This design comes from an exercise in tuning for small area and a short achievable clock period on the open sky130 flow, not from production work.
RTL that was checked went through simulation tests only; none was proved equivalent to the original.
Not every run is shown, and edits may drop behaviour that the tests do not exercise.
Only the layout flow was run in runs 20 to 22; the RTL was not checked for function there.

**flow/config.mk**
```make
export PLATFORM = sky130hd
export DESIGN_NAME = mlt_cplx
export DESIGN_NICKNAME = mlt_cplx
export VERILOG_FILES = /design/flow/design.v
export SDC_FILE = /design/flow/constraint.sdc
export NUM_CORES = 8
export LEC_CHECK = 0
export ABC_AREA = 1
export CAP_MARGIN = 20
export CORE_MARGIN = 2
export CORE_UTILIZATION = 60
export SLEW_MARGIN = 20
export SYNTH_HIERARCHICAL = 1
```
**flow/constraint.sdc**
```tcl
create_clock -name core_clock -period 35.0 [get_ports {clock}]
set_input_delay 7.0000 -clock core_clock [delete_from_list [all_inputs] [get_ports {clock}]]
set_output_delay 7.0000 -clock core_clock [all_outputs]
set_load 0.01 [all_outputs]
```
**flow/design.v**
```verilog
module fp_add(a, b, z);
parameter SUB = 0;
input  [23:0] a, b;
output reg [23:0] z;
wire        sa = a[23];
wire        sb = b[23] ^ SUB;
wire [5:0]  ea = a[22:17], eb = b[22:17];
wire [16:0] fa = a[16:0],  fb = b[16:0];
wire ha = |ea, hb = |eb;
wire a_max = &ea, b_max = &eb;
wire a_f0 = ~|fa, b_f0 = ~|fb;
wire a_nan = a_max & ~a_f0, b_nan = b_max & ~b_f0;
wire a_inf = a_max & a_f0,  b_inf = b_max & b_f0;
wire [5:0]  ea1 = {ea[5:1], ea[0] | ~ha};
wire [5:0]  eb1 = {eb[5:1], eb[0] | ~hb};
wire [6:0]  dab  = {1'b0, ea1} - {1'b0, eb1};
wire [5:0]  dba  = eb1 - ea1;
wire        swap = dab[6];
wire [5:0]  d    = swap ? dba : dab[5:0];
wire        sx   = swap ? sb : sa;
wire        sy   = swap ? sa : sb;
wire [5:0]  ex1  = swap ? eb1 : ea1;
wire [17:0] mx   = swap ? {hb, fb} : {ha, fa};
wire [17:0] my   = swap ? {ha, fa} : {hb, fb};
wire        eff_sub = sa ^ sb;
reg [20:0] v;
reg        st;
always @(*) begin
   v  = {my, 3'b000};
   st = 1'b0;
   if (d[5]) begin st = |v;            v = 21'd0;              end
   if (d[4]) begin st = st | |v[15:0]; v = {16'd0, v[20:16]}; end
   if (d[3]) begin st = st | |v[7:0];  v = {8'd0, v[20:8]};   end
   if (d[2]) begin st = st | |v[3:0];  v = {4'd0, v[20:4]};   end
   if (d[1]) begin st = st | |v[1:0];  v = {2'd0, v[20:2]};   end
   if (d[0]) begin st = st | v[0];     v = {1'd0, v[20:1]};   end
end
wire [20:0] ax = {mx, 3'b000};
wire [20:0] ay = {v[20:1], v[0] | st} ^ {21{eff_sub}};
wire [20:0] g0 = ax & ay, p0 = ax ^ ay;
reg  [20:0] gg, pp;    
integer i, k;
always @(*) begin
   gg = g0; pp = p0;
   for (k = 1; k < 21; k = k * 2)
      for (i = 20; i >= 0; i = i - 1)
         if (i & k) begin
            gg[i] = gg[i] | (pp[i] & gg[(i & ~(k - 1)) - 1]);
            pp[i] = pp[i] & pp[(i & ~(k - 1)) - 1];
         end
end
wire [21:0] s0 = {gg[20], p0 ^ {gg[19:0], 1'b0}};
wire [21:0] s1 = {gg[20] | pp[20], p0 ^ {gg[19:0] | pp[19:0], 1'b1}};
wire        neg = eff_sub & ~gg[20];
wire [21:0] sum = ~eff_sub ? s0 : (neg ? {1'b0, ~s0[20:0]} : {1'b0, s1[20:0]});
wire        sr  = neg ? sy : sx;
wire [21:0] mark = (ex1 > 6'd21) ? 22'd0 : (22'h200000 >> ex1);
wire [21:0] sm   = sum | mark;
reg  [4:0]  lz;
always @(*) begin
   lz = 5'd0;
   for (k = 0; k < 22; k = k + 1)
      if (sm[k]) lz = 21 - k;
end
wire [21:0] nrm = sum << lz;
wire [6:0]  en  = {1'b0, ex1} + 7'd1 - {2'b00, lz};
wire [5:0]  ee  = nrm[21] ? en[5:0] : 6'd0;
wire        g   = nrm[3];
wire        s   = |nrm[2:0];
wire        rup = g & (s | nrm[4]);
wire [22:0] mag = {ee, nrm[20:4]} + {22'd0, rup};
always @(*) begin
   if (a_nan || b_nan || (a_inf && b_inf && eff_sub))
      z = 24'h7e0001;
   else if (a_inf)
      z = {sa, 6'h3f, 17'd0};
   else if (b_inf)
      z = {sb, 6'h3f, 17'd0};
   else if (sum == 22'd0)
      z = {sa & sb, 23'd0};
   else if ((nrm[21] && (en[6] || (&en[5:0]))) || (&mag[22:17]))
      z = {sr, 6'h3f, 17'd0};
   else
      z = {sr, mag};
end
endmodule
module fp_unpack(x, e, f, tz, c);
input  [23:0] x;
output [6:0]  e;
output [16:0] f;
output reg [4:0] tz;
output [2:0]  c;
wire [5:0]  ex = x[22:17];
wire [16:0] fx = x[16:0];
wire        en = |ex;
reg [4:0] lz;
integer k;
always @(*) begin
   lz = 5'd17;
   for (k = 0; k < 17; k = k + 1)
      if (fx[k]) lz = 17 - k;
end
wire [4:0]  sh = en ? 5'd0 : lz;
assign f = fx << sh;
assign e = en ? {1'b0, ex} : (7'd1 - {2'b00, lz});
always @(*) begin
   tz = 5'd17;
   for (k = 16; k >= 0; k = k - 1)
      if (f[k]) tz = k;
end
assign c = {(&ex) & (|fx), (&ex) & ~(|fx), ~en & ~(|fx)};
endmodule
module fp_mulr(sa, ea, fa, ta, ca, sb, eb, fb, tb, cb, z);
input        sa, sb;
input [6:0]  ea, eb;
input [16:0] fa, fb;
input [4:0]  ta, tb;
input [2:0]  ca, cb;
output reg [23:0] z;
wire        sz = sa ^ sb;
wire [35:15] pn;
wire [35:15] p = ~pn;
mul18 u_mul (.a(fa), .b(fb), .pn(pn));
wire [7:0]  eb0 = {ea[6], ea} + {eb[6], eb} - 8'd31;
wire [7:0]  ebx = eb0 + 8'd1;
wire        nf  = ~eb0[7] & (eb0 != 8'd0);             
wire [7:0]  rr  = 8'd1 - eb0;
wire [4:0]  r   = nf ? 5'd0 : ((rr[7:5] != 3'd0) ? 5'd21 : (rr[4:0] > 5'd21 ? 5'd21 : rr[4:0]));
wire [5:0]  tzp = {1'b0, ta} + {1'b0, tb};
wire        st0 = tzp < ({1'b0, r} + 6'd16);
wire [20:0] w    = p[35:15] >> r;
wire        corr = w[20];
wire [17:0] sig  = corr ? w[20:3] : w[19:2];
wire        g    = corr ? w[2] : w[1];
wire        s    = st0 | (corr & w[1]);
wire        rup  = g & (s | sig[0]);
wire [7:0]  ee   = nf ? (corr ? ebx : eb0) : {7'd0, sig[17]};
wire [22:0] mag  = {ee[5:0], sig[16:0]} + {22'd0, rup};
wire        ovf  = (nf & ((ee[7:6] != 2'b00) | (&ee[5:0]))) | (&mag[22:17]);
always @(*) begin
   if (ca[2] || cb[2] || (ca[1] && cb[0]) || (cb[1] && ca[0]))
      z = 24'h7e0001;
   else if (ca[1] || cb[1] || ovf)
      z = {sz, 6'h3f, 17'd0};
   else if (ca[0] || cb[0])
      z = {sz, 23'd0};
   else
      z = {sz, mag};
end
endmodule
module mul18(a, b, pn);
input  [16:0] a, b;
output [35:15] pn;
wire pp1;
wire pp2;
wire pp3;
wire pp4;
wire pp5;
wire pp6;
wire pp7;
wire pp8;
wire pp9;
wire pp10;
wire pp11;
wire pp12;
wire pp13;
wire pp14;
wire pp15;
wire pp16;
wire pp17;
wire pp18;
wire pp19;
wire pp20;
wire pp21;
wire pp22;
wire pp23;
wire pp24;
wire pp25;
wire pp26;
wire pp27;
wire pp28;
wire pp29;
wire pp30;
wire pp31;
wire pp32;
wire pp33;
wire pp34;
wire pp35;
wire pp36;
wire pp37;
wire pp38;
wire pp39;
wire pp40;
wire pp41;
wire pp42;
wire pp43;
wire pp44;
wire pp45;
wire pp46;
wire pp47;
wire pp48;
wire pp49;
wire pp50;
wire pp51;
wire pp52;
wire pp53;
wire pp54;
wire pp55;
wire pp56;
wire pp57;
wire pp58;
wire pp59;
wire pp60;
wire pp61;
wire pp62;
wire pp63;
wire pp64;
wire pp65;
wire pp66;
wire pp67;
wire pp68;
wire pp69;
wire pp70;
wire pp71;
wire pp72;
wire pp73;
wire pp74;
wire pp75;
wire pp76;
wire pp77;
wire pp78;
wire pp79;
wire pp80;
wire pp81;
wire pp82;
wire pp83;
wire pp84;
wire pp85;
wire pp86;
wire pp87;
wire pp88;
wire pp89;
wire pp90;
wire pp91;
wire pp92;
wire pp93;
wire pp94;
wire pp95;
wire pp96;
wire pp97;
wire pp98;
wire pp99;
wire pp100;
wire pp101;
wire pp102;
wire pp103;
wire pp104;
wire pp105;
wire pp106;
wire pp107;
wire pp108;
wire pp109;
wire pp110;
wire pp111;
wire pp112;
wire pp113;
wire pp114;
wire pp115;
wire pp116;
wire pp117;
wire pp118;
wire pp119;
wire pp120;
wire pp121;
wire pp122;
wire pp123;
wire pp124;
wire pp125;
wire pp126;
wire pp127;
wire pp128;
wire pp129;
wire pp130;
wire pp131;
wire pp132;
wire pp133;
wire pp134;
wire pp135;
wire pp136;
wire pp137;
wire pp138;
wire pp139;
wire pp140;
wire pp141;
wire pp142;
wire pp143;
wire pp144;
wire pp145;
wire pp146;
wire pp147;
wire pp148;
wire pp149;
wire pp150;
wire pp151;
wire pp152;
wire pp153;
wire pp154;
wire pp155;
wire pp156;
wire pp157;
wire pp158;
wire pp159;
wire pp160;
wire pp161;
wire pp162;
wire pp163;
wire pp164;
wire pp165;
wire pp166;
wire pp167;
wire pp168;
wire pp169;
wire pp170;
wire pp171;
wire pp172;
wire pp173;
wire pp174;
wire pp175;
wire pp176;
wire pp177;
wire pp178;
wire pp179;
wire pp180;
wire pp181;
wire pp182;
wire pp183;
wire pp184;
wire pp185;
wire pp186;
wire pp187;
wire pp188;
wire pp189;
wire pp190;
wire pp191;
wire pp192;
wire pp193;
wire pp194;
wire pp195;
wire pp196;
wire pp197;
wire pp198;
wire pp199;
wire pp200;
wire pp201;
wire pp202;
wire pp203;
wire pp204;
wire pp205;
wire pp206;
wire pp207;
wire pp208;
wire pp209;
wire pp210;
wire pp211;
wire pp212;
wire pp213;
wire pp214;
wire pp215;
wire pp216;
wire pp217;
wire pp218;
wire pp219;
wire pp220;
wire pp221;
wire pp222;
wire pp223;
wire pp224;
wire pp225;
wire pp226;
wire pp227;
wire pp228;
wire pp229;
wire pp230;
wire pp231;
wire pp232;
wire pp233;
wire pp234;
wire pp235;
wire pp236;
wire pp237;
wire pp238;
wire pp239;
wire pp240;
wire pp241;
wire pp242;
wire pp243;
wire pp244;
wire pp245;
wire pp246;
wire pp247;
wire pp248;
wire pp249;
wire pp250;
wire pp251;
wire pp252;
wire pp253;
wire pp254;
wire pp255;
wire pp256;
wire pp257;
wire pp258;
wire pp259;
wire pp260;
wire pp261;
wire pp262;
wire pp263;
wire pp264;
wire pp265;
wire pp266;
wire pp267;
wire pp268;
wire pp269;
wire pp270;
wire pp271;
wire pp272;
wire pp273;
wire pp274;
wire pp275;
wire pp276;
wire pp277;
wire pp278;
wire pp279;
wire pp280;
wire pp281;
wire pp282;
wire pp283;
wire pp284;
wire pp285;
wire pp286;
wire pp287;
wire pp288;
wire pp289;
wire pa290;
wire pb291;
wire pa292;
wire pb293;
wire pa294;
wire pb295;
wire pa296;
wire pb297;
wire pa298;
wire pb299;
wire pa300;
wire pb301;
wire pa302;
wire pb303;
wire pa304;
wire pb305;
wire pa306;
wire pb307;
wire pa308;
wire pb309;
wire pa310;
wire pb311;
wire pa312;
wire pb313;
wire pa314;
wire pb315;
wire pa316;
wire pb317;
wire pa318;
wire pb319;
wire pa320;
wire pb321;
wire pa322;
wire pb323;
wire s324;
wire c325;
wire s326;
wire c327;
wire s328;
wire c329;
wire s330;
wire c331;
wire s332;
wire c333;
wire s334;
wire c335;
wire s336;
wire c337;
wire s338;
wire c339;
wire s340;
wire c341;
wire s342;
wire c343;
wire s344;
wire c345;
wire s346;
wire c347;
wire s348;
wire c349;
wire s350;
wire c351;
wire s352;
wire c353;
wire s354;
wire c355;
wire s356;
wire c357;
wire s358;
wire c359;
wire s360;
wire c361;
wire s362;
wire c363;
wire s364;
wire c365;
wire s366;
wire c367;
wire s368;
wire c369;
wire s370;
wire c371;
wire s372;
wire c373;
wire s374;
wire c375;
wire s376;
wire c377;
wire s378;
wire c379;
wire s380;
wire c381;
wire s382;
wire c383;
wire s384;
wire c385;
wire s386;
wire c387;
wire s388;
wire c389;
wire s390;
wire c391;
wire s392;
wire c393;
wire s394;
wire c395;
wire s396;
wire c397;
wire s398;
wire c399;
wire s400;
wire c401;
wire s402;
wire c403;
wire s404;
wire c405;
wire s406;
wire c407;
wire s408;
wire c409;
wire s410;
wire c411;
wire s412;
wire c413;
wire s414;
wire c415;
wire s416;
wire c417;
wire s418;
wire c419;
wire s420;
wire c421;
wire s422;
wire c423;
wire s424;
wire c425;
wire s426;
wire c427;
wire s428;
wire c429;
wire s430;
wire c431;
wire s432;
wire c433;
wire s434;
wire c435;
wire s436;
wire c437;
wire s438;
wire c439;
wire s440;
wire c441;
wire s442;
wire c443;
wire s444;
wire c445;
wire s446;
wire c447;
wire s448;
wire c449;
wire s450;
wire c451;
wire s452;
wire c453;
wire s454;
wire c455;
wire s456;
wire c457;
wire s458;
wire c459;
wire s460;
wire c461;
wire s462;
wire c463;
wire s464;
wire c465;
wire s466;
wire c467;
wire s468;
wire c469;
wire s470;
wire c471;
wire s472;
wire c473;
wire s474;
wire c475;
wire s476;
wire c477;
wire s478;
wire c479;
wire s480;
wire c481;
wire s482;
wire c483;
wire s484;
wire c485;
wire s486;
wire c487;
wire s488;
wire c489;
wire s490;
wire c491;
wire s492;
wire c493;
wire s494;
wire c495;
wire s496;
wire c497;
wire s498;
wire c499;
wire s500;
wire c501;
wire s502;
wire c503;
wire s504;
wire c505;
wire s506;
wire c507;
wire s508;
wire c509;
wire s510;
wire c511;
wire s512;
wire c513;
wire s514;
wire c515;
wire s516;
wire c517;
wire s518;
wire c519;
wire s520;
wire c521;
wire s522;
wire c523;
wire s524;
wire c525;
wire s526;
wire c527;
wire s528;
wire c529;
wire s530;
wire c531;
wire s532;
wire c533;
wire s534;
wire c535;
wire s536;
wire c537;
wire s538;
wire c539;
wire s540;
wire c541;
wire s542;
wire c543;
wire s544;
wire c545;
wire s546;
wire c547;
wire s548;
wire c549;
wire s550;
wire c551;
wire s552;
wire c553;
wire s554;
wire c555;
wire s556;
wire c557;
wire s558;
wire c559;
wire s560;
wire c561;
wire s562;
wire c563;
wire s564;
wire c565;
wire s566;
wire c567;
wire s568;
wire c569;
wire s570;
wire c571;
wire s572;
wire c573;
wire s574;
wire c575;
wire s576;
wire c577;
wire s578;
wire c579;
wire s580;
wire c581;
wire s582;
wire c583;
wire s584;
wire c585;
wire s586;
wire c587;
wire s588;
wire c589;
wire s590;
wire c591;
wire s592;
wire c593;
wire s594;
wire c595;
wire s596;
wire c597;
wire s598;
wire c599;
wire s600;
wire c601;
wire s602;
wire c603;
wire s604;
wire c605;
wire s606;
wire c607;
wire s608;
wire c609;
wire s610;
wire c611;
wire s612;
wire c613;
wire s614;
wire c615;
wire s616;
wire c617;
wire s618;
wire c619;
wire s620;
wire c621;
wire s622;
wire c623;
wire s624;
wire c625;
wire s626;
wire c627;
wire s628;
wire c629;
wire s630;
wire c631;
wire s632;
wire c633;
wire s634;
wire c635;
wire s636;
wire c637;
wire s638;
wire c639;
wire s640;
wire c641;
wire s642;
wire c643;
wire s644;
wire c645;
wire s646;
wire c647;
wire s648;
wire c649;
wire s650;
wire c651;
wire s652;
wire c653;
wire s654;
wire c655;
wire s656;
wire c657;
wire s658;
wire c659;
wire s660;
wire c661;
wire s662;
wire c663;
wire s664;
wire c665;
wire s666;
wire c667;
wire s668;
wire c669;
wire s670;
wire c671;
wire s672;
wire c673;
wire s674;
wire c675;
wire s676;
wire c677;
wire s678;
wire c679;
wire s680;
wire c681;
wire s682;
wire c683;
wire s684;
wire c685;
wire s686;
wire c687;
wire s688;
wire c689;
wire s690;
wire c691;
wire s692;
wire c693;
wire s694;
wire c695;
wire s696;
wire c697;
wire s698;
wire c699;
wire s700;
wire c701;
wire s702;
wire c703;
wire s704;
wire c705;
wire s706;
wire c707;
wire s708;
wire c709;
wire s710;
wire c711;
wire s712;
wire c713;
wire s714;
wire c715;
wire s716;
wire c717;
wire s718;
wire c719;
wire s720;
wire c721;
wire s722;
wire c723;
wire s724;
wire c725;
wire s726;
wire c727;
wire s728;
wire c729;
wire s730;
wire c731;
wire s732;
wire c733;
wire s734;
wire c735;
wire s736;
wire c737;
wire s738;
wire c739;
wire s740;
wire c741;
wire s742;
wire c743;
wire s744;
wire c745;
wire s746;
wire c747;
wire s748;
wire c749;
wire s750;
wire c751;
wire s752;
wire c753;
wire s754;
wire c755;
wire s756;
wire c757;
wire s758;
wire c759;
wire s760;
wire c761;
wire s762;
wire c763;
wire s764;
wire c765;
wire s766;
wire c767;
wire s768;
wire c769;
wire s770;
wire c771;
wire s772;
wire c773;
wire s774;
wire c775;
wire s776;
wire c777;
wire s778;
wire c779;
wire s780;
wire c781;
wire s782;
wire c783;
wire s784;
wire c785;
wire s786;
wire c787;
wire s788;
wire c789;
wire s790;
wire c791;
wire s792;
wire c793;
wire s794;
wire c795;
wire s796;
wire c797;
wire s798;
wire c799;
wire s800;
wire c801;
wire s802;
wire c803;
wire s804;
wire c805;
wire s806;
wire c807;
wire s808;
wire c809;
wire s810;
wire c811;
wire s812;
wire c813;
wire s814;
wire c815;
wire s816;
wire c817;
wire s818;
wire c819;
wire s820;
wire c821;
wire s822;
wire c823;
wire s824;
wire c825;
wire s826;
wire c827;
wire s828;
wire c829;
wire s830;
wire c831;
wire s832;
wire c833;
wire s834;
wire c835;
wire s836;
wire c837;
wire s838;
wire c839;
wire s840;
wire c841;
wire s842;
wire c843;
wire s844;
wire c845;
wire s846;
wire c847;
wire s848;
wire c849;
wire s850;
wire c851;
wire s852;
wire c853;
wire s854;
wire c855;
wire s856;
wire c857;
wire s858;
wire c859;
wire s860;
wire c861;
wire s862;
wire c863;
wire s864;
wire c865;
wire s866;
wire c867;
assign pp1 = ~(a[0] & b[0]);
assign pp2 = ~(a[0] & b[1]);
assign pp3 = ~(a[0] & b[2]);
assign pp4 = ~(a[0] & b[3]);
assign pp5 = ~(a[0] & b[4]);
assign pp6 = ~(a[0] & b[5]);
assign pp7 = ~(a[0] & b[6]);
assign pp8 = ~(a[0] & b[7]);
assign pp9 = ~(a[0] & b[8]);
assign pp10 = ~(a[0] & b[9]);
assign pp11 = ~(a[0] & b[10]);
assign pp12 = ~(a[0] & b[11]);
assign pp13 = ~(a[0] & b[12]);
assign pp14 = ~(a[0] & b[13]);
assign pp15 = ~(a[0] & b[14]);
assign pp16 = ~(a[0] & b[15]);
assign pp17 = ~(a[0] & b[16]);
assign pp18 = ~(a[1] & b[0]);
assign pp19 = ~(a[1] & b[1]);
assign pp20 = ~(a[1] & b[2]);
assign pp21 = ~(a[1] & b[3]);
assign pp22 = ~(a[1] & b[4]);
assign pp23 = ~(a[1] & b[5]);
assign pp24 = ~(a[1] & b[6]);
assign pp25 = ~(a[1] & b[7]);
assign pp26 = ~(a[1] & b[8]);
assign pp27 = ~(a[1] & b[9]);
assign pp28 = ~(a[1] & b[10]);
assign pp29 = ~(a[1] & b[11]);
assign pp30 = ~(a[1] & b[12]);
assign pp31 = ~(a[1] & b[13]);
assign pp32 = ~(a[1] & b[14]);
assign pp33 = ~(a[1] & b[15]);
assign pp34 = ~(a[1] & b[16]);
assign pp35 = ~(a[2] & b[0]);
assign pp36 = ~(a[2] & b[1]);
assign pp37 = ~(a[2] & b[2]);
assign pp38 = ~(a[2] & b[3]);
assign pp39 = ~(a[2] & b[4]);
assign pp40 = ~(a[2] & b[5]);
assign pp41 = ~(a[2] & b[6]);
assign pp42 = ~(a[2] & b[7]);
assign pp43 = ~(a[2] & b[8]);
assign pp44 = ~(a[2] & b[9]);
assign pp45 = ~(a[2] & b[10]);
assign pp46 = ~(a[2] & b[11]);
assign pp47 = ~(a[2] & b[12]);
assign pp48 = ~(a[2] & b[13]);
assign pp49 = ~(a[2] & b[14]);
assign pp50 = ~(a[2] & b[15]);
assign pp51 = ~(a[2] & b[16]);
assign pp52 = ~(a[3] & b[0]);
assign pp53 = ~(a[3] & b[1]);
assign pp54 = ~(a[3] & b[2]);
assign pp55 = ~(a[3] & b[3]);
assign pp56 = ~(a[3] & b[4]);
assign pp57 = ~(a[3] & b[5]);
assign pp58 = ~(a[3] & b[6]);
assign pp59 = ~(a[3] & b[7]);
assign pp60 = ~(a[3] & b[8]);
assign pp61 = ~(a[3] & b[9]);
assign pp62 = ~(a[3] & b[10]);
assign pp63 = ~(a[3] & b[11]);
assign pp64 = ~(a[3] & b[12]);
assign pp65 = ~(a[3] & b[13]);
assign pp66 = ~(a[3] & b[14]);
assign pp67 = ~(a[3] & b[15]);
assign pp68 = ~(a[3] & b[16]);
assign pp69 = ~(a[4] & b[0]);
assign pp70 = ~(a[4] & b[1]);
assign pp71 = ~(a[4] & b[2]);
assign pp72 = ~(a[4] & b[3]);
assign pp73 = ~(a[4] & b[4]);
assign pp74 = ~(a[4] & b[5]);
assign pp75 = ~(a[4] & b[6]);
assign pp76 = ~(a[4] & b[7]);
assign pp77 = ~(a[4] & b[8]);
assign pp78 = ~(a[4] & b[9]);
assign pp79 = ~(a[4] & b[10]);
assign pp80 = ~(a[4] & b[11]);
assign pp81 = ~(a[4] & b[12]);
assign pp82 = ~(a[4] & b[13]);
assign pp83 = ~(a[4] & b[14]);
assign pp84 = ~(a[4] & b[15]);
assign pp85 = ~(a[4] & b[16]);
assign pp86 = ~(a[5] & b[0]);
assign pp87 = ~(a[5] & b[1]);
assign pp88 = ~(a[5] & b[2]);
assign pp89 = ~(a[5] & b[3]);
assign pp90 = ~(a[5] & b[4]);
assign pp91 = ~(a[5] & b[5]);
assign pp92 = ~(a[5] & b[6]);
assign pp93 = ~(a[5] & b[7]);
assign pp94 = ~(a[5] & b[8]);
assign pp95 = ~(a[5] & b[9]);
assign pp96 = ~(a[5] & b[10]);
assign pp97 = ~(a[5] & b[11]);
assign pp98 = ~(a[5] & b[12]);
assign pp99 = ~(a[5] & b[13]);
assign pp100 = ~(a[5] & b[14]);
assign pp101 = ~(a[5] & b[15]);
assign pp102 = ~(a[5] & b[16]);
assign pp103 = ~(a[6] & b[0]);
assign pp104 = ~(a[6] & b[1]);
assign pp105 = ~(a[6] & b[2]);
assign pp106 = ~(a[6] & b[3]);
assign pp107 = ~(a[6] & b[4]);
assign pp108 = ~(a[6] & b[5]);
assign pp109 = ~(a[6] & b[6]);
assign pp110 = ~(a[6] & b[7]);
assign pp111 = ~(a[6] & b[8]);
assign pp112 = ~(a[6] & b[9]);
assign pp113 = ~(a[6] & b[10]);
assign pp114 = ~(a[6] & b[11]);
assign pp115 = ~(a[6] & b[12]);
assign pp116 = ~(a[6] & b[13]);
assign pp117 = ~(a[6] & b[14]);
assign pp118 = ~(a[6] & b[15]);
assign pp119 = ~(a[6] & b[16]);
assign pp120 = ~(a[7] & b[0]);
assign pp121 = ~(a[7] & b[1]);
assign pp122 = ~(a[7] & b[2]);
assign pp123 = ~(a[7] & b[3]);
assign pp124 = ~(a[7] & b[4]);
assign pp125 = ~(a[7] & b[5]);
assign pp126 = ~(a[7] & b[6]);
assign pp127 = ~(a[7] & b[7]);
assign pp128 = ~(a[7] & b[8]);
assign pp129 = ~(a[7] & b[9]);
assign pp130 = ~(a[7] & b[10]);
assign pp131 = ~(a[7] & b[11]);
assign pp132 = ~(a[7] & b[12]);
assign pp133 = ~(a[7] & b[13]);
assign pp134 = ~(a[7] & b[14]);
assign pp135 = ~(a[7] & b[15]);
assign pp136 = ~(a[7] & b[16]);
assign pp137 = ~(a[8] & b[0]);
assign pp138 = ~(a[8] & b[1]);
assign pp139 = ~(a[8] & b[2]);
assign pp140 = ~(a[8] & b[3]);
assign pp141 = ~(a[8] & b[4]);
assign pp142 = ~(a[8] & b[5]);
assign pp143 = ~(a[8] & b[6]);
assign pp144 = ~(a[8] & b[7]);
assign pp145 = ~(a[8] & b[8]);
assign pp146 = ~(a[8] & b[9]);
assign pp147 = ~(a[8] & b[10]);
assign pp148 = ~(a[8] & b[11]);
assign pp149 = ~(a[8] & b[12]);
assign pp150 = ~(a[8] & b[13]);
assign pp151 = ~(a[8] & b[14]);
assign pp152 = ~(a[8] & b[15]);
assign pp153 = ~(a[8] & b[16]);
assign pp154 = ~(a[9] & b[0]);
assign pp155 = ~(a[9] & b[1]);
assign pp156 = ~(a[9] & b[2]);
assign pp157 = ~(a[9] & b[3]);
assign pp158 = ~(a[9] & b[4]);
assign pp159 = ~(a[9] & b[5]);
assign pp160 = ~(a[9] & b[6]);
assign pp161 = ~(a[9] & b[7]);
assign pp162 = ~(a[9] & b[8]);
assign pp163 = ~(a[9] & b[9]);
assign pp164 = ~(a[9] & b[10]);
assign pp165 = ~(a[9] & b[11]);
assign pp166 = ~(a[9] & b[12]);
assign pp167 = ~(a[9] & b[13]);
assign pp168 = ~(a[9] & b[14]);
assign pp169 = ~(a[9] & b[15]);
assign pp170 = ~(a[9] & b[16]);
assign pp171 = ~(a[10] & b[0]);
assign pp172 = ~(a[10] & b[1]);
assign pp173 = ~(a[10] & b[2]);
assign pp174 = ~(a[10] & b[3]);
assign pp175 = ~(a[10] & b[4]);
assign pp176 = ~(a[10] & b[5]);
assign pp177 = ~(a[10] & b[6]);
assign pp178 = ~(a[10] & b[7]);
assign pp179 = ~(a[10] & b[8]);
assign pp180 = ~(a[10] & b[9]);
assign pp181 = ~(a[10] & b[10]);
assign pp182 = ~(a[10] & b[11]);
assign pp183 = ~(a[10] & b[12]);
assign pp184 = ~(a[10] & b[13]);
assign pp185 = ~(a[10] & b[14]);
assign pp186 = ~(a[10] & b[15]);
assign pp187 = ~(a[10] & b[16]);
assign pp188 = ~(a[11] & b[0]);
assign pp189 = ~(a[11] & b[1]);
assign pp190 = ~(a[11] & b[2]);
assign pp191 = ~(a[11] & b[3]);
assign pp192 = ~(a[11] & b[4]);
assign pp193 = ~(a[11] & b[5]);
assign pp194 = ~(a[11] & b[6]);
assign pp195 = ~(a[11] & b[7]);
assign pp196 = ~(a[11] & b[8]);
assign pp197 = ~(a[11] & b[9]);
assign pp198 = ~(a[11] & b[10]);
assign pp199 = ~(a[11] & b[11]);
assign pp200 = ~(a[11] & b[12]);
assign pp201 = ~(a[11] & b[13]);
assign pp202 = ~(a[11] & b[14]);
assign pp203 = ~(a[11] & b[15]);
assign pp204 = ~(a[11] & b[16]);
assign pp205 = ~(a[12] & b[0]);
assign pp206 = ~(a[12] & b[1]);
assign pp207 = ~(a[12] & b[2]);
assign pp208 = ~(a[12] & b[3]);
assign pp209 = ~(a[12] & b[4]);
assign pp210 = ~(a[12] & b[5]);
assign pp211 = ~(a[12] & b[6]);
assign pp212 = ~(a[12] & b[7]);
assign pp213 = ~(a[12] & b[8]);
assign pp214 = ~(a[12] & b[9]);
assign pp215 = ~(a[12] & b[10]);
assign pp216 = ~(a[12] & b[11]);
assign pp217 = ~(a[12] & b[12]);
assign pp218 = ~(a[12] & b[13]);
assign pp219 = ~(a[12] & b[14]);
assign pp220 = ~(a[12] & b[15]);
assign pp221 = ~(a[12] & b[16]);
assign pp222 = ~(a[13] & b[0]);
assign pp223 = ~(a[13] & b[1]);
assign pp224 = ~(a[13] & b[2]);
assign pp225 = ~(a[13] & b[3]);
assign pp226 = ~(a[13] & b[4]);
assign pp227 = ~(a[13] & b[5]);
assign pp228 = ~(a[13] & b[6]);
assign pp229 = ~(a[13] & b[7]);
assign pp230 = ~(a[13] & b[8]);
assign pp231 = ~(a[13] & b[9]);
assign pp232 = ~(a[13] & b[10]);
assign pp233 = ~(a[13] & b[11]);
assign pp234 = ~(a[13] & b[12]);
assign pp235 = ~(a[13] & b[13]);
assign pp236 = ~(a[13] & b[14]);
assign pp237 = ~(a[13] & b[15]);
assign pp238 = ~(a[13] & b[16]);
assign pp239 = ~(a[14] & b[0]);
assign pp240 = ~(a[14] & b[1]);
assign pp241 = ~(a[14] & b[2]);
assign pp242 = ~(a[14] & b[3]);
assign pp243 = ~(a[14] & b[4]);
assign pp244 = ~(a[14] & b[5]);
assign pp245 = ~(a[14] & b[6]);
assign pp246 = ~(a[14] & b[7]);
assign pp247 = ~(a[14] & b[8]);
assign pp248 = ~(a[14] & b[9]);
assign pp249 = ~(a[14] & b[10]);
assign pp250 = ~(a[14] & b[11]);
assign pp251 = ~(a[14] & b[12]);
assign pp252 = ~(a[14] & b[13]);
assign pp253 = ~(a[14] & b[14]);
assign pp254 = ~(a[14] & b[15]);
assign pp255 = ~(a[14] & b[16]);
assign pp256 = ~(a[15] & b[0]);
assign pp257 = ~(a[15] & b[1]);
assign pp258 = ~(a[15] & b[2]);
assign pp259 = ~(a[15] & b[3]);
assign pp260 = ~(a[15] & b[4]);
assign pp261 = ~(a[15] & b[5]);
assign pp262 = ~(a[15] & b[6]);
assign pp263 = ~(a[15] & b[7]);
assign pp264 = ~(a[15] & b[8]);
assign pp265 = ~(a[15] & b[9]);
assign pp266 = ~(a[15] & b[10]);
assign pp267 = ~(a[15] & b[11]);
assign pp268 = ~(a[15] & b[12]);
assign pp269 = ~(a[15] & b[13]);
assign pp270 = ~(a[15] & b[14]);
assign pp271 = ~(a[15] & b[15]);
assign pp272 = ~(a[15] & b[16]);
assign pp273 = ~(a[16] & b[0]);
assign pp274 = ~(a[16] & b[1]);
assign pp275 = ~(a[16] & b[2]);
assign pp276 = ~(a[16] & b[3]);
assign pp277 = ~(a[16] & b[4]);
assign pp278 = ~(a[16] & b[5]);
assign pp279 = ~(a[16] & b[6]);
assign pp280 = ~(a[16] & b[7]);
assign pp281 = ~(a[16] & b[8]);
assign pp282 = ~(a[16] & b[9]);
assign pp283 = ~(a[16] & b[10]);
assign pp284 = ~(a[16] & b[11]);
assign pp285 = ~(a[16] & b[12]);
assign pp286 = ~(a[16] & b[13]);
assign pp287 = ~(a[16] & b[14]);
assign pp288 = ~(a[16] & b[15]);
assign pp289 = ~(a[16] & b[16]);
assign pa290 = ~a[0];
assign pb291 = ~b[0];
assign pa292 = ~a[1];
assign pb293 = ~b[1];
assign pa294 = ~a[2];
assign pb295 = ~b[2];
assign pa296 = ~a[3];
assign pb297 = ~b[3];
assign pa298 = ~a[4];
assign pb299 = ~b[4];
assign pa300 = ~a[5];
assign pb301 = ~b[5];
assign pa302 = ~a[6];
assign pb303 = ~b[6];
assign pa304 = ~a[7];
assign pb305 = ~b[7];
assign pa306 = ~a[8];
assign pb307 = ~b[8];
assign pa308 = ~a[9];
assign pb309 = ~b[9];
assign pa310 = ~a[10];
assign pb311 = ~b[10];
assign pa312 = ~a[11];
assign pb313 = ~b[11];
assign pa314 = ~a[12];
assign pb315 = ~b[12];
assign pa316 = ~a[13];
assign pb317 = ~b[13];
assign pa318 = ~a[14];
assign pb319 = ~b[14];
assign pa320 = ~a[15];
assign pb321 = ~b[15];
assign pa322 = ~a[16];
assign pb323 = ~b[16];
fa_cell u_s324 (.a(pp14), .b(pp30), .c(1'b1), .s(s324), .co(c325));
fa_cell u_s326 (.a(pp15), .b(pp31), .c(pp47), .s(s326), .co(c327));
fa_cell u_s328 (.a(pp63), .b(pp79), .c(1'b1), .s(s328), .co(c329));
fa_cell u_s330 (.a(pp16), .b(pp32), .c(pp48), .s(s330), .co(c331));
fa_cell u_s332 (.a(pp64), .b(pp80), .c(pp96), .s(s332), .co(c333));
fa_cell u_s334 (.a(pp112), .b(pp128), .c(1'b1), .s(s334), .co(c335));
fa_cell u_s336 (.a(pp17), .b(pp33), .c(pp49), .s(s336), .co(c337));
fa_cell u_s338 (.a(pp65), .b(pp81), .c(pp97), .s(s338), .co(c339));
fa_cell u_s340 (.a(pp113), .b(pp129), .c(pp145), .s(s340), .co(c341));
fa_cell u_s342 (.a(pp161), .b(pp177), .c(1'b1), .s(s342), .co(c343));
fa_cell u_s344 (.a(pp34), .b(pp50), .c(pp66), .s(s344), .co(c345));
fa_cell u_s346 (.a(pp82), .b(pp98), .c(pp114), .s(s346), .co(c347));
fa_cell u_s348 (.a(pp130), .b(pp146), .c(pp162), .s(s348), .co(c349));
fa_cell u_s350 (.a(pp178), .b(pp194), .c(pp210), .s(s350), .co(c351));
fa_cell u_s352 (.a(pp226), .b(pp242), .c(1'b1), .s(s352), .co(c353));
fa_cell u_s354 (.a(pp51), .b(pp67), .c(pp83), .s(s354), .co(c355));
fa_cell u_s356 (.a(pp99), .b(pp115), .c(pp131), .s(s356), .co(c357));
fa_cell u_s358 (.a(pp147), .b(pp163), .c(pp179), .s(s358), .co(c359));
fa_cell u_s360 (.a(pp195), .b(pp211), .c(pp227), .s(s360), .co(c361));
fa_cell u_s362 (.a(pp243), .b(pp259), .c(1'b1), .s(s362), .co(c363));
fa_cell u_s364 (.a(pp68), .b(pp84), .c(pp100), .s(s364), .co(c365));
fa_cell u_s366 (.a(pp116), .b(pp132), .c(pp148), .s(s366), .co(c367));
fa_cell u_s368 (.a(pp164), .b(pp180), .c(pp196), .s(s368), .co(c369));
fa_cell u_s370 (.a(pp212), .b(pp228), .c(pp244), .s(s370), .co(c371));
fa_cell u_s372 (.a(pp85), .b(pp101), .c(pp117), .s(s372), .co(c373));
fa_cell u_s374 (.a(pp133), .b(pp149), .c(pp165), .s(s374), .co(c375));
fa_cell u_s376 (.a(pp181), .b(pp197), .c(pp213), .s(s376), .co(c377));
fa_cell u_s378 (.a(pp102), .b(pp118), .c(pp134), .s(s378), .co(c379));
fa_cell u_s380 (.a(pp150), .b(pp166), .c(pp182), .s(s380), .co(c381));
fa_cell u_s382 (.a(pp119), .b(pp135), .c(pp151), .s(s382), .co(c383));
fa_cell u_s384 (.a(pp10), .b(pp26), .c(1'b1), .s(s384), .co(c385));
fa_cell u_s386 (.a(pp11), .b(pp27), .c(pp43), .s(s386), .co(c387));
fa_cell u_s388 (.a(pp59), .b(pp75), .c(1'b1), .s(s388), .co(c389));
fa_cell u_s390 (.a(pp12), .b(pp28), .c(pp44), .s(s390), .co(c391));
fa_cell u_s392 (.a(pp60), .b(pp76), .c(pp92), .s(s392), .co(c393));
fa_cell u_s394 (.a(pp108), .b(pp124), .c(1'b1), .s(s394), .co(c395));
fa_cell u_s396 (.a(pp13), .b(pp29), .c(pp45), .s(s396), .co(c397));
fa_cell u_s398 (.a(pp61), .b(pp77), .c(pp93), .s(s398), .co(c399));
fa_cell u_s400 (.a(pp109), .b(pp125), .c(pp141), .s(s400), .co(c401));
fa_cell u_s402 (.a(pp157), .b(pp173), .c(1'b1), .s(s402), .co(c403));
fa_cell u_s404 (.a(s324), .b(pp46), .c(pp62), .s(s404), .co(c405));
fa_cell u_s406 (.a(pp78), .b(pp94), .c(pp110), .s(s406), .co(c407));
fa_cell u_s408 (.a(pp126), .b(pp142), .c(pp158), .s(s408), .co(c409));
fa_cell u_s410 (.a(pp174), .b(pp190), .c(pp206), .s(s410), .co(c411));
fa_cell u_s412 (.a(c325), .b(s326), .c(s328), .s(s412), .co(c413));
fa_cell u_s414 (.a(pp95), .b(pp111), .c(pp127), .s(s414), .co(c415));
fa_cell u_s416 (.a(pp143), .b(pp159), .c(pp175), .s(s416), .co(c417));
fa_cell u_s418 (.a(pp191), .b(pp207), .c(pp223), .s(s418), .co(c419));
fa_cell u_s420 (.a(c327), .b(c329), .c(s330), .s(s420), .co(c421));
fa_cell u_s422 (.a(s332), .b(s334), .c(pp144), .s(s422), .co(c423));
fa_cell u_s424 (.a(pp160), .b(pp176), .c(pp192), .s(s424), .co(c425));
fa_cell u_s426 (.a(pp208), .b(pp224), .c(pp240), .s(s426), .co(c427));
fa_cell u_s428 (.a(c331), .b(c333), .c(c335), .s(s428), .co(c429));
fa_cell u_s430 (.a(s336), .b(s338), .c(s340), .s(s430), .co(c431));
fa_cell u_s432 (.a(s342), .b(pp193), .c(pp209), .s(s432), .co(c433));
fa_cell u_s434 (.a(pp225), .b(pp241), .c(pp257), .s(s434), .co(c435));
fa_cell u_s436 (.a(c337), .b(c339), .c(c341), .s(s436), .co(c437));
fa_cell u_s438 (.a(c343), .b(s344), .c(s346), .s(s438), .co(c439));
fa_cell u_s440 (.a(s348), .b(s350), .c(s352), .s(s440), .co(c441));
fa_cell u_s442 (.a(pp258), .b(pp274), .c(pa290), .s(s442), .co(c443));
fa_cell u_s444 (.a(c345), .b(c347), .c(c349), .s(s444), .co(c445));
fa_cell u_s446 (.a(c351), .b(c353), .c(s354), .s(s446), .co(c447));
fa_cell u_s448 (.a(s356), .b(s358), .c(s360), .s(s448), .co(c449));
fa_cell u_s450 (.a(s362), .b(pp275), .c(pa292), .s(s450), .co(c451));
fa_cell u_s452 (.a(c355), .b(c357), .c(c359), .s(s452), .co(c453));
fa_cell u_s454 (.a(c361), .b(c363), .c(s364), .s(s454), .co(c455));
fa_cell u_s456 (.a(s366), .b(s368), .c(s370), .s(s456), .co(c457));
fa_cell u_s458 (.a(pp260), .b(pp276), .c(pa294), .s(s458), .co(c459));
fa_cell u_s460 (.a(c365), .b(c367), .c(c369), .s(s460), .co(c461));
fa_cell u_s462 (.a(c371), .b(s372), .c(s374), .s(s462), .co(c463));
fa_cell u_s464 (.a(s376), .b(pp229), .c(pp245), .s(s464), .co(c465));
fa_cell u_s466 (.a(pp261), .b(pp277), .c(pa296), .s(s466), .co(c467));
fa_cell u_s468 (.a(c373), .b(c375), .c(c377), .s(s468), .co(c469));
fa_cell u_s470 (.a(s378), .b(s380), .c(pp198), .s(s470), .co(c471));
fa_cell u_s472 (.a(pp214), .b(pp230), .c(pp246), .s(s472), .co(c473));
fa_cell u_s474 (.a(pp262), .b(pp278), .c(pa298), .s(s474), .co(c475));
fa_cell u_s476 (.a(c379), .b(c381), .c(s382), .s(s476), .co(c477));
fa_cell u_s478 (.a(pp167), .b(pp183), .c(pp199), .s(s478), .co(c479));
fa_cell u_s480 (.a(pp215), .b(pp231), .c(pp247), .s(s480), .co(c481));
fa_cell u_s482 (.a(pp263), .b(pp279), .c(pa300), .s(s482), .co(c483));
fa_cell u_s484 (.a(c383), .b(pp136), .c(pp152), .s(s484), .co(c485));
fa_cell u_s486 (.a(pp168), .b(pp184), .c(pp200), .s(s486), .co(c487));
fa_cell u_s488 (.a(pp216), .b(pp232), .c(pp248), .s(s488), .co(c489));
fa_cell u_s490 (.a(pp264), .b(pp280), .c(pa302), .s(s490), .co(c491));
fa_cell u_s492 (.a(pp153), .b(pp169), .c(pp185), .s(s492), .co(c493));
fa_cell u_s494 (.a(pp201), .b(pp217), .c(pp233), .s(s494), .co(c495));
fa_cell u_s496 (.a(pp249), .b(pp265), .c(pp281), .s(s496), .co(c497));
fa_cell u_s498 (.a(pp170), .b(pp186), .c(pp202), .s(s498), .co(c499));
fa_cell u_s500 (.a(pp218), .b(pp234), .c(pp250), .s(s500), .co(c501));
fa_cell u_s502 (.a(pp187), .b(pp203), .c(pp219), .s(s502), .co(c503));
fa_cell u_s504 (.a(pp7), .b(pp23), .c(1'b1), .s(s504), .co(c505));
fa_cell u_s506 (.a(pp8), .b(pp24), .c(pp40), .s(s506), .co(c507));
fa_cell u_s508 (.a(pp56), .b(pp72), .c(1'b1), .s(s508), .co(c509));
fa_cell u_s510 (.a(pp9), .b(pp25), .c(pp41), .s(s510), .co(c511));
fa_cell u_s512 (.a(pp57), .b(pp73), .c(pp89), .s(s512), .co(c513));
fa_cell u_s514 (.a(pp105), .b(pp121), .c(1'b1), .s(s514), .co(c515));
fa_cell u_s516 (.a(s384), .b(pp42), .c(pp58), .s(s516), .co(c517));
fa_cell u_s518 (.a(pp74), .b(pp90), .c(pp106), .s(s518), .co(c519));
fa_cell u_s520 (.a(pp122), .b(pp138), .c(pp154), .s(s520), .co(c521));
fa_cell u_s522 (.a(c385), .b(s386), .c(s388), .s(s522), .co(c523));
fa_cell u_s524 (.a(pp91), .b(pp107), .c(pp123), .s(s524), .co(c525));
fa_cell u_s526 (.a(pp139), .b(pp155), .c(pp171), .s(s526), .co(c527));
fa_cell u_s528 (.a(c387), .b(c389), .c(s390), .s(s528), .co(c529));
fa_cell u_s530 (.a(s392), .b(s394), .c(pp140), .s(s530), .co(c531));
fa_cell u_s532 (.a(pp156), .b(pp172), .c(pp188), .s(s532), .co(c533));
fa_cell u_s534 (.a(c391), .b(c393), .c(c395), .s(s534), .co(c535));
fa_cell u_s536 (.a(s396), .b(s398), .c(s400), .s(s536), .co(c537));
fa_cell u_s538 (.a(s402), .b(pp189), .c(pp205), .s(s538), .co(c539));
fa_cell u_s540 (.a(c397), .b(c399), .c(c401), .s(s540), .co(c541));
fa_cell u_s542 (.a(c403), .b(s404), .c(s406), .s(s542), .co(c543));
fa_cell u_s544 (.a(s408), .b(s410), .c(pp222), .s(s544), .co(c545));
fa_cell u_s546 (.a(c405), .b(c407), .c(c409), .s(s546), .co(c547));
fa_cell u_s548 (.a(c411), .b(s412), .c(s414), .s(s548), .co(c549));
fa_cell u_s550 (.a(s416), .b(s418), .c(pp239), .s(s550), .co(c551));
fa_cell u_s552 (.a(c413), .b(c415), .c(c417), .s(s552), .co(c553));
fa_cell u_s554 (.a(c419), .b(s420), .c(s422), .s(s554), .co(c555));
fa_cell u_s556 (.a(s424), .b(s426), .c(pp256), .s(s556), .co(c557));
fa_cell u_s558 (.a(c421), .b(c423), .c(c425), .s(s558), .co(c559));
fa_cell u_s560 (.a(c427), .b(s428), .c(s430), .s(s560), .co(c561));
fa_cell u_s562 (.a(s432), .b(s434), .c(pp273), .s(s562), .co(c563));
fa_cell u_s564 (.a(c429), .b(c431), .c(c433), .s(s564), .co(c565));
fa_cell u_s566 (.a(c435), .b(s436), .c(s438), .s(s566), .co(c567));
fa_cell u_s568 (.a(s440), .b(s442), .c(pb291), .s(s568), .co(c569));
fa_cell u_s570 (.a(c437), .b(c439), .c(c441), .s(s570), .co(c571));
fa_cell u_s572 (.a(c443), .b(s444), .c(s446), .s(s572), .co(c573));
fa_cell u_s574 (.a(s448), .b(s450), .c(pb293), .s(s574), .co(c575));
fa_cell u_s576 (.a(c445), .b(c447), .c(c449), .s(s576), .co(c577));
fa_cell u_s578 (.a(c451), .b(s452), .c(s454), .s(s578), .co(c579));
fa_cell u_s580 (.a(s456), .b(s458), .c(pb295), .s(s580), .co(c581));
fa_cell u_s582 (.a(c453), .b(c455), .c(c457), .s(s582), .co(c583));
fa_cell u_s584 (.a(c459), .b(s460), .c(s462), .s(s584), .co(c585));
fa_cell u_s586 (.a(s464), .b(s466), .c(pb297), .s(s586), .co(c587));
fa_cell u_s588 (.a(c461), .b(c463), .c(c465), .s(s588), .co(c589));
fa_cell u_s590 (.a(c467), .b(s468), .c(s470), .s(s590), .co(c591));
fa_cell u_s592 (.a(s472), .b(s474), .c(pb299), .s(s592), .co(c593));
fa_cell u_s594 (.a(c469), .b(c471), .c(c473), .s(s594), .co(c595));
fa_cell u_s596 (.a(c475), .b(s476), .c(s478), .s(s596), .co(c597));
fa_cell u_s598 (.a(s480), .b(s482), .c(pb301), .s(s598), .co(c599));
fa_cell u_s600 (.a(c477), .b(c479), .c(c481), .s(s600), .co(c601));
fa_cell u_s602 (.a(c483), .b(s484), .c(s486), .s(s602), .co(c603));
fa_cell u_s604 (.a(s488), .b(s490), .c(pb303), .s(s604), .co(c605));
fa_cell u_s606 (.a(c485), .b(c487), .c(c489), .s(s606), .co(c607));
fa_cell u_s608 (.a(c491), .b(s492), .c(s494), .s(s608), .co(c609));
fa_cell u_s610 (.a(s496), .b(pa304), .c(pb305), .s(s610), .co(c611));
fa_cell u_s612 (.a(c493), .b(c495), .c(c497), .s(s612), .co(c613));
fa_cell u_s614 (.a(s498), .b(s500), .c(pp266), .s(s614), .co(c615));
fa_cell u_s616 (.a(pp282), .b(pa306), .c(pb307), .s(s616), .co(c617));
fa_cell u_s618 (.a(c499), .b(c501), .c(s502), .s(s618), .co(c619));
fa_cell u_s620 (.a(pp235), .b(pp251), .c(pp267), .s(s620), .co(c621));
fa_cell u_s622 (.a(pp283), .b(pa308), .c(pb309), .s(s622), .co(c623));
fa_cell u_s624 (.a(c503), .b(pp204), .c(pp220), .s(s624), .co(c625));
fa_cell u_s626 (.a(pp236), .b(pp252), .c(pp268), .s(s626), .co(c627));
fa_cell u_s628 (.a(pp284), .b(pa310), .c(pb311), .s(s628), .co(c629));
fa_cell u_s630 (.a(pp221), .b(pp237), .c(pp253), .s(s630), .co(c631));
fa_cell u_s632 (.a(pp269), .b(pp285), .c(pa312), .s(s632), .co(c633));
fa_cell u_s634 (.a(pp238), .b(pp254), .c(pp270), .s(s634), .co(c635));
fa_cell u_s636 (.a(pp5), .b(pp21), .c(1'b1), .s(s636), .co(c637));
fa_cell u_s638 (.a(pp6), .b(pp22), .c(pp38), .s(s638), .co(c639));
fa_cell u_s640 (.a(pp54), .b(pp70), .c(1'b1), .s(s640), .co(c641));
fa_cell u_s642 (.a(s504), .b(pp39), .c(pp55), .s(s642), .co(c643));
fa_cell u_s644 (.a(pp71), .b(pp87), .c(pp103), .s(s644), .co(c645));
fa_cell u_s646 (.a(c505), .b(s506), .c(s508), .s(s646), .co(c647));
fa_cell u_s648 (.a(pp88), .b(pp104), .c(pp120), .s(s648), .co(c649));
fa_cell u_s650 (.a(c507), .b(c509), .c(s510), .s(s650), .co(c651));
fa_cell u_s652 (.a(s512), .b(s514), .c(pp137), .s(s652), .co(c653));
fa_cell u_s654 (.a(c511), .b(c513), .c(c515), .s(s654), .co(c655));
fa_cell u_s656 (.a(s516), .b(s518), .c(s520), .s(s656), .co(c657));
fa_cell u_s658 (.a(c517), .b(c519), .c(c521), .s(s658), .co(c659));
fa_cell u_s660 (.a(s522), .b(s524), .c(s526), .s(s660), .co(c661));
fa_cell u_s662 (.a(c523), .b(c525), .c(c527), .s(s662), .co(c663));
fa_cell u_s664 (.a(s528), .b(s530), .c(s532), .s(s664), .co(c665));
fa_cell u_s666 (.a(c529), .b(c531), .c(c533), .s(s666), .co(c667));
fa_cell u_s668 (.a(s534), .b(s536), .c(s538), .s(s668), .co(c669));
fa_cell u_s670 (.a(c535), .b(c537), .c(c539), .s(s670), .co(c671));
fa_cell u_s672 (.a(s540), .b(s542), .c(s544), .s(s672), .co(c673));
fa_cell u_s674 (.a(c541), .b(c543), .c(c545), .s(s674), .co(c675));
fa_cell u_s676 (.a(s546), .b(s548), .c(s550), .s(s676), .co(c677));
fa_cell u_s678 (.a(c547), .b(c549), .c(c551), .s(s678), .co(c679));
fa_cell u_s680 (.a(s552), .b(s554), .c(s556), .s(s680), .co(c681));
fa_cell u_s682 (.a(c553), .b(c555), .c(c557), .s(s682), .co(c683));
fa_cell u_s684 (.a(s558), .b(s560), .c(s562), .s(s684), .co(c685));
fa_cell u_s686 (.a(c559), .b(c561), .c(c563), .s(s686), .co(c687));
fa_cell u_s688 (.a(s564), .b(s566), .c(s568), .s(s688), .co(c689));
fa_cell u_s690 (.a(c565), .b(c567), .c(c569), .s(s690), .co(c691));
fa_cell u_s692 (.a(s570), .b(s572), .c(s574), .s(s692), .co(c693));
fa_cell u_s694 (.a(c571), .b(c573), .c(c575), .s(s694), .co(c695));
fa_cell u_s696 (.a(s576), .b(s578), .c(s580), .s(s696), .co(c697));
fa_cell u_s698 (.a(c577), .b(c579), .c(c581), .s(s698), .co(c699));
fa_cell u_s700 (.a(s582), .b(s584), .c(s586), .s(s700), .co(c701));
fa_cell u_s702 (.a(c583), .b(c585), .c(c587), .s(s702), .co(c703));
fa_cell u_s704 (.a(s588), .b(s590), .c(s592), .s(s704), .co(c705));
fa_cell u_s706 (.a(c589), .b(c591), .c(c593), .s(s706), .co(c707));
fa_cell u_s708 (.a(s594), .b(s596), .c(s598), .s(s708), .co(c709));
fa_cell u_s710 (.a(c595), .b(c597), .c(c599), .s(s710), .co(c711));
fa_cell u_s712 (.a(s600), .b(s602), .c(s604), .s(s712), .co(c713));
fa_cell u_s714 (.a(c601), .b(c603), .c(c605), .s(s714), .co(c715));
fa_cell u_s716 (.a(s606), .b(s608), .c(s610), .s(s716), .co(c717));
fa_cell u_s718 (.a(c607), .b(c609), .c(c611), .s(s718), .co(c719));
fa_cell u_s720 (.a(s612), .b(s614), .c(s616), .s(s720), .co(c721));
fa_cell u_s722 (.a(c613), .b(c615), .c(c617), .s(s722), .co(c723));
fa_cell u_s724 (.a(s618), .b(s620), .c(s622), .s(s724), .co(c725));
fa_cell u_s726 (.a(c619), .b(c621), .c(c623), .s(s726), .co(c727));
fa_cell u_s728 (.a(s624), .b(s626), .c(s628), .s(s728), .co(c729));
fa_cell u_s730 (.a(c625), .b(c627), .c(c629), .s(s730), .co(c731));
fa_cell u_s732 (.a(s630), .b(s632), .c(pb313), .s(s732), .co(c733));
fa_cell u_s734 (.a(c631), .b(c633), .c(s634), .s(s734), .co(c735));
fa_cell u_s736 (.a(pp286), .b(pa314), .c(pb315), .s(s736), .co(c737));
fa_cell u_s738 (.a(c635), .b(pp255), .c(pp271), .s(s738), .co(c739));
fa_cell u_s740 (.a(pp287), .b(pa316), .c(pb317), .s(s740), .co(c741));
fa_cell u_s742 (.a(pp272), .b(pp288), .c(pa318), .s(s742), .co(c743));
fa_cell u_s744 (.a(pp4), .b(pp20), .c(1'b1), .s(s744), .co(c745));
fa_cell u_s746 (.a(s636), .b(pp37), .c(pp53), .s(s746), .co(c747));
fa_cell u_s748 (.a(c637), .b(s638), .c(s640), .s(s748), .co(c749));
fa_cell u_s750 (.a(c639), .b(c641), .c(s642), .s(s750), .co(c751));
fa_cell u_s752 (.a(c643), .b(c645), .c(s646), .s(s752), .co(c753));
fa_cell u_s754 (.a(c647), .b(c649), .c(s650), .s(s754), .co(c755));
fa_cell u_s756 (.a(c651), .b(c653), .c(s654), .s(s756), .co(c757));
fa_cell u_s758 (.a(c655), .b(c657), .c(s658), .s(s758), .co(c759));
fa_cell u_s760 (.a(c659), .b(c661), .c(s662), .s(s760), .co(c761));
fa_cell u_s762 (.a(c663), .b(c665), .c(s666), .s(s762), .co(c763));
fa_cell u_s764 (.a(c667), .b(c669), .c(s670), .s(s764), .co(c765));
fa_cell u_s766 (.a(c671), .b(c673), .c(s674), .s(s766), .co(c767));
fa_cell u_s768 (.a(c675), .b(c677), .c(s678), .s(s768), .co(c769));
fa_cell u_s770 (.a(c679), .b(c681), .c(s682), .s(s770), .co(c771));
fa_cell u_s772 (.a(c683), .b(c685), .c(s686), .s(s772), .co(c773));
fa_cell u_s774 (.a(c687), .b(c689), .c(s690), .s(s774), .co(c775));
fa_cell u_s776 (.a(c691), .b(c693), .c(s694), .s(s776), .co(c777));
fa_cell u_s778 (.a(c695), .b(c697), .c(s698), .s(s778), .co(c779));
fa_cell u_s780 (.a(c699), .b(c701), .c(s702), .s(s780), .co(c781));
fa_cell u_s782 (.a(c703), .b(c705), .c(s706), .s(s782), .co(c783));
fa_cell u_s784 (.a(c707), .b(c709), .c(s710), .s(s784), .co(c785));
fa_cell u_s786 (.a(c711), .b(c713), .c(s714), .s(s786), .co(c787));
fa_cell u_s788 (.a(c715), .b(c717), .c(s718), .s(s788), .co(c789));
fa_cell u_s790 (.a(c719), .b(c721), .c(s722), .s(s790), .co(c791));
fa_cell u_s792 (.a(c723), .b(c725), .c(s726), .s(s792), .co(c793));
fa_cell u_s794 (.a(c727), .b(c729), .c(s730), .s(s794), .co(c795));
fa_cell u_s796 (.a(c731), .b(c733), .c(s734), .s(s796), .co(c797));
fa_cell u_s798 (.a(c735), .b(c737), .c(s738), .s(s798), .co(c799));
fa_cell u_s800 (.a(c739), .b(c741), .c(s742), .s(s800), .co(c801));
fa_cell u_s802 (.a(c743), .b(pp289), .c(pa320), .s(s802), .co(c803));
fa_cell u_s804 (.a(pp3), .b(pp19), .c(1'b1), .s(s804), .co(c805));
fa_cell u_s806 (.a(s744), .b(pp36), .c(pp52), .s(s806), .co(c807));
fa_cell u_s808 (.a(c745), .b(s746), .c(pp69), .s(s808), .co(c809));
fa_cell u_s810 (.a(c747), .b(s748), .c(pp86), .s(s810), .co(c811));
fa_cell u_s812 (.a(c749), .b(s750), .c(s644), .s(s812), .co(c813));
fa_cell u_s814 (.a(c751), .b(s752), .c(s648), .s(s814), .co(c815));
fa_cell u_s816 (.a(c753), .b(s754), .c(s652), .s(s816), .co(c817));
fa_cell u_s818 (.a(c755), .b(s756), .c(s656), .s(s818), .co(c819));
fa_cell u_s820 (.a(c757), .b(s758), .c(s660), .s(s820), .co(c821));
fa_cell u_s822 (.a(c759), .b(s760), .c(s664), .s(s822), .co(c823));
fa_cell u_s824 (.a(c761), .b(s762), .c(s668), .s(s824), .co(c825));
fa_cell u_s826 (.a(c763), .b(s764), .c(s672), .s(s826), .co(c827));
fa_cell u_s828 (.a(c765), .b(s766), .c(s676), .s(s828), .co(c829));
fa_cell u_s830 (.a(c767), .b(s768), .c(s680), .s(s830), .co(c831));
fa_cell u_s832 (.a(c769), .b(s770), .c(s684), .s(s832), .co(c833));
fa_cell u_s834 (.a(c771), .b(s772), .c(s688), .s(s834), .co(c835));
fa_cell u_s836 (.a(c773), .b(s774), .c(s692), .s(s836), .co(c837));
fa_cell u_s838 (.a(c775), .b(s776), .c(s696), .s(s838), .co(c839));
fa_cell u_s840 (.a(c777), .b(s778), .c(s700), .s(s840), .co(c841));
fa_cell u_s842 (.a(c779), .b(s780), .c(s704), .s(s842), .co(c843));
fa_cell u_s844 (.a(c781), .b(s782), .c(s708), .s(s844), .co(c845));
fa_cell u_s846 (.a(c783), .b(s784), .c(s712), .s(s846), .co(c847));
fa_cell u_s848 (.a(c785), .b(s786), .c(s716), .s(s848), .co(c849));
fa_cell u_s850 (.a(c787), .b(s788), .c(s720), .s(s850), .co(c851));
fa_cell u_s852 (.a(c789), .b(s790), .c(s724), .s(s852), .co(c853));
fa_cell u_s854 (.a(c791), .b(s792), .c(s728), .s(s854), .co(c855));
fa_cell u_s856 (.a(c793), .b(s794), .c(s732), .s(s856), .co(c857));
fa_cell u_s858 (.a(c795), .b(s796), .c(s736), .s(s858), .co(c859));
fa_cell u_s860 (.a(c797), .b(s798), .c(s740), .s(s860), .co(c861));
fa_cell u_s862 (.a(c799), .b(s800), .c(pb319), .s(s862), .co(c863));
fa_cell u_s864 (.a(c801), .b(s802), .c(pb321), .s(s864), .co(c865));
fa_cell u_s866 (.a(c803), .b(pa322), .c(pb323), .s(s866), .co(c867));
wire [35:0] x = {1'b1, c867, c865, c863, c861, c859, c857, c855, c853, c851, c849, c847, c845, c843, c841, c839, c837, c835, c833, c831, c829, c827, c825, c823, c821, c819, c817, c815, c813, c811, c809, c807, c805, s804, pp2, pp1};
wire [35:0] y = {1'b1, 1'b0, s866, s864, s862, s860, s858, s856, s854, s852, s850, s848, s846, s844, s842, s840, s838, s836, s834, s832, s830, s828, s826, s824, s822, s820, s818, s816, s814, s812, s810, s808, s806, pp35, pp18, 1'b1};
wire [35:0] g0 = x & y;
wire [35:0] p0 = x ^ y;
wire g0c = x[0] | y[0];
wire G1 = g0[1] | (p0[1] & g0c);
wire P1 = p0[1] & p0[0];
wire G2 = g0[3] | (p0[3] & g0[2]);
wire P2 = p0[3] & p0[2];
wire G3 = g0[5] | (p0[5] & g0[4]);
wire P3 = p0[5] & p0[4];
wire G4 = g0[7] | (p0[7] & g0[6]);
wire P4 = p0[7] & p0[6];
wire G5 = g0[9] | (p0[9] & g0[8]);
wire P5 = p0[9] & p0[8];
wire G6 = g0[11] | (p0[11] & g0[10]);
wire P6 = p0[11] & p0[10];
wire G7 = g0[13] | (p0[13] & g0[12]);
wire P7 = p0[13] & p0[12];
wire G8 = g0[15] | (p0[15] & g0[14]);
wire P8 = p0[15] & p0[14];
wire G9 = g0[17] | (p0[17] & g0[16]);
wire P9 = p0[17] & p0[16];
wire G10 = g0[19] | (p0[19] & g0[18]);
wire P10 = p0[19] & p0[18];
wire G11 = g0[21] | (p0[21] & g0[20]);
wire P11 = p0[21] & p0[20];
wire G12 = g0[23] | (p0[23] & g0[22]);
wire P12 = p0[23] & p0[22];
wire G13 = g0[25] | (p0[25] & g0[24]);
wire P13 = p0[25] & p0[24];
wire G14 = g0[27] | (p0[27] & g0[26]);
wire P14 = p0[27] & p0[26];
wire G15 = g0[29] | (p0[29] & g0[28]);
wire P15 = p0[29] & p0[28];
wire G16 = g0[31] | (p0[31] & g0[30]);
wire P16 = p0[31] & p0[30];
wire G17 = g0[33] | (p0[33] & g0[32]);
wire P17 = p0[33] & p0[32];
wire G18 = g0[35] | (p0[35] & g0[34]);
wire P18 = p0[35] & p0[34];
wire G19 = g0[2] | (p0[2] & G1);
wire P19 = p0[2] & P1;
wire G20 = G2 | (P2 & G1);
wire P20 = P2 & P1;
wire G21 = g0[6] | (p0[6] & G3);
wire P21 = p0[6] & P3;
wire G22 = G4 | (P4 & G3);
wire P22 = P4 & P3;
wire G23 = g0[10] | (p0[10] & G5);
wire P23 = p0[10] & P5;
wire G24 = G6 | (P6 & G5);
wire P24 = P6 & P5;
wire G25 = g0[14] | (p0[14] & G7);
wire P25 = p0[14] & P7;
wire G26 = G8 | (P8 & G7);
wire P26 = P8 & P7;
wire G27 = g0[18] | (p0[18] & G9);
wire P27 = p0[18] & P9;
wire G28 = G10 | (P10 & G9);
wire P28 = P10 & P9;
wire G29 = g0[22] | (p0[22] & G11);
wire P29 = p0[22] & P11;
wire G30 = G12 | (P12 & G11);
wire P30 = P12 & P11;
wire G31 = g0[26] | (p0[26] & G13);
wire P31 = p0[26] & P13;
wire G32 = G14 | (P14 & G13);
wire P32 = P14 & P13;
wire G33 = g0[30] | (p0[30] & G15);
wire P33 = p0[30] & P15;
wire G34 = G16 | (P16 & G15);
wire P34 = P16 & P15;
wire G35 = g0[34] | (p0[34] & G17);
wire P35 = p0[34] & P17;
wire G36 = G18 | (P18 & G17);
wire P36 = P18 & P17;
wire G37 = g0[4] | (p0[4] & G20);
wire P37 = p0[4] & P20;
wire G38 = G3 | (P3 & G20);
wire P38 = P3 & P20;
wire G39 = G21 | (P21 & G20);
wire P39 = P21 & P20;
wire G40 = G22 | (P22 & G20);
wire P40 = P22 & P20;
wire G41 = g0[12] | (p0[12] & G24);
wire P41 = p0[12] & P24;
wire G42 = G7 | (P7 & G24);
wire P42 = P7 & P24;
wire G43 = G25 | (P25 & G24);
wire P43 = P25 & P24;
wire G44 = G26 | (P26 & G24);
wire P44 = P26 & P24;
wire G45 = g0[20] | (p0[20] & G28);
wire P45 = p0[20] & P28;
wire G46 = G11 | (P11 & G28);
wire P46 = P11 & P28;
wire G47 = G29 | (P29 & G28);
wire P47 = P29 & P28;
wire G48 = G30 | (P30 & G28);
wire P48 = P30 & P28;
wire G49 = g0[28] | (p0[28] & G32);
wire P49 = p0[28] & P32;
wire G50 = G15 | (P15 & G32);
wire P50 = P15 & P32;
wire G51 = G33 | (P33 & G32);
wire P51 = P33 & P32;
wire G52 = G34 | (P34 & G32);
wire P52 = P34 & P32;
wire G53 = g0[8] | (p0[8] & G40);
wire P53 = p0[8] & P40;
wire G54 = G5 | (P5 & G40);
wire P54 = P5 & P40;
wire G55 = G23 | (P23 & G40);
wire P55 = P23 & P40;
wire G56 = G24 | (P24 & G40);
wire P56 = P24 & P40;
wire G57 = G41 | (P41 & G40);
wire P57 = P41 & P40;
wire G58 = G42 | (P42 & G40);
wire P58 = P42 & P40;
wire G59 = G43 | (P43 & G40);
wire P59 = P43 & P40;
wire G60 = G44 | (P44 & G40);
wire P60 = P44 & P40;
wire G61 = g0[24] | (p0[24] & G48);
wire P61 = p0[24] & P48;
wire G62 = G13 | (P13 & G48);
wire P62 = P13 & P48;
wire G63 = G31 | (P31 & G48);
wire P63 = P31 & P48;
wire G64 = G32 | (P32 & G48);
wire P64 = P32 & P48;
wire G65 = G49 | (P49 & G48);
wire P65 = P49 & P48;
wire G66 = G50 | (P50 & G48);
wire P66 = P50 & P48;
wire G67 = G51 | (P51 & G48);
wire P67 = P51 & P48;
wire G68 = G52 | (P52 & G48);
wire P68 = P52 & P48;
wire G69 = g0[16] | (p0[16] & G60);
wire P69 = p0[16] & P60;
wire G70 = G9 | (P9 & G60);
wire P70 = P9 & P60;
wire G71 = G27 | (P27 & G60);
wire P71 = P27 & P60;
wire G72 = G28 | (P28 & G60);
wire P72 = P28 & P60;
wire G73 = G45 | (P45 & G60);
wire P73 = P45 & P60;
wire G74 = G46 | (P46 & G60);
wire P74 = P46 & P60;
wire G75 = G47 | (P47 & G60);
wire P75 = P47 & P60;
wire G76 = G48 | (P48 & G60);
wire P76 = P48 & P60;
wire G77 = G61 | (P61 & G60);
wire P77 = P61 & P60;
wire G78 = G62 | (P62 & G60);
wire P78 = P62 & P60;
wire G79 = G63 | (P63 & G60);
wire P79 = P63 & P60;
wire G80 = G64 | (P64 & G60);
wire P80 = P64 & P60;
wire G81 = G65 | (P65 & G60);
wire P81 = P65 & P60;
wire G82 = G66 | (P66 & G60);
wire P82 = P66 & P60;
wire G83 = G67 | (P67 & G60);
wire P83 = P67 & P60;
wire G84 = G68 | (P68 & G60);
wire P84 = P68 & P60;
wire G85 = g0[32] | (p0[32] & G84);
wire P85 = p0[32] & P84;
wire G86 = G17 | (P17 & G84);
wire P86 = P17 & P84;
wire G87 = G35 | (P35 & G84);
wire P87 = P35 & P84;
wire G88 = G36 | (P36 & G84);
wire P88 = P36 & P84;
assign pn = {(p0[35] ^ G87), (p0[34] ^ G86), (p0[33] ^ G85), (p0[32] ^ G84), (p0[31] ^ G83), (p0[30] ^ G82), (p0[29] ^ G81), (p0[28] ^ G80), (p0[27] ^ G79), (p0[26] ^ G78), (p0[25] ^ G77), (p0[24] ^ G76), (p0[23] ^ G75), (p0[22] ^ G74), (p0[21] ^ G73), (p0[20] ^ G72), (p0[19] ^ G71), (p0[18] ^ G70), (p0[17] ^ G69), (p0[16] ^ G60), (p0[15] ^ G59)};
endmodule
module fa_cell(a, b, c, s, co);
input a, b, c;
output s, co;
assign s = a ^ b ^ c;
assign co = (a & b) | (a & c) | (b & c);
endmodule
module mlt_cplx(in1, in2, op, clock);
input  [47:0] in1, in2;
input         clock;
output [47:0] op;
wire [6:0]  e_ar, e_ai, e_br, e_bi;
wire [16:0] f_ar, f_ai, f_br, f_bi;
wire [4:0]  t_ar, t_ai, t_br, t_bi;
wire [2:0]  c_ar, c_ai, c_br, c_bi;
fp_unpack u_ar (.x(in1[47:24]), .e(e_ar), .f(f_ar), .tz(t_ar), .c(c_ar));
fp_unpack u_ai (.x(in1[23:0]),  .e(e_ai), .f(f_ai), .tz(t_ai), .c(c_ai));
fp_unpack u_br (.x(in2[47:24]), .e(e_br), .f(f_br), .tz(t_br), .c(c_br));
fp_unpack u_bi (.x(in2[23:0]),  .e(e_bi), .f(f_bi), .tz(t_bi), .c(c_bi));
wire s_ar = in1[47], s_ai = in1[23], s_br = in2[47], s_bi = in2[23];
wire [23:0] rr, ii, ri, ir;
fp_mulr m1 (s_ar, e_ar, f_ar, t_ar, c_ar, s_br, e_br, f_br, t_br, c_br, rr);
fp_mulr m2 (s_ai, e_ai, f_ai, t_ai, c_ai, s_bi, e_bi, f_bi, t_bi, c_bi, ii);
fp_mulr m3 (s_ar, e_ar, f_ar, t_ar, c_ar, s_bi, e_bi, f_bi, t_bi, c_bi, ri);
fp_mulr m4 (s_ai, e_ai, f_ai, t_ai, c_ai, s_br, e_br, f_br, t_br, c_br, ir);
reg [23:0] p_rr, p_ii, p_ri, p_ir;
always @(posedge clock) begin
   p_rr <= rr;
   p_ii <= ii;
   p_ri <= ri;
   p_ir <= ir;
end
fp_add #(1) a_re (.a(p_rr), .b(p_ii), .z(op[47:24]));
fp_add #(0) a_im (.a(p_ri), .b(p_ir), .z(op[23:0]));
endmodule
```
**flow/run.sh**
```bash
#!/bin/bash
# synth_recipe.tcl (not shown) runs the flow's synth.tcl, then flattens the netlist and writes it again
# the make line also repeats each setting of config.mk as NAME=value (left out here)
make -C /OpenROAD-flow-scripts/flow DESIGN_CONFIG=/design/flow/config.mk WORK_HOME=/design/flow/orfs CLKGATE_MAP_FILE= SYNTH_SCRIPT=/design/flow/synth_recipe.tcl finish
```
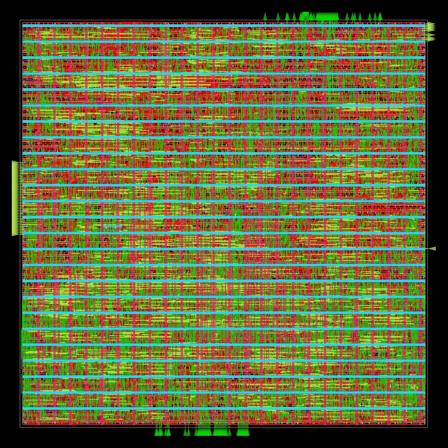
run_1/final_all.png
Top Ports: 145
Non-Filler Cell Area, Final: 72800 sq um
Non-Filler Instances: 11.9k

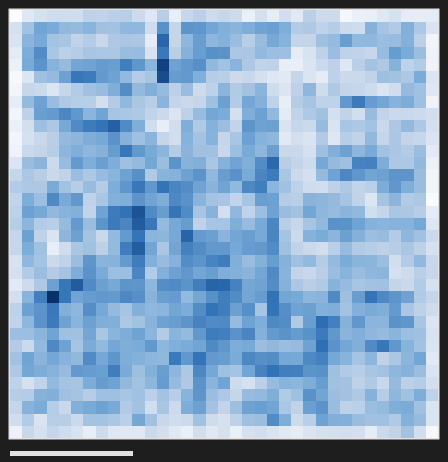
run_1/wire_density.png
Scale bar: 100 um. 35 x 35 tiles, from white (low) to dark blue (high), scaled to the fullest tile. Values are wire area over tile area, all layers added.
mean over tiles: 0.33
tiles over half the peak: 28%
emptiest ninth of the die: upper right
vias: 70.7k
wirelength, routed: 232000 um
WL per Instance: 19.6 um
Tot GR Track Use: 0.385

==> qor.yml, run 1 <==
detailed_routing:
  drtPass1Iterations: 9
  drt-met1-wl_um: 96400
  wl_met2_um: 102000
  maxUsedRoutingLayer: "met5"
  wl_met3_um: 24300
  drt-initial-drc-count: 7167
  via_per_inst: 5.96
  antenna_left: 0
  drc: 0
worst_setup_path:
  crit_path_end: "op[25]"
  crit_required_ns: 28.00
  crit_path_start: "p_rr[18]$_DFF_P_"
  worstPathArrival_ns: 12.96
  cp-start-kind: "flip-flop"
  cp_max_fo: 53
  critPathCaptureType: "primary output"
  criticalPathCategory: "reg -> out"
  cpMostUsedCell: "nand2_1"
  max_stage_delay_ns: 0.60
  slowest_stage: "nor2_2"
sta:
  rsz0062_at_grt: "no"
  whs_ns: 7.32
  period_share: 0.570
  worst_slew_pin_slew_ns: 1.14
  drv_slew: 0
  setup_viol: 0
  slew_headroom: 0.238
  max_freq_mhz: 50.1
  final-hold-violation-count: 0
  finalCriticalPeriod_ns: 19.96
  fin_ws_ns: 15.04
  final.setup.tns_ns: 0
clock_tree:
  cts_tree: "done"
  cts.sinks: 96
  root_buffer: "clkbuf_16"
  htree_levels: 3
  cts_hold_buf: 0
  clkTransAtPathRegs_ns: 0.07
  cts_buffer_depth: 2
  post-cts-setup-buffer-count: 0
  cts_resized: 0
  numCtsBuffers: 9
floorplanning:
  dieWidth_um: 348
  core_area_sq_um: 118000
  rows: 126
  design.die.area_sq_um: 121000
  initial_core_util: 0.602
  die_h_um: 348
place:
  gp_congestion: 1.01
  hpwl_um: 182000
  io_buffers: 144
  place_area_sq_um: 72500
  place_inst: 11800
  place_ws_ns: 15.68
synth:
  yosysWarnings: 11
  syn_area_sq_um: 70900
  syn_inst: 10500
  synth_area_per_cell_sq_um: 6.73
layout:
  fin_nets: 11900
  num-fill-cells: 11300
  area_growth_pct: 2.76
  utilization: 0.619
  layout-drive-gt1-share: 0.0775
global_route:
  antenna_found_initial: 1
  grt_pass1_vias: 69100
  grt_max_degree: 79
  gr-total-overflow: 0
  grt_pass1_wl_um: 373000
job:
  cap_violations: 0
min_path:
  hold_path.class: "in -> reg"
  hp-start: "in1[23]"
  hold_depth: 3
  hold_path_end: "p_ir[23]$_DFF_P_"
outcome:
  status: "timing/DRC/antenna clean"
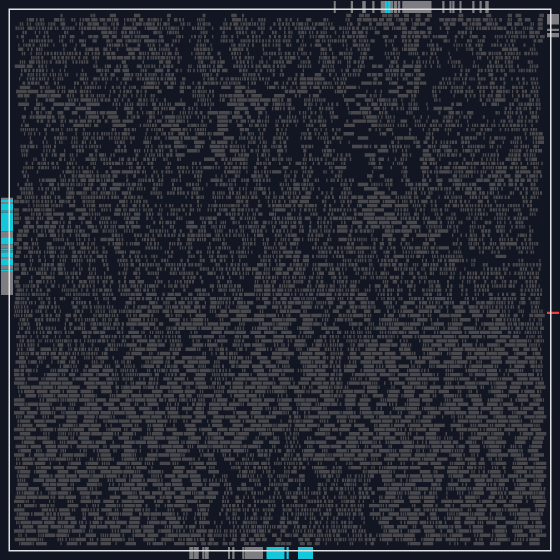
run_1/pins.png
Pins as bars across the die edge, other pins in grey.
| colour | port | pins | direction | edge |
|---|---|---|---|---|
| red | clock | 1 | input | right |
| cyan | in2 | 48 | input | 23 bottom, 23 left, 2 top |

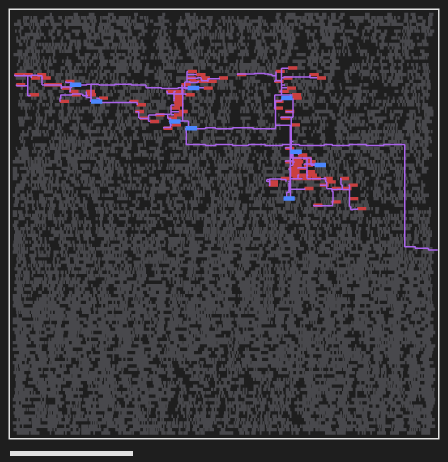
run_1/clock_map.png
Scale bar: 100 um.
[purple] clock wires | length: 1560 um
[blue] cells driving clock nets | count: 9
[red] flip-flops | count: 96
flops lie: a horizontal strip, top
routed clock nets: 10

run 1: flip-flops by register name, summed over array words and instances (netlist names):
signal and count:
p_ir 24, p_ri 24, p_ii 24, p_rr 24
run 1: final cells by class:
class,count,area (sq um),area share
tap,1536,1920,0.0264
timing repair buffer,233,2110,0.0290
multi-input combinational,8777,62000,0.852
clock inverter,6,62.6,0.000859
antenna,2,5.00,0.0000687
sequential,96,1920,0.0264
clock buffer,10,239,0.00328
inverter,1200,4520,0.0620
run 1: placed cells by master, fill, tap and decap left out, drive strengths merged, types with 68 or more instances in the layout:
master / n
ha: 338
buf: 89
conb: 68
nand3: 1411
fa: 1116
nand4: 214
nand2: 3623
nor2: 850
clkdlybuf4s50: 144
inv: 1187
a21oi: 271
xor2: 176
o21ai: 326
dfxtp: 96
nor3: 88
run 1: routing by layer:
layer / vias up / track usage
li1: 32700 / -
met3: 532 / 0.0751
met5: - / 0
met2: 3485 / 0.597
met1: 34000 / 0.534
met4: 2 / 0.140
run 1: critical path, delay by kind of cell (launching register included):
kind            cells  cell delay (ns)
compound gates     12             2.70
fa+ha+maj           6             1.61
buf+inv            11             2.66
simple gates       29             4.87
flops               1             0.36
xor+xnor            2             0.35
==> run 2, diff against run 1 <==
--- a/flow/config.mk
+++ b/flow/config.mk
@@ -10,3 +10,4 @@
 export CORE_MARGIN = 2
-export CORE_UTILIZATION = 60
+export CORE_UTILIZATION = 40
+export GPL_TIMING_DRIVEN = 0
 export SLEW_MARGIN = 20
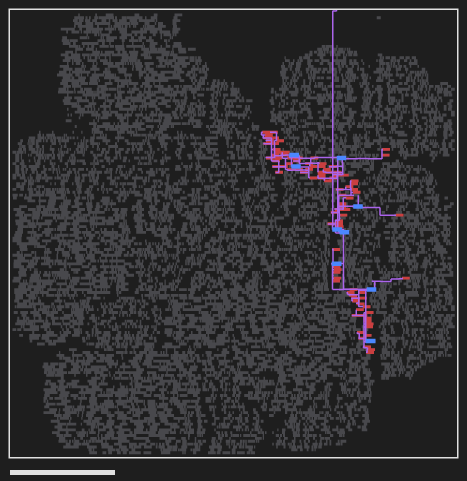
run_2/clock_map.png
Scale bar: 100 um.
[red] flip-flops | count: 96
[blue] cells driving clock nets | count: 9
[purple] clock wires | length: 1370 um
routed clock nets: 10

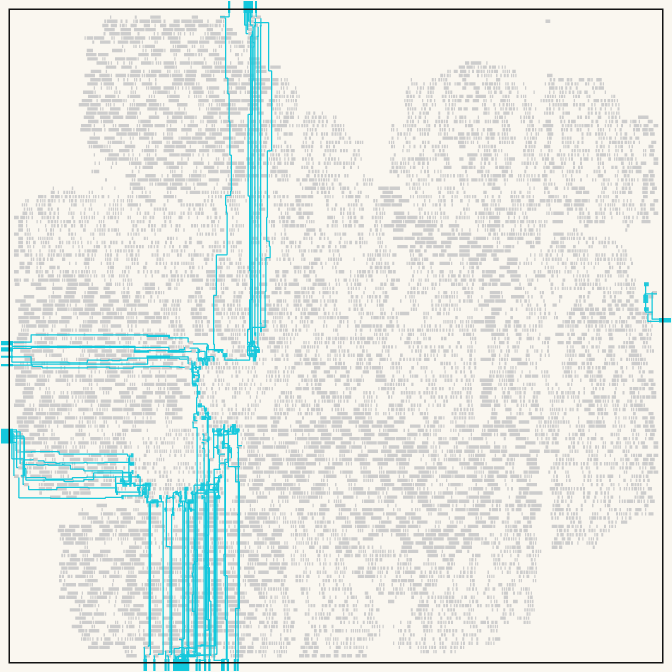
run_2/port_nets.png
| colour | port | direction | end cells | buffers | wire |
|---|---|---|---|---|---|
| cyan | in2 | input | 128 | 48 | 7280 um |
Port Buf Inserts: 144

==> qor.yml, run 2 <==
clock_tree:
  cts_buffer_depth: 2
  clkTransAtPathRegs_ns: 0.08
  cts_resized: 0
  numCtsBuffers: 9
  post-cts-setup-buffer-count: 0
  cts_tree: "done"
  root_buffer: "clkbuf_16"
  cts_hold_buf: 0
  cts.sinks: 96
  htree_levels: 3
detailed_routing:
  wl_met2_um: 117000
  antenna_left: 0
  maxUsedRoutingLayer: "met5"
  drt-initial-drc-count: 6445
  drtPass1Iterations: 6
  vias: 71500
  wl_met3_um: 16400
  drc: 0
  wirelength_um: 257000
  via_per_inst: 5.46
  wl_per_cell_um: 19.6
  drt-met1-wl_um: 111000
worst_setup_path:
  worstPathArrival_ns: 12.00
  critPathCaptureType: "primary output"
  slowest_stage: "clkdlybuf4s50_1"
  cp-start-kind: "flip-flop"
  cp_max_fo: 10
  crit_required_ns: 28.00
  max_stage_delay_ns: 0.53
  cpMostUsedCell: "nand2_1"
  criticalPathCategory: "reg -> out"
sta:
  drv_slew: 0
  setup_viol: 0
  whs_ns: 7.41
  final-hold-violation-count: 0
  worst_slew_pin_slew_ns: 1.21
  max_freq_mhz: 52.6
  finalCriticalPeriod_ns: 19.00
  rsz0062_at_grt: "no"
  fin_ws_ns: 16.00
  period_share: 0.543
  slew_headroom: 0.189
  final.setup.tns_ns: 0
layout:
  seq-cell-share: 0.0254
  numSequentialCells: 96
  num-fill-cells: 18600
  nNonClkBuffers: 664
  insertedDiodeCount: 10
  nClkBuffers: 9
  final_common_cell: "nand2_1"
  seq_area_sq_um: 1920
  multi_input_gates: 8777
  layout_common_cells: "nand2_1 (3457), nand3_1 (1350), fa_1 (1116), inv_1 (1077), nor2_1 (639)"
  bufAreaShareNonClock: 0.0560
  final_cells: 13100
  largestClassByArea: "multi-input combinational cells"
  final_cell_area_sq_um: 75800
  multi_input_area_share: 0.816
  clk_share: 0.00421
  nonClockInverterCount: 1200
  area_growth_pct: 7.00
  fin_nets: 12300
  multi_input_area_sq_um: 61900
  layout-drive-gt1-share: 0.0821
  utilization: 0.430
floorplanning:
  io_pins: 145
  core_area_sq_um: 176000
  taps: 2340
  design.die.area_sq_um: 181000
  dieWidth_um: 425
  initial_core_util: 0.402
  die_h_um: 425
  rows: 154
global_route:
  grt_util_met1: 0.379
  top_usage_layer: "met2"
  antenna_found_initial: 14
  gr-total-overflow: 0
  grt_usage: 0.281
  grt_pass1_vias: 71600
  grt_max_degree: 22
  use_met3: 0.0262
  grt_pass1_wl_um: 403000
  use_met2: 0.461
place:
  place_inst: 13100
  place_area_sq_um: 75500
  hpwl_um: 219000
  gp_congestion: 1.00
  place_ws_ns: 16.00
job:
  cap_violations: 0
synth:
  syn_area_sq_um: 70900
  synth_area_per_cell_sq_um: 6.73
  syn_inst: 10500
  yosysWarnings: 11
outcome:
  status: "timing/DRC/antenna clean"
min_path:
  hold_path.class: "in -> reg"
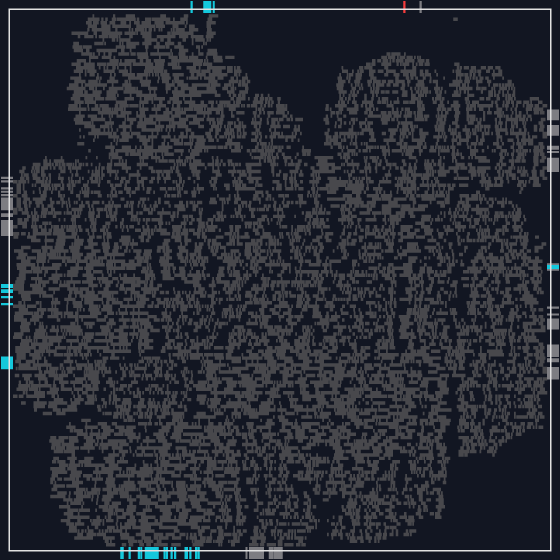
run_2/pins.png
Pins as bars across the die edge, other pins in grey.
| colour | port | pins | direction | edge |
|---|---|---|---|---|
| red | clock | 1 | input | top |
| cyan | in2 | 48 | input | 25 bottom, 13 left, 8 top, 2 right |
all pins by edge: 51 right, 48 bottom, 36 left, 10 top

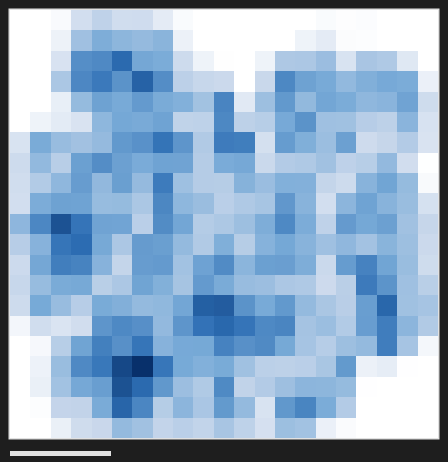
run_2/wire_density.png
Scale bar: 100 um. 21 x 21 tiles, from white (low) to dark blue (high), scaled to the fullest tile. Values are wire area over tile area, all layers added.
mean over tiles: 0.23
nearly empty tiles: 13%
tiles over half the peak: 30%
fullest tile: 0.64

==> run 2: cell count changes in the layout (fill, tap and decap cells not counted), moves of 3 or more <==
| cell | delta |
|---|---|
| buf_1 | +77 |
| buf_12 | +6 |
| buf_2 | +87 |
| buf_4 | -46 |
| buf_6 | +56 |
| buf_8 | +4 |
| clkbuf_1 | +242 |
| clkbuf_4 | +5 |
| clkinv_4 | -3 |
| diode_2 | +8 |
| nor2_1 | +28 |
| nor2_2 | -7 |
| nor2_4 | -21 |
==> run 2: critical path: cells and delay by family, from the launching register on <==
kind / cells / cell delay [ns]
xor gates and xnor gates: 2 / 0.45
DFF: 1 / 0.40
and+or+nand+nor: 34 / 3.92
adders and majority gates: 6 / 1.98
buffers and inverters: 14 / 2.77
AOI/OAI and AO/OA: 10 / 2.05
==> run 2: final timing paths <==
| kind | start | end | slack, ns | depth (start not counted) |
|---|---|---|---|---|
| max | p_ir[18]$_DFF_P_ | op[7] | 16.00 | 66 |
| min | in1[23] | p_ii[23]$_DFF_P_ | 7.41 | 3 |
==> run 3, diff against run 2 <==
--- a/flow/config.mk
+++ b/flow/config.mk
@@ -11,3 +11,2 @@
 export CORE_UTILIZATION = 40
-export GPL_TIMING_DRIVEN = 0
 export SLEW_MARGIN = 20
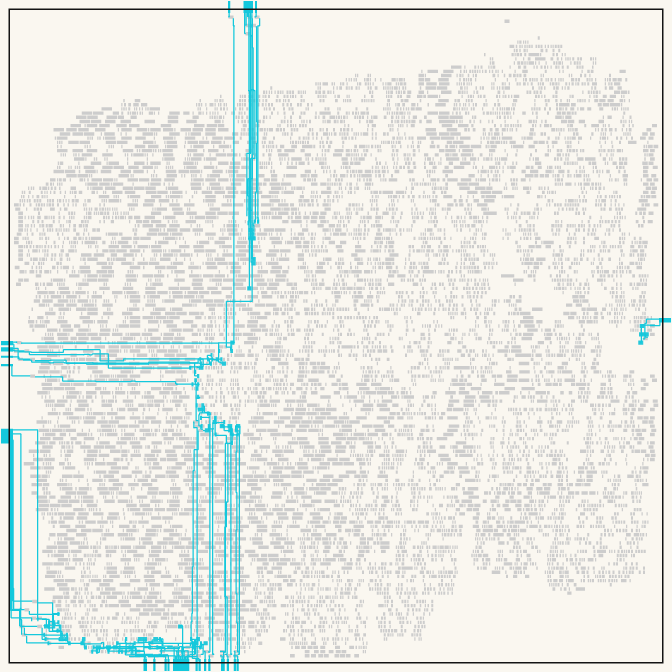
run_3/port_nets.png

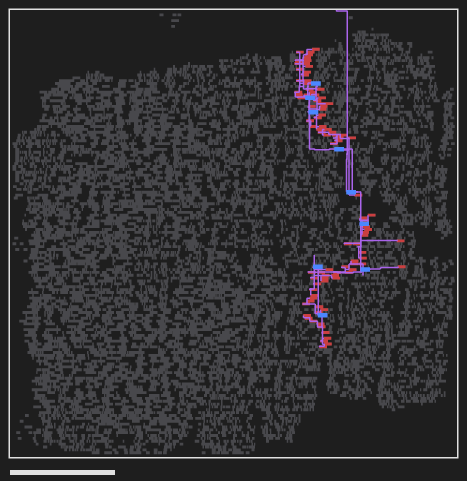
run_3/clock_map.png
Scale bar: 100 um.

==> qor.yml, run 3 <==
outcome:
  status: "timing/DRC/antenna clean"
worst_setup_path:
  max_stage_delay_ns: 0.69
  critPathCaptureType: "primary output"
  worstPathArrival_ns: 12.79
  slowest_stage: "nor2_2"
  crit_required_ns: 28.00
  cp-start-kind: "flip-flop"
  cp_max_fo: 31
  cpMostUsedCell: "nand2_1"
  crit_path_start: "p_rr[18]$_DFF_P_"
  criticalPathCategory: "reg -> out"
layout:
  final_common_cell: "nand2_1"
  fin_nets: 11900
  utilization: 0.419
  layout_common_cells: "nand2_1 (3457), nand3_1 (1350), fa_1 (1116), inv_1 (1062), nor2_1 (608)"
  area_growth_pct: 4.19
  layout-drive-gt1-share: 0.0792
  final_cell_area_sq_um: 73800
min_path:
  hp-start: "in1[23]"
  hold_path.class: "in -> reg"
  hold_depth: 3
global_route:
  use_met2: 0.450
  antenna_found_initial: 7
  gr-total-overflow: 0
  grt_pass1_wl_um: 391000
  grt_pass1_vias: 69000
  grt_max_degree: 62
  use_met3: 0.0369
  grt_util_met1: 0.359
  top_usage_layer: "met2"
job:
  cap_violations: 0
place:
  gp_congestion: 0.964
  place_inst: 12600
  place_area_sq_um: 73500
  io_buffers: 144
  hpwl_um: 195000
  place_ws_ns: 15.64
sta:
  finalCriticalPeriod_ns: 19.79
  period_share: 0.566
  whs_ns: 7.40
  slew_headroom: 0.263
  final-hold-violation-count: 0
  rsz0062_at_grt: "no"
  fin_ws_ns: 15.21
  drv_slew: 0
  worst_slew_pin_slew_ns: 1.10
  setup_viol: 0
  final.setup.tns_ns: 0
  max_freq_mhz: 50.5
detailed_routing:
  drtPass1Iterations: 8
  drt-initial-drc-count: 5744
  antenna_left: 0
  drc: 0
  via_per_inst: 5.46
clock_tree:
  cts_resized: 0
  cts_hold_buf: 0
  numCtsBuffers: 9
  root_buffer: "clkbuf_16"
  post-cts-setup-buffer-count: 0
  cts.sinks: 96
  cts_buffer_depth: 2
  clkTransAtPathRegs_ns: 0.06
  htree_levels: 3
  cts_tree: "done"
floorplanning:
  dieWidth_um: 425
  design.die.area_sq_um: 181000
  initial_core_util: 0.402
  io_pins: 145
  core_area_sq_um: 176000
synth:
  yosysWarnings: 11
  syn_area_sq_um: 70900
  synth_area_per_cell_sq_um: 6.73
  syn_inst: 10500
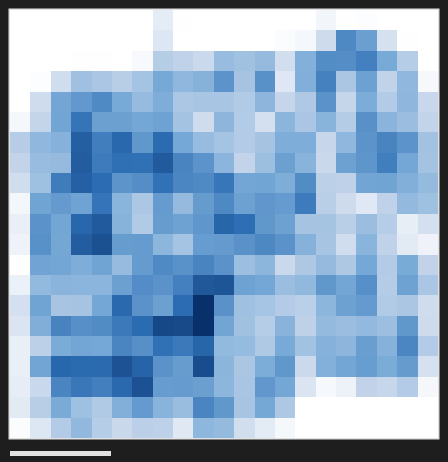
run_3/wire_density.png
Scale bar: 100 um. 21 x 21 tiles, from white (low) to dark blue (high), scaled to the fullest tile. Values are wire area over tile area, all layers added.
WL per Instance: 19.5 um
wirelength, routed: 247000 um
Tot GR Track Use: 0.273
vias: 69.2k

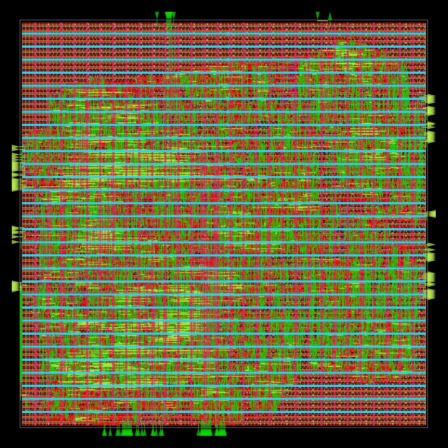
run_3/final_all.png
row count: 154
Die Y: 425 um
Non-Filler Instances: 12.7k

run 3: layer usage:
metal | wire, um | share of wire
met1 | 104000 | 0.42
met2 | 114000 | 0.46
met3 | 17800 | 0.072
met4 | 11700 | 0.048
met5 | 0 | 0
run 3: critical path: cells and delay by family, from the launching register on:
family / cells / cell delay, ns
flops: 1 / 0.41
fa+ha+maj: 4 / 1.13
xor+xnor: 1 / 0.27
compound gates: 10 / 1.84
buf+inv: 12 / 2.76
simple gates: 36 / 5.94
run 3: worst paths after layout:
kind | end | slack, ns
setup / recovery | op[29] | 15.21
hold / removal | p_ii[23]$_DFF_P_ | 7.40
run 3: final cells by class:
type | count | area [sq um]
antenna | 5 | 12.5
clock buffer | 9 | 225
tap | 2340 | 2930
multi-input combinational | 8777 | 62000
inverter | 1200 | 4520
timing repair buffer | 231 | 2090
clock inverter | 6 | 115
sequential | 96 | 1920
fill | 18500 | 102000
==> run 4, diff against run 3 <==
==> flow/flow/run.sh (new file) <==
#!/bin/bash
# The standard layout, with the port buffers made of plain buffers.
export BUFFER_PORTS_ARGS="-buffer_cell sky130_fd_sc_hd__buf_4"
bash standard.sh > standard.log 2>&1
==> flow/standard.sh (new file) <==
#!/bin/bash
# synth_recipe.tcl (not shown) runs the flow's synth.tcl, then flattens the netlist and writes it again
# the make line also repeats each setting of config.mk as NAME=value (left out here)
make -C /OpenROAD-flow-scripts/flow DESIGN_CONFIG=/design/flow/config.mk WORK_HOME=/design/flow/orfs CLKGATE_MAP_FILE= SYNTH_SCRIPT=/design/flow/synth_recipe.tcl "${@:-finish}"
--- a/flow/config.mk
+++ b/flow/config.mk
@@ -11,2 +11,3 @@
 export CORE_UTILIZATION = 40
+export GPL_TIMING_DRIVEN = 0
 export SLEW_MARGIN = 20
removed: flow/run.sh
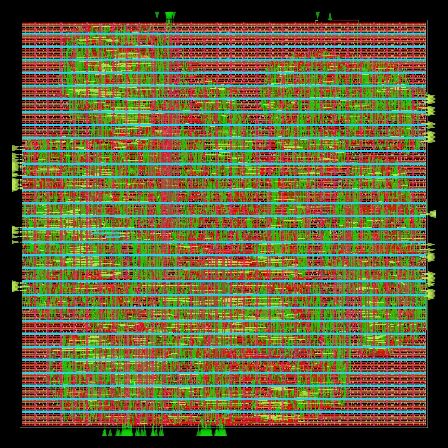
run_4/final_all.png
Non-Filler Cell Area, Final: 75500 sq um
die width: 425 um
Non-Filler Instances: 13.1k

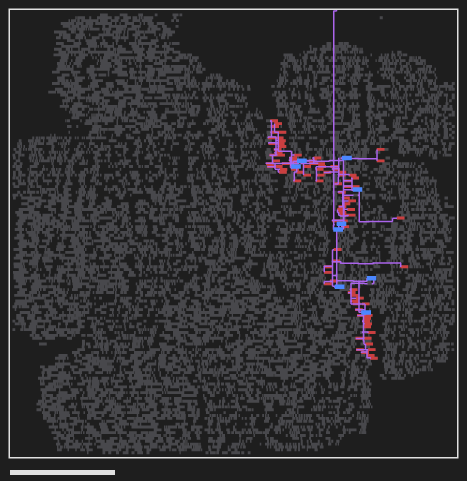
run_4/clock_map.png
Scale bar: 100 um.

==> qor.yml, run 4 <==
outcome:
  status: "timing/DRC/antenna clean"
worst_setup_path:
  worst-path-buf-inv: 14
  max_stage_delay_ns: 0.49
  slowest_stage: "fa_1"
  critPathCaptureType: "primary output"
  crit_required_ns: 28.00
  cp_max_fo: 10
  worstPathArrival_ns: 11.72
  cpMostUsedCell: "nand2_1"
  path_delay_family: "simple AND/OR/NAND/NOR gates"
  criticalPathCategory: "reg -> out"
  cp-start-kind: "flip-flop"
detailed_routing:
  drt-met1-wl_um: 112000
  drtPass1Iterations: 8
  drc: 0
  wl_met2_um: 119000
  wl_met3_um: 15700
  drt-initial-drc-count: 6427
  vias: 71500
  maxUsedRoutingLayer: "met5"
  antenna_left: 0
  via_per_inst: 5.45
place:
  place_area_sq_um: 75100
  gp_congestion: 1.01
  hpwl_um: 220000
  io_buffers: 144
  place_inst: 13100
  place_ws_ns: 16.65
sta:
  worst_slew_pin_slew_ns: 1.12
  drv_slew: 0
  rsz0062_at_grt: "no"
  setup_viol: 0
  max_freq_mhz: 53.4
  final.setup.tns_ns: 0
  period_share: 0.535
  slew_headroom: 0.253
  final-hold-violation-count: 0
  whs_ns: 6.99
  finalCriticalPeriod_ns: 18.72
  fin_ws_ns: 16.28
floorplanning:
  io_pins: 145
  design.die.area_sq_um: 181000
  core_area_sq_um: 176000
  initial_core_util: 0.402
  rows: 154
clock_tree:
  cts_buffer_depth: 2
  cts_resized: 0
  post-cts-setup-buffer-count: 0
  root_buffer: "clkbuf_16"
  cts_tree: "done"
  cts.sinks: 96
  htree_levels: 3
  clkTransAtPathRegs_ns: 0.08
  numCtsBuffers: 9
  cts_hold_buf: 0
synth:
  syn_inst: 10500
  yosysWarnings: 11
  synth_area_per_cell_sq_um: 6.73
  syn_area_sq_um: 70900
layout:
  layout_common_cells: "nand2_1 (3457), nand3_1 (1350), fa_1 (1116), inv_1 (1077), nor2_1 (639)"
  layout-drive-gt1-share: 0.0956
  utilization: 0.428
  fin_nets: 12300
  area_growth_pct: 6.50
  final_common_cell: "nand2_1"
global_route:
  antenna_found_initial: 14
  grt_max_degree: 22
  gr-total-overflow: 0
  grt_pass1_vias: 70700
  grt_pass1_wl_um: 404000
job:
  cap_violations: 0
min_path:
  hold_path.class: "in -> reg"
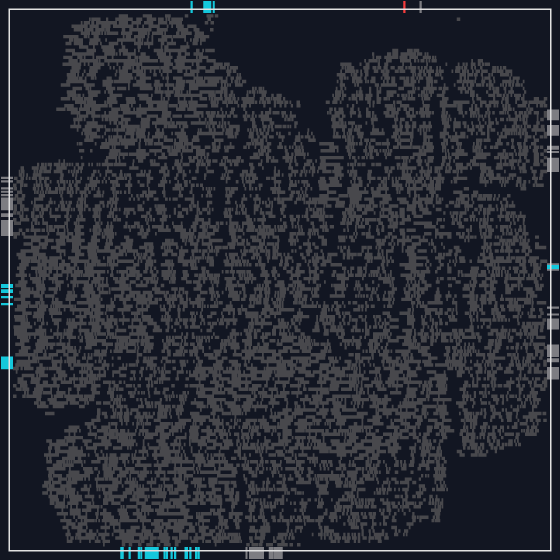
run_4/pins.png
Pins as bars across the die edge, other pins in grey.
| colour | port | pins | direction | edge |
|---|---|---|---|---|
| cyan | in2 | 48 | input | 25 bottom, 13 left, 8 top, 2 right |
| red | clock | 1 | input | top |

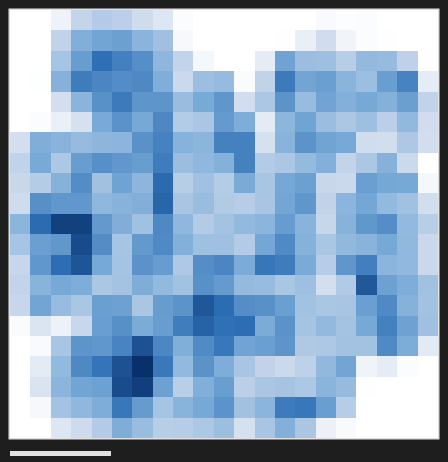
run_4/wire_density.png
Scale bar: 100 um. 21 x 21 tiles, from white (low) to dark blue (high), scaled to the fullest tile. Values are wire area over tile area, all layers added.
Tot GR Track Use: 0.282
wirelength, routed: 258000 um
WL per Instance: 19.7 um

==> run 4: changes by cell type in the layout (fill, tap and decap cells not counted), moves of 18 or more <==
cell             before  now
buf_2                 0   88
nor2_2              135  117
nor2_1              608  639
buf_1                 0   77
buf_6                 0   56
buf_4                87  187
clkdlybuf4s50_1     144    0
clkbuf_1              0  242
==> run 4: area by class of cell <==
class,count,area (sq um)
Fill cell,18700,101000
Multi-Input combinational cell,8777,61900
Inverter,1200,4520
Tap cell,2340,2930
Buffer,520,2800
Sequential cell,96,1920
Timing Repair Buffer,145,1090
Clock buffer,9,225
Clock inverter,7,91.3
Antenna cell,12,30.0
==> run 4: final timing paths <==
kind,endpoint,depth (start not counted),startpoint,slack [ns]
worst min-delay path,p_ii[23]$_DFF_P_,3,in1[23],6.99
worst max-delay path,op[13],65,p_ir[18]$_DFF_P_,16.28
==> run 4: layer usage <==
layer	vias to the layer above	GRT usage
met4	6	0.115
met1	34500	0.384
met5	-	0
met3	440	0.0239
li1	33700	-
met2	2819	0.463
==> run 5, diff against run 4 <==
==> flow/flow/run.sh (replaced) <==
#!/bin/bash
# The standard layout, with the port buffers made of plain buffers and the
# timing repair aiming for extra setup slack.
export BUFFER_PORTS_ARGS="-buffer_cell sky130_fd_sc_hd__buf_4"
export SETUP_SLACK_MARGIN=19
bash standard.sh > standard.log 2>&1
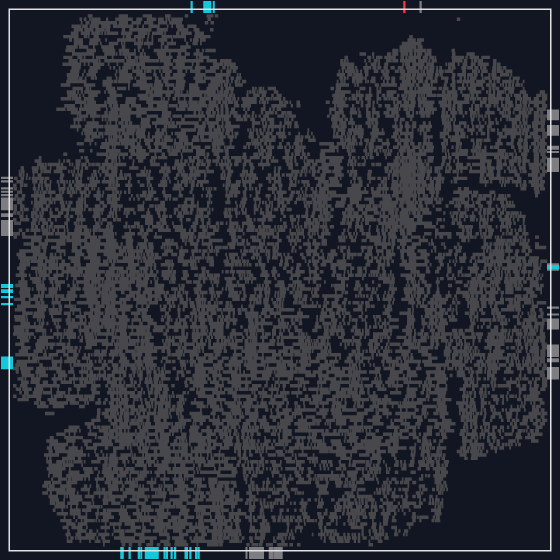
run_5/pins.png
Pins as bars across the die edge, other pins in grey.
| colour | port | pins | direction | edge |
|---|---|---|---|---|
| red | clock | 1 | input | top |
| cyan | in2 | 48 | input | 25 bottom, 13 left, 8 top, 2 right |

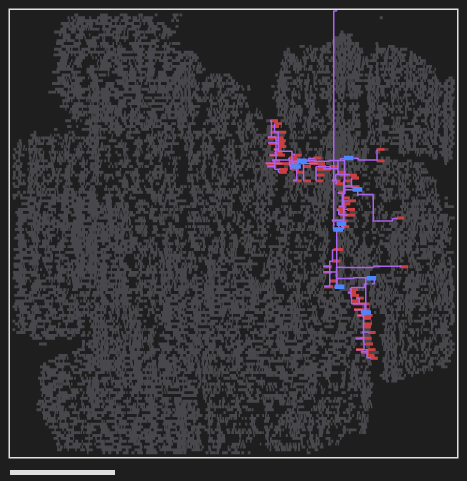
run_5/clock_map.png
Scale bar: 100 um.

==> qor.yml, run 5 <==
floorplanning:
  core_area_sq_um: 176000
  dieWidth_um: 425
  rows: 154
  io_pins: 145
  initial_core_util: 0.402
  die_h_um: 425
detailed_routing:
  via_per_inst: 5.49
  vias: 75400
  antenna_left: 0
  drc: 0
  drtPass1Iterations: 8
  drt-initial-drc-count: 6465
  wl_per_cell_um: 20.0
worst_setup_path:
  slowest_stage: "fa_2"
  cp_max_fo: 6
  max_stage_delay_ns: 0.56
  worstPathArrival_ns: 9.56
  path_delay_family: "simple AND/OR/NAND/NOR gates"
  critPathCaptureType: "primary output"
  criticalPathCategory: "reg -> out"
  cp-start-kind: "flip-flop"
  crit_required_ns: 28.00
  worst-path-buf-inv: 20
layout:
  area_growth_pct: 25.8
  layout_common_cells: "nand2_1 (3209), nand3_1 (1159), inv_1 (995), fa_1 (888), buf_4 (704)"
  final_cell_area_sq_um: 89100
  final_common_cell: "nand2_1"
  fin_nets: 12900
  layout-drive-gt1-share: 0.275
global_route:
  grt_pass1_wl_um: 417000
  grt_max_degree: 22
  antenna_found_initial: 13
  grt_usage: 0.292
  grt_pass1_vias: 73600
  gr-total-overflow: 0
clock_tree:
  cts_tree: "done"
  cts_buffer_depth: 2
  cts.sinks: 96
  cts_resized: 1294
  clkTransAtPathRegs_ns: 0.08
  root_buffer: "clkbuf_16"
  cts_hold_buf: 0
  htree_levels: 3
  numCtsBuffers: 9
  post-cts-setup-buffer-count: 341
place:
  place_area_sq_um: 75100
  gp_congestion: 1.01
  hpwl_um: 220000
  place_ws_ns: 16.65
  place_inst: 13100
  io_buffers: 144
sta:
  period_share: 0.473
  worst_slew_pin_slew_ns: 1.14
  drv_slew: 0
  max_freq_mhz: 60.4
  final.setup.tns_ns: 0
  fin_ws_ns: 18.44
  setup_viol: 0
  finalCriticalPeriod_ns: 16.56
  rsz0062_at_grt: "yes"
  final-hold-violation-count: 0
  slew_headroom: 0.235
  whs_ns: 6.98
synth:
  synth_area_per_cell_sq_um: 6.73
  syn_inst: 10500
  yosysWarnings: 11
  syn_area_sq_um: 70900
job:
  cap_violations: 0
min_path:
  hold_path.class: "in -> reg"
outcome:
  status: "timing/DRC/antenna clean"
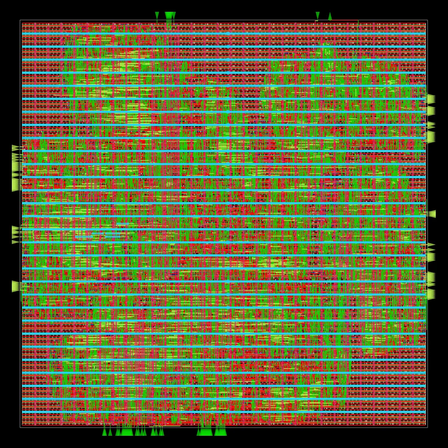
run_5/final_all.png
wirelength, routed: 275000 um
post-layout util: 0.506
die area: 181000 sq um
Non-Filler Instances: 13.7k

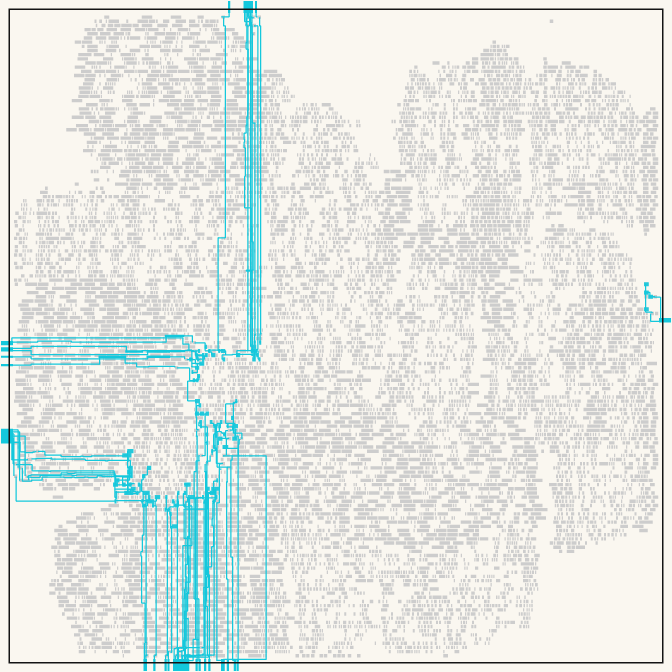
run_5/port_nets.png
| colour | port | direction | end cells | buffers | wire |
|---|---|---|---|---|---|
| cyan | in2 | input | 128 | 52 | 7400 um |

==> run 5: area by class of cell <==
cell class,instances,area (sq um)
Timing Repair Buffer,774,6590
Sequential cell,96,1960
Timing Repair inverter,1,5.00
Tap cell,2340,2930
Multi-Input combinational cell,8780,67700
Clock buffer,9,225
Inverter,1200,4620
Fill cell,17300,87000
Clock inverter,7,91.3
Buffer,520,4940
Antenna cell,8,20.0
==> run 5: layer usage <==
| metal | up-vias | track usage | share of wire |
|---|---|---|---|
| li1 | 35000 | - | - |
| met3 | 563 | 0.0289 | 0.062 |
| met1 | 36800 | 0.387 | 0.42 |
| met4 | 10 | 0.126 | 0.048 |
| met2 | 3036 | 0.482 | 0.47 |
| met5 | - | 0 | 0.00024 |
==> run 5: worst paths after layout <==
check / depth (start not counted) / slack [ns] / end / start
setup / recovery: 74 / 18.44 / op[12] / p_ir[17]$_DFF_P_
hold / removal: 3 / 6.98 / p_ii[23]$_DFF_P_ / in1[23]
==> run 6, diff against run 5 <==
--- a/flow/flow/run.sh
+++ b/flow/flow/run.sh
@@ -4,3 +4,3 @@
 export BUFFER_PORTS_ARGS="-buffer_cell sky130_fd_sc_hd__buf_4"
-export SETUP_SLACK_MARGIN=19
+export SETUP_SLACK_MARGIN=16
 bash standard.sh > standard.log 2>&1
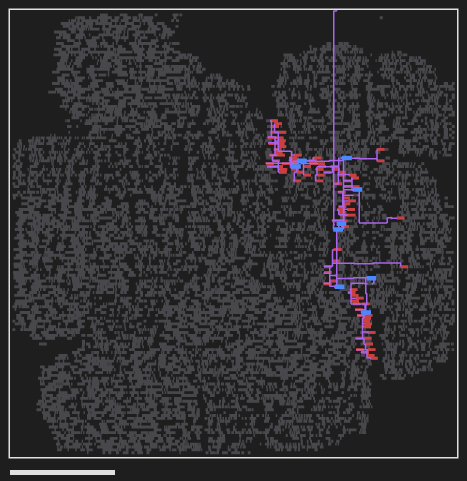
run_6/clock_map.png
Scale bar: 100 um.
[purple] clock wires | length: 1410 um
[red] flip-flops | count: 96
[blue] cells driving clock nets | count: 9
routed clock nets: 10

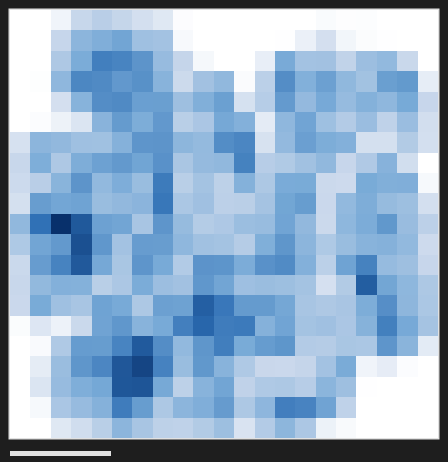
run_6/wire_density.png
Scale bar: 100 um. 21 x 21 tiles, from white (low) to dark blue (high), scaled to the fullest tile. Values are wire area over tile area, all layers added.
nearly empty tiles: 13%
tiles over half the peak: 27%
fullest tile: 0.64
mean over tiles: 0.23
wirelength, routed: 258000 um
WL per Instance: 19.7 um

==> qor.yml, run 6 <==
outcome:
  status: "timing/DRC/antenna clean"
worst_setup_path:
  crit_path_start: "in2[18]"
  path_delay_family: "simple AND/OR/NAND/NOR gates"
  worstPathArrival_ns: 18.61
  cpMostUsedCell: "nand2_1"
  max_stage_delay_ns: 0.71
  cp_max_fo: 10
  worst-path-stages: 53
  crit_path_end: "p_ri[16]$_DFF_P_"
  slowest_stage: "clkbuf_1"
  crit_required_ns: 35.30
  critPathCaptureType: "flip-flop"
  worst-path-buf-inv: 7
  criticalPathCategory: "in -> reg"
  cp-start-kind: "input port"
floorplanning:
  design.die.area_sq_um: 181000
  core_area_sq_um: 176000
  rows: 154
  dieWidth_um: 425
  io_pins: 145
  initial_core_util: 0.402
  die_h_um: 425
synth:
  syn_area_sq_um: 70900
  yosysWarnings: 11
  synth_area_per_cell_sq_um: 6.73
  syn_inst: 10500
detailed_routing:
  drt-initial-drc-count: 6592
  vias: 71300
  maxUsedRoutingLayer: "met5"
  via_per_inst: 5.44
  wl_met2_um: 118000
  drc: 0
  wl_met3_um: 15600
  drt-met1-wl_um: 112000
  drtPass1Iterations: 8
  antenna_left: 0
sta:
  final-hold-violation-count: 0
  slew_headroom: 0.258
  rsz0062_at_grt: "yes"
  max_freq_mhz: 54.6
  period_share: 0.523
  drv_slew: 0
  fin_ws_ns: 16.69
  setup_viol: 0
  worst_slew_pin_slew_ns: 1.11
  final.setup.tns_ns: 0
  whs_ns: 6.97
  finalCriticalPeriod_ns: 18.31
clock_tree:
  numCtsBuffers: 9
  root_buffer: "clkbuf_16"
  htree_levels: 3
  cts_hold_buf: 0
  cts_buffer_depth: 2
  clkTransAtPathRegs_ns: 0.08
  cts.sinks: 96
  cts_tree: "done"
global_route:
  grt_util_met1: 0.384
  use_met3: 0.0239
  grt_usage: 0.282
  grt_pass1_vias: 70700
  grt_pass1_wl_um: 404000
  top_usage_layer: "met2"
  gr-total-overflow: 0
  use_met2: 0.463
  antenna_found_initial: 14
  grt_max_degree: 22
place:
  io_buffers: 144
  place_ws_ns: 16.65
  hpwl_um: 220000
  place_area_sq_um: 75100
  place_inst: 13100
  gp_congestion: 1.01
layout:
  layout-drive-gt1-share: 0.0974
  multi_input_area_sq_um: 61900
  layout_common_cells: "nand2_1 (3457), nand3_1 (1350), fa_1 (1115), inv_1 (1077), nor2_1 (639)"
  area_growth_pct: 6.63
  num-fill-cells: 18700
  fin_nets: 12300
  seq_area_sq_um: 1920
  final_common_cell: "nand2_1"
min_path:
  hp-start: "in1[23]"
  hold_path.class: "in -> reg"
job:
  cap_violations: 0
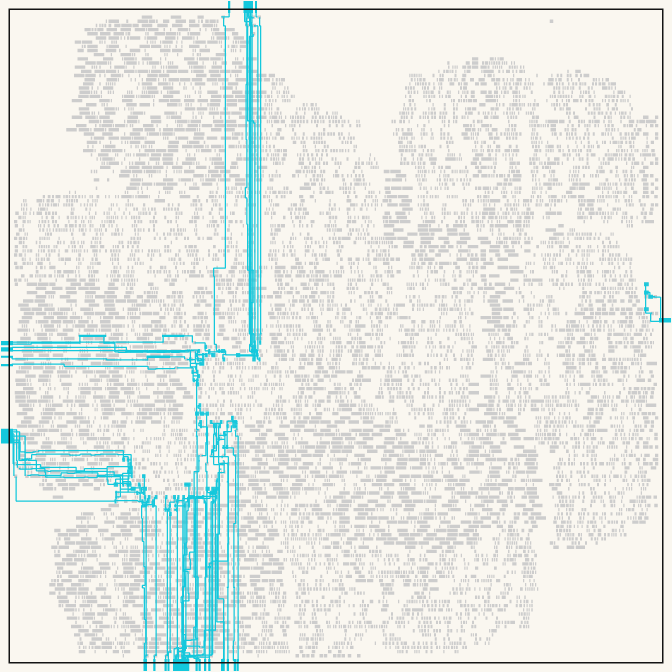
run_6/port_nets.png
| colour | port | direction | end cells | buffers | wire |
|---|---|---|---|---|---|
| cyan | in2 | input | 128 | 48 | 7330 um |

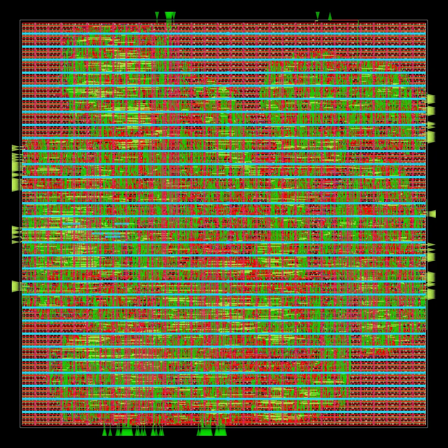
run_6/final_all.png
post-layout util: 0.429
Non-Filler Instances: 13.1k
Non-Filler Cell Area, Final: 75500 sq um

run 6: worst min-delay path by stage:
stage                             endpoint  slack (ns)  cells past startpoint
after floorplan           p_ii[23]$_DFF_P_        7.15                      2
after global placement    p_ii[23]$_DFF_P_        7.34                      3
after detailed placement  p_ii[23]$_DFF_P_        7.34                      3
after CTS                 p_ii[23]$_DFF_P_        6.96                      3
after global routing      p_ii[23]$_DFF_P_        6.99                      3
final                     p_ii[23]$_DFF_P_        6.97                      3
run 6: layout make-up:
cell class | count | share of cell area
antenna | 8 | 0.000265
tap | 2340 | 0.0388
clock inverter | 7 | 0.00121
clock buffer | 9 | 0.00298
timing repair buffer | 149 | 0.0148
multi-input combinational | 8777 | 0.819
inverter | 1200 | 0.0599
buffer | 520 | 0.0372
sequential | 96 | 0.0255
run 6: what timing repair did:
action / in CTS / in global routing
gates resized for setup: 0 / 26
endpoints found under the setup margin: 0 / 46
setup buffers: 0 / 4
==> run 7, diff against run 6 <==
--- a/flow/flow/run.sh
+++ b/flow/flow/run.sh
@@ -4,3 +4,3 @@
 export BUFFER_PORTS_ARGS="-buffer_cell sky130_fd_sc_hd__buf_4"
-export SETUP_SLACK_MARGIN=16
+export SETUP_SLACK_MARGIN=17
 bash standard.sh > standard.log 2>&1
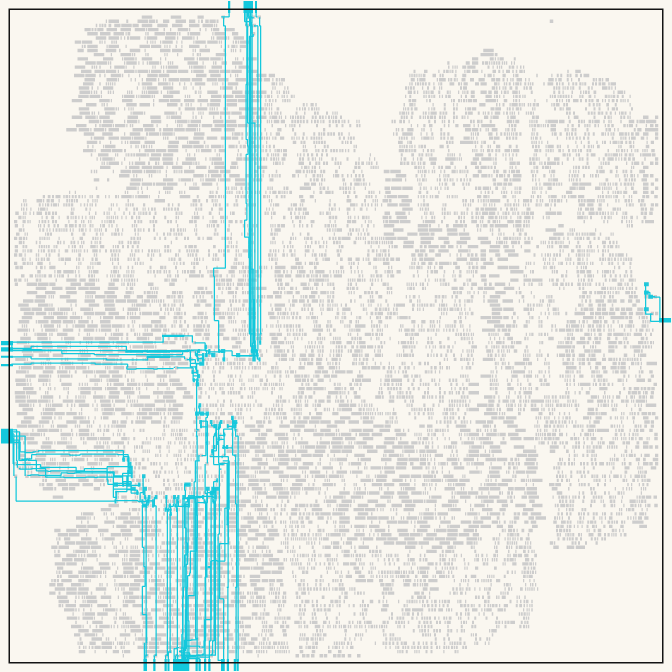
run_7/port_nets.png
| colour | port | direction | end cells | buffers | wire |
|---|---|---|---|---|---|
| cyan | in2 | input | 128 | 48 | 7290 um |

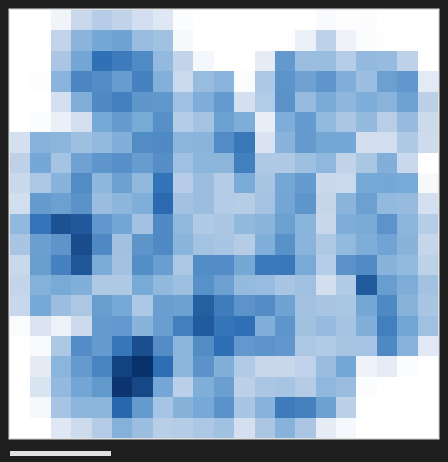
run_7/wire_density.png
Scale bar: 100 um. 21 x 21 tiles, from white (low) to dark blue (high), scaled to the fullest tile. Values are wire area over tile area, all layers added.
nearly empty tiles: 13%
mean over tiles: 0.24
tiles over half the peak: 33%

==> qor.yml, run 7 <==
worst_setup_path:
  cpMostUsedCell: "nand2_1"
  cp_max_fo: 10
  max_stage_delay_ns: 0.61
  slowest_stage: "fa_1"
  worstPathArrival_ns: 17.67
  cp-start-kind: "input port"
  criticalPathCategory: "in -> reg"
  crit_required_ns: 35.30
  critPathCaptureType: "flip-flop"
sta:
  rsz0062_at_grt: "no"
  period_share: 0.496
  setup_viol: 0
  fin_ws_ns: 17.64
  final.setup.tns_ns: 0
  worst_slew_pin_slew_ns: 1.11
  max_freq_mhz: 57.6
  finalCriticalPeriod_ns: 17.36
  slew_headroom: 0.256
  drv_slew: 0
floorplanning:
  io_pins: 145
  dieWidth_um: 425
  rows: 154
  initial_core_util: 0.402
  die_h_um: 425
  core_area_sq_um: 176000
clock_tree:
  cts.sinks: 96
  numCtsBuffers: 9
  cts_hold_buf: 0
  clkTransAtPathRegs_ns: 0.08
  cts_buffer_depth: 2
  post-cts-setup-buffer-count: 3
  htree_levels: 3
  cts_tree: "done"
  root_buffer: "clkbuf_16"
  cts_resized: 23
place:
  place_ws_ns: 16.65
  hpwl_um: 220000
  io_buffers: 144
  place_inst: 13100
  gp_congestion: 1.01
  place_area_sq_um: 75100
synth:
  syn_inst: 10500
  yosysWarnings: 11
  syn_area_sq_um: 70900
  synth_area_per_cell_sq_um: 6.73
detailed_routing:
  drt-met1-wl_um: 112000
  antenna_left: 0
  wl_met3_um: 16400
  vias: 71800
  wl_per_cell_um: 19.7
  drtPass1Iterations: 6
  wl_met2_um: 119000
  via_per_inst: 5.46
  maxUsedRoutingLayer: "met5"
  drt-initial-drc-count: 6200
  drc: 0
min_path:
  hold_path.class: "in -> reg"
  hold_depth: 3
outcome:
  status: "timing/DRC/antenna clean"
layout:
  fin_nets: 12300
  layout_common_cells: "nand2_1 (3446), nand3_1 (1348), fa_1 (1112), inv_1 (1069), nor2_1 (627)"
  layout-drive-gt1-share: 0.120
  final_common_cell: "nand2_1"
  area_growth_pct: 7.91
job:
  cap_violations: 0
global_route:
  grt_pass1_vias: 70700
  grt_max_degree: 22
  use_met3: 0.0239
  grt_pass1_wl_um: 404000
  top_usage_layer: "met2"
  gr-total-overflow: 0
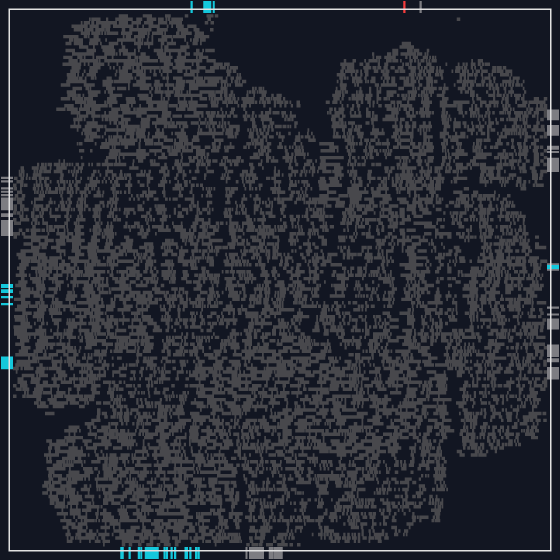
run_7/pins.png
Pins as bars across the die edge, other pins in grey.
| colour | port | pins | direction | edge |
|---|---|---|---|---|
| cyan | in2 | 48 | input | 25 bottom, 13 left, 8 top, 2 right |
| red | clock | 1 | input | top |
all pins by edge: 51 right, 48 bottom, 36 left, 10 top

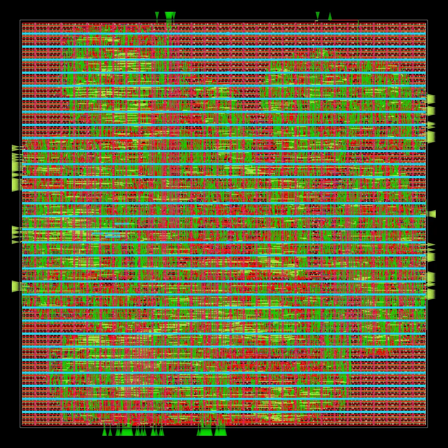
run_7/final_all.png
post-layout util: 0.434
Non-Filler Instances: 13.2k
Non-Filler Cell Area, Final: 76500 sq um
wirelength, routed: 259000 um

## run 7: worst max-delay path by stage
stage | from | to | slack [ns] | depth (start not counted)
CTS | in2[18] | p_ri[16]$_DFF_P_ | 17.00 | 53
global route | p_ii[18]$_DFF_P_ | op[37] | 16.97 | 78
finish | in2[3] | p_ri[16]$_DFF_P_ | 17.64 | 65
floorplan | p_ir[18]$_DFF_P_ | op[10] | 19.11 | 65
global placement | in2[20] | p_ri[16]$_DFF_P_ | 16.70 | 53
detailed placement | in2[20] | p_ri[16]$_DFF_P_ | 16.65 | 53
## run 7: layout make-up
type,count,area (sq um)
antenna,10,25.0
buffer,520,3040
clock buffer,9,225
clock inverter,7,91.3
fill,18600,99700
inverter,1200,4530
multi-input combinational,8777,62200
sequential,96,1920
tap,2340,2930
timing repair buffer,193,1460
## run 7: worst max-delay path: cells and delay by family
family / cells / cell delay, ns
adder cells (fa/ha/maj): 9 / 3.95
AO/OA/AOI/OAI: 4 / 0.62
AND/OR/NAND/NOR: 45 / 4.63
XOR/XNOR: 1 / 0.20
buffers and inverters: 6 / 1.22
==> run 8, diff against run 7 <==
==> flow/flow/run.sh (replaced) <==
#!/bin/bash
# Layout flow for this design.
#  1. Synthesis: the standard flow's own synthesis script (ORFS synth.tcl, hierarchical
#     as set in config.mk), changed so that only the full adders of the
#     multiplier arrays (module fa_cell) are mapped to adder cells; the rest
#     of the logic is flattened just before ABC, which maps it in one piece
#     with flow/abc.script.  Yosys's early "abc -fast" pass is skipped so
#     that the adders stay as written.  Registers are untouched, so they keep
#     the names and cell types of the standard synthesis.
#  2. Floorplan to finish: the standard steps (standard.sh).
# Each tool's output goes to a log file of its own in this folder.
set -o pipefail
W=$(pwd)
S=$FLOW_HOME/scripts

# synthesis script
sed -e "s|^source \$::env(SCRIPTS_DIR)/synth_preamble.tcl\$|&\nset abc_args [list -script $W/flow/abc.script {*}\$lib_args {*}\$lib_dont_use_args -constr \$::env(OBJECTS_DIR)/abc.constr]|" \
    -e "s|^\(  *\)extract_fa {\*}\[dont_use_extract_fa_args\]\$|\1extract_fa {*}[dont_use_extract_fa_args] fa_cell|" \
    -e "s|^\(  *\)log_cmd abc {\*}\$abc_args\$|\1setattr -mod -unset keep_hierarchy\n\1flatten\n\1hierarchy -top \$::env(DESIGN_NAME)\n\1opt_clean -purge\n&|" \
    $S/synth.tcl > my_synth.tcl
sed -e "s|yosys synth -nofsm -noshare|yosys synth -nofsm -noshare -noabc|" \
    -e "s|^source \$::env(SCRIPTS_DIR)/synth.tcl\$|source $W/my_synth.tcl|" \
    synth_recipe.tcl > my_synth_recipe.tcl
diff $S/synth.tcl my_synth.tcl > my_synth.diff
diff synth_recipe.tcl my_synth_recipe.tcl > my_synth_recipe.diff

# the standard make command, for the synthesis target with the script above
MK=$(grep '^make ' standard.sh | sed -e "s|SYNTH_SCRIPT=[^ ]*|SYNTH_SCRIPT=$W/my_synth_recipe.tcl|" -e 's|"\${@:-finish}"|synth|')
eval "$MK" > synth.log 2>&1 || exit 1

# floorplan to finish
bash standard.sh > standard.log 2>&1
==> flow/flow/abc.script (new file) <==
strash
dch
map -B 0.9
topo
stime -c
buffer -c
upsize -c
dnsize -c
--- a/flow/config.mk
+++ b/flow/config.mk
@@ -7,3 +7,2 @@
 export LEC_CHECK = 0
-export ABC_AREA = 1
 export CAP_MARGIN = 20
@@ -11,3 +10,2 @@
 export CORE_UTILIZATION = 40
-export GPL_TIMING_DRIVEN = 0
 export SLEW_MARGIN = 20
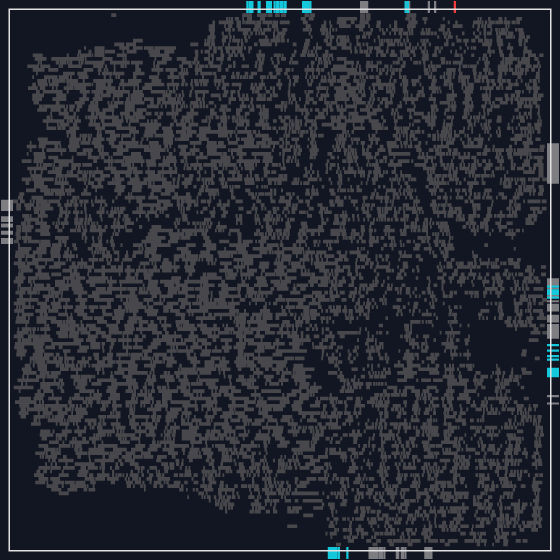
run_8/pins.png
Pins as bars across the die edge, other pins in grey.
die width: 402 um
Die Y: 402 um

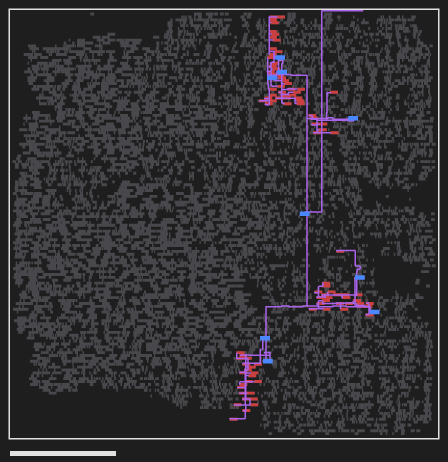
run_8/clock_map.png
Scale bar: 100 um.
[purple] clock wires | length: 1770 um
[blue] cells driving clock nets | count: 9
[red] flip-flops | count: 96
routed clock nets: 10

==> qor.yml, run 8 <==
place:
  place_inst: 12000
  io_buffers: 144
  gp_congestion: 0.989
  place_ws_ns: 14.32
  hpwl_um: 203000
  place_area_sq_um: 66900
sta:
  drv_slew: 0
  fin_ws_ns: 14.55
  rsz0062_at_grt: "no"
  slew_headroom: 0.155
  final.setup.tns_ns: 0
  worst_slew_pin_slew_ns: 1.25
  final-hold-violation-count: 0
  finalCriticalPeriod_ns: 20.45
  whs_ns: 7.39
  max_freq_mhz: 48.9
  period_share: 0.584
  setup_viol: 0
job:
  cap_violations: 0
synth:
  async_flop_share: 0
  synth_commonest_cells: "nand2_1 (3508), nand3_1 (1226), fa_1 (1088)"
  synth_mux_area_frac: 0.000789
  synth_top_family_by_area: "simple AND/OR/NAND/NOR gates"
  synth_compound_area_frac: 0.0802
  synth_edf_count: 0
  ys_ff_latch: 96
  syn_inst: 10100
  yosysWarnings: 11
  synth-main-ff-cell: "dfxtp_1"
  ys_seq_area_frac: 0.0303
  synthAdderAreaFrac: 0.344
  synth.distinct_cells: 79
  synth.most_common_cell: "nand2_1"
  yosys.area.top_type_share: 0.343
  synth_simple_gate_area_frac: 0.420
  yosys.area.top_type: "fa_1"
  syn_area_sq_um: 63500
  synth_area_leaders: "fa_1 (34%), nand2_1 (21%), nand3_1 (9.7%), inv_1 (5.9%), nor2_1 (5.5%)"
  synth_xor_area_frac: 0.0283
  synth_area_per_cell_sq_um: 6.31
layout:
  final_cell_area_sq_um: 67300
  fin_nets: 11200
  final_common_cell: "nand2_1"
  utilization: 0.426
  layout-drive-gt1-share: 0.0513
  final_cells: 12100
  area_growth_pct: 6.05
  layout_common_cells: "nand2_1 (3508), nand3_1 (1226), fa_1 (1088), inv_1 (1003), nor2_1 (916)"
worst_setup_path:
  slowest_stage: "nor2_1"
  crit_required_ns: 35.25
  worstPathArrival_ns: 20.70
  worst-path-buf-inv: 9
  cp_max_fo: 36
  worst-path-stages: 52
  criticalPathCategory: "in -> reg"
  path_delay_family: "simple AND/OR/NAND/NOR gates"
  cpMostUsedCell: "nand2_1"
  cp-start-kind: "input port"
  max_stage_delay_ns: 0.96
  critPathCaptureType: "flip-flop"
detailed_routing:
  drt-initial-drc-count: 6469
  wirelength_um: 255000
  vias: 67500
  drtPass1Iterations: 9
  via_per_inst: 5.60
  antenna_left: 0
  drc: 0
  wl_per_cell_um: 21.2
floorplanning:
  core_area_sq_um: 158000
  rows: 146
  design.die.area_sq_um: 162000
  io_pins: 145
  initial_core_util: 0.402
clock_tree:
  post-cts-setup-buffer-count: 0
  root_buffer: "clkbuf_16"
  cts_resized: 0
  cts_tree: "done"
  numCtsBuffers: 9
  cts_hold_buf: 0
  cts_buffer_depth: 2
  cts.sinks: 96
  htree_levels: 3
  clkTransAtPathRegs_ns: 0.07
min_path:
  hold_depth: 3
  hold_path.class: "in -> reg"
global_route:
  grt_pass1_wl_um: 392000
  grt_max_degree: 72
  grt_usage: 0.311
  gr-total-overflow: 0
  antenna_found_initial: 9
  grt_pass1_vias: 65700
outcome:
  status: "timing/DRC/antenna clean"
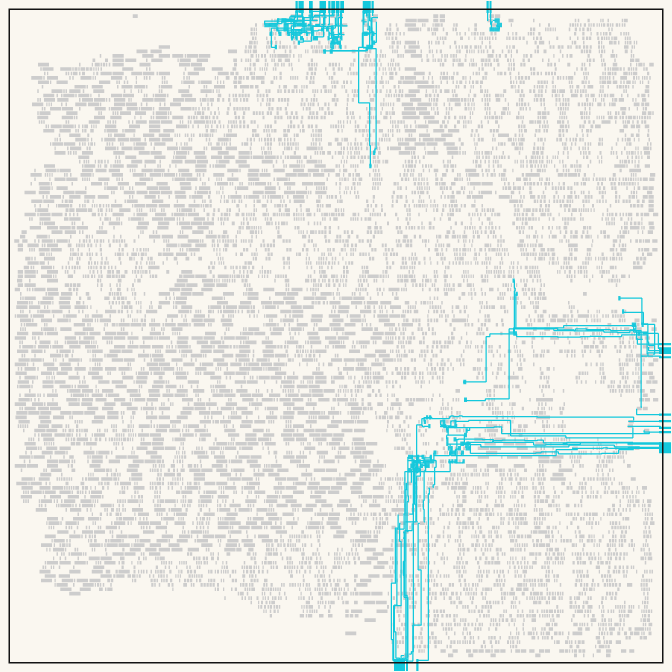
run_8/port_nets.png

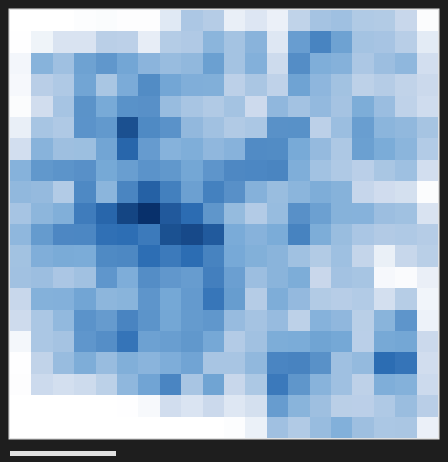
run_8/wire_density.png
Scale bar: 100 um. 20 x 20 tiles, from white (low) to dark blue (high), scaled to the fullest tile. Values are wire area over tile area, all layers added.
emptiest ninth of the die: lower left
fullest tile: 0.66
mean over tiles: 0.26

## run 8: kinds of logic (layout without fill, tap and decap cells)
kind of cell    count (synthesis)  in the layout
simple gates                 6236           6236
buf+inv                      1535           1389
fa+ha+maj                    1095           1095
compound gates                886            886
xor+xnor                      205            205
flops                          96             96
mux                             5              5
other cells                     1             75
## run 8: layer usage
| layer | vias to the layer above | wire, um | track usage |
|---|---|---|---|
| met4 | 2 | 12100 | 0.133 |
| met5 | - | 7 | 0 |
| li1 | 31400 | - | - |
| met1 | 32800 | 110000 | 0.427 |
| met3 | 502 | 19300 | 0.0411 |
| met2 | 2801 | 114000 | 0.492 |
## run 8: layout make-up
class | instances | area, sq um
diodes | 7 | 17.5
well taps | 2072 | 2590
multi-input cells | 8495 | 56000
clock inverters | 7 | 118
inverters | 1126 | 4230
fillers | 16800 | 90700
repair buffers | 247 | 2210
clock buffers | 9 | 225
flip-flops and latches | 96 | 1920
## run 8: worst paths after layout
path / slack [ns] / from / end
setup / recovery: 14.55 / in2[20] / p_ri[22]$_DFF_P_
hold / removal: 7.39 / in2[47] / p_rr[23]$_DFF_P_
==> run 9, diff against run 8 <==
--- a/flow/flow/run.sh
+++ b/flow/flow/run.sh
@@ -30,3 +30,6 @@
 
-# floorplan to finish
+# floorplan to finish: port buffers of plain buffers, and the timing repair
+# aiming for extra setup slack (the clock and constraints are unchanged)
+export BUFFER_PORTS_ARGS="-buffer_cell sky130_fd_sc_hd__buf_4"
+export SETUP_SLACK_MARGIN=$(cat flow/margin.txt)
 bash standard.sh > standard.log 2>&1
==> flow/flow/margin.txt (new file) <==
19
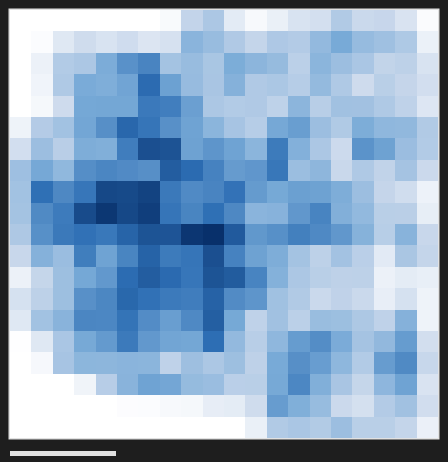
run_9/wire_density.png
Scale bar: 100 um. 20 x 20 tiles, from white (low) to dark blue (high), scaled to the fullest tile. Values are wire area over tile area, all layers added.
fullest tile: 0.79
mean over tiles: 0.32
emptiest ninth of the die: lower left
nearly empty tiles: 8.7%
tiles over half the peak: 34%
densest ninth of the die: centre

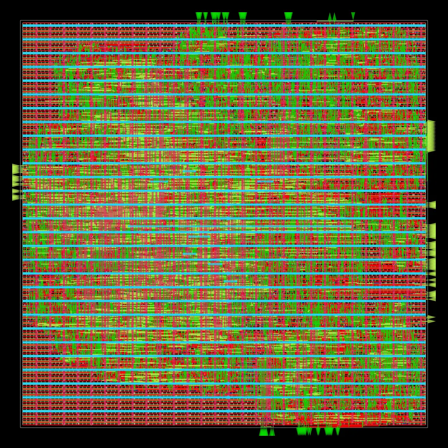
run_9/final_all.png
row count: 146
Non-Filler Instances: 12.8k

==> qor.yml, run 9 <==
outcome:
  status: "timing/DRC/antenna clean"
sta:
  slew_headroom: 0.130
  drv_slew: 0
  whs_ns: 6.89
  setup_viol: 0
  rsz0062_at_grt: "yes"
  final.setup.tns_ns: 0
  finalCriticalPeriod_ns: 16.42
  max_freq_mhz: 60.9
  period_share: 0.469
  fin_ws_ns: 18.58
detailed_routing:
  vias: 73400
  via_per_inst: 5.73
  wl_met3_um: 31400
  drtPass1Iterations: 8
  antenna_left: 0
  wl_met2_um: 124000
  maxUsedRoutingLayer: "met5"
  drt-met1-wl_um: 113000
  drt-initial-drc-count: 7377
synth:
  yosysWarnings: 11
  synth-main-ff-cell: "dfxtp_1"
  syn_inst: 10100
  synth_compound_area_frac: 0.0802
  synth_commonest_cells: "nand2_1 (3508), nand3_1 (1226), fa_1 (1088)"
  synth_xor_area_frac: 0.0283
  syn_area_sq_um: 63500
  synth.distinct_cells: 79
  synth_top_family_by_area: "simple AND/OR/NAND/NOR gates"
  synthAdderAreaFrac: 0.344
  ys_ff_latch: 96
  yosys.area.top_type_share: 0.343
  synth_mux_area_frac: 0.000789
  yosys.area.top_type: "fa_1"
  synth_area_leaders: "fa_1 (34%), nand2_1 (21%), nand3_1 (9.7%), inv_1 (5.9%), nor2_1 (5.5%)"
  async_flop_share: 0
min_path:
  hold_path_end: "p_ir[23]$_DFF_P_"
  hold_path.class: "in -> reg"
  hold_depth: 3
worst_setup_path:
  criticalPathCategory: "in -> reg"
  crit_required_ns: 35.29
  cp-start-kind: "input port"
  cpMostUsedCell: "buf_4"
  cp_max_fo: 19
  crit_path_start: "in1[19]"
  critPathCaptureType: "flip-flop"
  slowest_stage: "fa_2"
clock_tree:
  clkTransAtPathRegs_ns: 0.07
  numCtsBuffers: 9
  htree_levels: 3
  cts_resized: 1231
  root_buffer: "clkbuf_16"
  cts_hold_buf: 0
  cts_tree: "done"
  post-cts-setup-buffer-count: 432
floorplanning:
  design.die.area_sq_um: 162000
  core_area_sq_um: 158000
  io_pins: 145
  initial_core_util: 0.402
  dieWidth_um: 402
global_route:
  grt_usage: 0.340
  antenna_found_initial: 12
  grt_pass1_wl_um: 425000
  grt_pass1_vias: 70800
  grt_max_degree: 71
  gr-total-overflow: 0
layout:
  final_cell_area_sq_um: 81300
  area_growth_pct: 28.1
  fin_nets: 11900
  layout_common_cells: "nand2_1 (3264), nand3_1 (1069), inv_1 (915), fa_1 (882), buf_4 (742)"
place:
  place_ws_ns: 15.43
  io_buffers: 144
  gp_congestion: 0.971
  hpwl_um: 200000
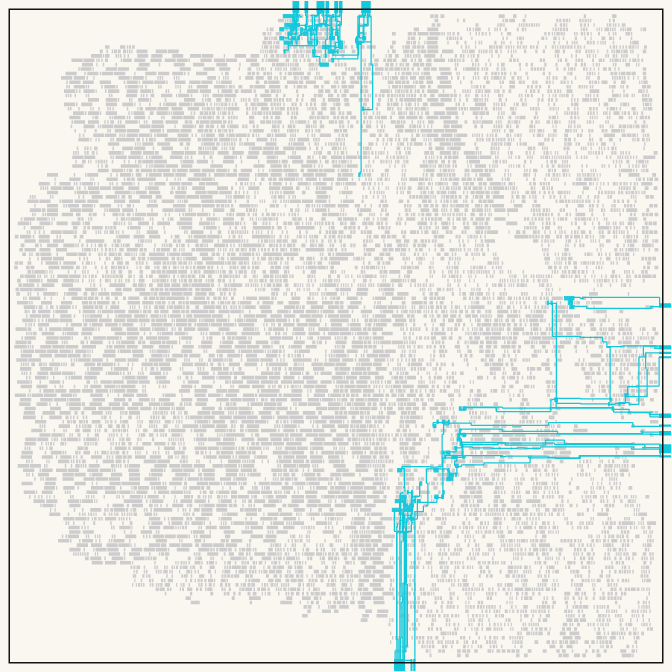
run_9/port_nets.png
| colour | port | direction | end cells | buffers | wire |
|---|---|---|---|---|---|
| cyan | in2 | input | 120 | 50 | 4140 um |

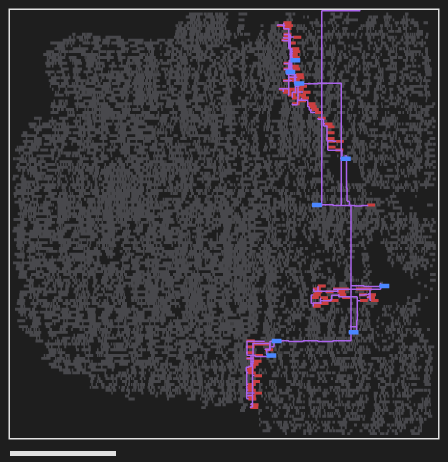
run_9/clock_map.png
Scale bar: 100 um.
[purple] clock wires | length: 1610 um
[blue] cells driving clock nets | count: 9
[red] flip-flops | count: 96
routed clock nets: 10

run 9: cell counts after synthesis:
Identical to the previous run, type by type.
run 9: through the flow:
stage / cells / util
5_1_grt: 12800 / 0.514
6_report: 12800 / 0.514
2_1_floorplan: 10100 / -
3_5_place_dp: 12000 / 0.421
3_3_place_gp: 12000 / 0.421
4_1_cts: 12600 / 0.481
run 9: final cells by class:
class / instances / area (sq um)
Clock inverter: 7 / 61.3
Fill cell: 15600 / 76800
Antenna cell: 5 / 12.5
Timing Repair Buffer: 947 / 9600
Clock buffer: 9 / 225
Timing Repair inverter: 13 / 106
Multi-Input combinational cell: 8530 / 62100
Inverter: 1126 / 4580
Sequential cell: 96 / 1930
Tap cell: 2072 / 2590
run 9: critical path: cells and delay by family:
kind / cells / cell delay, ns
adders and majority gates: 6 / 2.93
buffers and inverters: 14 / 2.67
AOI/OAI and AO/OA: 6 / 1.02
xor gates and xnor gates: 2 / 0.30
and+or+nand+nor: 20 / 2.74
run 9: metal layers:
layer / up-vias / track usage
li1: 33100 / -
met1: 35400 / 0.442
met2: 3943 / 0.521
met3: 1007 / 0.0807
met4: 16 / 0.188
met5: - / 0
==> run 10, diff against run 9 <==
==> flow/flow/abc.script (replaced) <==
strash
dch
map -D 7000
topo
stime -c
buffer -c
upsize -c
dnsize -c
==> flow/flow/margin.txt (replaced) <==
17
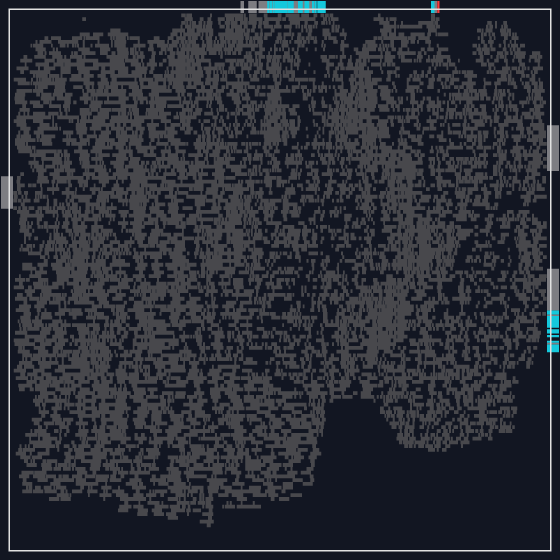
run_10/pins.png
Pins as bars across the die edge, other pins in grey.
die width: 389 um
Die Y: 389 um

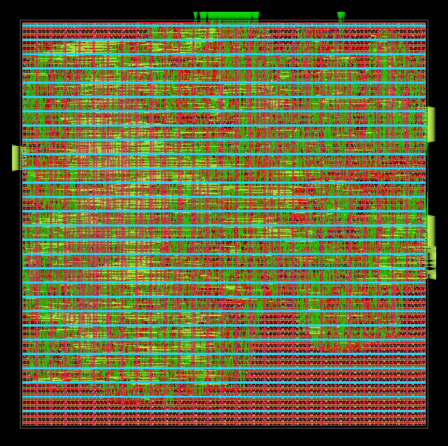
run_10/final_all.png
Non-Filler Cell Area, Final: 71800 sq um
post-layout util: 0.487
wirelength, routed: 241000 um

==> qor.yml, run 10 <==
synth:
  synth_top_family_by_area: "adder cells"
  synth_edf_count: 0
  synth_area_leaders: "fa_1 (37%), nand2_1 (16%), nor2_1 (7.9%), inv_1 (5.9%), o21ai_0 (4.1%)"
  synth.distinct_cells: 105
  synth_compound_area_frac: 0.136
  yosys.area.top_type: "fa_1"
  synth_area_per_cell_sq_um: 6.69
  synth-main-ff-cell: "dfxtp_1"
  syn_area_sq_um: 59200
  ys_seq_area_frac: 0.0325
  synth_xor_area_frac: 0.0425
  synthAdderAreaFrac: 0.369
  yosys.area.top_type_share: 0.368
  synth.most_common_cell: "nand2_1"
  syn_inst: 8856
detailed_routing:
  wl_met2_um: 112000
  drc: 0
  antenna_left: 0
  via_per_inst: 5.59
  drt-initial-drc-count: 5539
  drt-met1-wl_um: 93800
worst_setup_path:
  crit_path_start: "in2[25]"
  max_stage_delay_ns: 0.55
  worstPathArrival_ns: 19.08
  cp-start-kind: "input port"
  cp_max_fo: 9
  criticalPathCategory: "in -> reg"
  worst-path-buf-inv: 13
  critPathCaptureType: "flip-flop"
min_path:
  hold_path.class: "in -> reg"
  hp-start: "in1[23]"
clock_tree:
  cts_tree: "done"
  numCtsBuffers: 9
  root_buffer: "clkbuf_16"
  post-cts-setup-buffer-count: 270
  clkTransAtPathRegs_ns: 0.07
  cts_resized: 544
  cts_hold_buf: 0
  cts.sinks: 96
global_route:
  gr-total-overflow: 0
  grt_pass1_wl_um: 354000
  use_met2: 0.503
  top_usage_layer: "met2"
  antenna_found_initial: 2
  use_met3: 0.0492
  grt_pass1_vias: 61000
job:
  cap_violations: 0
sta:
  period_share: 0.538
  rsz0062_at_grt: "yes"
  final.setup.tns_ns: 0
  fin_ws_ns: 16.17
  final-hold-violation-count: 0
  setup_viol: 0
  max_freq_mhz: 53.1
  finalCriticalPeriod_ns: 18.83
  slew_headroom: 0.129
layout:
  fin_nets: 10500
  final_common_cell: "nand2_1"
  layout-drive-gt1-share: 0.186
place:
  place_ws_ns: 13.34
  gp_congestion: 0.979
  hpwl_um: 171000
  place_area_sq_um: 62700
  io_buffers: 144
floorplanning:
  core_area_sq_um: 147000
  rows: 141
  design.die.area_sq_um: 151000
outcome:
  status: "timing/DRC/antenna clean"
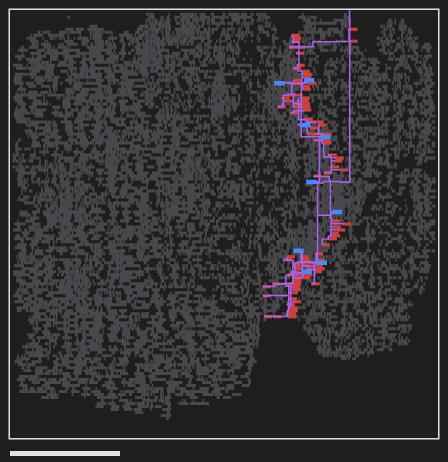
run_10/clock_map.png
Scale bar: 100 um.
[blue] cells driving clock nets | count: 9
[purple] clock wires | length: 1360 um
[red] flip-flops | count: 96
routed clock nets: 10

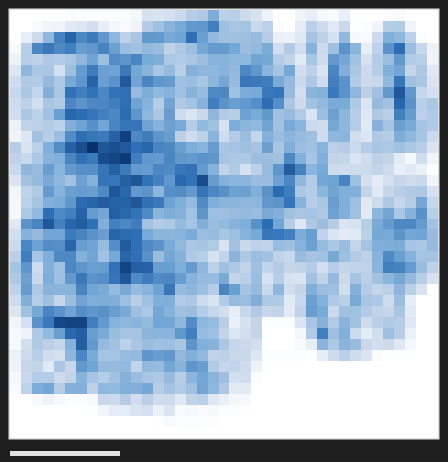
run_10/wire_density.png
Scale bar: 100 um. 39 x 39 tiles, from white (low) to dark blue (high), scaled to the fullest tile. Values are wire area over tile area, all layers added.
emptiest ninth of the die: lower right
mean over tiles: 0.27
fullest tile: 0.77
densest ninth of the die: middle left
nearly empty tiles: 16%
tiles over half the peak: 26%
WL per Instance: 21.4 um
vias: 62.8k
Tot GR Track Use: 0.299

-- run 10: cell types whose count changed in the layout (fill, tap and decap cells not counted), sizes merged, moves of 44 or more --
cell	before	now
inv	1088	974
nand3	1251	169
mux2i	5	54
xor2	153	215
buf	905	711
a31oi	24	80
and2	21	65
nand2	3617	2604
nor2	1016	1287
o21ai	454	644
nor3	99	174
a21oi	212	380
-- run 10: final cells by class --
cell class	instances	area [sq um]	share of cell area
repair inverters	8	53.8	0.000750
inverters	1006	4030	0.0561
diodes	2	5.00	0.0000697
multi-input cells	7437	55800	0.778
flip-flops and latches	96	1920	0.0268
well taps	1930	2410	0.0336
repair buffers	747	7200	0.100
clock inverters	6	115	0.00160
clock buffers	9	225	0.00314
-- run 10: per-stage QoR --
| step | std cells | hold WS, ns |
|---|---|---|
| floorplan | 8923 | 7.15 |
| global placement | 10700 | 7.28 |
| detailed placement | 10700 | 7.27 |
| CTS | 11000 | 6.89 |
| global route | 11200 | 6.91 |
| finish | 11200 | 6.89 |
==> run 11, diff against run 10 <==
==> flow/flow/abc.script (replaced) <==
strash
dch
map -B 0.9
topo
stime -c
buffer -c
upsize -c
dnsize -c
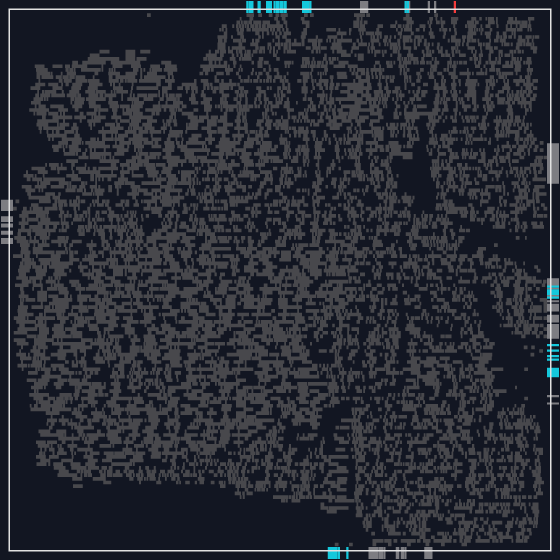
run_11/pins.png
Pins as bars across the die edge, other pins in grey.
| colour | port | pins | direction | edge |
|---|---|---|---|---|
| red | clock | 1 | input | top |
| cyan | in2 | 48 | input | 25 top, 14 right, 9 bottom |
all pins by edge: 61 right, 37 top, 31 bottom, 16 left
Die Y: 402 um
die width: 402 um

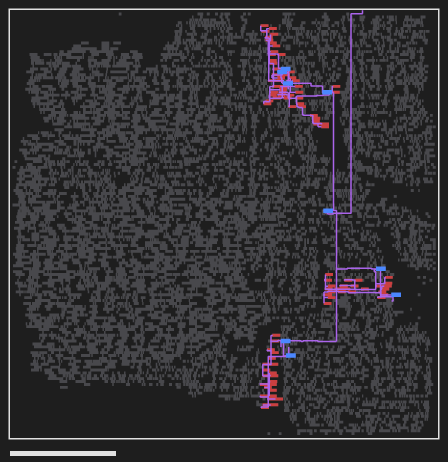
run_11/clock_map.png
Scale bar: 100 um.

==> qor.yml, run 11 <==
detailed_routing:
  maxUsedRoutingLayer: "met5"
  drc: 0
  wl_per_cell_um: 20.8
  via_per_inst: 5.61
  drt-met1-wl_um: 108000
  drt-initial-drc-count: 6296
  drtPass1Iterations: 7
  vias: 67900
  wl_met2_um: 111000
  antenna_left: 0
  wl_met3_um: 21300
place:
  place_area_sq_um: 66600
  hpwl_um: 199000
  gp_congestion: 1.01
  io_buffers: 144
  place_ws_ns: 14.97
  place_inst: 12000
global_route:
  grt_max_degree: 72
  gr-total-overflow: 0
  grt_usage: 0.307
  grt_util_met1: 0.418
  grt_pass1_vias: 65400
  use_met2: 0.483
  grt_pass1_wl_um: 388000
  top_usage_layer: "met2"
  antenna_found_initial: 6
  use_met3: 0.0497
layout:
  nonClockInverterCount: 1126
  multi_input_area_share: 0.829
  nNonClkBuffers: 296
  fin_nets: 11200
  num-fill-cells: 16800
  insertedDiodeCount: 1
  clk_share: 0.00481
  numSequentialCells: 96
  multi_input_gates: 8499
  area_growth_pct: 7.72
  multi_input_area_sq_um: 56700
  layout-drive-gt1-share: 0.0837
  seq_area_sq_um: 1920
  largestClassByArea: "multi-input combinational cells"
  bufAreaShareNonClock: 0.0366
  nClkBuffers: 10
  seq-cell-share: 0.0281
  layout_common_cells: "nand2_1 (3483), nand3_1 (1225), fa_1 (1087), inv_1 (997), nor2_1 (881)"
  final_common_cell: "nand2_1"
clock_tree:
  root_buffer: "clkbuf_16"
  cts_buffer_depth: 2
  clkTransAtPathRegs_ns: 0.07
  post-cts-setup-buffer-count: 14
  cts_resized: 91
  cts.sinks: 96
  cts_tree: "done"
  htree_levels: 3
  numCtsBuffers: 9
  cts_hold_buf: 0
worst_setup_path:
  path_delay_family: "simple AND/OR/NAND/NOR gates"
  crit_required_ns: 35.32
  worst-path-buf-inv: 13
  cp-start-kind: "input port"
  cp_max_fo: 27
  crit_path_start: "in1[19]"
  max_stage_delay_ns: 0.58
  slowest_stage: "fa_1"
  criticalPathCategory: "in -> reg"
  critPathCaptureType: "flip-flop"
  cpMostUsedCell: "nand2_1"
  worstPathArrival_ns: 17.71
  worst-path-stages: 54
  crit_path_end: "p_ii[12]$_DFF_P_"
sta:
  final.setup.tns_ns: 0
  rsz0062_at_grt: "no"
  drv_slew: 0
  worst_slew_pin_slew_ns: 1.15
  fin_ws_ns: 17.61
  slew_headroom: 0.223
  whs_ns: 6.98
  max_freq_mhz: 57.5
  setup_viol: 0
  final-hold-violation-count: 0
  finalCriticalPeriod_ns: 17.39
  period_share: 0.497
synth:
  synth_xor_area_frac: 0.0283
  synth_mux_area_frac: 0.000789
  yosys.area.top_type_share: 0.343
  synth_simple_gate_area_frac: 0.420
  synth_commonest_cells: "nand2_1 (3508), nand3_1 (1226), fa_1 (1088)"
  syn_area_sq_um: 63500
  synth.distinct_cells: 79
  synth_compound_area_frac: 0.0802
  synth.most_common_cell: "nand2_1"
  yosysWarnings: 11
  synth_area_per_cell_sq_um: 6.31
  synth_edf_count: 0
  ys_ff_latch: 96
  synth-main-ff-cell: "dfxtp_1"
  synth_top_family_by_area: "simple AND/OR/NAND/NOR gates"
  yosys.area.top_type: "fa_1"
  ys_seq_area_frac: 0.0303
  syn_inst: 10100
  synthAdderAreaFrac: 0.344
  async_flop_share: 0
  synth_area_leaders: "fa_1 (34%), nand2_1 (21%), nand3_1 (9.7%), inv_1 (5.9%), nor2_1 (5.5%)"
job:
  cap_violations: 0
floorplanning:
  rows: 146
  taps: 2072
  initial_core_util: 0.402
  io_pins: 145
  core_area_sq_um: 158000
outcome:
  status: "timing/DRC/antenna clean"
min_path:
  hold_path.class: "in -> reg"
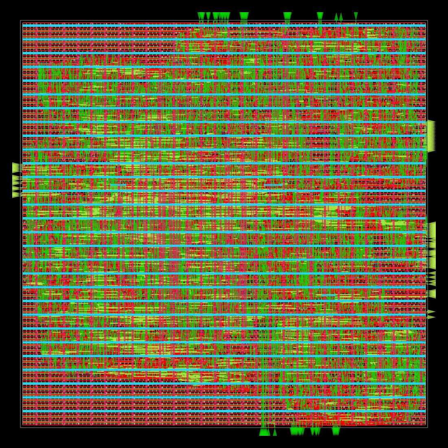
run_11/final_all.png
Non-Filler Cell Area, Final: 68300 sq um
Non-Filler Instances: 12.1k
wirelength, routed: 252000 um
post-layout util: 0.433
die area: 162000 sq um

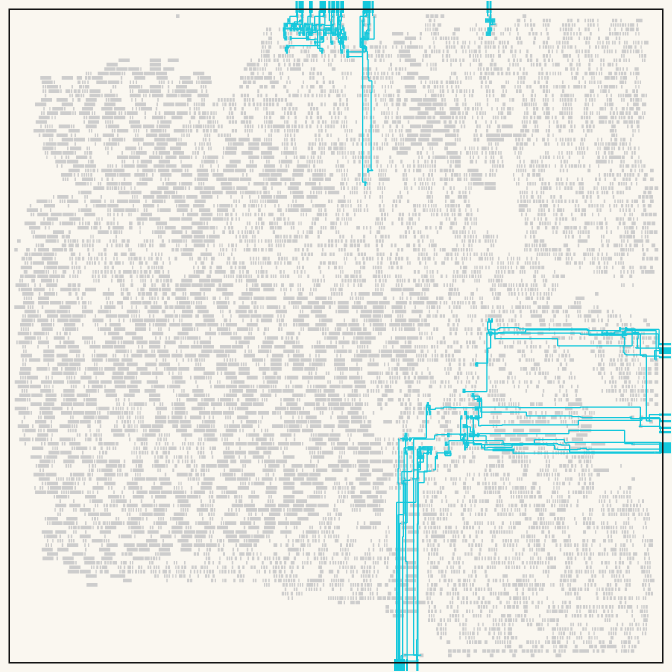
run_11/port_nets.png

-- run 11: cell types whose count changed after synthesis, sizes merged, moves of 37 or more --
cell and change:
nand3 +1081, a21oi -168, xor2 -62, nor2 -265, o21ai -187, nor3 -75, nand4 +37, nand2 +984
inv +112, and2 -44, a31oi -56, mux2i -49
-- run 11: worst min path at each step --
| stage | start | to | slack [ns] | cells after the start |
|---|---|---|---|---|
| finish | in2[47] | p_rr[23]$_DFF_P_ | 6.98 | 3 |
| CTS | in2[47] | p_rr[23]$_DFF_P_ | 6.95 | 3 |
| detailed placement | in2[47] | p_rr[23]$_DFF_P_ | 7.37 | 3 |
| global placement | in2[47] | p_rr[23]$_DFF_P_ | 7.37 | 3 |
| global route | in2[47] | p_rr[23]$_DFF_P_ | 7.00 | 3 |
| floorplan | in2[23] | p_ii[23]$_DFF_P_ | 7.15 | 2 |
==> run 12, diff against run 11 <==
--- a/flow/flow/run.sh
+++ b/flow/flow/run.sh
@@ -5,5 +5,6 @@
 #     multiplier arrays (module fa_cell) are mapped to adder cells; the rest
-#     of the logic is flattened just before ABC, which maps it in one piece
-#     with flow/abc.script.  Yosys's early "abc -fast" pass is skipped so
-#     that the adders stay as written.  Registers are untouched, so they keep
+#     of the logic, except the multiplier arrays (module mul18), is
+#     flattened just before ABC, which maps it with flow/abc.script.
+#     Yosys's early "abc -fast" pass is skipped so that the adders stay as
+#     written.  Registers are untouched, so they keep
 #     the names and cell types of the standard synthesis.
@@ -18,3 +19,3 @@
     -e "s|^\(  *\)extract_fa {\*}\[dont_use_extract_fa_args\]\$|\1extract_fa {*}[dont_use_extract_fa_args] fa_cell|" \
-    -e "s|^\(  *\)log_cmd abc {\*}\$abc_args\$|\1setattr -mod -unset keep_hierarchy\n\1flatten\n\1hierarchy -top \$::env(DESIGN_NAME)\n\1opt_clean -purge\n&|" \
+    -e "s|^\(  *\)log_cmd abc {\*}\$abc_args\$|\1setattr -mod -unset keep_hierarchy\n\1setattr -mod -set keep_hierarchy 1 mul18\n\1flatten\n\1hierarchy -top \$::env(DESIGN_NAME)\n\1opt_clean -purge\n&|" \
     $S/synth.tcl > my_synth.tcl
==> flow/flow/margin.txt (replaced) <==
16.5
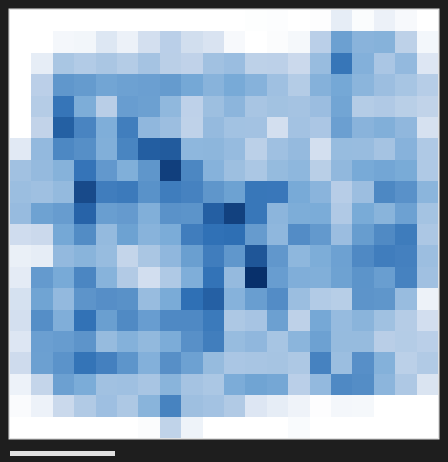
run_12/wire_density.png
Scale bar: 100 um. 20 x 20 tiles, from white (low) to dark blue (high), scaled to the fullest tile. Values are wire area over tile area, all layers added.
tiles over half the peak: 32%
fullest tile: 0.60
mean over tiles: 0.23
densest ninth of the die: centre
Tot GR Track Use: 0.280
WL per Instance: 19.2 um
vias: 66.9k
wirelength, routed: 236000 um

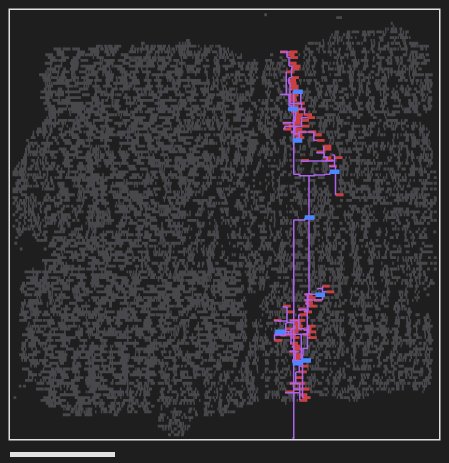
run_12/clock_map.png
Scale bar: 100 um.
[purple] clock wires | length: 1370 um
[blue] cells driving clock nets | count: 9
[red] flip-flops | count: 96
routed clock nets: 10

==> qor.yml, run 12 <==
outcome:
  status: "timing/DRC/antenna clean"
detailed_routing:
  drt-initial-drc-count: 5697
  antenna_left: 0
  drc: 0
  drtPass1Iterations: 6
  via_per_inst: 5.42
global_route:
  grt_max_degree: 74
  antenna_found_initial: 6
  grt_pass1_wl_um: 372000
  gr-total-overflow: 0
  grt_pass1_vias: 66200
layout:
  num-fill-cells: 17300
  final_common_cell: "nand2_1"
  final_cells: 12300
  layout-drive-gt1-share: 0.0899
  final_cell_area_sq_um: 69300
  area_growth_pct: 5.93
  insertedDiodeCount: 0
  seq_area_sq_um: 1920
  fin_nets: 11300
  layout_common_cells: "nand2_1 (3618), inv_1 (1179), fa_1 (1088), nor2_1 (852), nand3_1 (830)"
  multi_input_area_sq_um: 57300
clock_tree:
  root_buffer: "clkbuf_16"
  cts_hold_buf: 0
  post-cts-setup-buffer-count: 0
  clkTransAtPathRegs_ns: 0.07
  cts.sinks: 96
  numCtsBuffers: 9
  cts_buffer_depth: 2
  cts_resized: 4
  cts_tree: "done"
  htree_levels: 3
sta:
  rsz0062_at_grt: "yes"
  drv_slew: 0
  setup_viol: 0
  final.setup.tns_ns: 0
  final-hold-violation-count: 0
  fin_ws_ns: 17.19
  whs_ns: 6.99
  worst_slew_pin_slew_ns: 1.13
  period_share: 0.509
  finalCriticalPeriod_ns: 17.81
  slew_headroom: 0.249
  max_freq_mhz: 56.1
synth:
  syn_area_sq_um: 65400
  yosysWarnings: 11
  synth_area_per_cell_sq_um: 6.36
  syn_inst: 10300
worst_setup_path:
  crit_required_ns: 35.29
  path_delay_family: "simple AND/OR/NAND/NOR gates"
  crit_path_end: "p_ir[15]$_DFF_P_"
  criticalPathCategory: "in -> reg"
  cp-start-kind: "input port"
  cp_max_fo: 21
  worst-path-buf-inv: 11
  crit_path_start: "in2[43]"
  critPathCaptureType: "flip-flop"
  slowest_stage: "o21ai_4"
  worst-path-stages: 52
  max_stage_delay_ns: 0.82
  worstPathArrival_ns: 18.11
min_path:
  hold_path.class: "in -> reg"
place:
  place_area_sq_um: 68500
  hpwl_um: 187000
  place_ws_ns: 15.71
  gp_congestion: 1.02
  io_buffers: 144
  place_inst: 12300
floorplanning:
  io_pins: 145
  design.die.area_sq_um: 167000
  core_area_sq_um: 163000
  initial_core_util: 0.402
job:
  cap_violations: 0
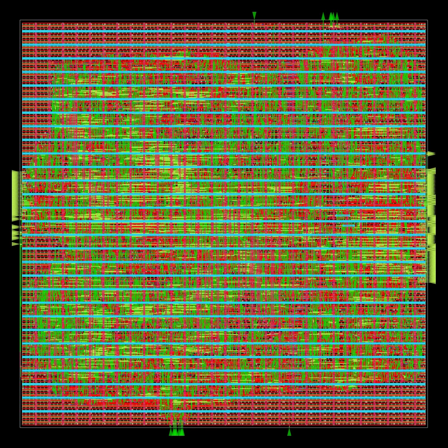
run_12/final_all.png
row count: 148
post-layout util: 0.426

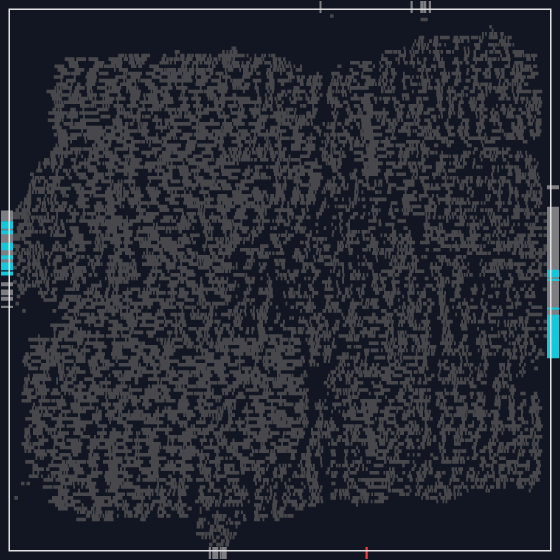
run_12/pins.png
Pins as bars across the die edge, other pins in grey.
| colour | port | pins | direction | edge |
|---|---|---|---|---|
| red | clock | 1 | input | bottom |
| cyan | in2 | 48 | input | 30 right, 18 left |
Die Y: 408 um
die width: 408 um

## run 12: final cells by class
cell class	count	share of cell area
Timing Repair Buffer	257	0.0306
Sequential cell	96	0.0277
Tap cell	2175	0.0393
Inverter	1302	0.0712
Clock buffer	10	0.00330
Multi-Input combinational cell	8496	0.827
Clock inverter	6	0.000993
## run 12: per-layer routing
layer,track usage,part of all wire,wire [um]
met1,0.382,0.43,102000
met5,0,0.000097,23
met3,0.0395,0.082,19300
met4,0.0861,0.032,7650
met2,0.459,0.46,108000
## run 12: how the worst min path moves through the flow
| stage | slack (ns) | startpoint | cells past startpoint | endpoint |
|---|---|---|---|---|
| after detailed placement | 7.38 | in2[23] | 3 | p_ii[23]$_DFF_P_ |
| after global routing | 7.03 | in2[23] | 3 | p_ii[23]$_DFF_P_ |
| after global placement | 7.37 | in2[23] | 3 | p_ii[23]$_DFF_P_ |
| after CTS | 6.99 | in2[23] | 3 | p_ii[23]$_DFF_P_ |
| after floorplan | 7.15 | in2[23] | 2 | p_ii[23]$_DFF_P_ |
| final | 6.99 | in2[23] | 3 | p_ii[23]$_DFF_P_ |
==> run 13, diff against run 12 <==
==> flow/flow/margin.txt (replaced) <==
17.5
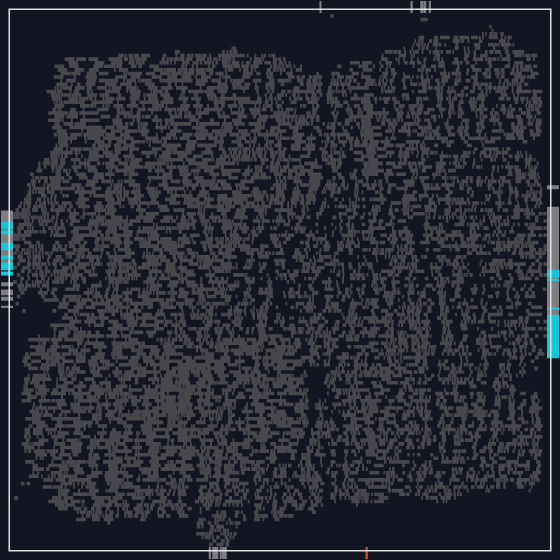
run_13/pins.png
Pins as bars across the die edge, other pins in grey.

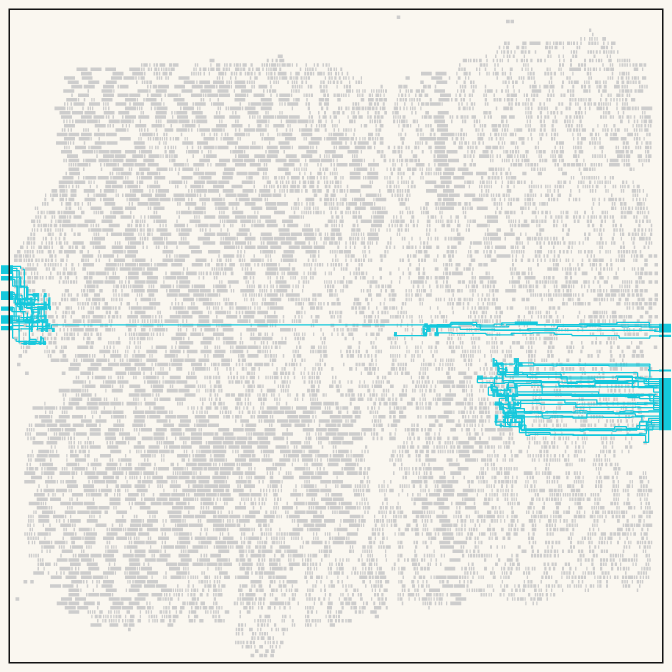
run_13/port_nets.png
| colour | port | direction | end cells | buffers | wire |
|---|---|---|---|---|---|
| cyan | in2 | input | 119 | 48 | 4700 um |

==> qor.yml, run 13 <==
outcome:
  status: "timing/DRC/antenna clean"
detailed_routing:
  wl_met2_um: 110000
  maxUsedRoutingLayer: "met5"
  vias: 68000
  drt-met1-wl_um: 103000
  drtPass1Iterations: 8
  drt-initial-drc-count: 5741
  drc: 0
  antenna_left: 0
  via_per_inst: 5.45
  wl_met3_um: 22300
clock_tree:
  root_buffer: "clkbuf_16"
  numCtsBuffers: 9
  cts_tree: "done"
  cts.sinks: 96
  cts_hold_buf: 0
  cts_buffer_depth: 2
  clkTransAtPathRegs_ns: 0.07
  htree_levels: 3
worst_setup_path:
  max_stage_delay_ns: 0.62
  path_delay_family: "simple AND/OR/NAND/NOR gates"
  criticalPathCategory: "in -> reg"
  cp_max_fo: 39
  critPathCaptureType: "flip-flop"
  worstPathArrival_ns: 17.21
  worst-path-buf-inv: 11
  slowest_stage: "nor2_1"
  cp-start-kind: "input port"
  crit_required_ns: 35.24
layout:
  nNonClkBuffers: 385
  final_common_cell: "nand2_1"
  multi_input_gates: 8503
  utilization: 0.441
  multi_input_area_sq_um: 58000
  final_cell_area_sq_um: 71600
  final_cells: 12500
  seq_area_sq_um: 1920
  nonClockInverterCount: 1303
  layout_common_cells: "nand2_1 (3600), inv_1 (1169), fa_1 (1083), nand3_1 (830), nor2_1 (827)"
  layout-drive-gt1-share: 0.114
  nClkBuffers: 10
  insertedDiodeCount: 0
  num-fill-cells: 17200
  seq-cell-share: 0.0268
  bufAreaShareNonClock: 0.0522
  fin_nets: 11500
  multi_input_area_share: 0.809
  largestClassByArea: "multi-input combinational cells"
  clk_share: 0.00416
  area_growth_pct: 9.52
  numSequentialCells: 96
floorplanning:
  taps: 2175
  dieWidth_um: 408
  io_pins: 145
  core_area_sq_um: 163000
  design.die.area_sq_um: 167000
  initial_core_util: 0.402
  rows: 148
  die_h_um: 408
place:
  place_ws_ns: 15.71
  io_buffers: 144
  place_area_sq_um: 68500
  place_inst: 12300
  hpwl_um: 187000
  gp_congestion: 1.02
synth:
  yosysWarnings: 11
  syn_inst: 10300
  synth_area_per_cell_sq_um: 6.36
  syn_area_sq_um: 65400
global_route:
  grt_pass1_vias: 66300
  grt_usage: 0.281
  grt_max_degree: 74
  grt_pass1_wl_um: 373000
  gr-total-overflow: 0
  antenna_found_initial: 7
sta:
  setup_viol: 0
  worst_slew_pin_slew_ns: 1.20
  finalCriticalPeriod_ns: 16.97
  max_freq_mhz: 58.9
  period_share: 0.485
  fin_ws_ns: 18.03
  final-hold-violation-count: 0
  drv_slew: 0
  whs_ns: 6.99
  final.setup.tns_ns: 0
  rsz0062_at_grt: "yes"
  slew_headroom: 0.199
job:
  cap_violations: 0
min_path:
  hold_path.class: "in -> reg"
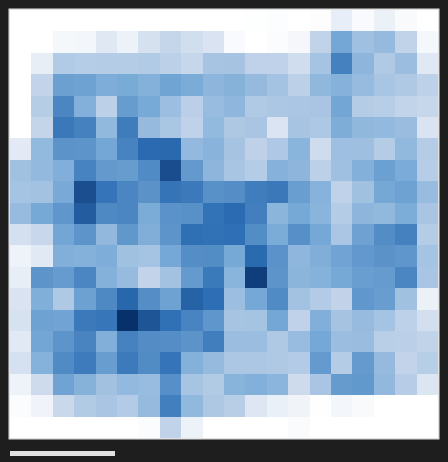
run_13/wire_density.png
Scale bar: 100 um. 20 x 20 tiles, from white (low) to dark blue (high), scaled to the fullest tile. Values are wire area over tile area, all layers added.
wirelength, routed: 246000 um
WL per Instance: 19.7 um

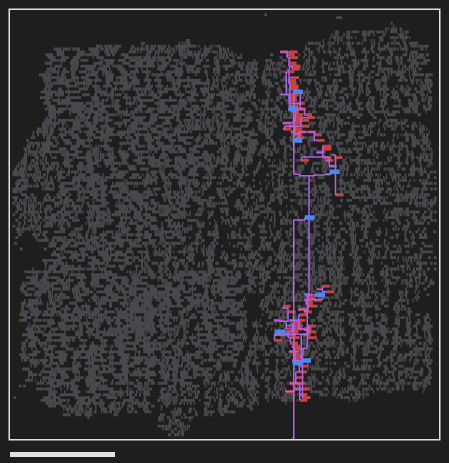
run_13/clock_map.png
Scale bar: 100 um.

## run 13: tightest hold or removal path, delay by kind of cell
family	cells	cell delay [ns]
buf+inv	1	0.12
simple gates	1	0.11
xor+xnor	1	0.09
## run 13: repair_timing
action	4_1_cts	5_1_grt
endpoints found under the setup margin	92	108
pin swaps	7	46
buffers inserted	15	105
cloned	0	29
gates resized for setup	99	336
endpoints found under the hold margin	0	0
## run 13: final timing paths
path / startpoint / endpoint / slack (ns) / cells past startpoint
worst min-delay path: in2[23] / p_ii[23]$_DFF_P_ / 6.99 / 3
worst max-delay path: in1[44] / p_rr[11]$_DFF_P_ / 18.03 / 48
## run 13: layer usage
metal	GRT usage	vias up
met5	0	-
met2	0.459	2776
met4	0.0881	6
li1	-	31900
met3	0.0447	496
met1	0.379	32800
==> run 14, diff against run 13 <==
==> flow/flow/abc.script (replaced) <==
strash
dch
map -B 0.9
topo
stime -c
==> flow/flow/margin.txt (replaced) <==
17
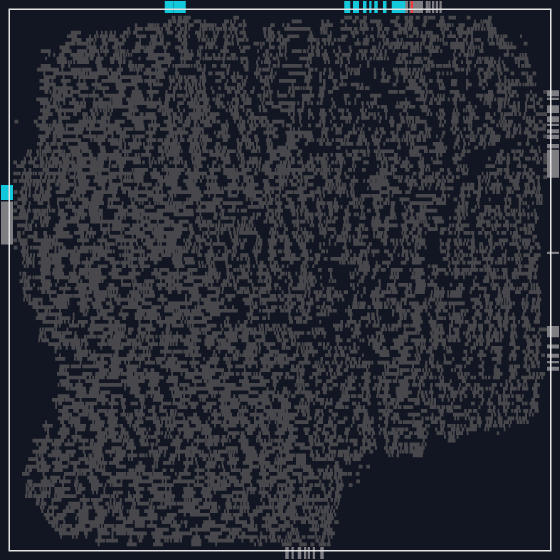
run_14/pins.png
Pins as bars across the die edge, other pins in grey.
| colour | port | pins | direction | edge |
|---|---|---|---|---|
| cyan | in2 | 48 | input | 40 top, 8 left |
| red | clock | 1 | input | top |

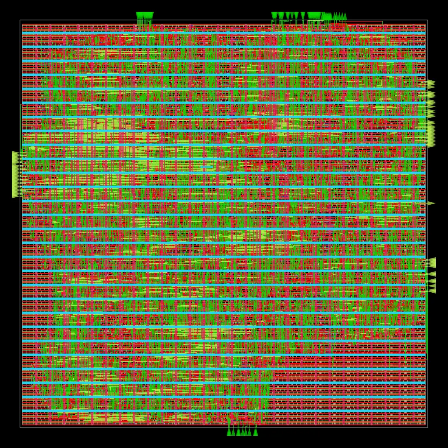
run_14/final_all.png
die area: 157000 sq um
row count: 143

==> qor.yml, run 14 <==
global_route:
  antenna_found_initial: 5
  gr-total-overflow: 0
  grt_pass1_vias: 66100
  grt_pass1_wl_um: 373000
  grt_max_degree: 61
  grt_usage: 0.300
detailed_routing:
  wl_per_cell_um: 19.7
  drtPass1Iterations: 8
  vias: 67400
  antenna_left: 0
  drc: 0
  via_per_inst: 5.49
  wirelength_um: 243000
  drt-initial-drc-count: 5395
layout:
  layout_common_cells: "nand2_1 (3728), clkinv_1 (1253), fa_1 (1087), nor2_1 (942), nand3_1 (884)"
  seq-cell-share: 0.0278
  multi_input_area_share: 0.812
  nNonClkBuffers: 332
  final_common_cell: "nand2_1"
  final_cells: 12300
  layout-drive-gt1-share: 0.0677
  area_growth_pct: 12.6
  bufAreaShareNonClock: 0.0465
  utilization: 0.454
  final_cell_area_sq_um: 69200
  multi_input_area_sq_um: 56200
  nClkBuffers: 9
  num-fill-cells: 16200
  seq_area_sq_um: 1920
  numSequentialCells: 96
  fin_nets: 11400
  multi_input_gates: 8503
  clk_share: 0.00468
  largestClassByArea: "multi-input combinational cells"
  nonClockInverterCount: 1304
  insertedDiodeCount: 5
worst_setup_path:
  cp-start-kind: "input port"
  worstPathArrival_ns: 17.56
  worst-path-stages: 58
  crit_path_end: "p_ri[8]$_DFF_P_"
  critPathCaptureType: "flip-flop"
  cp_max_fo: 27
  crit_required_ns: 35.28
  cpMostUsedCell: "nand2_1"
  slowest_stage: "fa_1"
  max_stage_delay_ns: 0.58
  criticalPathCategory: "in -> reg"
  path_delay_family: "simple AND/OR/NAND/NOR gates"
  crit_path_start: "in2[1]"
  worst-path-buf-inv: 8
outcome:
  status: "timing/DRC/antenna clean"
synth:
  syn_area_sq_um: 61500
  synth_area_per_cell_sq_um: 6.25
  syn_inst: 9834
  yosysWarnings: 11
sta:
  period_share: 0.493
  slew_headroom: 0.276
  max_freq_mhz: 57.9
  final.setup.tns_ns: 0
  rsz0062_at_grt: "no"
  whs_ns: 7.00
  drv_slew: 0
  finalCriticalPeriod_ns: 17.27
  setup_viol: 0
  fin_ws_ns: 17.73
  final-hold-violation-count: 0
  worst_slew_pin_slew_ns: 1.08
floorplanning:
  dieWidth_um: 396
  taps: 2030
  die_h_um: 396
  core_area_sq_um: 152000
  io_pins: 145
  initial_core_util: 0.404
place:
  gp_congestion: 0.994
  place_ws_ns: 14.80
  place_inst: 12200
  io_buffers: 144
  place_area_sq_um: 66600
  hpwl_um: 186000
clock_tree:
  cts_buffer_depth: 2
  numCtsBuffers: 9
  htree_levels: 3
  root_buffer: "clkbuf_16"
  clkTransAtPathRegs_ns: 0.07
  cts.sinks: 96
  cts_tree: "done"
min_path:
  hold_path.class: "in -> reg"
job:
  cap_violations: 0
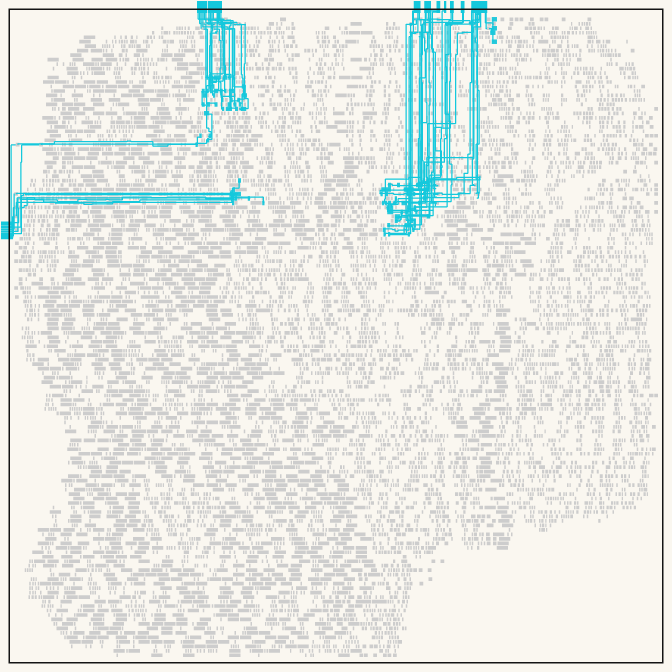
run_14/port_nets.png

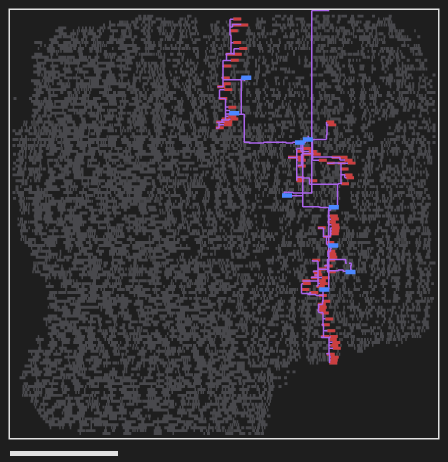
run_14/clock_map.png
Scale bar: 100 um.
[purple] clock wires | length: 1440 um
[red] flip-flops | count: 96
[blue] cells driving clock nets | count: 9
routed clock nets: 10

[run 14: worst min-delay path by stage]
| stage | slack, ns | endpoint | from | cells after the start |
|---|---|---|---|---|
| after floorplan | 7.15 | p_ii[23]$_DFF_P_ | in2[23] | 2 |
| after CTS | 6.99 | p_ri[23]$_DFF_P_ | in2[23] | 3 |
| final | 7.00 | p_ir[23]$_DFF_P_ | in1[23] | 3 |
| after global routing | 6.99 | p_ir[23]$_DFF_P_ | in1[23] | 3 |
| after global placement | 7.40 | p_ri[23]$_DFF_P_ | in2[23] | 3 |
| after detailed placement | 7.39 | p_ri[23]$_DFF_P_ | in2[23] | 3 |
[run 14: timing repair]
action | in CTS | in global routing
gates resized for setup | 125 | 324
cloned | 3 | 18
pin swaps | 8 | 21
setup endpoints to repair | 138 | 138
endpoints found under the hold margin | 0 | 0
hold buffers | 0 | 0
setup buffers | 12 | 58
[run 14: metal layers]
layer	routed length (um)	up-vias	GRT usage
met5	10	-	0
li1	-	31900	-
met3	19100	471	0.0525
met4	11200	2	0.105
met1	99000	32500	0.385
met2	113000	2527	0.508
==> run 15, diff against run 14 <==
==> flow/flow/abc.script (replaced) <==
strash
dch
map -B 0.9
topo
stime -c
buffer -c
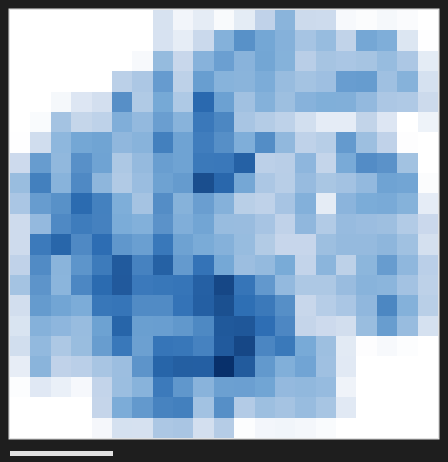
run_15/wire_density.png
Scale bar: 100 um. 21 x 21 tiles, from white (low) to dark blue (high), scaled to the fullest tile. Values are wire area over tile area, all layers added.
nearly empty tiles: 15%
mean over tiles: 0.23
fullest tile: 0.62
Tot GR Track Use: 0.267
wirelength, routed: 238000 um

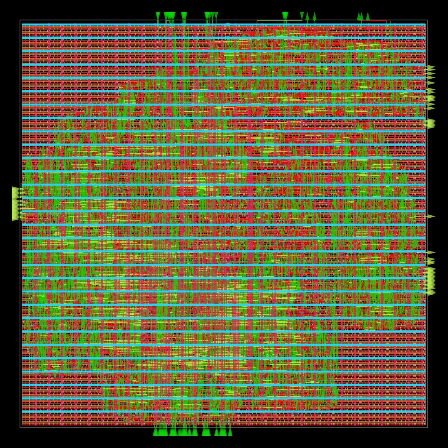
run_15/final_all.png
post-layout util: 0.414
Die Y: 415 um

==> qor.yml, run 15 <==
global_route:
  grt_pass1_vias: 65800
  grt_pass1_wl_um: 368000
  gr-total-overflow: 0
  grt_max_degree: 73
  antenna_found_initial: 4
sta:
  setup_viol: 0
  whs_ns: 7.02
  fin_ws_ns: 17.48
  finalCriticalPeriod_ns: 17.52
  worst_slew_pin_slew_ns: 1.18
  drv_slew: 0
  final.setup.tns_ns: 0
  rsz0062_at_grt: "yes"
  final-hold-violation-count: 0
  max_freq_mhz: 57.1
  slew_headroom: 0.212
  period_share: 0.500
floorplanning:
  io_pins: 145
  core_area_sq_um: 168000
  rows: 150
  initial_core_util: 0.404
  dieWidth_um: 415
  design.die.area_sq_um: 172000
clock_tree:
  htree_levels: 3
  root_buffer: "clkbuf_16"
  cts_buffer_depth: 2
  numCtsBuffers: 9
  cts.sinks: 96
  clkTransAtPathRegs_ns: 0.07
  cts_hold_buf: 0
  cts_tree: "done"
detailed_routing:
  drc: 0
  wl_per_cell_um: 19.1
  vias: 67000
  via_per_inst: 5.38
  antenna_left: 0
  drtPass1Iterations: 6
  drt-initial-drc-count: 5378
worst_setup_path:
  worst-path-buf-inv: 12
  cp-start-kind: "input port"
  crit_required_ns: 35.25
  slowest_stage: "fa_1"
  path_delay_family: "simple AND/OR/NAND/NOR gates"
  max_stage_delay_ns: 0.55
  cpMostUsedCell: "nand2_1"
  worstPathArrival_ns: 17.77
  worst-path-stages: 57
  cp_max_fo: 23
  criticalPathCategory: "in -> reg"
  critPathCaptureType: "flip-flop"
layout:
  area_growth_pct: 2.42
  layout_common_cells: "nand2_1 (3712), inv_1 (1257), fa_1 (1086), nor2_1 (948), nand3_1 (884)"
  final_cell_area_sq_um: 69300
  final_cells: 12500
  num-fill-cells: 17900
  layout-drive-gt1-share: 0.0685
  final_common_cell: "nand2_1"
  fin_nets: 11400
place:
  place_area_sq_um: 66900
  hpwl_um: 186000
  gp_congestion: 1.01
  place_inst: 12300
  io_buffers: 144
  place_ws_ns: 14.49
min_path:
  hold_depth: 3
  hold_path.class: "in -> reg"
synth:
  yosysWarnings: 11
  syn_inst: 10300
  syn_area_sq_um: 67700
  synth_area_per_cell_sq_um: 6.58
outcome:
  status: "timing/DRC/antenna clean"
job:
  cap_violations: 0
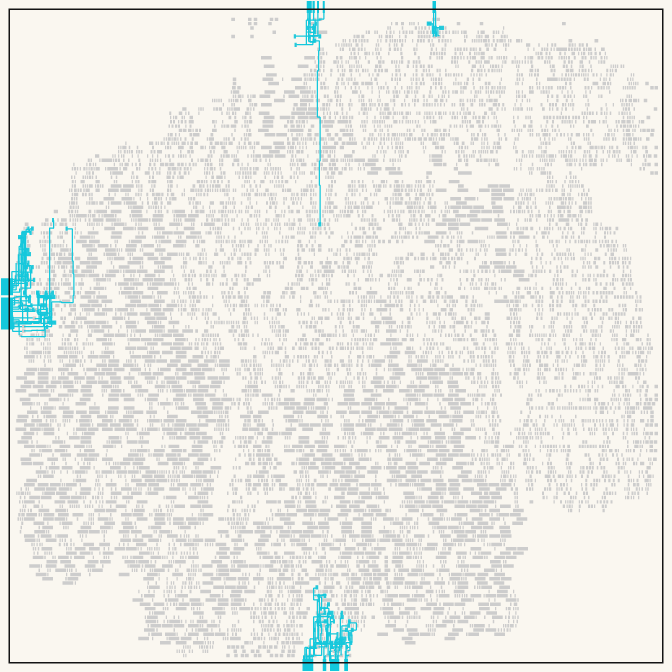
run_15/port_nets.png
| colour | port | direction | end cells | buffers | wire |
|---|---|---|---|---|---|
| cyan | in2 | input | 119 | 48 | 2090 um |

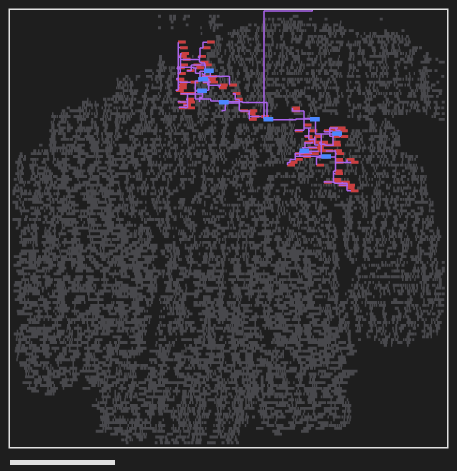
run_15/clock_map.png
Scale bar: 100 um.

==> run 15: final cells by class <==
cell class                      count  area, sq um  area share
Sequential cell                    96         1920      0.0277
Timing Repair Buffer              332         3030      0.0437
Antenna cell                        4         10.0    0.000144
Timing Repair inverter              5         35.0    0.000505
Clock inverter                      6         57.6    0.000830
Inverter                         1302         4960      0.0715
Clock buffer                       10          239     0.00345
Multi-Input combinational cell   8503        56300       0.812
Tap cell                         2204         2760      0.0398
==> run 15: timing repair <==
| action | 4_1_cts | 5_1_grt |
|---|---|---|
| setup endpoints to repair | 132 | 138 |
| cloned | 3 | 15 |
| buffers inserted | 27 | 50 |
| pin swaps | 13 | 29 |
| gates resized for setup | 97 | 290 |
==> run 15: path summary, 6_finish.rpt <==
path | from | to | slack (ns)
max | in1[1] | p_ii[15]$_DFF_P_ | 17.48
min | in2[23] | p_ii[23]$_DFF_P_ | 7.02
==> run 15: per-layer routing <==
layer | routed length (um) | vias up | GRT usage
li1 | - | 31800 | -
met1 | 97800 | 32300 | 0.340
met2 | 110000 | 2487 | 0.445
met3 | 16000 | 519 | 0.0343
met4 | 14400 | 0 | 0.136
met5 | 0 | - | 0
==> run 16, diff against run 15 <==
==> flow/flow/abc.script (replaced) <==
strash
dch
amap
topo
stime -c
buffer -c
upsize -c
dnsize -c
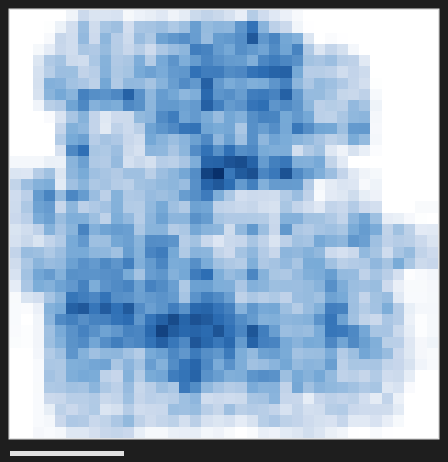
run_16/wire_density.png
Scale bar: 100 um. 38 x 38 tiles, from white (low) to dark blue (high), scaled to the fullest tile. Values are wire area over tile area, all layers added.
tiles over half the peak: 26%
fullest tile: 0.95
mean over tiles: 0.33
densest ninth of the die: top centre
nearly empty tiles: 14%
emptiest ninth of the die: upper right
wirelength, routed: 260000 um
Tot GR Track Use: 0.344
WL per Instance: 25.0 um

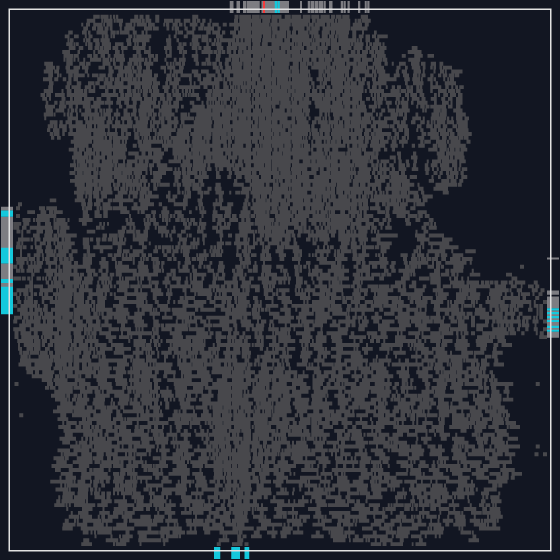
run_16/pins.png
Pins as bars across the die edge, other pins in grey.
| colour | port | pins | direction | edge |
|---|---|---|---|---|
| red | clock | 1 | input | top |
| cyan | in2 | 48 | input | 27 left, 13 bottom, 6 right, 2 top |
all pins by edge: 55 left, 53 top, 24 right, 13 bottom

==> qor.yml, run 16 <==
outcome:
  status: "timing/DRC/antenna clean"
place:
  hpwl_um: 153000
  gp_congestion: 0.942
  io_buffers: 144
  place_area_sq_um: 59800
layout:
  fin_nets: 9792
  layout-drive-gt1-share: 0.341
  num-fill-cells: 11900
  numSequentialCells: 96
  final_cell_area_sq_um: 77700
  nClkBuffers: 11
  seq-cell-share: 0.0250
  clk_share: 0.00364
  nNonClkBuffers: 1432
  bufAreaShareNonClock: 0.183
  seq_area_sq_um: 1940
  final_common_cell: "nand2_1"
  largestClassByArea: "multi-input combinational cells"
  area_growth_pct: 40.4
  layout_common_cells: "nand2_1 (1414), buf_4 (996), fa_1 (827), nor2_1 (821), inv_1 (536)"
  multi_input_area_share: 0.723
  insertedDiodeCount: 7
  multi_input_area_sq_um: 56200
  nonClockInverterCount: 674
  multi_input_gates: 6394
global_route:
  grt_pass1_vias: 64100
  grt_pass1_wl_um: 377000
  antenna_found_initial: 20
  grt_max_degree: 61
  gr-total-overflow: 0
synth:
  syn_area_sq_um: 55400
  yosysWarnings: 11
  synth_area_per_cell_sq_um: 7.34
  syn_inst: 7543
clock_tree:
  root_buffer: "clkbuf_16"
  numCtsBuffers: 9
  post-cts-setup-buffer-count: 868
  clkTransAtPathRegs_ns: 0.08
  cts_hold_buf: 0
  htree_levels: 3
  cts_tree: "done"
  cts_buffer_depth: 2
  cts_resized: 1095
  cts.sinks: 96
sta:
  final-hold-violation-count: 0
  finalCriticalPeriod_ns: 20.19
  worst_slew_pin_slew_ns: 1.33
  setup_viol: 0
  final.setup.tns_ns: 0
  drv_slew: 0
  period_share: 0.577
  slew_headroom: 0.112
  rsz0062_at_grt: "yes"
  max_freq_mhz: 49.5
worst_setup_path:
  worstPathArrival_ns: 20.44
  crit_required_ns: 35.25
  max_stage_delay_ns: 0.62
  cp_max_fo: 17
  slowest_stage: "fa_1"
  worst-path-buf-inv: 21
  cpMostUsedCell: "nor2_4"
  cp-start-kind: "input port"
  criticalPathCategory: "in -> reg"
  path_delay_family: "simple AND/OR/NAND/NOR gates"
  critPathCaptureType: "flip-flop"
detailed_routing:
  antenna_left: 0
  drtPass1Iterations: 10
  drt-initial-drc-count: 7415
  via_per_inst: 6.31
  vias: 65700
  drc: 0
floorplanning:
  taps: 1794
  core_area_sq_um: 137000
  dieWidth_um: 376
  io_pins: 145
  rows: 136
  die_h_um: 376
  initial_core_util: 0.403
min_path:
  hold_path.class: "in -> reg"
job:
  cap_violations: 0
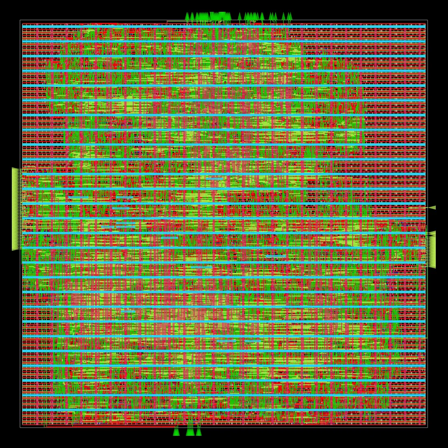
run_16/final_all.png
post-layout util: 0.565
die area: 141000 sq um
Non-Filler Instances: 10.4k

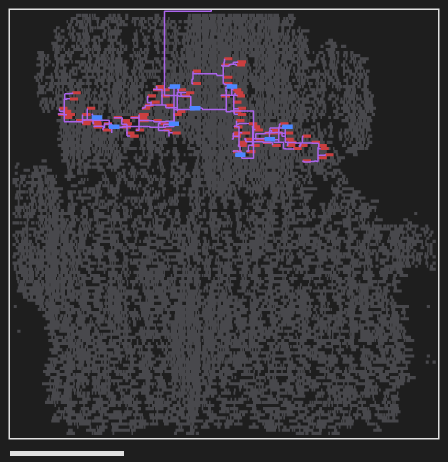
run_16/clock_map.png
Scale bar: 100 um.
[red] flip-flops | count: 96
[purple] clock wires | length: 1350 um
[blue] cells driving clock nets | count: 9
routed clock nets: 10

## run 16: final timing paths
path / start / endpoint / slack (ns) / cells after the start
min: in2[23] / p_ri[23]$_DFF_P_ / 6.85 / 2
max: in2[2] / p_ri[4]$_DFF_P_ / 14.81 / 75
## run 16: metrics by stage
stage          hold slack [ns]  instances  setup WS (ns)
6_report                  6.85      10400          14.81
4_1_cts                   6.85      10200          15.68
3_3_place_gp              7.23       9189          11.59
2_1_floorplan             7.10       7607          16.15
3_5_place_dp              7.23       9189          11.97
5_1_grt                   6.86      10400          14.44
## run 16: routing by layer
layer / routed length (um) / track usage / vias up / share of wire
met1: 95200 / 0.432 / 32200 / 0.37
li1: - / - / 28000 / -
met4: 16700 / 0.168 / 26 / 0.064
met5: 186 / 0 / - / 0.00071
met3: 33400 / 0.102 / 1197 / 0.13
met2: 115000 / 0.539 / 4294 / 0.44
==> run 17, diff against run 16 <==
==> flow/flow/abc.script (replaced) <==
strash
&get -n
&dch
&nf
&put
topo
stime -c
buffer -c
upsize -c
dnsize -c
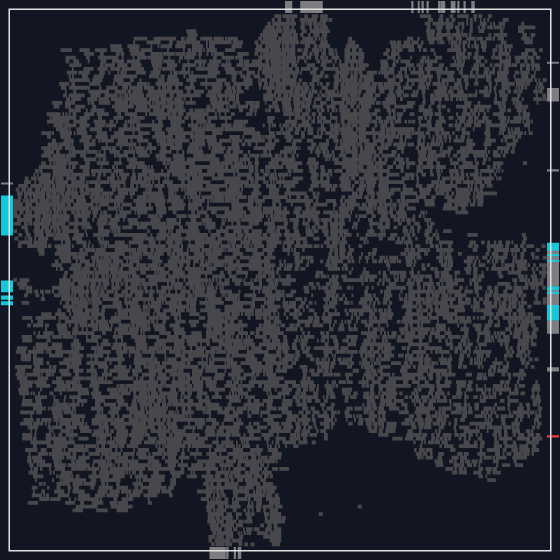
run_17/pins.png
Pins as bars across the die edge, other pins in grey.
die width: 389 um
Die Y: 389 um

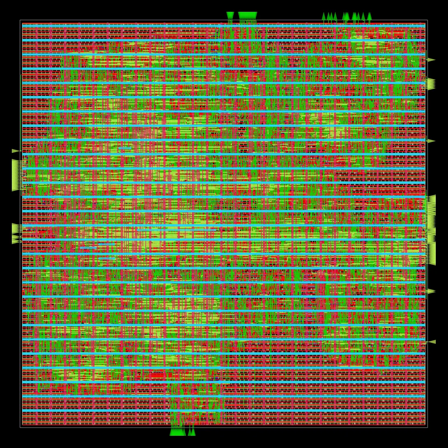
run_17/final_all.png
wirelength, routed: 249000 um
Non-Filler Instances: 10.0k
post-layout util: 0.510
row count: 141
Non-Filler Cell Area, Final: 75200 sq um

==> qor.yml, run 17 <==
outcome:
  status: "timing/DRC/antenna clean"
job:
  cap_violations: 0
layout:
  fin_nets: 9280
  largestClassByArea: "multi-input combinational cells"
  layout_common_cells: "nand2_1 (1691), fa_1 (898), buf_4 (699), nor2_1 (560), a21oi_1 (350)"
  nonClockInverterCount: 230
  num-fill-cells: 13600
  area_growth_pct: 26.6
  seq-cell-share: 0.0258
  nNonClkBuffers: 916
  nClkBuffers: 10
  multi_input_area_share: 0.799
  multi_input_area_sq_um: 60000
  multi_input_gates: 6842
  numSequentialCells: 96
  layout-drive-gt1-share: 0.246
  final_common_cell: "nand2_1"
  bufAreaShareNonClock: 0.127
  seq_area_sq_um: 1940
  insertedDiodeCount: 10
  clk_share: 0.00458
global_route:
  gr-total-overflow: 0
  grt_usage: 0.318
  grt_pass1_wl_um: 372000
  grt_max_degree: 40
  grt_pass1_vias: 61300
  antenna_found_initial: 11
place:
  gp_congestion: 0.991
  hpwl_um: 164000
  io_buffers: 144
  place_ws_ns: 13.80
worst_setup_path:
  critPathCaptureType: "flip-flop"
  worst-path-buf-inv: 17
  crit_path_end: "p_ii[1]$_DFF_P_"
  criticalPathCategory: "in -> reg"
  slowest_stage: "o31ai_2"
  crit_required_ns: 35.29
  cpMostUsedCell: "buf_4"
  worst-path-stages: 54
  worstPathArrival_ns: 19.06
  cp-start-kind: "input port"
  max_stage_delay_ns: 0.85
  crit_path_start: "in2[21]"
  path_delay_family: "simple AND/OR/NAND/NOR gates"
  cp_max_fo: 13
floorplanning:
  core_area_sq_um: 147000
  taps: 1930
  io_pins: 145
  design.die.area_sq_um: 152000
  initial_core_util: 0.403
sta:
  drv_slew: 0
  max_freq_mhz: 53.3
  final-hold-violation-count: 0
  fin_ws_ns: 16.23
  period_share: 0.536
  rsz0062_at_grt: "yes"
  worst_slew_pin_slew_ns: 1.12
  finalCriticalPeriod_ns: 18.77
  slew_headroom: 0.251
  final.setup.tns_ns: 0
  setup_viol: 0
min_path:
  hold_path.class: "in -> reg"
  hold_depth: 3
  hp-start: "in2[47]"
  hold_path_end: "p_rr[23]$_DFF_P_"
clock_tree:
  numCtsBuffers: 9
  htree_levels: 3
  cts_buffer_depth: 2
  cts.sinks: 96
  cts_tree: "done"
  clkTransAtPathRegs_ns: 0.07
  root_buffer: "clkbuf_16"
detailed_routing:
  vias: 61300
  drt-initial-drc-count: 5936
  drtPass1Iterations: 8
  antenna_left: 0
  wl_per_cell_um: 24.8
  via_per_inst: 6.11
  drc: 0
synth:
  syn_inst: 7538
  syn_area_sq_um: 59400
  yosysWarnings: 11
  synth_area_per_cell_sq_um: 7.88
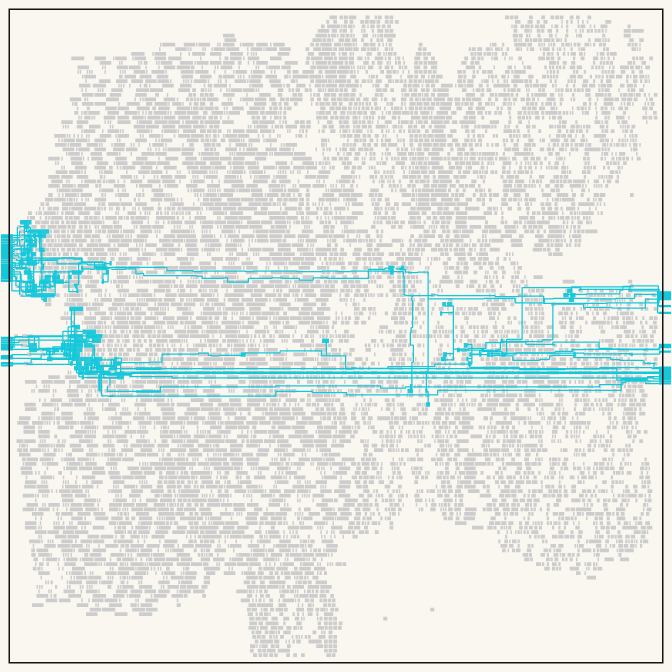
run_17/port_nets.png
| colour | port | direction | end cells | buffers | wire |
|---|---|---|---|---|---|
| cyan | in2 | input | 133 | 51 | 6290 um |

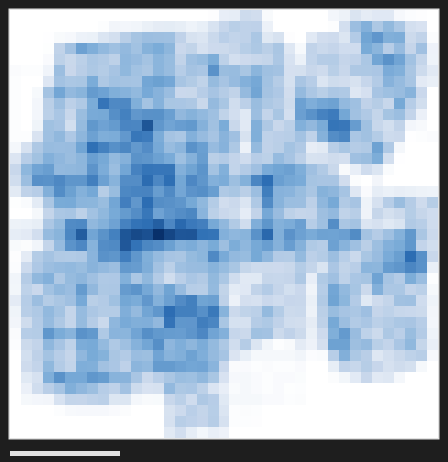
run_17/wire_density.png
Scale bar: 100 um. 39 x 39 tiles, from white (low) to dark blue (high), scaled to the fullest tile. Values are wire area over tile area, all layers added.
nearly empty tiles: 16%
emptiest ninth of the die: lower right
mean over tiles: 0.29
tiles over half the peak: 17%

-- run 17: per-layer routing --
layer | track usage | part of all wire | vias to the layer above | wire length, um
met2 | 0.501 | 0.45 | 3365 | 111000
li1 | - | - | 26600 | -
met1 | 0.404 | 0.38 | 30500 | 95500
met5 | 0 | 0.00050 | - | 125
met3 | 0.0990 | 0.12 | 763 | 29300
met4 | 0.128 | 0.052 | 10 | 13000
-- run 17: metrics by stage --
stage / hold slack [ns] / instances / instance area (sq um)
floorplan: 7.14 / 7602 / 60300
global placement: 7.29 / 9344 / 62900
detailed placement: 7.28 / 9344 / 62900
CTS: 6.90 / 9874 / 71800
global route: 6.93 / 10000 / 75100
finish: 6.90 / 10000 / 75200
-- run 17: timing repair --
action	4_1_cts	5_1_grt
resized for setup	747	445
endpoints found under the setup margin	138	138
hold buffers	0	0
buffers inserted	453	149
gates cloned	61	7
pin swaps	193	201
==> run 18, diff against run 17 <==
==> flow/flow/abc.script (replaced) <==
strash
dch
map -B 0.9
topo
stime -c
buffer -c
upsize -c
dnsize -c
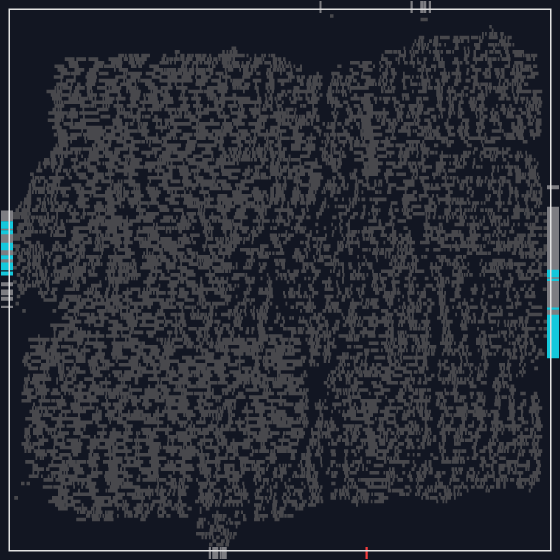
run_18/pins.png
Pins as bars across the die edge, other pins in grey.
| colour | port | pins | direction | edge |
|---|---|---|---|---|
| cyan | in2 | 48 | input | 30 right, 18 left |
| red | clock | 1 | input | bottom |
all pins by edge: 86 right, 43 left, 10 bottom, 6 top
Die Y: 408 um
die width: 408 um

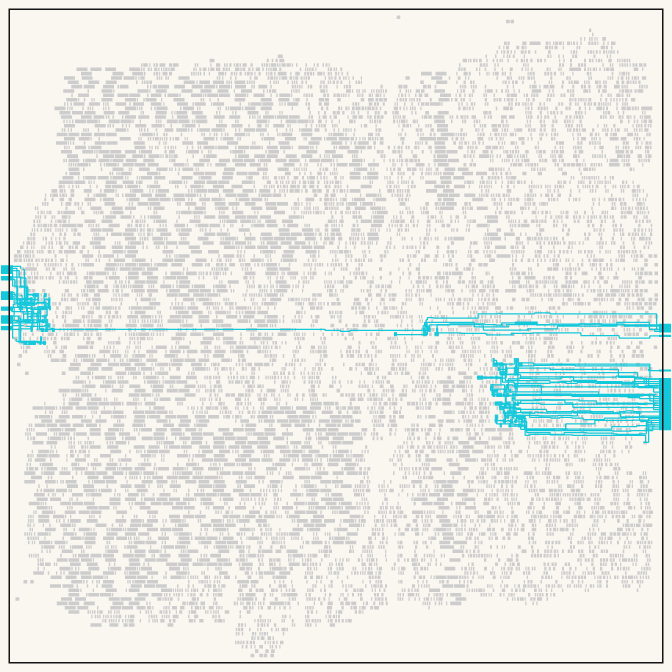
run_18/port_nets.png
| colour | port | direction | end cells | buffers | wire |
|---|---|---|---|---|---|
| cyan | in2 | input | 119 | 48 | 4730 um |

==> qor.yml, run 18 <==
outcome:
  status: "timing/DRC/antenna clean"
sta:
  fin_ws_ns: 17.74
  setup_viol: 0
  final-hold-violation-count: 0
  whs_ns: 6.99
  period_share: 0.493
  finalCriticalPeriod_ns: 17.26
  rsz0062_at_grt: "no"
  slew_headroom: 0.235
  final.setup.tns_ns: 0
worst_setup_path:
  slowest_stage: "fa_1"
  cp-start-kind: "input port"
  cp_max_fo: 38
  max_stage_delay_ns: 0.54
  crit_path_start: "in1[25]"
  criticalPathCategory: "in -> reg"
  worstPathArrival_ns: 17.54
  worst-path-stages: 59
  critPathCaptureType: "flip-flop"
  cpMostUsedCell: "nand2_1"
  crit_path_end: "p_rr[11]$_DFF_P_"
  worst-path-buf-inv: 10
place:
  place_inst: 12300
  io_buffers: 144
  gp_congestion: 1.02
  hpwl_um: 187000
global_route:
  grt_util_met1: 0.382
  use_met3: 0.0410
  grt_pass1_vias: 66200
  top_usage_layer: "met2"
  gr-total-overflow: 0
  antenna_found_initial: 6
  grt_max_degree: 74
  grt_usage: 0.280
clock_tree:
  clkTransAtPathRegs_ns: 0.07
  post-cts-setup-buffer-count: 7
  cts_tree: "done"
  cts_resized: 30
  cts_buffer_depth: 2
  htree_levels: 3
  numCtsBuffers: 9
layout:
  final_cell_area_sq_um: 69900
  multi_input_area_sq_um: 57500
  layout-drive-gt1-share: 0.0950
  area_growth_pct: 6.91
  seq_area_sq_um: 1920
synth:
  syn_area_sq_um: 65400
  synth_area_per_cell_sq_um: 6.36
  syn_inst: 10300
detailed_routing:
  vias: 67400
  drt-met1-wl_um: 102000
  drc: 0
  maxUsedRoutingLayer: "met5"
  wirelength_um: 239000
  wl_met3_um: 20500
  drtPass1Iterations: 6
  drt-initial-drc-count: 5866
  wl_per_cell_um: 19.3
floorplanning:
  initial_core_util: 0.402
  rows: 148
  core_area_sq_um: 163000
  design.die.area_sq_um: 167000
min_path:
  hp-start: "in2[23]"
  hold_path.class: "in -> reg"
job:
  cap_violations: 0
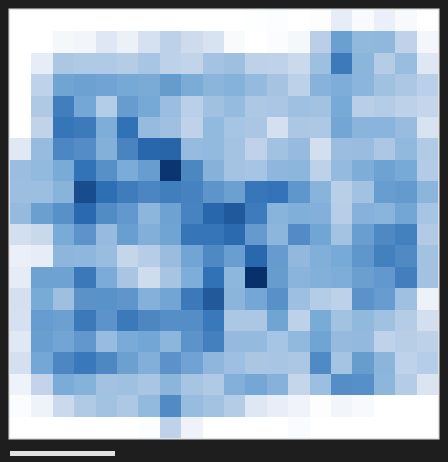
run_18/wire_density.png
Scale bar: 100 um. 20 x 20 tiles, from white (low) to dark blue (high), scaled to the fullest tile. Values are wire area over tile area, all layers added.
densest ninth of the die: centre
tiles over half the peak: 30%
mean over tiles: 0.24
fullest tile: 0.62
nearly empty tiles: 11%

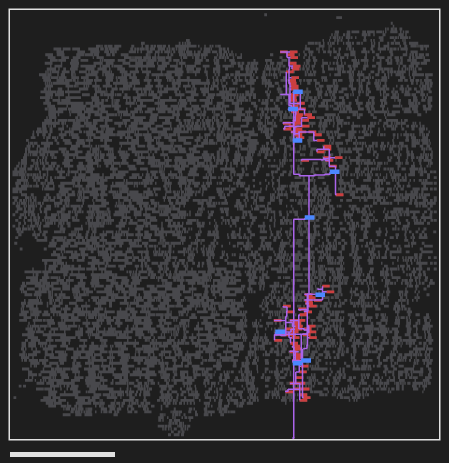
run_18/clock_map.png
Scale bar: 100 um.

[run 18: cell type report]
cell class | instances | area share
flip-flops and latches | 96 | 0.0275
repair buffers | 288 | 0.0365
inverters | 1302 | 0.0708
clock buffers | 10 | 0.00327
well taps | 2175 | 0.0389
clock inverters | 6 | 0.000984
repair inverters | 1 | 0.000107
multi-input cells | 8499 | 0.822
diodes | 2 | 0.0000716
[run 18: worst min path at each step]
| stage | endpoint | slack (ns) | cells after the start |
|---|---|---|---|
| 3_3_place_gp | p_ii[23]$_DFF_P_ | 7.37 | 3 |
| 3_5_place_dp | p_ii[23]$_DFF_P_ | 7.38 | 3 |
| 4_1_cts | p_ii[23]$_DFF_P_ | 6.99 | 3 |
| 5_1_grt | p_ii[23]$_DFF_P_ | 7.03 | 3 |
| 6_report | p_ii[23]$_DFF_P_ | 6.99 | 3 |
| 2_1_floorplan | p_ii[23]$_DFF_P_ | 7.15 | 2 |
==> run 19, diff against run 18 <==
--- a/flow/flow/run.sh
+++ b/flow/flow/run.sh
@@ -19,3 +19,3 @@
     -e "s|^\(  *\)extract_fa {\*}\[dont_use_extract_fa_args\]\$|\1extract_fa {*}[dont_use_extract_fa_args] fa_cell|" \
-    -e "s|^\(  *\)log_cmd abc {\*}\$abc_args\$|\1setattr -mod -unset keep_hierarchy\n\1setattr -mod -set keep_hierarchy 1 mul18\n\1flatten\n\1hierarchy -top \$::env(DESIGN_NAME)\n\1opt_clean -purge\n&|" \
+    -e "s|^\(  *\)log_cmd abc {\*}\$abc_args\$|\1setattr -mod -unset keep_hierarchy\n\1setattr -mod -set keep_hierarchy 1 mul18 fp_unpack\n\1flatten\n\1hierarchy -top \$::env(DESIGN_NAME)\n\1opt_clean -purge\n&|" \
     $S/synth.tcl > my_synth.tcl
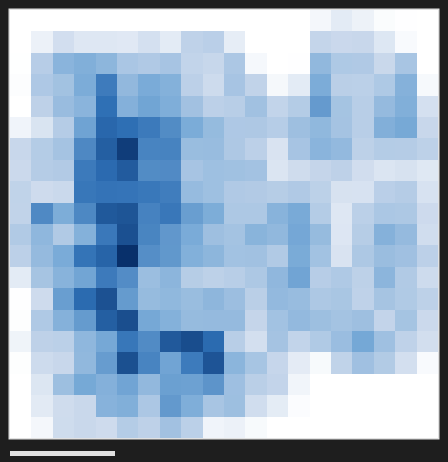
run_19/wire_density.png
Scale bar: 100 um. 20 x 20 tiles, from white (low) to dark blue (high), scaled to the fullest tile. Values are wire area over tile area, all layers added.
WL per Instance: 19.5 um
wirelength, routed: 247000 um
Tot GR Track Use: 0.271
vias: 68.7k

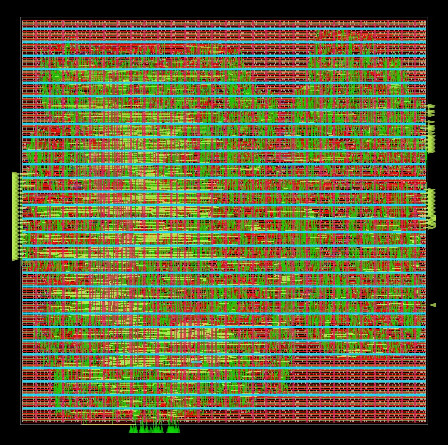
run_19/final_all.png
die area: 167000 sq um
die width: 409 um
post-layout util: 0.449

==> qor.yml, run 19 <==
outcome:
  status: "timing/DRC/antenna clean"
floorplanning:
  initial_core_util: 0.403
  core_area_sq_um: 163000
  rows: 148
  taps: 2175
  io_pins: 145
worst_setup_path:
  cpMostUsedCell: "nand2_1"
  cp-start-kind: "input port"
  crit_required_ns: 35.27
  crit_path_start: "in1[2]"
  worstPathArrival_ns: 17.67
  cp_max_fo: 21
  max_stage_delay_ns: 0.61
  critPathCaptureType: "flip-flop"
  criticalPathCategory: "in -> reg"
  slowest_stage: "fa_1"
  crit_path_end: "p_ii[16]$_DFF_P_"
layout:
  final_common_cell: "nand2_1"
  numSequentialCells: 96
  layout-drive-gt1-share: 0.130
  insertedDiodeCount: 6
  multi_input_gates: 8551
  multi_input_area_sq_um: 58000
  seq_area_sq_um: 1920
  num-fill-cells: 17000
  clk_share: 0.00434
  final_cells: 12700
  bufAreaShareNonClock: 0.0682
  layout_common_cells: "nand2_1 (3667), inv_1 (1157), fa_1 (1071), nand3_1 (953), nor2_1 (777)"
  area_growth_pct: 11.6
  largestClassByArea: "multi-input combinational cells"
  multi_input_area_share: 0.794
  seq-cell-share: 0.0263
  fin_nets: 11700
  nNonClkBuffers: 498
  nClkBuffers: 11
  final_cell_area_sq_um: 73000
  nonClockInverterCount: 1324
clock_tree:
  cts_hold_buf: 0
  cts_buffer_depth: 2
  cts_tree: "done"
  cts.sinks: 96
  cts_resized: 62
  numCtsBuffers: 9
  clkTransAtPathRegs_ns: 0.07
  root_buffer: "clkbuf_16"
  htree_levels: 3
  post-cts-setup-buffer-count: 34
job:
  cap_violations: 0
synth:
  synth_area_per_cell_sq_um: 6.32
  syn_inst: 10300
  syn_area_sq_um: 65500
  yosysWarnings: 11
place:
  place_area_sq_um: 68100
  hpwl_um: 180000
  place_inst: 12300
  gp_congestion: 0.964
  io_buffers: 144
global_route:
  grt_pass1_vias: 65800
  antenna_found_initial: 4
  grt_max_degree: 76
  gr-total-overflow: 0
  grt_pass1_wl_um: 363000
sta:
  rsz0062_at_grt: "yes"
  final.setup.tns_ns: 0
  slew_headroom: 0.0871
  drv_slew: 0
  finalCriticalPeriod_ns: 17.40
  final-hold-violation-count: 0
  worst_slew_pin_slew_ns: 1.36
  period_share: 0.497
  setup_viol: 0
  max_freq_mhz: 57.5
detailed_routing:
  drc: 0
  drtPass1Iterations: 9
  antenna_left: 0
  drt-initial-drc-count: 6135
  via_per_inst: 5.42
min_path:
  hold_path.class: "in -> reg"
  hold_path_end: "p_ri[23]$_DFF_P_"
  hold_depth: 3
  hp-start: "in2[23]"
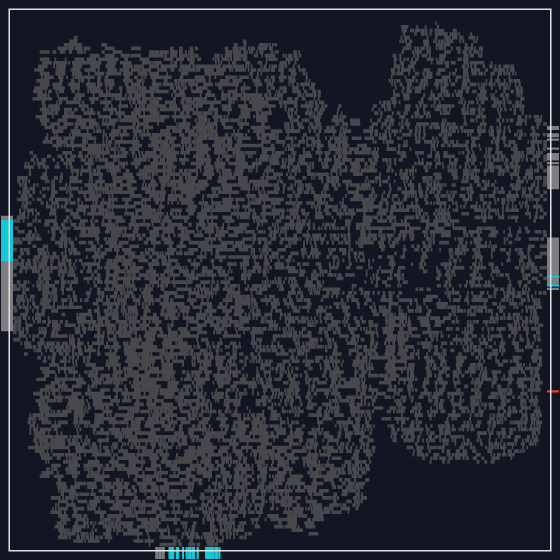
run_19/pins.png
Pins as bars across the die edge, other pins in grey.
| colour | port | pins | direction | edge |
|---|---|---|---|---|
| red | clock | 1 | input | right |
| cyan | in2 | 48 | input | 23 left, 23 bottom, 2 right |
all pins by edge: 64 left, 53 right, 28 bottom

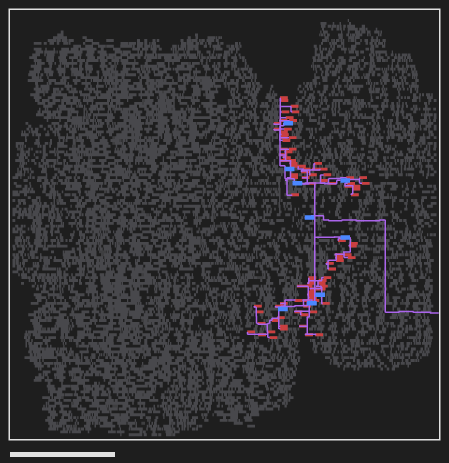
run_19/clock_map.png
Scale bar: 100 um.
[red] flip-flops | count: 96
[purple] clock wires | length: 1280 um
[blue] cells driving clock nets | count: 9
routed clock nets: 10

[run 19: per-layer routing]
| metal | wire length (um) | part of all wire | global-route usage | up-vias |
|---|---|---|---|---|
| li1 | - | - | - | 32300 |
| met1 | 101000 | 0.41 | 0.360 | 32900 |
| met2 | 112000 | 0.45 | 0.451 | 2911 |
| met3 | 23300 | 0.094 | 0.0453 | 585 |
| met4 | 10800 | 0.044 | 0.0811 | 2 |
| met5 | 8 | 0.000032 | 0 | - |
[run 19: per-stage QoR]
stage | hold slack (ns) | util | setup WS, ns
finish | 6.96 | 0.449 | 17.60
global route | 6.97 | 0.449 | 16.87
floorplan | 7.15 | - | 18.35
CTS | 6.94 | 0.424 | 16.93
global placement | 7.33 | 0.419 | 15.62
detailed placement | 7.32 | 0.419 | 15.49
[run 19: worst max-delay path: cells and delay by family]
kind	cells	cell delay, ns
AO/OA/AOI/OAI	3	0.52
buffers and inverters	10	1.37
AND/OR/NAND/NOR	52	5.36
multiplexers	2	0.37
adder cells (fa/ha/maj)	6	3.03
==> run 20, diff against run 19 <==
--- a/flow/design.v
+++ b/flow/design.v
@@ -95,9 +95,35 @@
 wire        en = |ex;
-reg [4:0] lz;
-integer k;
-always @(*) begin
-   lz = 5'd17;
-   for (k = 0; k < 17; k = k + 1)
-      if (fx[k]) lz = 17 - k;
-end
+wire [31:0] q = {fx, 15'h7fff};
+wire [15:0] z1;    
+wire [15:0] c1;
+genvar i;
+generate
+   for (i = 0; i < 16; i = i + 1) begin : l1
+      assign z1[i] = ~q[2*i+1] & ~q[2*i];
+      assign c1[i] = ~q[2*i+1];
+   end
+endgenerate
+wire [7:0] z2;  wire [15:0] c2;
+generate
+   for (i = 0; i < 8; i = i + 1) begin : l2
+      assign z2[i] = z1[2*i+1] & z1[2*i];
+      assign c2[2*i+1:2*i] = z1[2*i+1] ? {1'b1, c1[2*i]} : {1'b0, c1[2*i+1]};
+   end
+endgenerate
+wire [3:0] z3;  wire [11:0] c3;
+generate
+   for (i = 0; i < 4; i = i + 1) begin : l3
+      assign z3[i] = z2[2*i+1] & z2[2*i];
+      assign c3[3*i+2:3*i] = z2[2*i+1] ? {1'b1, c2[4*i+1:4*i]} : {1'b0, c2[4*i+3:4*i+2]};
+   end
+endgenerate
+wire [1:0] z4;  wire [7:0] c4;
+generate
+   for (i = 0; i < 2; i = i + 1) begin : l4
+      assign z4[i] = z3[2*i+1] & z3[2*i];
+      assign c4[4*i+3:4*i] = z3[2*i+1] ? {1'b1, c3[6*i+2:6*i]} : {1'b0, c3[6*i+5:6*i+3]};
+   end
+endgenerate
+wire [4:0] lz0 = z4[1] ? {1'b1, c4[3:0]} : {1'b0, c4[7:4]};
+wire [4:0] lz = lz0 + 5'd1;
 wire [4:0]  sh = en ? 5'd0 : lz;
@@ -105,2 +131,3 @@
 assign e = en ? {1'b0, ex} : (7'd1 - {2'b00, lz});
+integer k;
 always @(*) begin
@@ -112,3 +139,3 @@
 endmodule
-module fp_mulr(sa, ea, fa, ta, ca, sb, eb, fb, tb, cb, z);
+module fp_mulr(sa, ea, fa, ta, ca, sb, eb, fb, tb, cb, u);
 input        sa, sb;
@@ -118,7 +145,7 @@
 input [2:0]  ca, cb;
-output reg [23:0] z;
+output [30:0] u;
 wire        sz = sa ^ sb;
 wire [35:15] pn;
-wire [35:15] p = ~pn;
 mul18 u_mul (.a(fa), .b(fb), .pn(pn));
+wire [35:15] p = ~pn;
 wire [7:0]  eb0 = {ea[6], ea} + {eb[6], eb} - 8'd31;
@@ -135,15 +162,28 @@
 wire        s    = st0 | (corr & w[1]);
-wire        rup  = g & (s | sig[0]);
 wire [7:0]  ee   = nf ? (corr ? ebx : eb0) : {7'd0, sig[17]};
-wire [22:0] mag  = {ee[5:0], sig[16:0]} + {22'd0, rup};
-wire        ovf  = (nf & ((ee[7:6] != 2'b00) | (&ee[5:0]))) | (&mag[22:17]);
+wire        nan  = ca[2] | cb[2] | (ca[1] & cb[0]) | (cb[1] & ca[0]);
+wire        inf  = ca[1] | cb[1];
+wire        zero = ca[0] | cb[0];
+wire [1:0]  cls  = nan ? 2'd3 : inf ? 2'd2 : zero ? 2'd1 : 2'd0;
+assign u = {sz, cls, ee, sig, g, s};
+endmodule
+module fp_round(u, z);
+input  [30:0] u;
+output reg [23:0] z;
+wire        sz  = u[30];
+wire [1:0]  cls = u[29:28];
+wire [7:0]  ee  = u[27:20];
+wire [17:0] sig = u[19:2];
+wire        g   = u[1];
+wire        s   = u[0];
+wire        rup = g & (s | sig[0]);
+wire [22:0] mag = {ee[5:0], sig[16:0]} + {22'd0, rup};
+wire        ovf = (ee[7:6] != 2'b00) | (&ee[5:0]) | (&mag[22:17]);
 always @(*) begin
-   if (ca[2] || cb[2] || (ca[1] && cb[0]) || (cb[1] && ca[0]))
-      z = 24'h7e0001;
-   else if (ca[1] || cb[1] || ovf)
-      z = {sz, 6'h3f, 17'd0};
-   else if (ca[0] || cb[0])
-      z = {sz, 23'd0};
-   else
-      z = {sz, mag};
+   case (cls)
+      2'd3: z = 24'h7e0001;
+      2'd2: z = {sz, 6'h3f, 17'd0};
+      2'd1: z = {sz, 23'd0};
+      default: z = ovf ? {sz, 6'h3f, 17'd0} : {sz, mag};
+   endcase
 end
@@ -1817,3 +1857,3 @@
 wire s_ar = in1[47], s_ai = in1[23], s_br = in2[47], s_bi = in2[23];
-wire [23:0] rr, ii, ri, ir;
+wire [30:0] rr, ii, ri, ir;
 fp_mulr m1 (s_ar, e_ar, f_ar, t_ar, c_ar, s_br, e_br, f_br, t_br, c_br, rr);
@@ -1822,3 +1862,3 @@
 fp_mulr m4 (s_ai, e_ai, f_ai, t_ai, c_ai, s_br, e_br, f_br, t_br, c_br, ir);
-reg [23:0] p_rr, p_ii, p_ri, p_ir;
+reg [30:0] p_rr, p_ii, p_ri, p_ir;
 always @(posedge clock) begin
@@ -1829,4 +1869,9 @@
 end
-fp_add #(1) a_re (.a(p_rr), .b(p_ii), .z(op[47:24]));
-fp_add #(0) a_im (.a(p_ri), .b(p_ir), .z(op[23:0]));
+wire [23:0] q_rr, q_ii, q_ri, q_ir;
+fp_round r1 (.u(p_rr), .z(q_rr));
+fp_round r2 (.u(p_ii), .z(q_ii));
+fp_round r3 (.u(p_ri), .z(q_ri));
+fp_round r4 (.u(p_ir), .z(q_ir));
+fp_add #(1) a_re (.a(q_rr), .b(q_ii), .z(op[47:24]));
+fp_add #(0) a_im (.a(q_ri), .b(q_ir), .z(op[23:0]));
 endmodule
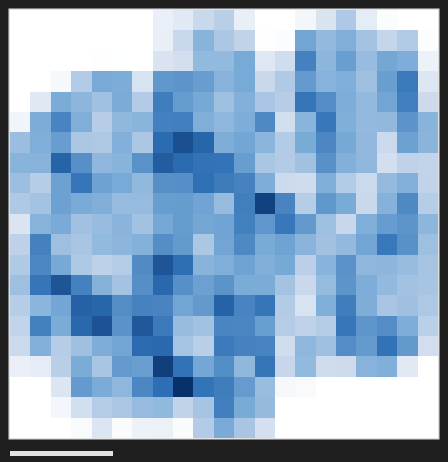
run_20/wire_density.png
Scale bar: 100 um. 21 x 21 tiles, from white (low) to dark blue (high), scaled to the fullest tile. Values are wire area over tile area, all layers added.
mean over tiles: 0.22
nearly empty tiles: 14%
emptiest ninth of the die: upper left
tiles over half the peak: 33%
densest ninth of the die: centre

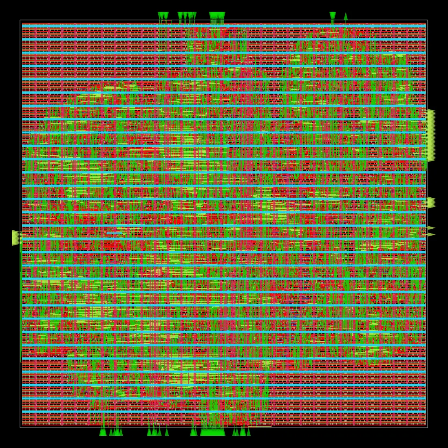
run_20/final_all.png
die area: 174000 sq um
wirelength, routed: 237000 um

==> qor.yml, run 20 <==
worst_setup_path:
  max_stage_delay_ns: 0.63
  worst-path-buf-inv: 15
  critPathCaptureType: "flip-flop"
  crit_required_ns: 35.30
  path_delay_family: "simple AND/OR/NAND/NOR gates"
  cp-start-kind: "input port"
  worstPathArrival_ns: 17.34
  crit_path_start: "in2[44]"
  criticalPathCategory: "in -> reg"
  slowest_stage: "nor3_4"
place:
  gp_congestion: 0.986
  place_ws_ns: 17.26
  io_buffers: 144
  place_area_sq_um: 70800
  hpwl_um: 185000
  place_inst: 12700
sta:
  period_share: 0.487
  max_freq_mhz: 58.7
  slew_headroom: 0.253
  final.setup.tns_ns: 0
  fin_ws_ns: 17.96
  worst_slew_pin_slew_ns: 1.12
  rsz0062_at_grt: "no"
  final-hold-violation-count: 0
  drv_slew: 0
  setup_viol: 0
global_route:
  use_met3: 0.0308
  grt_max_degree: 86
  grt_pass1_vias: 67500
  grt_util_met1: 0.344
  use_met2: 0.460
  grt_pass1_wl_um: 373000
  antenna_found_initial: 7
  gr-total-overflow: 0
  top_usage_layer: "met2"
  grt_usage: 0.269
floorplanning:
  rows: 151
  core_area_sq_um: 169000
  io_pins: 145
  initial_core_util: 0.403
min_path:
  hold_path.class: "in -> reg"
  hp-start: "in1[23]"
clock_tree:
  cts_buffer_depth: 2
  numCtsBuffers: 17
  root_buffer: "clkbuf_16"
  clkTransAtPathRegs_ns: 0.07
  htree_levels: 4
  cts_tree: "done"
  cts_hold_buf: 0
  cts.sinks: 120
detailed_routing:
  wl_met2_um: 113000
  drt-met1-wl_um: 97800
  drtPass1Iterations: 8
  wl_met3_um: 15800
  maxUsedRoutingLayer: "met5"
  via_per_inst: 5.39
  drt-initial-drc-count: 5603
  vias: 68800
  drc: 0
  wl_per_cell_um: 18.5
  antenna_left: 0
job:
  cap_violations: 0
layout:
  area_growth_pct: 5.30
  final_cell_area_sq_um: 71800
  fin_nets: 11700
  layout-drive-gt1-share: 0.0965
  layout_common_cells: "nand2_1 (3986), inv_1 (1110), fa_1 (1088), nand3_1 (922), nor2_1 (846)"
  utilization: 0.424
  final_common_cell: "nand2_1"
outcome:
  status: "timing/DRC/antenna clean"
synth:
  syn_area_sq_um: 68200
  syn_inst: 10700
  synth_area_per_cell_sq_um: 6.39
  yosysWarnings: 11
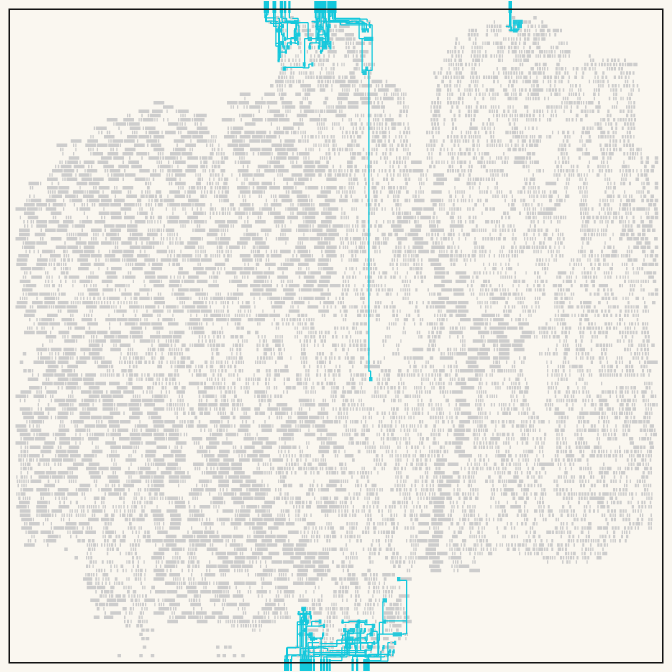
run_20/port_nets.png
| colour | port | direction | end cells | buffers | wire |
|---|---|---|---|---|---|
| cyan | in2 | input | 114 | 48 | 2240 um |

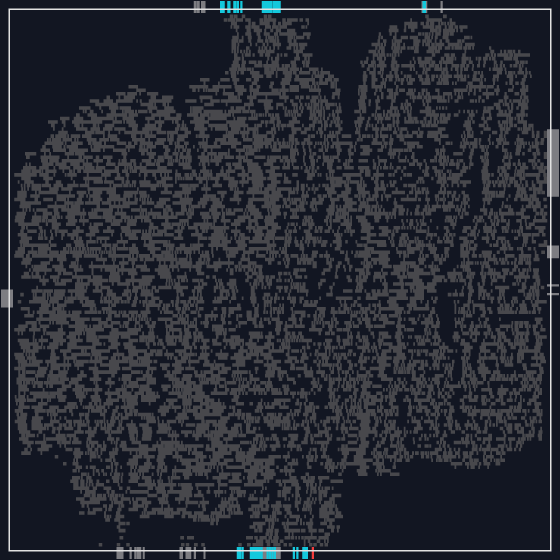
run_20/pins.png
Pins as bars across the die edge, other pins in grey.
| colour | port | pins | direction | edge |
|---|---|---|---|---|
| cyan | in2 | 48 | input | 25 top, 23 bottom |
| red | clock | 1 | input | bottom |
all pins by edge: 54 bottom, 47 right, 34 top, 10 left
die width: 417 um
Die Y: 417 um

-- run 20: path summary, 6_finish.rpt --
kind	end	cells past startpoint	slack (ns)
min	p_ir[30]$_DFF_P_	2	6.85
max	p_rr[26]$_DFF_P_	47	17.96
-- run 20: area by class of cell --
type                            count  area [sq um]
Antenna cell                        8          20.0
Clock buffer                       18           439
Clock inverter                     14           151
Fill cell                       17900         97600
Inverter                         1247          4710
Multi-Input combinational cell   8899         59400
Sequential cell                   120          2400
Tap cell                         2218          2780
Timing Repair Buffer              254          1940
-- run 20: repair_timing --
item                       CTS  global route
resized for setup            0            38
setup endpoints to repair    1            48
gates cloned                 1             3
pin swaps                    0             5
setup buffers                0            21
-- run 20: stage by stage --
stage / hold WS [ns]
6_report: 6.85
5_1_grt: 6.84
4_1_cts: 6.82
3_5_place_dp: 7.29
3_3_place_gp: 7.30
2_1_floorplan: 7.09
==> run 21, diff against run 20 <==
--- a/flow/design.v
+++ b/flow/design.v
@@ -145,9 +145,8 @@
 input [2:0]  ca, cb;
-output [30:0] u;
+output [31:0] u;
 wire        sz = sa ^ sb;
-wire [35:15] pn;
+wire [35:16] pn;
 mul18 u_mul (.a(fa), .b(fb), .pn(pn));
-wire [35:15] p = ~pn;
+wire [35:16] p = ~pn;
 wire [7:0]  eb0 = {ea[6], ea} + {eb[6], eb} - 8'd31;
-wire [7:0]  ebx = eb0 + 8'd1;
 wire        nf  = ~eb0[7] & (eb0 != 8'd0);             
@@ -157,8 +156,3 @@
 wire        st0 = tzp < ({1'b0, r} + 6'd16);
-wire [20:0] w    = p[35:15] >> r;
-wire        corr = w[20];
-wire [17:0] sig  = corr ? w[20:3] : w[19:2];
-wire        g    = corr ? w[2] : w[1];
-wire        s    = st0 | (corr & w[1]);
-wire [7:0]  ee   = nf ? (corr ? ebx : eb0) : {7'd0, sig[17]};
+wire [6:0]  x   = nf ? eb0[6:0] : {2'b00, r};
 wire        nan  = ca[2] | cb[2] | (ca[1] & cb[0]) | (cb[1] & ca[0]);
@@ -167,16 +161,25 @@
 wire [1:0]  cls  = nan ? 2'd3 : inf ? 2'd2 : zero ? 2'd1 : 2'd0;
-assign u = {sz, cls, ee, sig, g, s};
+assign u = {sz, cls, nf, x, st0, p};
 endmodule
 module fp_round(u, z);
-input  [30:0] u;
+input  [31:0] u;
 output reg [23:0] z;
-wire        sz  = u[30];
-wire [1:0]  cls = u[29:28];
-wire [7:0]  ee  = u[27:20];
-wire [17:0] sig = u[19:2];
-wire        g   = u[1];
-wire        s   = u[0];
-wire        rup = g & (s | sig[0]);
-wire [22:0] mag = {ee[5:0], sig[16:0]} + {22'd0, rup};
-wire        ovf = (ee[7:6] != 2'b00) | (&ee[5:0]) | (&mag[22:17]);
+wire        sz  = u[31];
+wire [1:0]  cls = u[30:29];
+wire        nf  = u[28];
+wire [6:0]  x   = u[27:21];
+wire        st0 = u[20];
+wire [35:16] p  = u[19:0];
+wire [4:0]  r   = nf ? 5'd0 : x[4:0];
+wire [7:0]  eb0 = {1'b0, x};
+wire [7:0]  ebx = eb0 + 8'd1;
+wire [20:1] w    = p[35:16] >> r;
+wire        corr = w[20];
+wire [17:0] sig  = corr ? w[20:3] : w[19:2];
+wire        g    = corr ? w[2] : w[1];
+wire        s    = st0 | (corr & w[1]);
+wire [7:0]  ee   = nf ? (corr ? ebx : eb0) : {7'd0, sig[17]};
+wire        rup  = g & (s | sig[0]);
+wire [22:0] mag  = {ee[5:0], sig[16:0]} + {22'd0, rup};
+wire        ovf  = (ee[7:6] != 2'b00) | (&ee[5:0]) | (&mag[22:17]);
 always @(*) begin
@@ -192,3 +195,3 @@
 input  [16:0] a, b;
-output [35:15] pn;
+output [35:16] pn;
 wire pp1;
@@ -1657,2 +1660,7 @@
 wire [35:0] y = {1'b1, 1'b0, s866, s864, s862, s860, s858, s856, s854, s852, s850, s848, s846, s844, s842, s840, s838, s836, s834, s832, s830, s828, s826, s824, s822, s820, s818, s816, s814, s812, s810, s808, s806, pp35, pp18, 1'b1};
+mul18_cpa u_cpa (.x(x), .y(y), .pn(pn));
+endmodule
+module mul18_cpa(x, y, pn);
+input  [35:0] x, y;
+output [35:16] pn;
 wire [35:0] g0 = x & y;
@@ -1836,3 +1844,3 @@
 wire P88 = P36 & P84;
-assign pn = {(p0[35] ^ G87), (p0[34] ^ G86), (p0[33] ^ G85), (p0[32] ^ G84), (p0[31] ^ G83), (p0[30] ^ G82), (p0[29] ^ G81), (p0[28] ^ G80), (p0[27] ^ G79), (p0[26] ^ G78), (p0[25] ^ G77), (p0[24] ^ G76), (p0[23] ^ G75), (p0[22] ^ G74), (p0[21] ^ G73), (p0[20] ^ G72), (p0[19] ^ G71), (p0[18] ^ G70), (p0[17] ^ G69), (p0[16] ^ G60), (p0[15] ^ G59)};
+assign pn = {(p0[35] ^ G87), (p0[34] ^ G86), (p0[33] ^ G85), (p0[32] ^ G84), (p0[31] ^ G83), (p0[30] ^ G82), (p0[29] ^ G81), (p0[28] ^ G80), (p0[27] ^ G79), (p0[26] ^ G78), (p0[25] ^ G77), (p0[24] ^ G76), (p0[23] ^ G75), (p0[22] ^ G74), (p0[21] ^ G73), (p0[20] ^ G72), (p0[19] ^ G71), (p0[18] ^ G70), (p0[17] ^ G69), (p0[16] ^ G60)};
 endmodule
@@ -1857,3 +1865,3 @@
 wire s_ar = in1[47], s_ai = in1[23], s_br = in2[47], s_bi = in2[23];
-wire [30:0] rr, ii, ri, ir;
+wire [31:0] rr, ii, ri, ir;
 fp_mulr m1 (s_ar, e_ar, f_ar, t_ar, c_ar, s_br, e_br, f_br, t_br, c_br, rr);
@@ -1862,3 +1870,3 @@
 fp_mulr m4 (s_ai, e_ai, f_ai, t_ai, c_ai, s_br, e_br, f_br, t_br, c_br, ir);
-reg [30:0] p_rr, p_ii, p_ri, p_ir;
+reg [31:0] p_rr, p_ii, p_ri, p_ir;
 always @(posedge clock) begin
--- a/flow/flow/run.sh
+++ b/flow/flow/run.sh
@@ -19,3 +19,3 @@
     -e "s|^\(  *\)extract_fa {\*}\[dont_use_extract_fa_args\]\$|\1extract_fa {*}[dont_use_extract_fa_args] fa_cell|" \
-    -e "s|^\(  *\)log_cmd abc {\*}\$abc_args\$|\1setattr -mod -unset keep_hierarchy\n\1setattr -mod -set keep_hierarchy 1 mul18 fp_unpack\n\1flatten\n\1hierarchy -top \$::env(DESIGN_NAME)\n\1opt_clean -purge\n&|" \
+    -e "s|^\(  *\)log_cmd abc {\*}\$abc_args\$|\1setattr -mod -unset keep_hierarchy\n\1setattr -mod -set keep_hierarchy 1 mul18\n\1flatten\n\1hierarchy -top \$::env(DESIGN_NAME)\n\1opt_clean -purge\n&|" \
     $S/synth.tcl > my_synth.tcl
==> flow/flow/margin.txt (replaced) <==
18
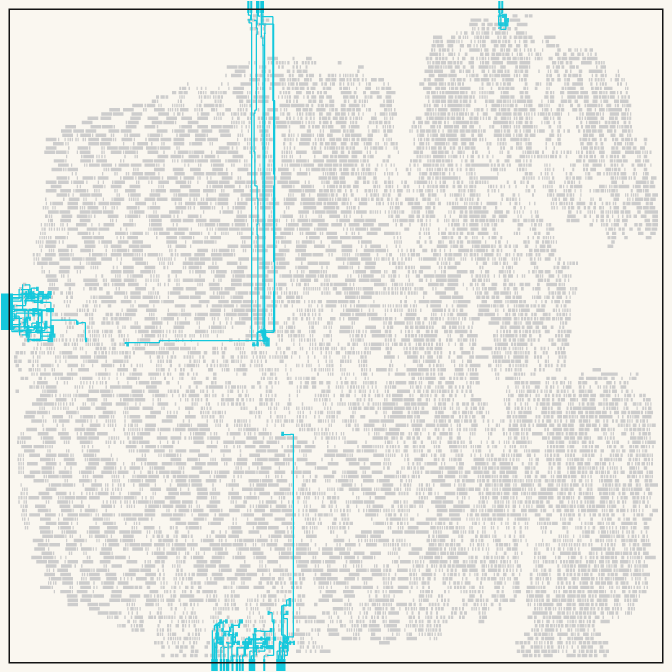
run_21/port_nets.png

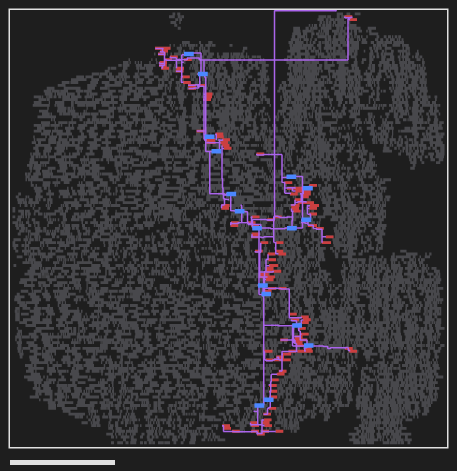
run_21/clock_map.png
Scale bar: 100 um.

==> qor.yml, run 21 <==
sta:
  fin_ws_ns: 18.13
  slew_headroom: 0.0389
  setup_viol: 0
  final-hold-violation-count: 0
  drv_slew: 0
  final.setup.tns_ns: 0
  rsz0062_at_grt: "yes"
  max_freq_mhz: 59.3
global_route:
  grt_max_degree: 49
  gr-total-overflow: 0
  top_usage_layer: "met2"
  use_met3: 0.0366
  grt_pass1_vias: 69200
  use_met2: 0.455
  grt_usage: 0.281
  grt_pass1_wl_um: 387000
  grt_util_met1: 0.372
  antenna_found_initial: 5
detailed_routing:
  wl_met3_um: 20100
  wl_per_cell_um: 19.6
  antenna_left: 0
  drtPass1Iterations: 9
  drt-met1-wl_um: 106000
  drc: 0
  via_per_inst: 5.52
  wl_met2_um: 121000
  vias: 73500
worst_setup_path:
  crit_required_ns: 28.00
  max_stage_delay_ns: 0.39
  cp-start-kind: "flip-flop"
  slowest_stage: "dfxtp_4"
  worst-path-buf-inv: 14
  critPathCaptureType: "primary output"
synth:
  yosys.area.top_type: "fa_1"
  synth_commonest_cells: "nand2_1 (3763), nand3_1 (1241), inv_1 (1179)"
  async_flop_share: 0
  ys_seq_area_frac: 0.0378
  yosysWarnings: 11
  synth_edf_count: 0
  synth_area_per_cell_sq_um: 6.35
  synth_area_leaders: "fa_1 (32%), nand2_1 (21%), nand3_1 (9.2%), inv_1 (6.5%), nor2_1 (4.8%)"
  synth.most_common_cell: "nand2_1"
layout:
  final_common_cell: "nand2_1"
  fin_nets: 12200
  area_growth_pct: 22.1
  utilization: 0.490
  layout_common_cells: "nand2_1 (3406), inv_1 (1148), fa_1 (1088), nand3_1 (896), nor2_1 (682)"
  num-fill-cells: 16900
clock_tree:
  numCtsBuffers: 17
  root_buffer: "clkbuf_16"
  cts_buffer_depth: 2
  cts_tree: "done"
  cts_hold_buf: 0
place:
  io_buffers: 144
  place_ws_ns: 15.55
  place_inst: 12700
  hpwl_um: 191000
  gp_congestion: 0.967
job:
  cap_violations: 0
outcome:
  status: "timing/DRC/antenna clean"
floorplanning:
  initial_core_util: 0.402
  core_area_sq_um: 169000
  io_pins: 145
min_path:
  hold_path.class: "in -> reg"
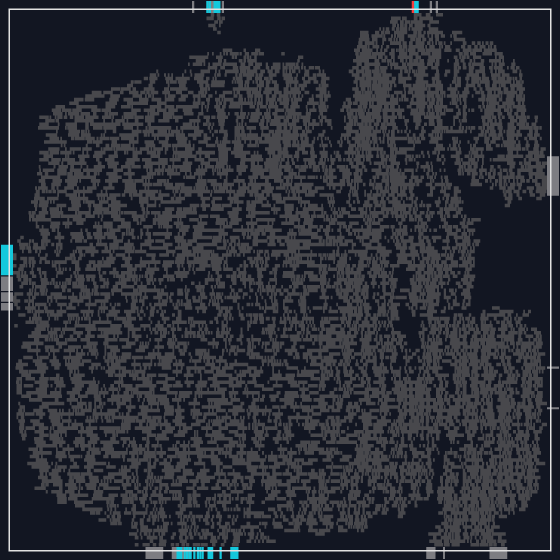
run_21/pins.png
Pins as bars across the die edge, other pins in grey.
| colour | port | pins | direction | edge |
|---|---|---|---|---|
| cyan | in2 | 48 | input | 23 bottom, 17 left, 8 top |
| red | clock | 1 | input | top |

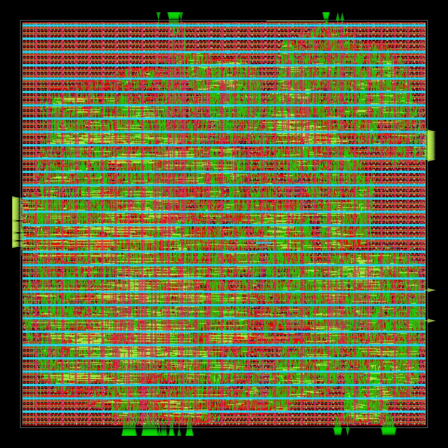
run_21/final_all.png
Non-Filler Instances: 13.3k
die area: 173000 sq um
row count: 151
wirelength, routed: 261000 um
die width: 416 um

run 21: area by class of cell:
cell class,instances,area [sq um],area share
flip-flops and latches,128,2610,0.0315
clock inverters,14,168,0.00202
repair buffers,708,6230,0.0752
inverters,1305,5240,0.0633
clock buffers,18,439,0.00530
multi-input cells,8881,65200,0.787
repair inverters,16,134,0.00162
well taps,2218,2780,0.0335
diodes,17,42.5,0.000514
run 21: Yosys stat by module, one instance, submodules excluded:
module,cells inside,times used
mlt_cplx,6834,1
mul18,963,4
run 21: logic make-up after synthesis:
logic type | synth area share
compound gates | 0.0757
fa+ha+maj | 0.322
flops | 0.0378
simple gates | 0.417
buf+inv | 0.112
xor+xnor | 0.0327
other cells | 0.000221
mux | 0.00192
run 21: path summary, 6_finish.rpt:
path,startpoint,endpoint,depth (start not counted)
max,p_rr[28]$_DFF_P_,op[37],70
min,in1[23],p_ir[31]$_DFF_P_,2
run 21: timing repair:
action | CTS | global route
gates resized for setup | 274 | 1424
buffers inserted | 84 | 372
pin swaps | 58 | 462
gates cloned | 28 | 53
setup endpoints to repair | 48 | 83
==> run 22, diff against run 21 <==
==> flow/flow/margin.txt (replaced) <==
16
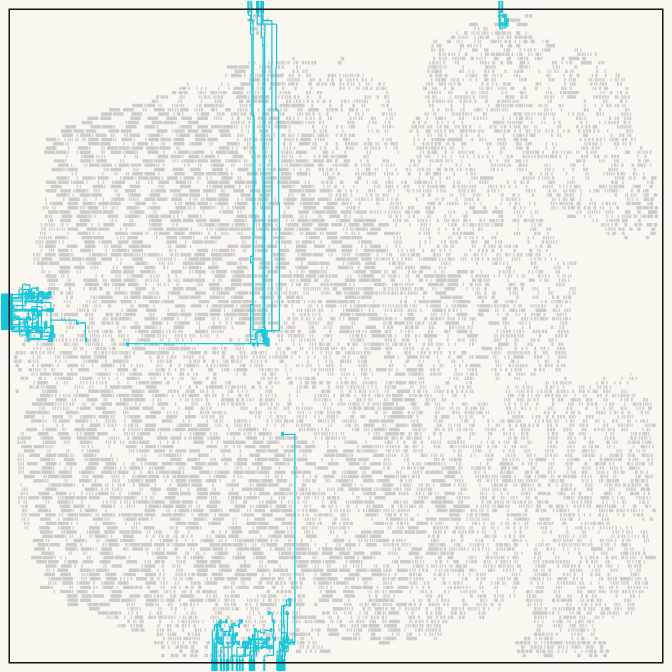
run_22/port_nets.png
| colour | port | direction | end cells | buffers | wire |
|---|---|---|---|---|---|
| cyan | in2 | input | 112 | 48 | 3040 um |

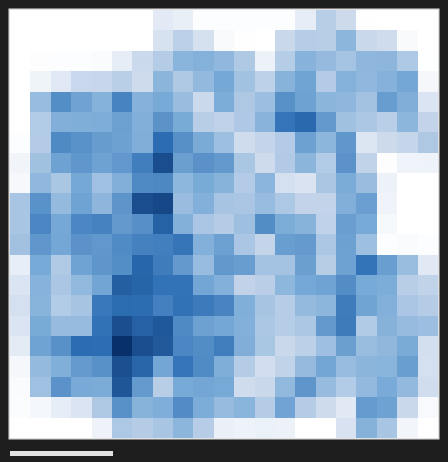
run_22/wire_density.png
Scale bar: 100 um. 21 x 21 tiles, from white (low) to dark blue (high), scaled to the fullest tile. Values are wire area over tile area, all layers added.
wirelength, routed: 243000 um
vias: 69.6k
Tot GR Track Use: 0.276

==> qor.yml, run 22 <==
worst_setup_path:
  critPathCaptureType: "primary output"
  cp_max_fo: 36
  cp-start-kind: "flip-flop"
  cpMostUsedCell: "nand2_1"
  worstPathArrival_ns: 10.98
  max_stage_delay_ns: 0.48
  criticalPathCategory: "reg -> out"
  crit_required_ns: 28.00
  path_delay_family: "simple AND/OR/NAND/NOR gates"
  slowest_stage: "nor2_1"
  worst-path-buf-inv: 10
sta:
  worst_slew_pin_slew_ns: 1.33
  rsz0062_at_grt: "no"
  period_share: 0.514
  drv_slew: 0
  final.setup.tns_ns: 0
  slew_headroom: 0.112
  whs_ns: 6.70
  finalCriticalPeriod_ns: 17.98
  fin_ws_ns: 17.02
  max_freq_mhz: 55.6
  setup_viol: 0
clock_tree:
  post-cts-setup-buffer-count: 2
  htree_levels: 4
  root_buffer: "clkbuf_16"
  cts_hold_buf: 0
  cts_resized: 11
  cts_tree: "done"
  cts_buffer_depth: 2
  numCtsBuffers: 17
  cts.sinks: 128
  clkTransAtPathRegs_ns: 0.09
synth:
  synth_commonest_cells: "nand2_1 (3763), nand3_1 (1241), inv_1 (1179)"
  yosysWarnings: 11
  async_flop_share: 0
  syn_area_sq_um: 67800
  synth_area_leaders: "fa_1 (32%), nand2_1 (21%), nand3_1 (9.2%), inv_1 (6.5%), nor2_1 (4.8%)"
  ys_ff_latch: 128
  synth.most_common_cell: "nand2_1"
  syn_inst: 10700
  synth.distinct_cells: 84
  synth-main-ff-cell: "dfxtp_1"
  synth_area_per_cell_sq_um: 6.35
  ys_seq_area_frac: 0.0378
  yosys.area.top_type: "fa_1"
layout:
  seq-cell-share: 0.0359
  layout-drive-gt1-share: 0.0904
  insertedDiodeCount: 16
  num-fill-cells: 18000
  nNonClkBuffers: 267
  multi_input_area_sq_um: 58900
  largestClassByArea: "multi-input combinational cells"
  nonClockInverterCount: 1308
  multi_input_gates: 8840
  numSequentialCells: 128
  final_cell_area_sq_um: 72000
  area_growth_pct: 6.09
  multi_input_area_share: 0.818
  seq_area_sq_um: 2580
  nClkBuffers: 18
  layout_common_cells: "nand2_1 (3758), nand3_1 (1240), inv_1 (1175), fa_1 (1088), nor2_1 (821)"
  final_common_cell: "nand2_1"
  fin_nets: 11700
  clk_share: 0.00843
  bufAreaShareNonClock: 0.0291
global_route:
  use_met2: 0.447
  grt_pass1_vias: 68000
  grt_max_degree: 73
  grt_pass1_wl_um: 380000
  top_usage_layer: "met2"
  grt_util_met1: 0.368
  use_met3: 0.0354
place:
  place_ws_ns: 15.55
  place_area_sq_um: 70500
  hpwl_um: 191000
  gp_congestion: 0.967
  io_buffers: 144
  place_inst: 12700
detailed_routing:
  drc: 0
  antenna_left: 0
  drtPass1Iterations: 9
  drt-met1-wl_um: 103000
  maxUsedRoutingLayer: "met4"
  drt-initial-drc-count: 6163
  via_per_inst: 5.44
  wl_met2_um: 111000
  wl_per_cell_um: 19.0
floorplanning:
  rows: 151
  io_pins: 145
  design.die.area_sq_um: 173000
  initial_core_util: 0.402
  taps: 2218
  core_area_sq_um: 169000
outcome:
  status: "timing/DRC/antenna clean"
min_path:
  hold_path.class: "in -> reg"
job:
  cap_violations: 0
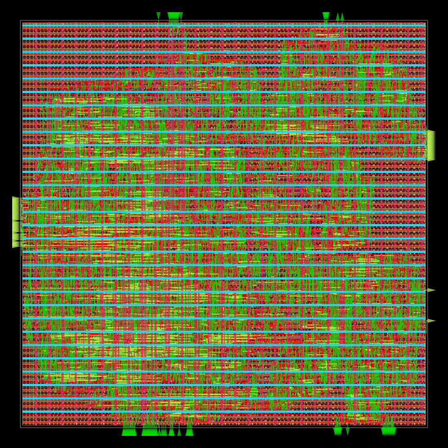
run_22/final_all.png
Non-Filler Instances: 12.8k
post-layout util: 0.426
Die Y: 416 um

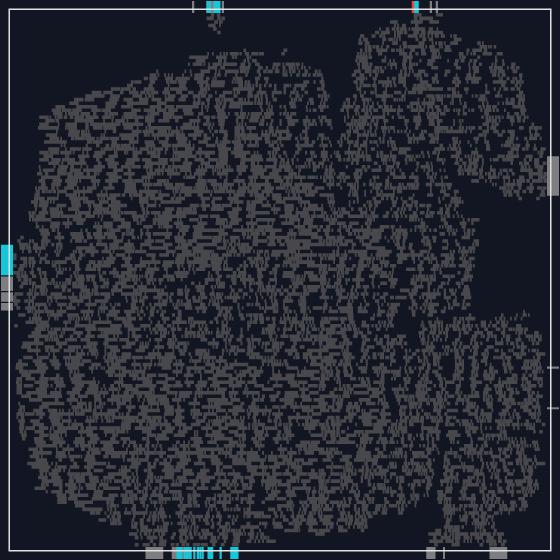
run_22/pins.png
Pins as bars across the die edge, other pins in grey.
| colour | port | pins | direction | edge |
|---|---|---|---|---|
| cyan | in2 | 48 | input | 23 bottom, 17 left, 8 top |
| red | clock | 1 | input | top |

[run 22: logic make-up (layout without fill, tap and decap cells)]
| group | after synthesis | in the layout | share of synthesized area |
|---|---|---|---|
| AO/OA/AOI/OAI | 880 | 881 | 0.0757 |
| XOR/XNOR | 242 | 243 | 0.0327 |
| adder cells (fa/ha/maj) | 1097 | 1097 | 0.322 |
| buffers and inverters | 1792 | 1607 | 0.112 |
| flip-flops | 128 | 128 | 0.0378 |
| multiplexers | 13 | 13 | 0.00192 |
| other | 4 | 84 | 0.000221 |
| AND/OR/NAND/NOR | 6530 | 6538 | 0.417 |
[run 22: worst paths after layout]
path | to | cells past startpoint | slack, ns | startpoint
max | op[24] | 72 | 17.02 | p_rr[23]$_DFF_P_
min | p_ir[31]$_DFF_P_ | 2 | 6.70 | in1[23]
--- run 23: outline of the changes from run 22 ---
flow/design.v: 1885 -> 1828 lines; modules unchanged: 2
  fp_opinfo: new, 18 lines
  fp_mulr: edited, 24 -> 41 lines
  mul18: edited, 1469 -> 1650 lines
  mlt_cplx: edited, 33 -> 27 lines
  removed: fp_unpack, fp_round, mul18_cpa
==> module fp_mulr as of run 23 <==
module fp_mulr(a, la, ta, ca, b, lb, tb, cb, z);
input  [23:0] a, b;
input  [4:0]  la, ta, lb, tb;
input  [2:0]  ca, cb;
output reg [23:0] z;
wire        sz  = a[23] ^ b[23];
wire [5:0]  ea  = a[22:17], eb = b[22:17];
wire [5:0]  ea1 = {ea[5:1], ea[0] | ~|ea};
wire [5:0]  eb1 = {eb[5:1], eb[0] | ~|eb};
wire [35:0] pn;
wire [35:0] p = ~pn;
mul18 u_mul (.a({|ea, a[16:0]}), .b({|eb, b[16:0]}), .pn(pn));
wire signed [7:0] lm = 8'sd17 - $signed({3'b000, la}) - $signed({3'b000, lb});
wire signed [7:0] q  = 8'sd49 - $signed({2'b00, ea1}) - $signed({2'b00, eb1});
wire              nf = (lm >= q);                        
wire signed [7:0] l0 = nf ? lm : q;
wire [5:0]        sh = l0[7] ? 6'd0 : (l0[6] ? 6'd63 : l0[5:0]);
wire [7:0]        eb0 = {2'b00, ea1} + {2'b00, eb1} - {3'b000, la} - {3'b000, lb} - 8'd31;
wire [7:0]        eb1x = eb0 + 8'd1;
wire              st = ({2'b00, ta} + {2'b00, tb} + 7'd2) <= {1'b0, sh};
wire [36:0] p2 = {p, 1'b0};
wire [19:0] w  = p2 >> sh;
wire        corr = w[19];
wire [17:0] sig  = corr ? w[19:2] : w[18:1];
wire        g    = corr ? w[1] : w[0];
wire        s    = st | (corr & w[0]);
wire        rup  = g & (s | sig[0]);
wire [7:0]  ee   = nf ? (corr ? eb1x : eb0) : {7'd0, sig[17]};
wire [22:0] mag  = {ee[5:0], sig[16:0]} + {22'd0, rup};
wire        ovf  = (nf & ((ee[7:6] != 2'b00) | (&ee[5:0]))) | (&mag[22:17]);
always @(*) begin
   if (ca[2] || cb[2] || (ca[1] && cb[0]) || (cb[1] && ca[0]))
      z = 24'h7e0001;
   else if (ca[1] || cb[1] || ovf)
      z = {sz, 6'h3f, 17'd0};
   else if (ca[0] || cb[0])
      z = {sz, 23'd0};
   else
      z = {sz, mag};
end
endmodule
==> module fp_opinfo as of run 23 <==
module fp_opinfo(x, lz, tz, c);
input  [23:0] x;
output reg [4:0] lz, tz;
output [2:0] c;
wire [5:0]  e = x[22:17];
wire [16:0] f = x[16:0];
wire [17:0] m = {|e, f};
integer k;
always @(*) begin
   lz = 5'd18;
   tz = 5'd18;
   for (k = 0; k < 18; k = k + 1) begin
      if (m[k]) lz = 17 - k;
      if (m[17 - k]) tz = 17 - k;
   end
end
assign c = {(&e) & (|f), (&e) & ~(|f), ~(|e) & ~(|f)};
endmodule
--- a/flow/flow/run.sh
+++ b/flow/flow/run.sh
@@ -4,8 +4,7 @@
 #     as set in config.mk), changed so that only the full adders of the
 #     multiplier arrays (module fa_cell) are mapped to adder cells; the rest
-#     of the logic, except the multiplier arrays (module mul18), is
-#     flattened just before ABC, which maps it with flow/abc.script.
-#     Yosys's early "abc -fast" pass is skipped so that the adders stay as
-#     written.  Registers are untouched, so they keep
+#     of the logic is flattened just before ABC, which maps it in one piece
+#     with flow/abc.script.  Yosys's early "abc -fast" pass is skipped so
+#     that the adders stay as written.  Registers are untouched, so they keep
 #     the names and cell types of the standard synthesis.
 #  2. Floorplan to finish: the standard steps (standard.sh).
@@ -18,5 +17,5 @@
 sed -e "s|^source \$::env(SCRIPTS_DIR)/synth_preamble.tcl\$|&\nset abc_args [list -script $W/flow/abc.script {*}\$lib_args {*}\$lib_dont_use_args -constr \$::env(OBJECTS_DIR)/abc.constr]|" \
     -e "s|^\(  *\)extract_fa {\*}\[dont_use_extract_fa_args\]\$|\1extract_fa {*}[dont_use_extract_fa_args] fa_cell|" \
-    -e "s|^\(  *\)log_cmd abc {\*}\$abc_args\$|\1setattr -mod -unset keep_hierarchy\n\1setattr -mod -set keep_hierarchy 1 mul18\n\1flatten\n\1hierarchy -top \$::env(DESIGN_NAME)\n\1opt_clean -purge\n&|" \
+    -e "s|^\(  *\)log_cmd abc {\*}\$abc_args\$|\1setattr -mod -unset keep_hierarchy\n\1flatten\n\1hierarchy -top \$::env(DESIGN_NAME)\n\1opt_clean -purge\n&|" \
     $S/synth.tcl > my_synth.tcl
 sed -e "s|yosys synth -nofsm -noshare|yosys synth -nofsm -noshare -noabc|" \
==> flow/flow/margin.txt (replaced) <==
17
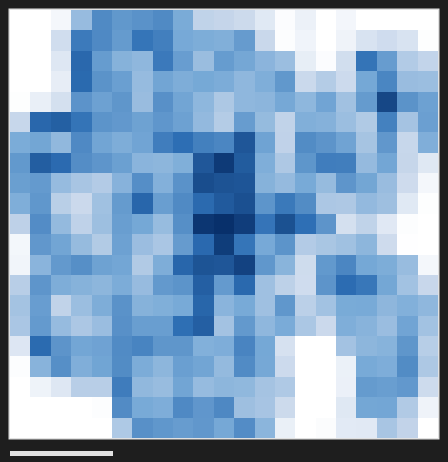
run_23/wire_density.png
Scale bar: 100 um. 21 x 21 tiles, from white (low) to dark blue (high), scaled to the fullest tile. Values are wire area over tile area, all layers added.
nearly empty tiles: 11%
emptiest ninth of the die: lower right
mean over tiles: 0.23

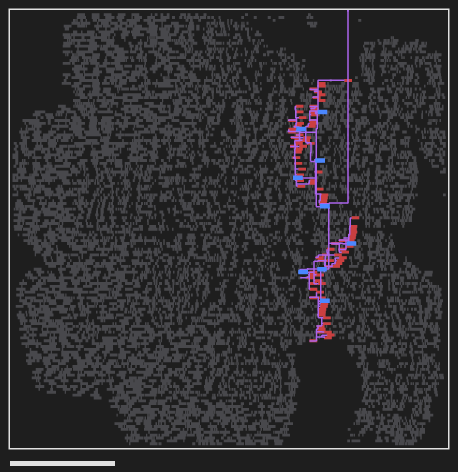
run_23/clock_map.png
Scale bar: 100 um.

==> qor.yml, run 23 <==
global_route:
  antenna_found_initial: 12
  grt_pass1_vias: 69000
  gr-total-overflow: 0
  grt_usage: 0.282
  grt_max_degree: 79
  grt_pass1_wl_um: 389000
layout:
  seq_area_sq_um: 1920
  bufAreaShareNonClock: 0.0207
  clk_share: 0.00442
  layout_common_cells: "nand2_1 (4030), fa_1 (1088), nor2_1 (969), inv_1 (959), nand3_1 (868)"
  final_cell_area_sq_um: 70500
  nClkBuffers: 10
  utilization: 0.416
  insertedDiodeCount: 7
  seq-cell-share: 0.0273
  multi_input_gates: 9248
  fin_nets: 11800
  multi_input_area_sq_um: 60000
  multi_input_area_share: 0.851
  num-fill-cells: 18300
  final_common_cell: "nand2_1"
  numSequentialCells: 96
detailed_routing:
  wirelength_um: 249000
  via_per_inst: 5.46
  drc: 0
  drt-initial-drc-count: 5733
  wl_per_cell_um: 19.3
  antenna_left: 0
  drtPass1Iterations: 8
sta:
  worst_slew_pin_slew_ns: 1.19
  max_freq_mhz: 58.9
  fin_ws_ns: 18.03
  rsz0062_at_grt: "no"
  final.setup.tns_ns: 0
  period_share: 0.485
  slew_headroom: 0.200
  setup_viol: 0
  final-hold-violation-count: 0
  finalCriticalPeriod_ns: 16.97
  whs_ns: 6.99
clock_tree:
  cts_tree: "done"
  cts.sinks: 96
  clkTransAtPathRegs_ns: 0.07
  htree_levels: 3
  root_buffer: "clkbuf_16"
  cts_buffer_depth: 2
  numCtsBuffers: 9
place:
  hpwl_um: 193000
  place_area_sq_um: 70100
  place_ws_ns: 17.80
  io_buffers: 144
  gp_congestion: 1.03
floorplanning:
  rows: 151
  core_area_sq_um: 169000
  design.die.area_sq_um: 174000
  initial_core_util: 0.402
synth:
  synth_area_per_cell_sq_um: 6.25
  synth_simple_gate_area_frac: 0.396
  synth_top_family_by_area: "simple AND/OR/NAND/NOR gates"
  synth_area_leaders: "fa_1 (32%), nand2_1 (22%), nand3_1 (6.4%), nor2_1 (5.4%), inv_1 (5.3%)"
  syn_area_sq_um: 68100
  synth_edf_count: 0
  synthAdderAreaFrac: 0.322
  synth.distinct_cells: 78
  ys_ff_latch: 96
  synth_mux_area_frac: 0.00397
  synth.most_common_cell: "nand2_1"
  synth_commonest_cells: "nand2_1 (4030), fa_1 (1088), nor2_1 (971)"
  yosys.area.top_type_share: 0.320
  yosysWarnings: 11
  synth_compound_area_frac: 0.0977
  ys_seq_area_frac: 0.0282
worst_setup_path:
  worstPathArrival_ns: 17.23
  cp_max_fo: 25
  critPathCaptureType: "flip-flop"
  path_delay_family: "simple AND/OR/NAND/NOR gates"
  crit_required_ns: 35.26
  cp-start-kind: "input port"
  cpMostUsedCell: "nand2_1"
  max_stage_delay_ns: 0.61
job:
  cap_violations: 0
outcome:
  status: "timing/DRC/antenna clean"
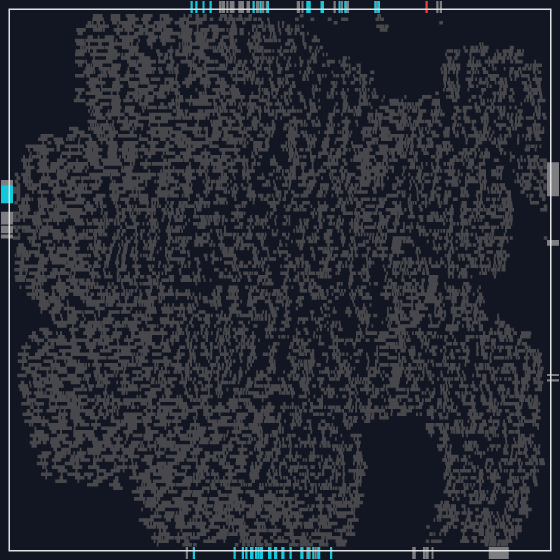
run_23/pins.png
Pins as bars across the die edge, other pins in grey.
die width: 417 um
Die Y: 417 um

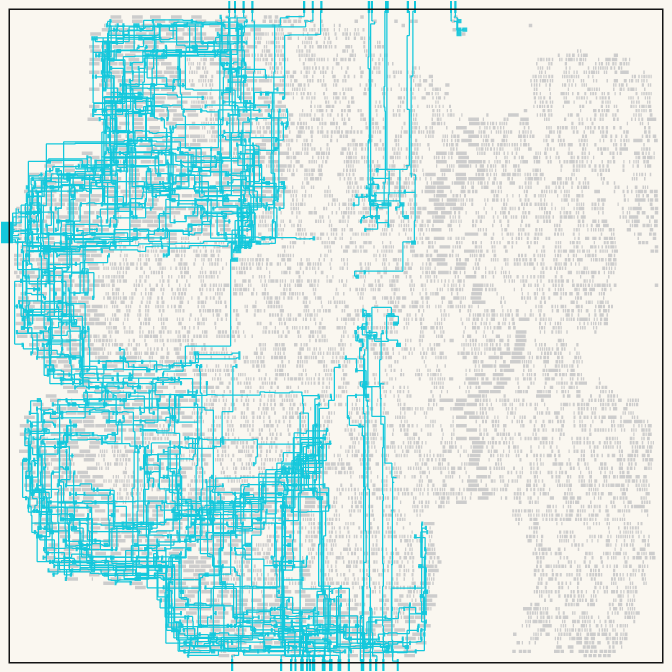
run_23/port_nets.png
| colour | port | direction | end cells | buffers | wire |
|---|---|---|---|---|---|
| cyan | in2 | input | 1353 | 49 | 32.6 mm |

[run 23: worst paths after layout]
| path | endpoint | startpoint | slack [ns] | cells past startpoint |
|---|---|---|---|---|
| worst max-delay path | p_ii[2]$_DFF_P_ | in2[18] | 18.03 | 49 |
| worst min-delay path | p_rr[23]$_DFF_P_ | in2[47] | 6.99 | 3 |
[run 23: metal layers]
metal / vias up / share of wire / global-route usage
met1: 33900 / 0.42 / 0.368
met4: 0 / 0.041 / 0.106
li1: 33400 / - / -
met5: - / 0 / 0
met3: 434 / 0.062 / 0.0267
met2: 2478 / 0.48 / 0.483
[run 23: metrics by stage]
step	cells
after floorplan	11000
after global placement	12800
after detailed placement	12800
after CTS	12800
after global routing	12800
final	12800
[run 23: cell families after synthesis]
family	after synthesis
AO/OA/AOI/OAI	1196
XOR/XNOR	438
adder cells (fa/ha/maj)	1104
buffers and inverters	1610
flip-flops	96
multiplexers	27
other	1
AND/OR/NAND/NOR	6415
[run 23: timing repair]
action | in CTS | in global routing
endpoints found under the setup margin | 0 | 23
resized for setup | 0 | 2
hold buffers | 0 | 0
setup buffers | 0 | 0

==> port drivers added, routing unchanged <==
No port has a modelled driver above. Below, the same layouts with a new extraction and two added sets of constraints.
Step 1 (the two cells are an assumption about what drives the block):
set clk [get_ports {clock}]
set_driving_cell -lib_cell sky130_fd_sc_hd__clkbuf_16 $clk
set_driving_cell -lib_cell sky130_fd_sc_hd__buf_2 [delete_from_list [all_inputs] $clk]
Step 2 moves the port delays by t, midway between the first and last clock arrival at a register: inputs arrive t later, outputs are due t later. That takes back most of the time a late clock gives input paths.
Slacks: ideal ports / drivers / drivers and shift; pairs: ideal ports / drivers.
| run | t, ns | slack for setup (ns) | worst hold slack (ns) | worst setup path after step 2 | clock arrival spread, ns |
|---|---|---|---|---|---|
| run 1 | 0.458 | 15.039 / 14.959 / 15.417 | 7.316 / 7.282 / 7.740 | register to output | 0.013 / 0.014 |
| run 2 | 0.426 | 16.000 / 15.940 / 15.760 | 7.409 / 7.379 / 7.805 | input to register | 0.016 / 0.015 |
| run 3 | 0.412 | 15.205 / 15.155 / 15.567 | 7.402 / 7.382 / 7.794 | register to output | 0.008 / 0.008 |
| run 4 | 0.416 | 16.281 / 16.221 / 16.302 | 6.989 / 6.954 / 7.370 | input to register | 0.015 / 0.015 |
| run 5 | 0.424 | 18.443 / 18.379 / 18.495 | 6.981 / 6.944 / 7.369 | input to register | 0.016 / 0.017 |
| run 6 | 0.417 | 16.690 / 16.728 / 16.310 | 6.971 / 6.936 / 7.353 | input to register | 0.016 / 0.015 |
| run 7 | 0.417 | 17.638 / 17.562 / 17.145 | 6.987 / 6.952 / 7.369 | input to register | 0.015 / 0.015 |
| run 8 | 0.462 | 14.553 / 14.590 / 14.128 | 7.389 / 7.346 / 7.808 | input to register | 0.013 / 0.014 |
| run 9 | 0.456 | 18.578 / 18.616 / 18.160 | 6.885 / 6.876 / 7.332 | input to register | 0.008 / 0.008 |
| run 10 | 0.418 | 16.170 / 16.128 / 15.710 | 6.891 / 6.861 / 7.279 | input to register | 0.017 / 0.016 |
| run 11 | 0.459 | 17.606 / 17.638 / 17.180 | 6.978 / 6.935 / 7.393 | input to register | 0.006 / 0.007 |
| run 12 | 0.424 | 17.187 / 17.215 / 16.790 | 6.988 / 6.962 / 7.387 | input to register | 0.007 / 0.007 |
| run 13 | 0.423 | 18.032 / 18.044 / 17.620 | 6.987 / 6.963 / 7.386 | input to register | 0.008 / 0.007 |
| run 14 | 0.439 | 17.728 / 17.642 / 17.204 | 6.999 / 6.960 / 7.398 | input to register | 0.014 / 0.015 |
| run 15 | 0.400 | 17.484 / 17.500 / 17.101 | 7.021 / 7.008 / 7.408 | input to register | 0.012 / 0.011 |
| run 16 | 0.419 | 14.808 / 14.807 / 14.388 | 6.854 / 6.886 / 7.305 | input to register | 0.013 / 0.013 |
| run 17 | 0.430 | 16.235 / 16.166 / 15.736 | 6.900 / 6.878 / 7.308 | input to register | 0.007 / 0.006 |
| run 18 | 0.425 | 17.740 / 17.752 / 17.327 | 6.990 / 6.964 / 7.389 | input to register | 0.008 / 0.008 |
| run 19 | 0.423 | 17.600 / 17.637 / 17.214 | 6.960 / 6.925 / 7.348 | input to register | 0.012 / 0.012 |
| run 20 | 0.478 | 17.963 / 17.941 / 17.516 | 6.850 / 6.817 / 7.295 | input to register | 0.017 / 0.017 |
| run 21 | 0.542 | 18.128 / 18.060 / 18.018 | 6.690 / 6.652 / 7.194 | input to register | 0.041 / 0.042 |
| run 22 | 0.540 | 17.017 / 16.947 / 17.487 | 6.701 / 6.661 / 7.201 | register to output | 0.032 / 0.031 |
| run 23 | 0.409 | 18.035 / 17.995 / 17.586 | 6.988 / 6.959 / 7.368 | input to register | 0.008 / 0.008 |
After both steps setup and hold are still met in every run listed. For run 14, which loses most, drivers alone change the setup slack by -0.086 ns; drivers and shift together by -0.524 ns.
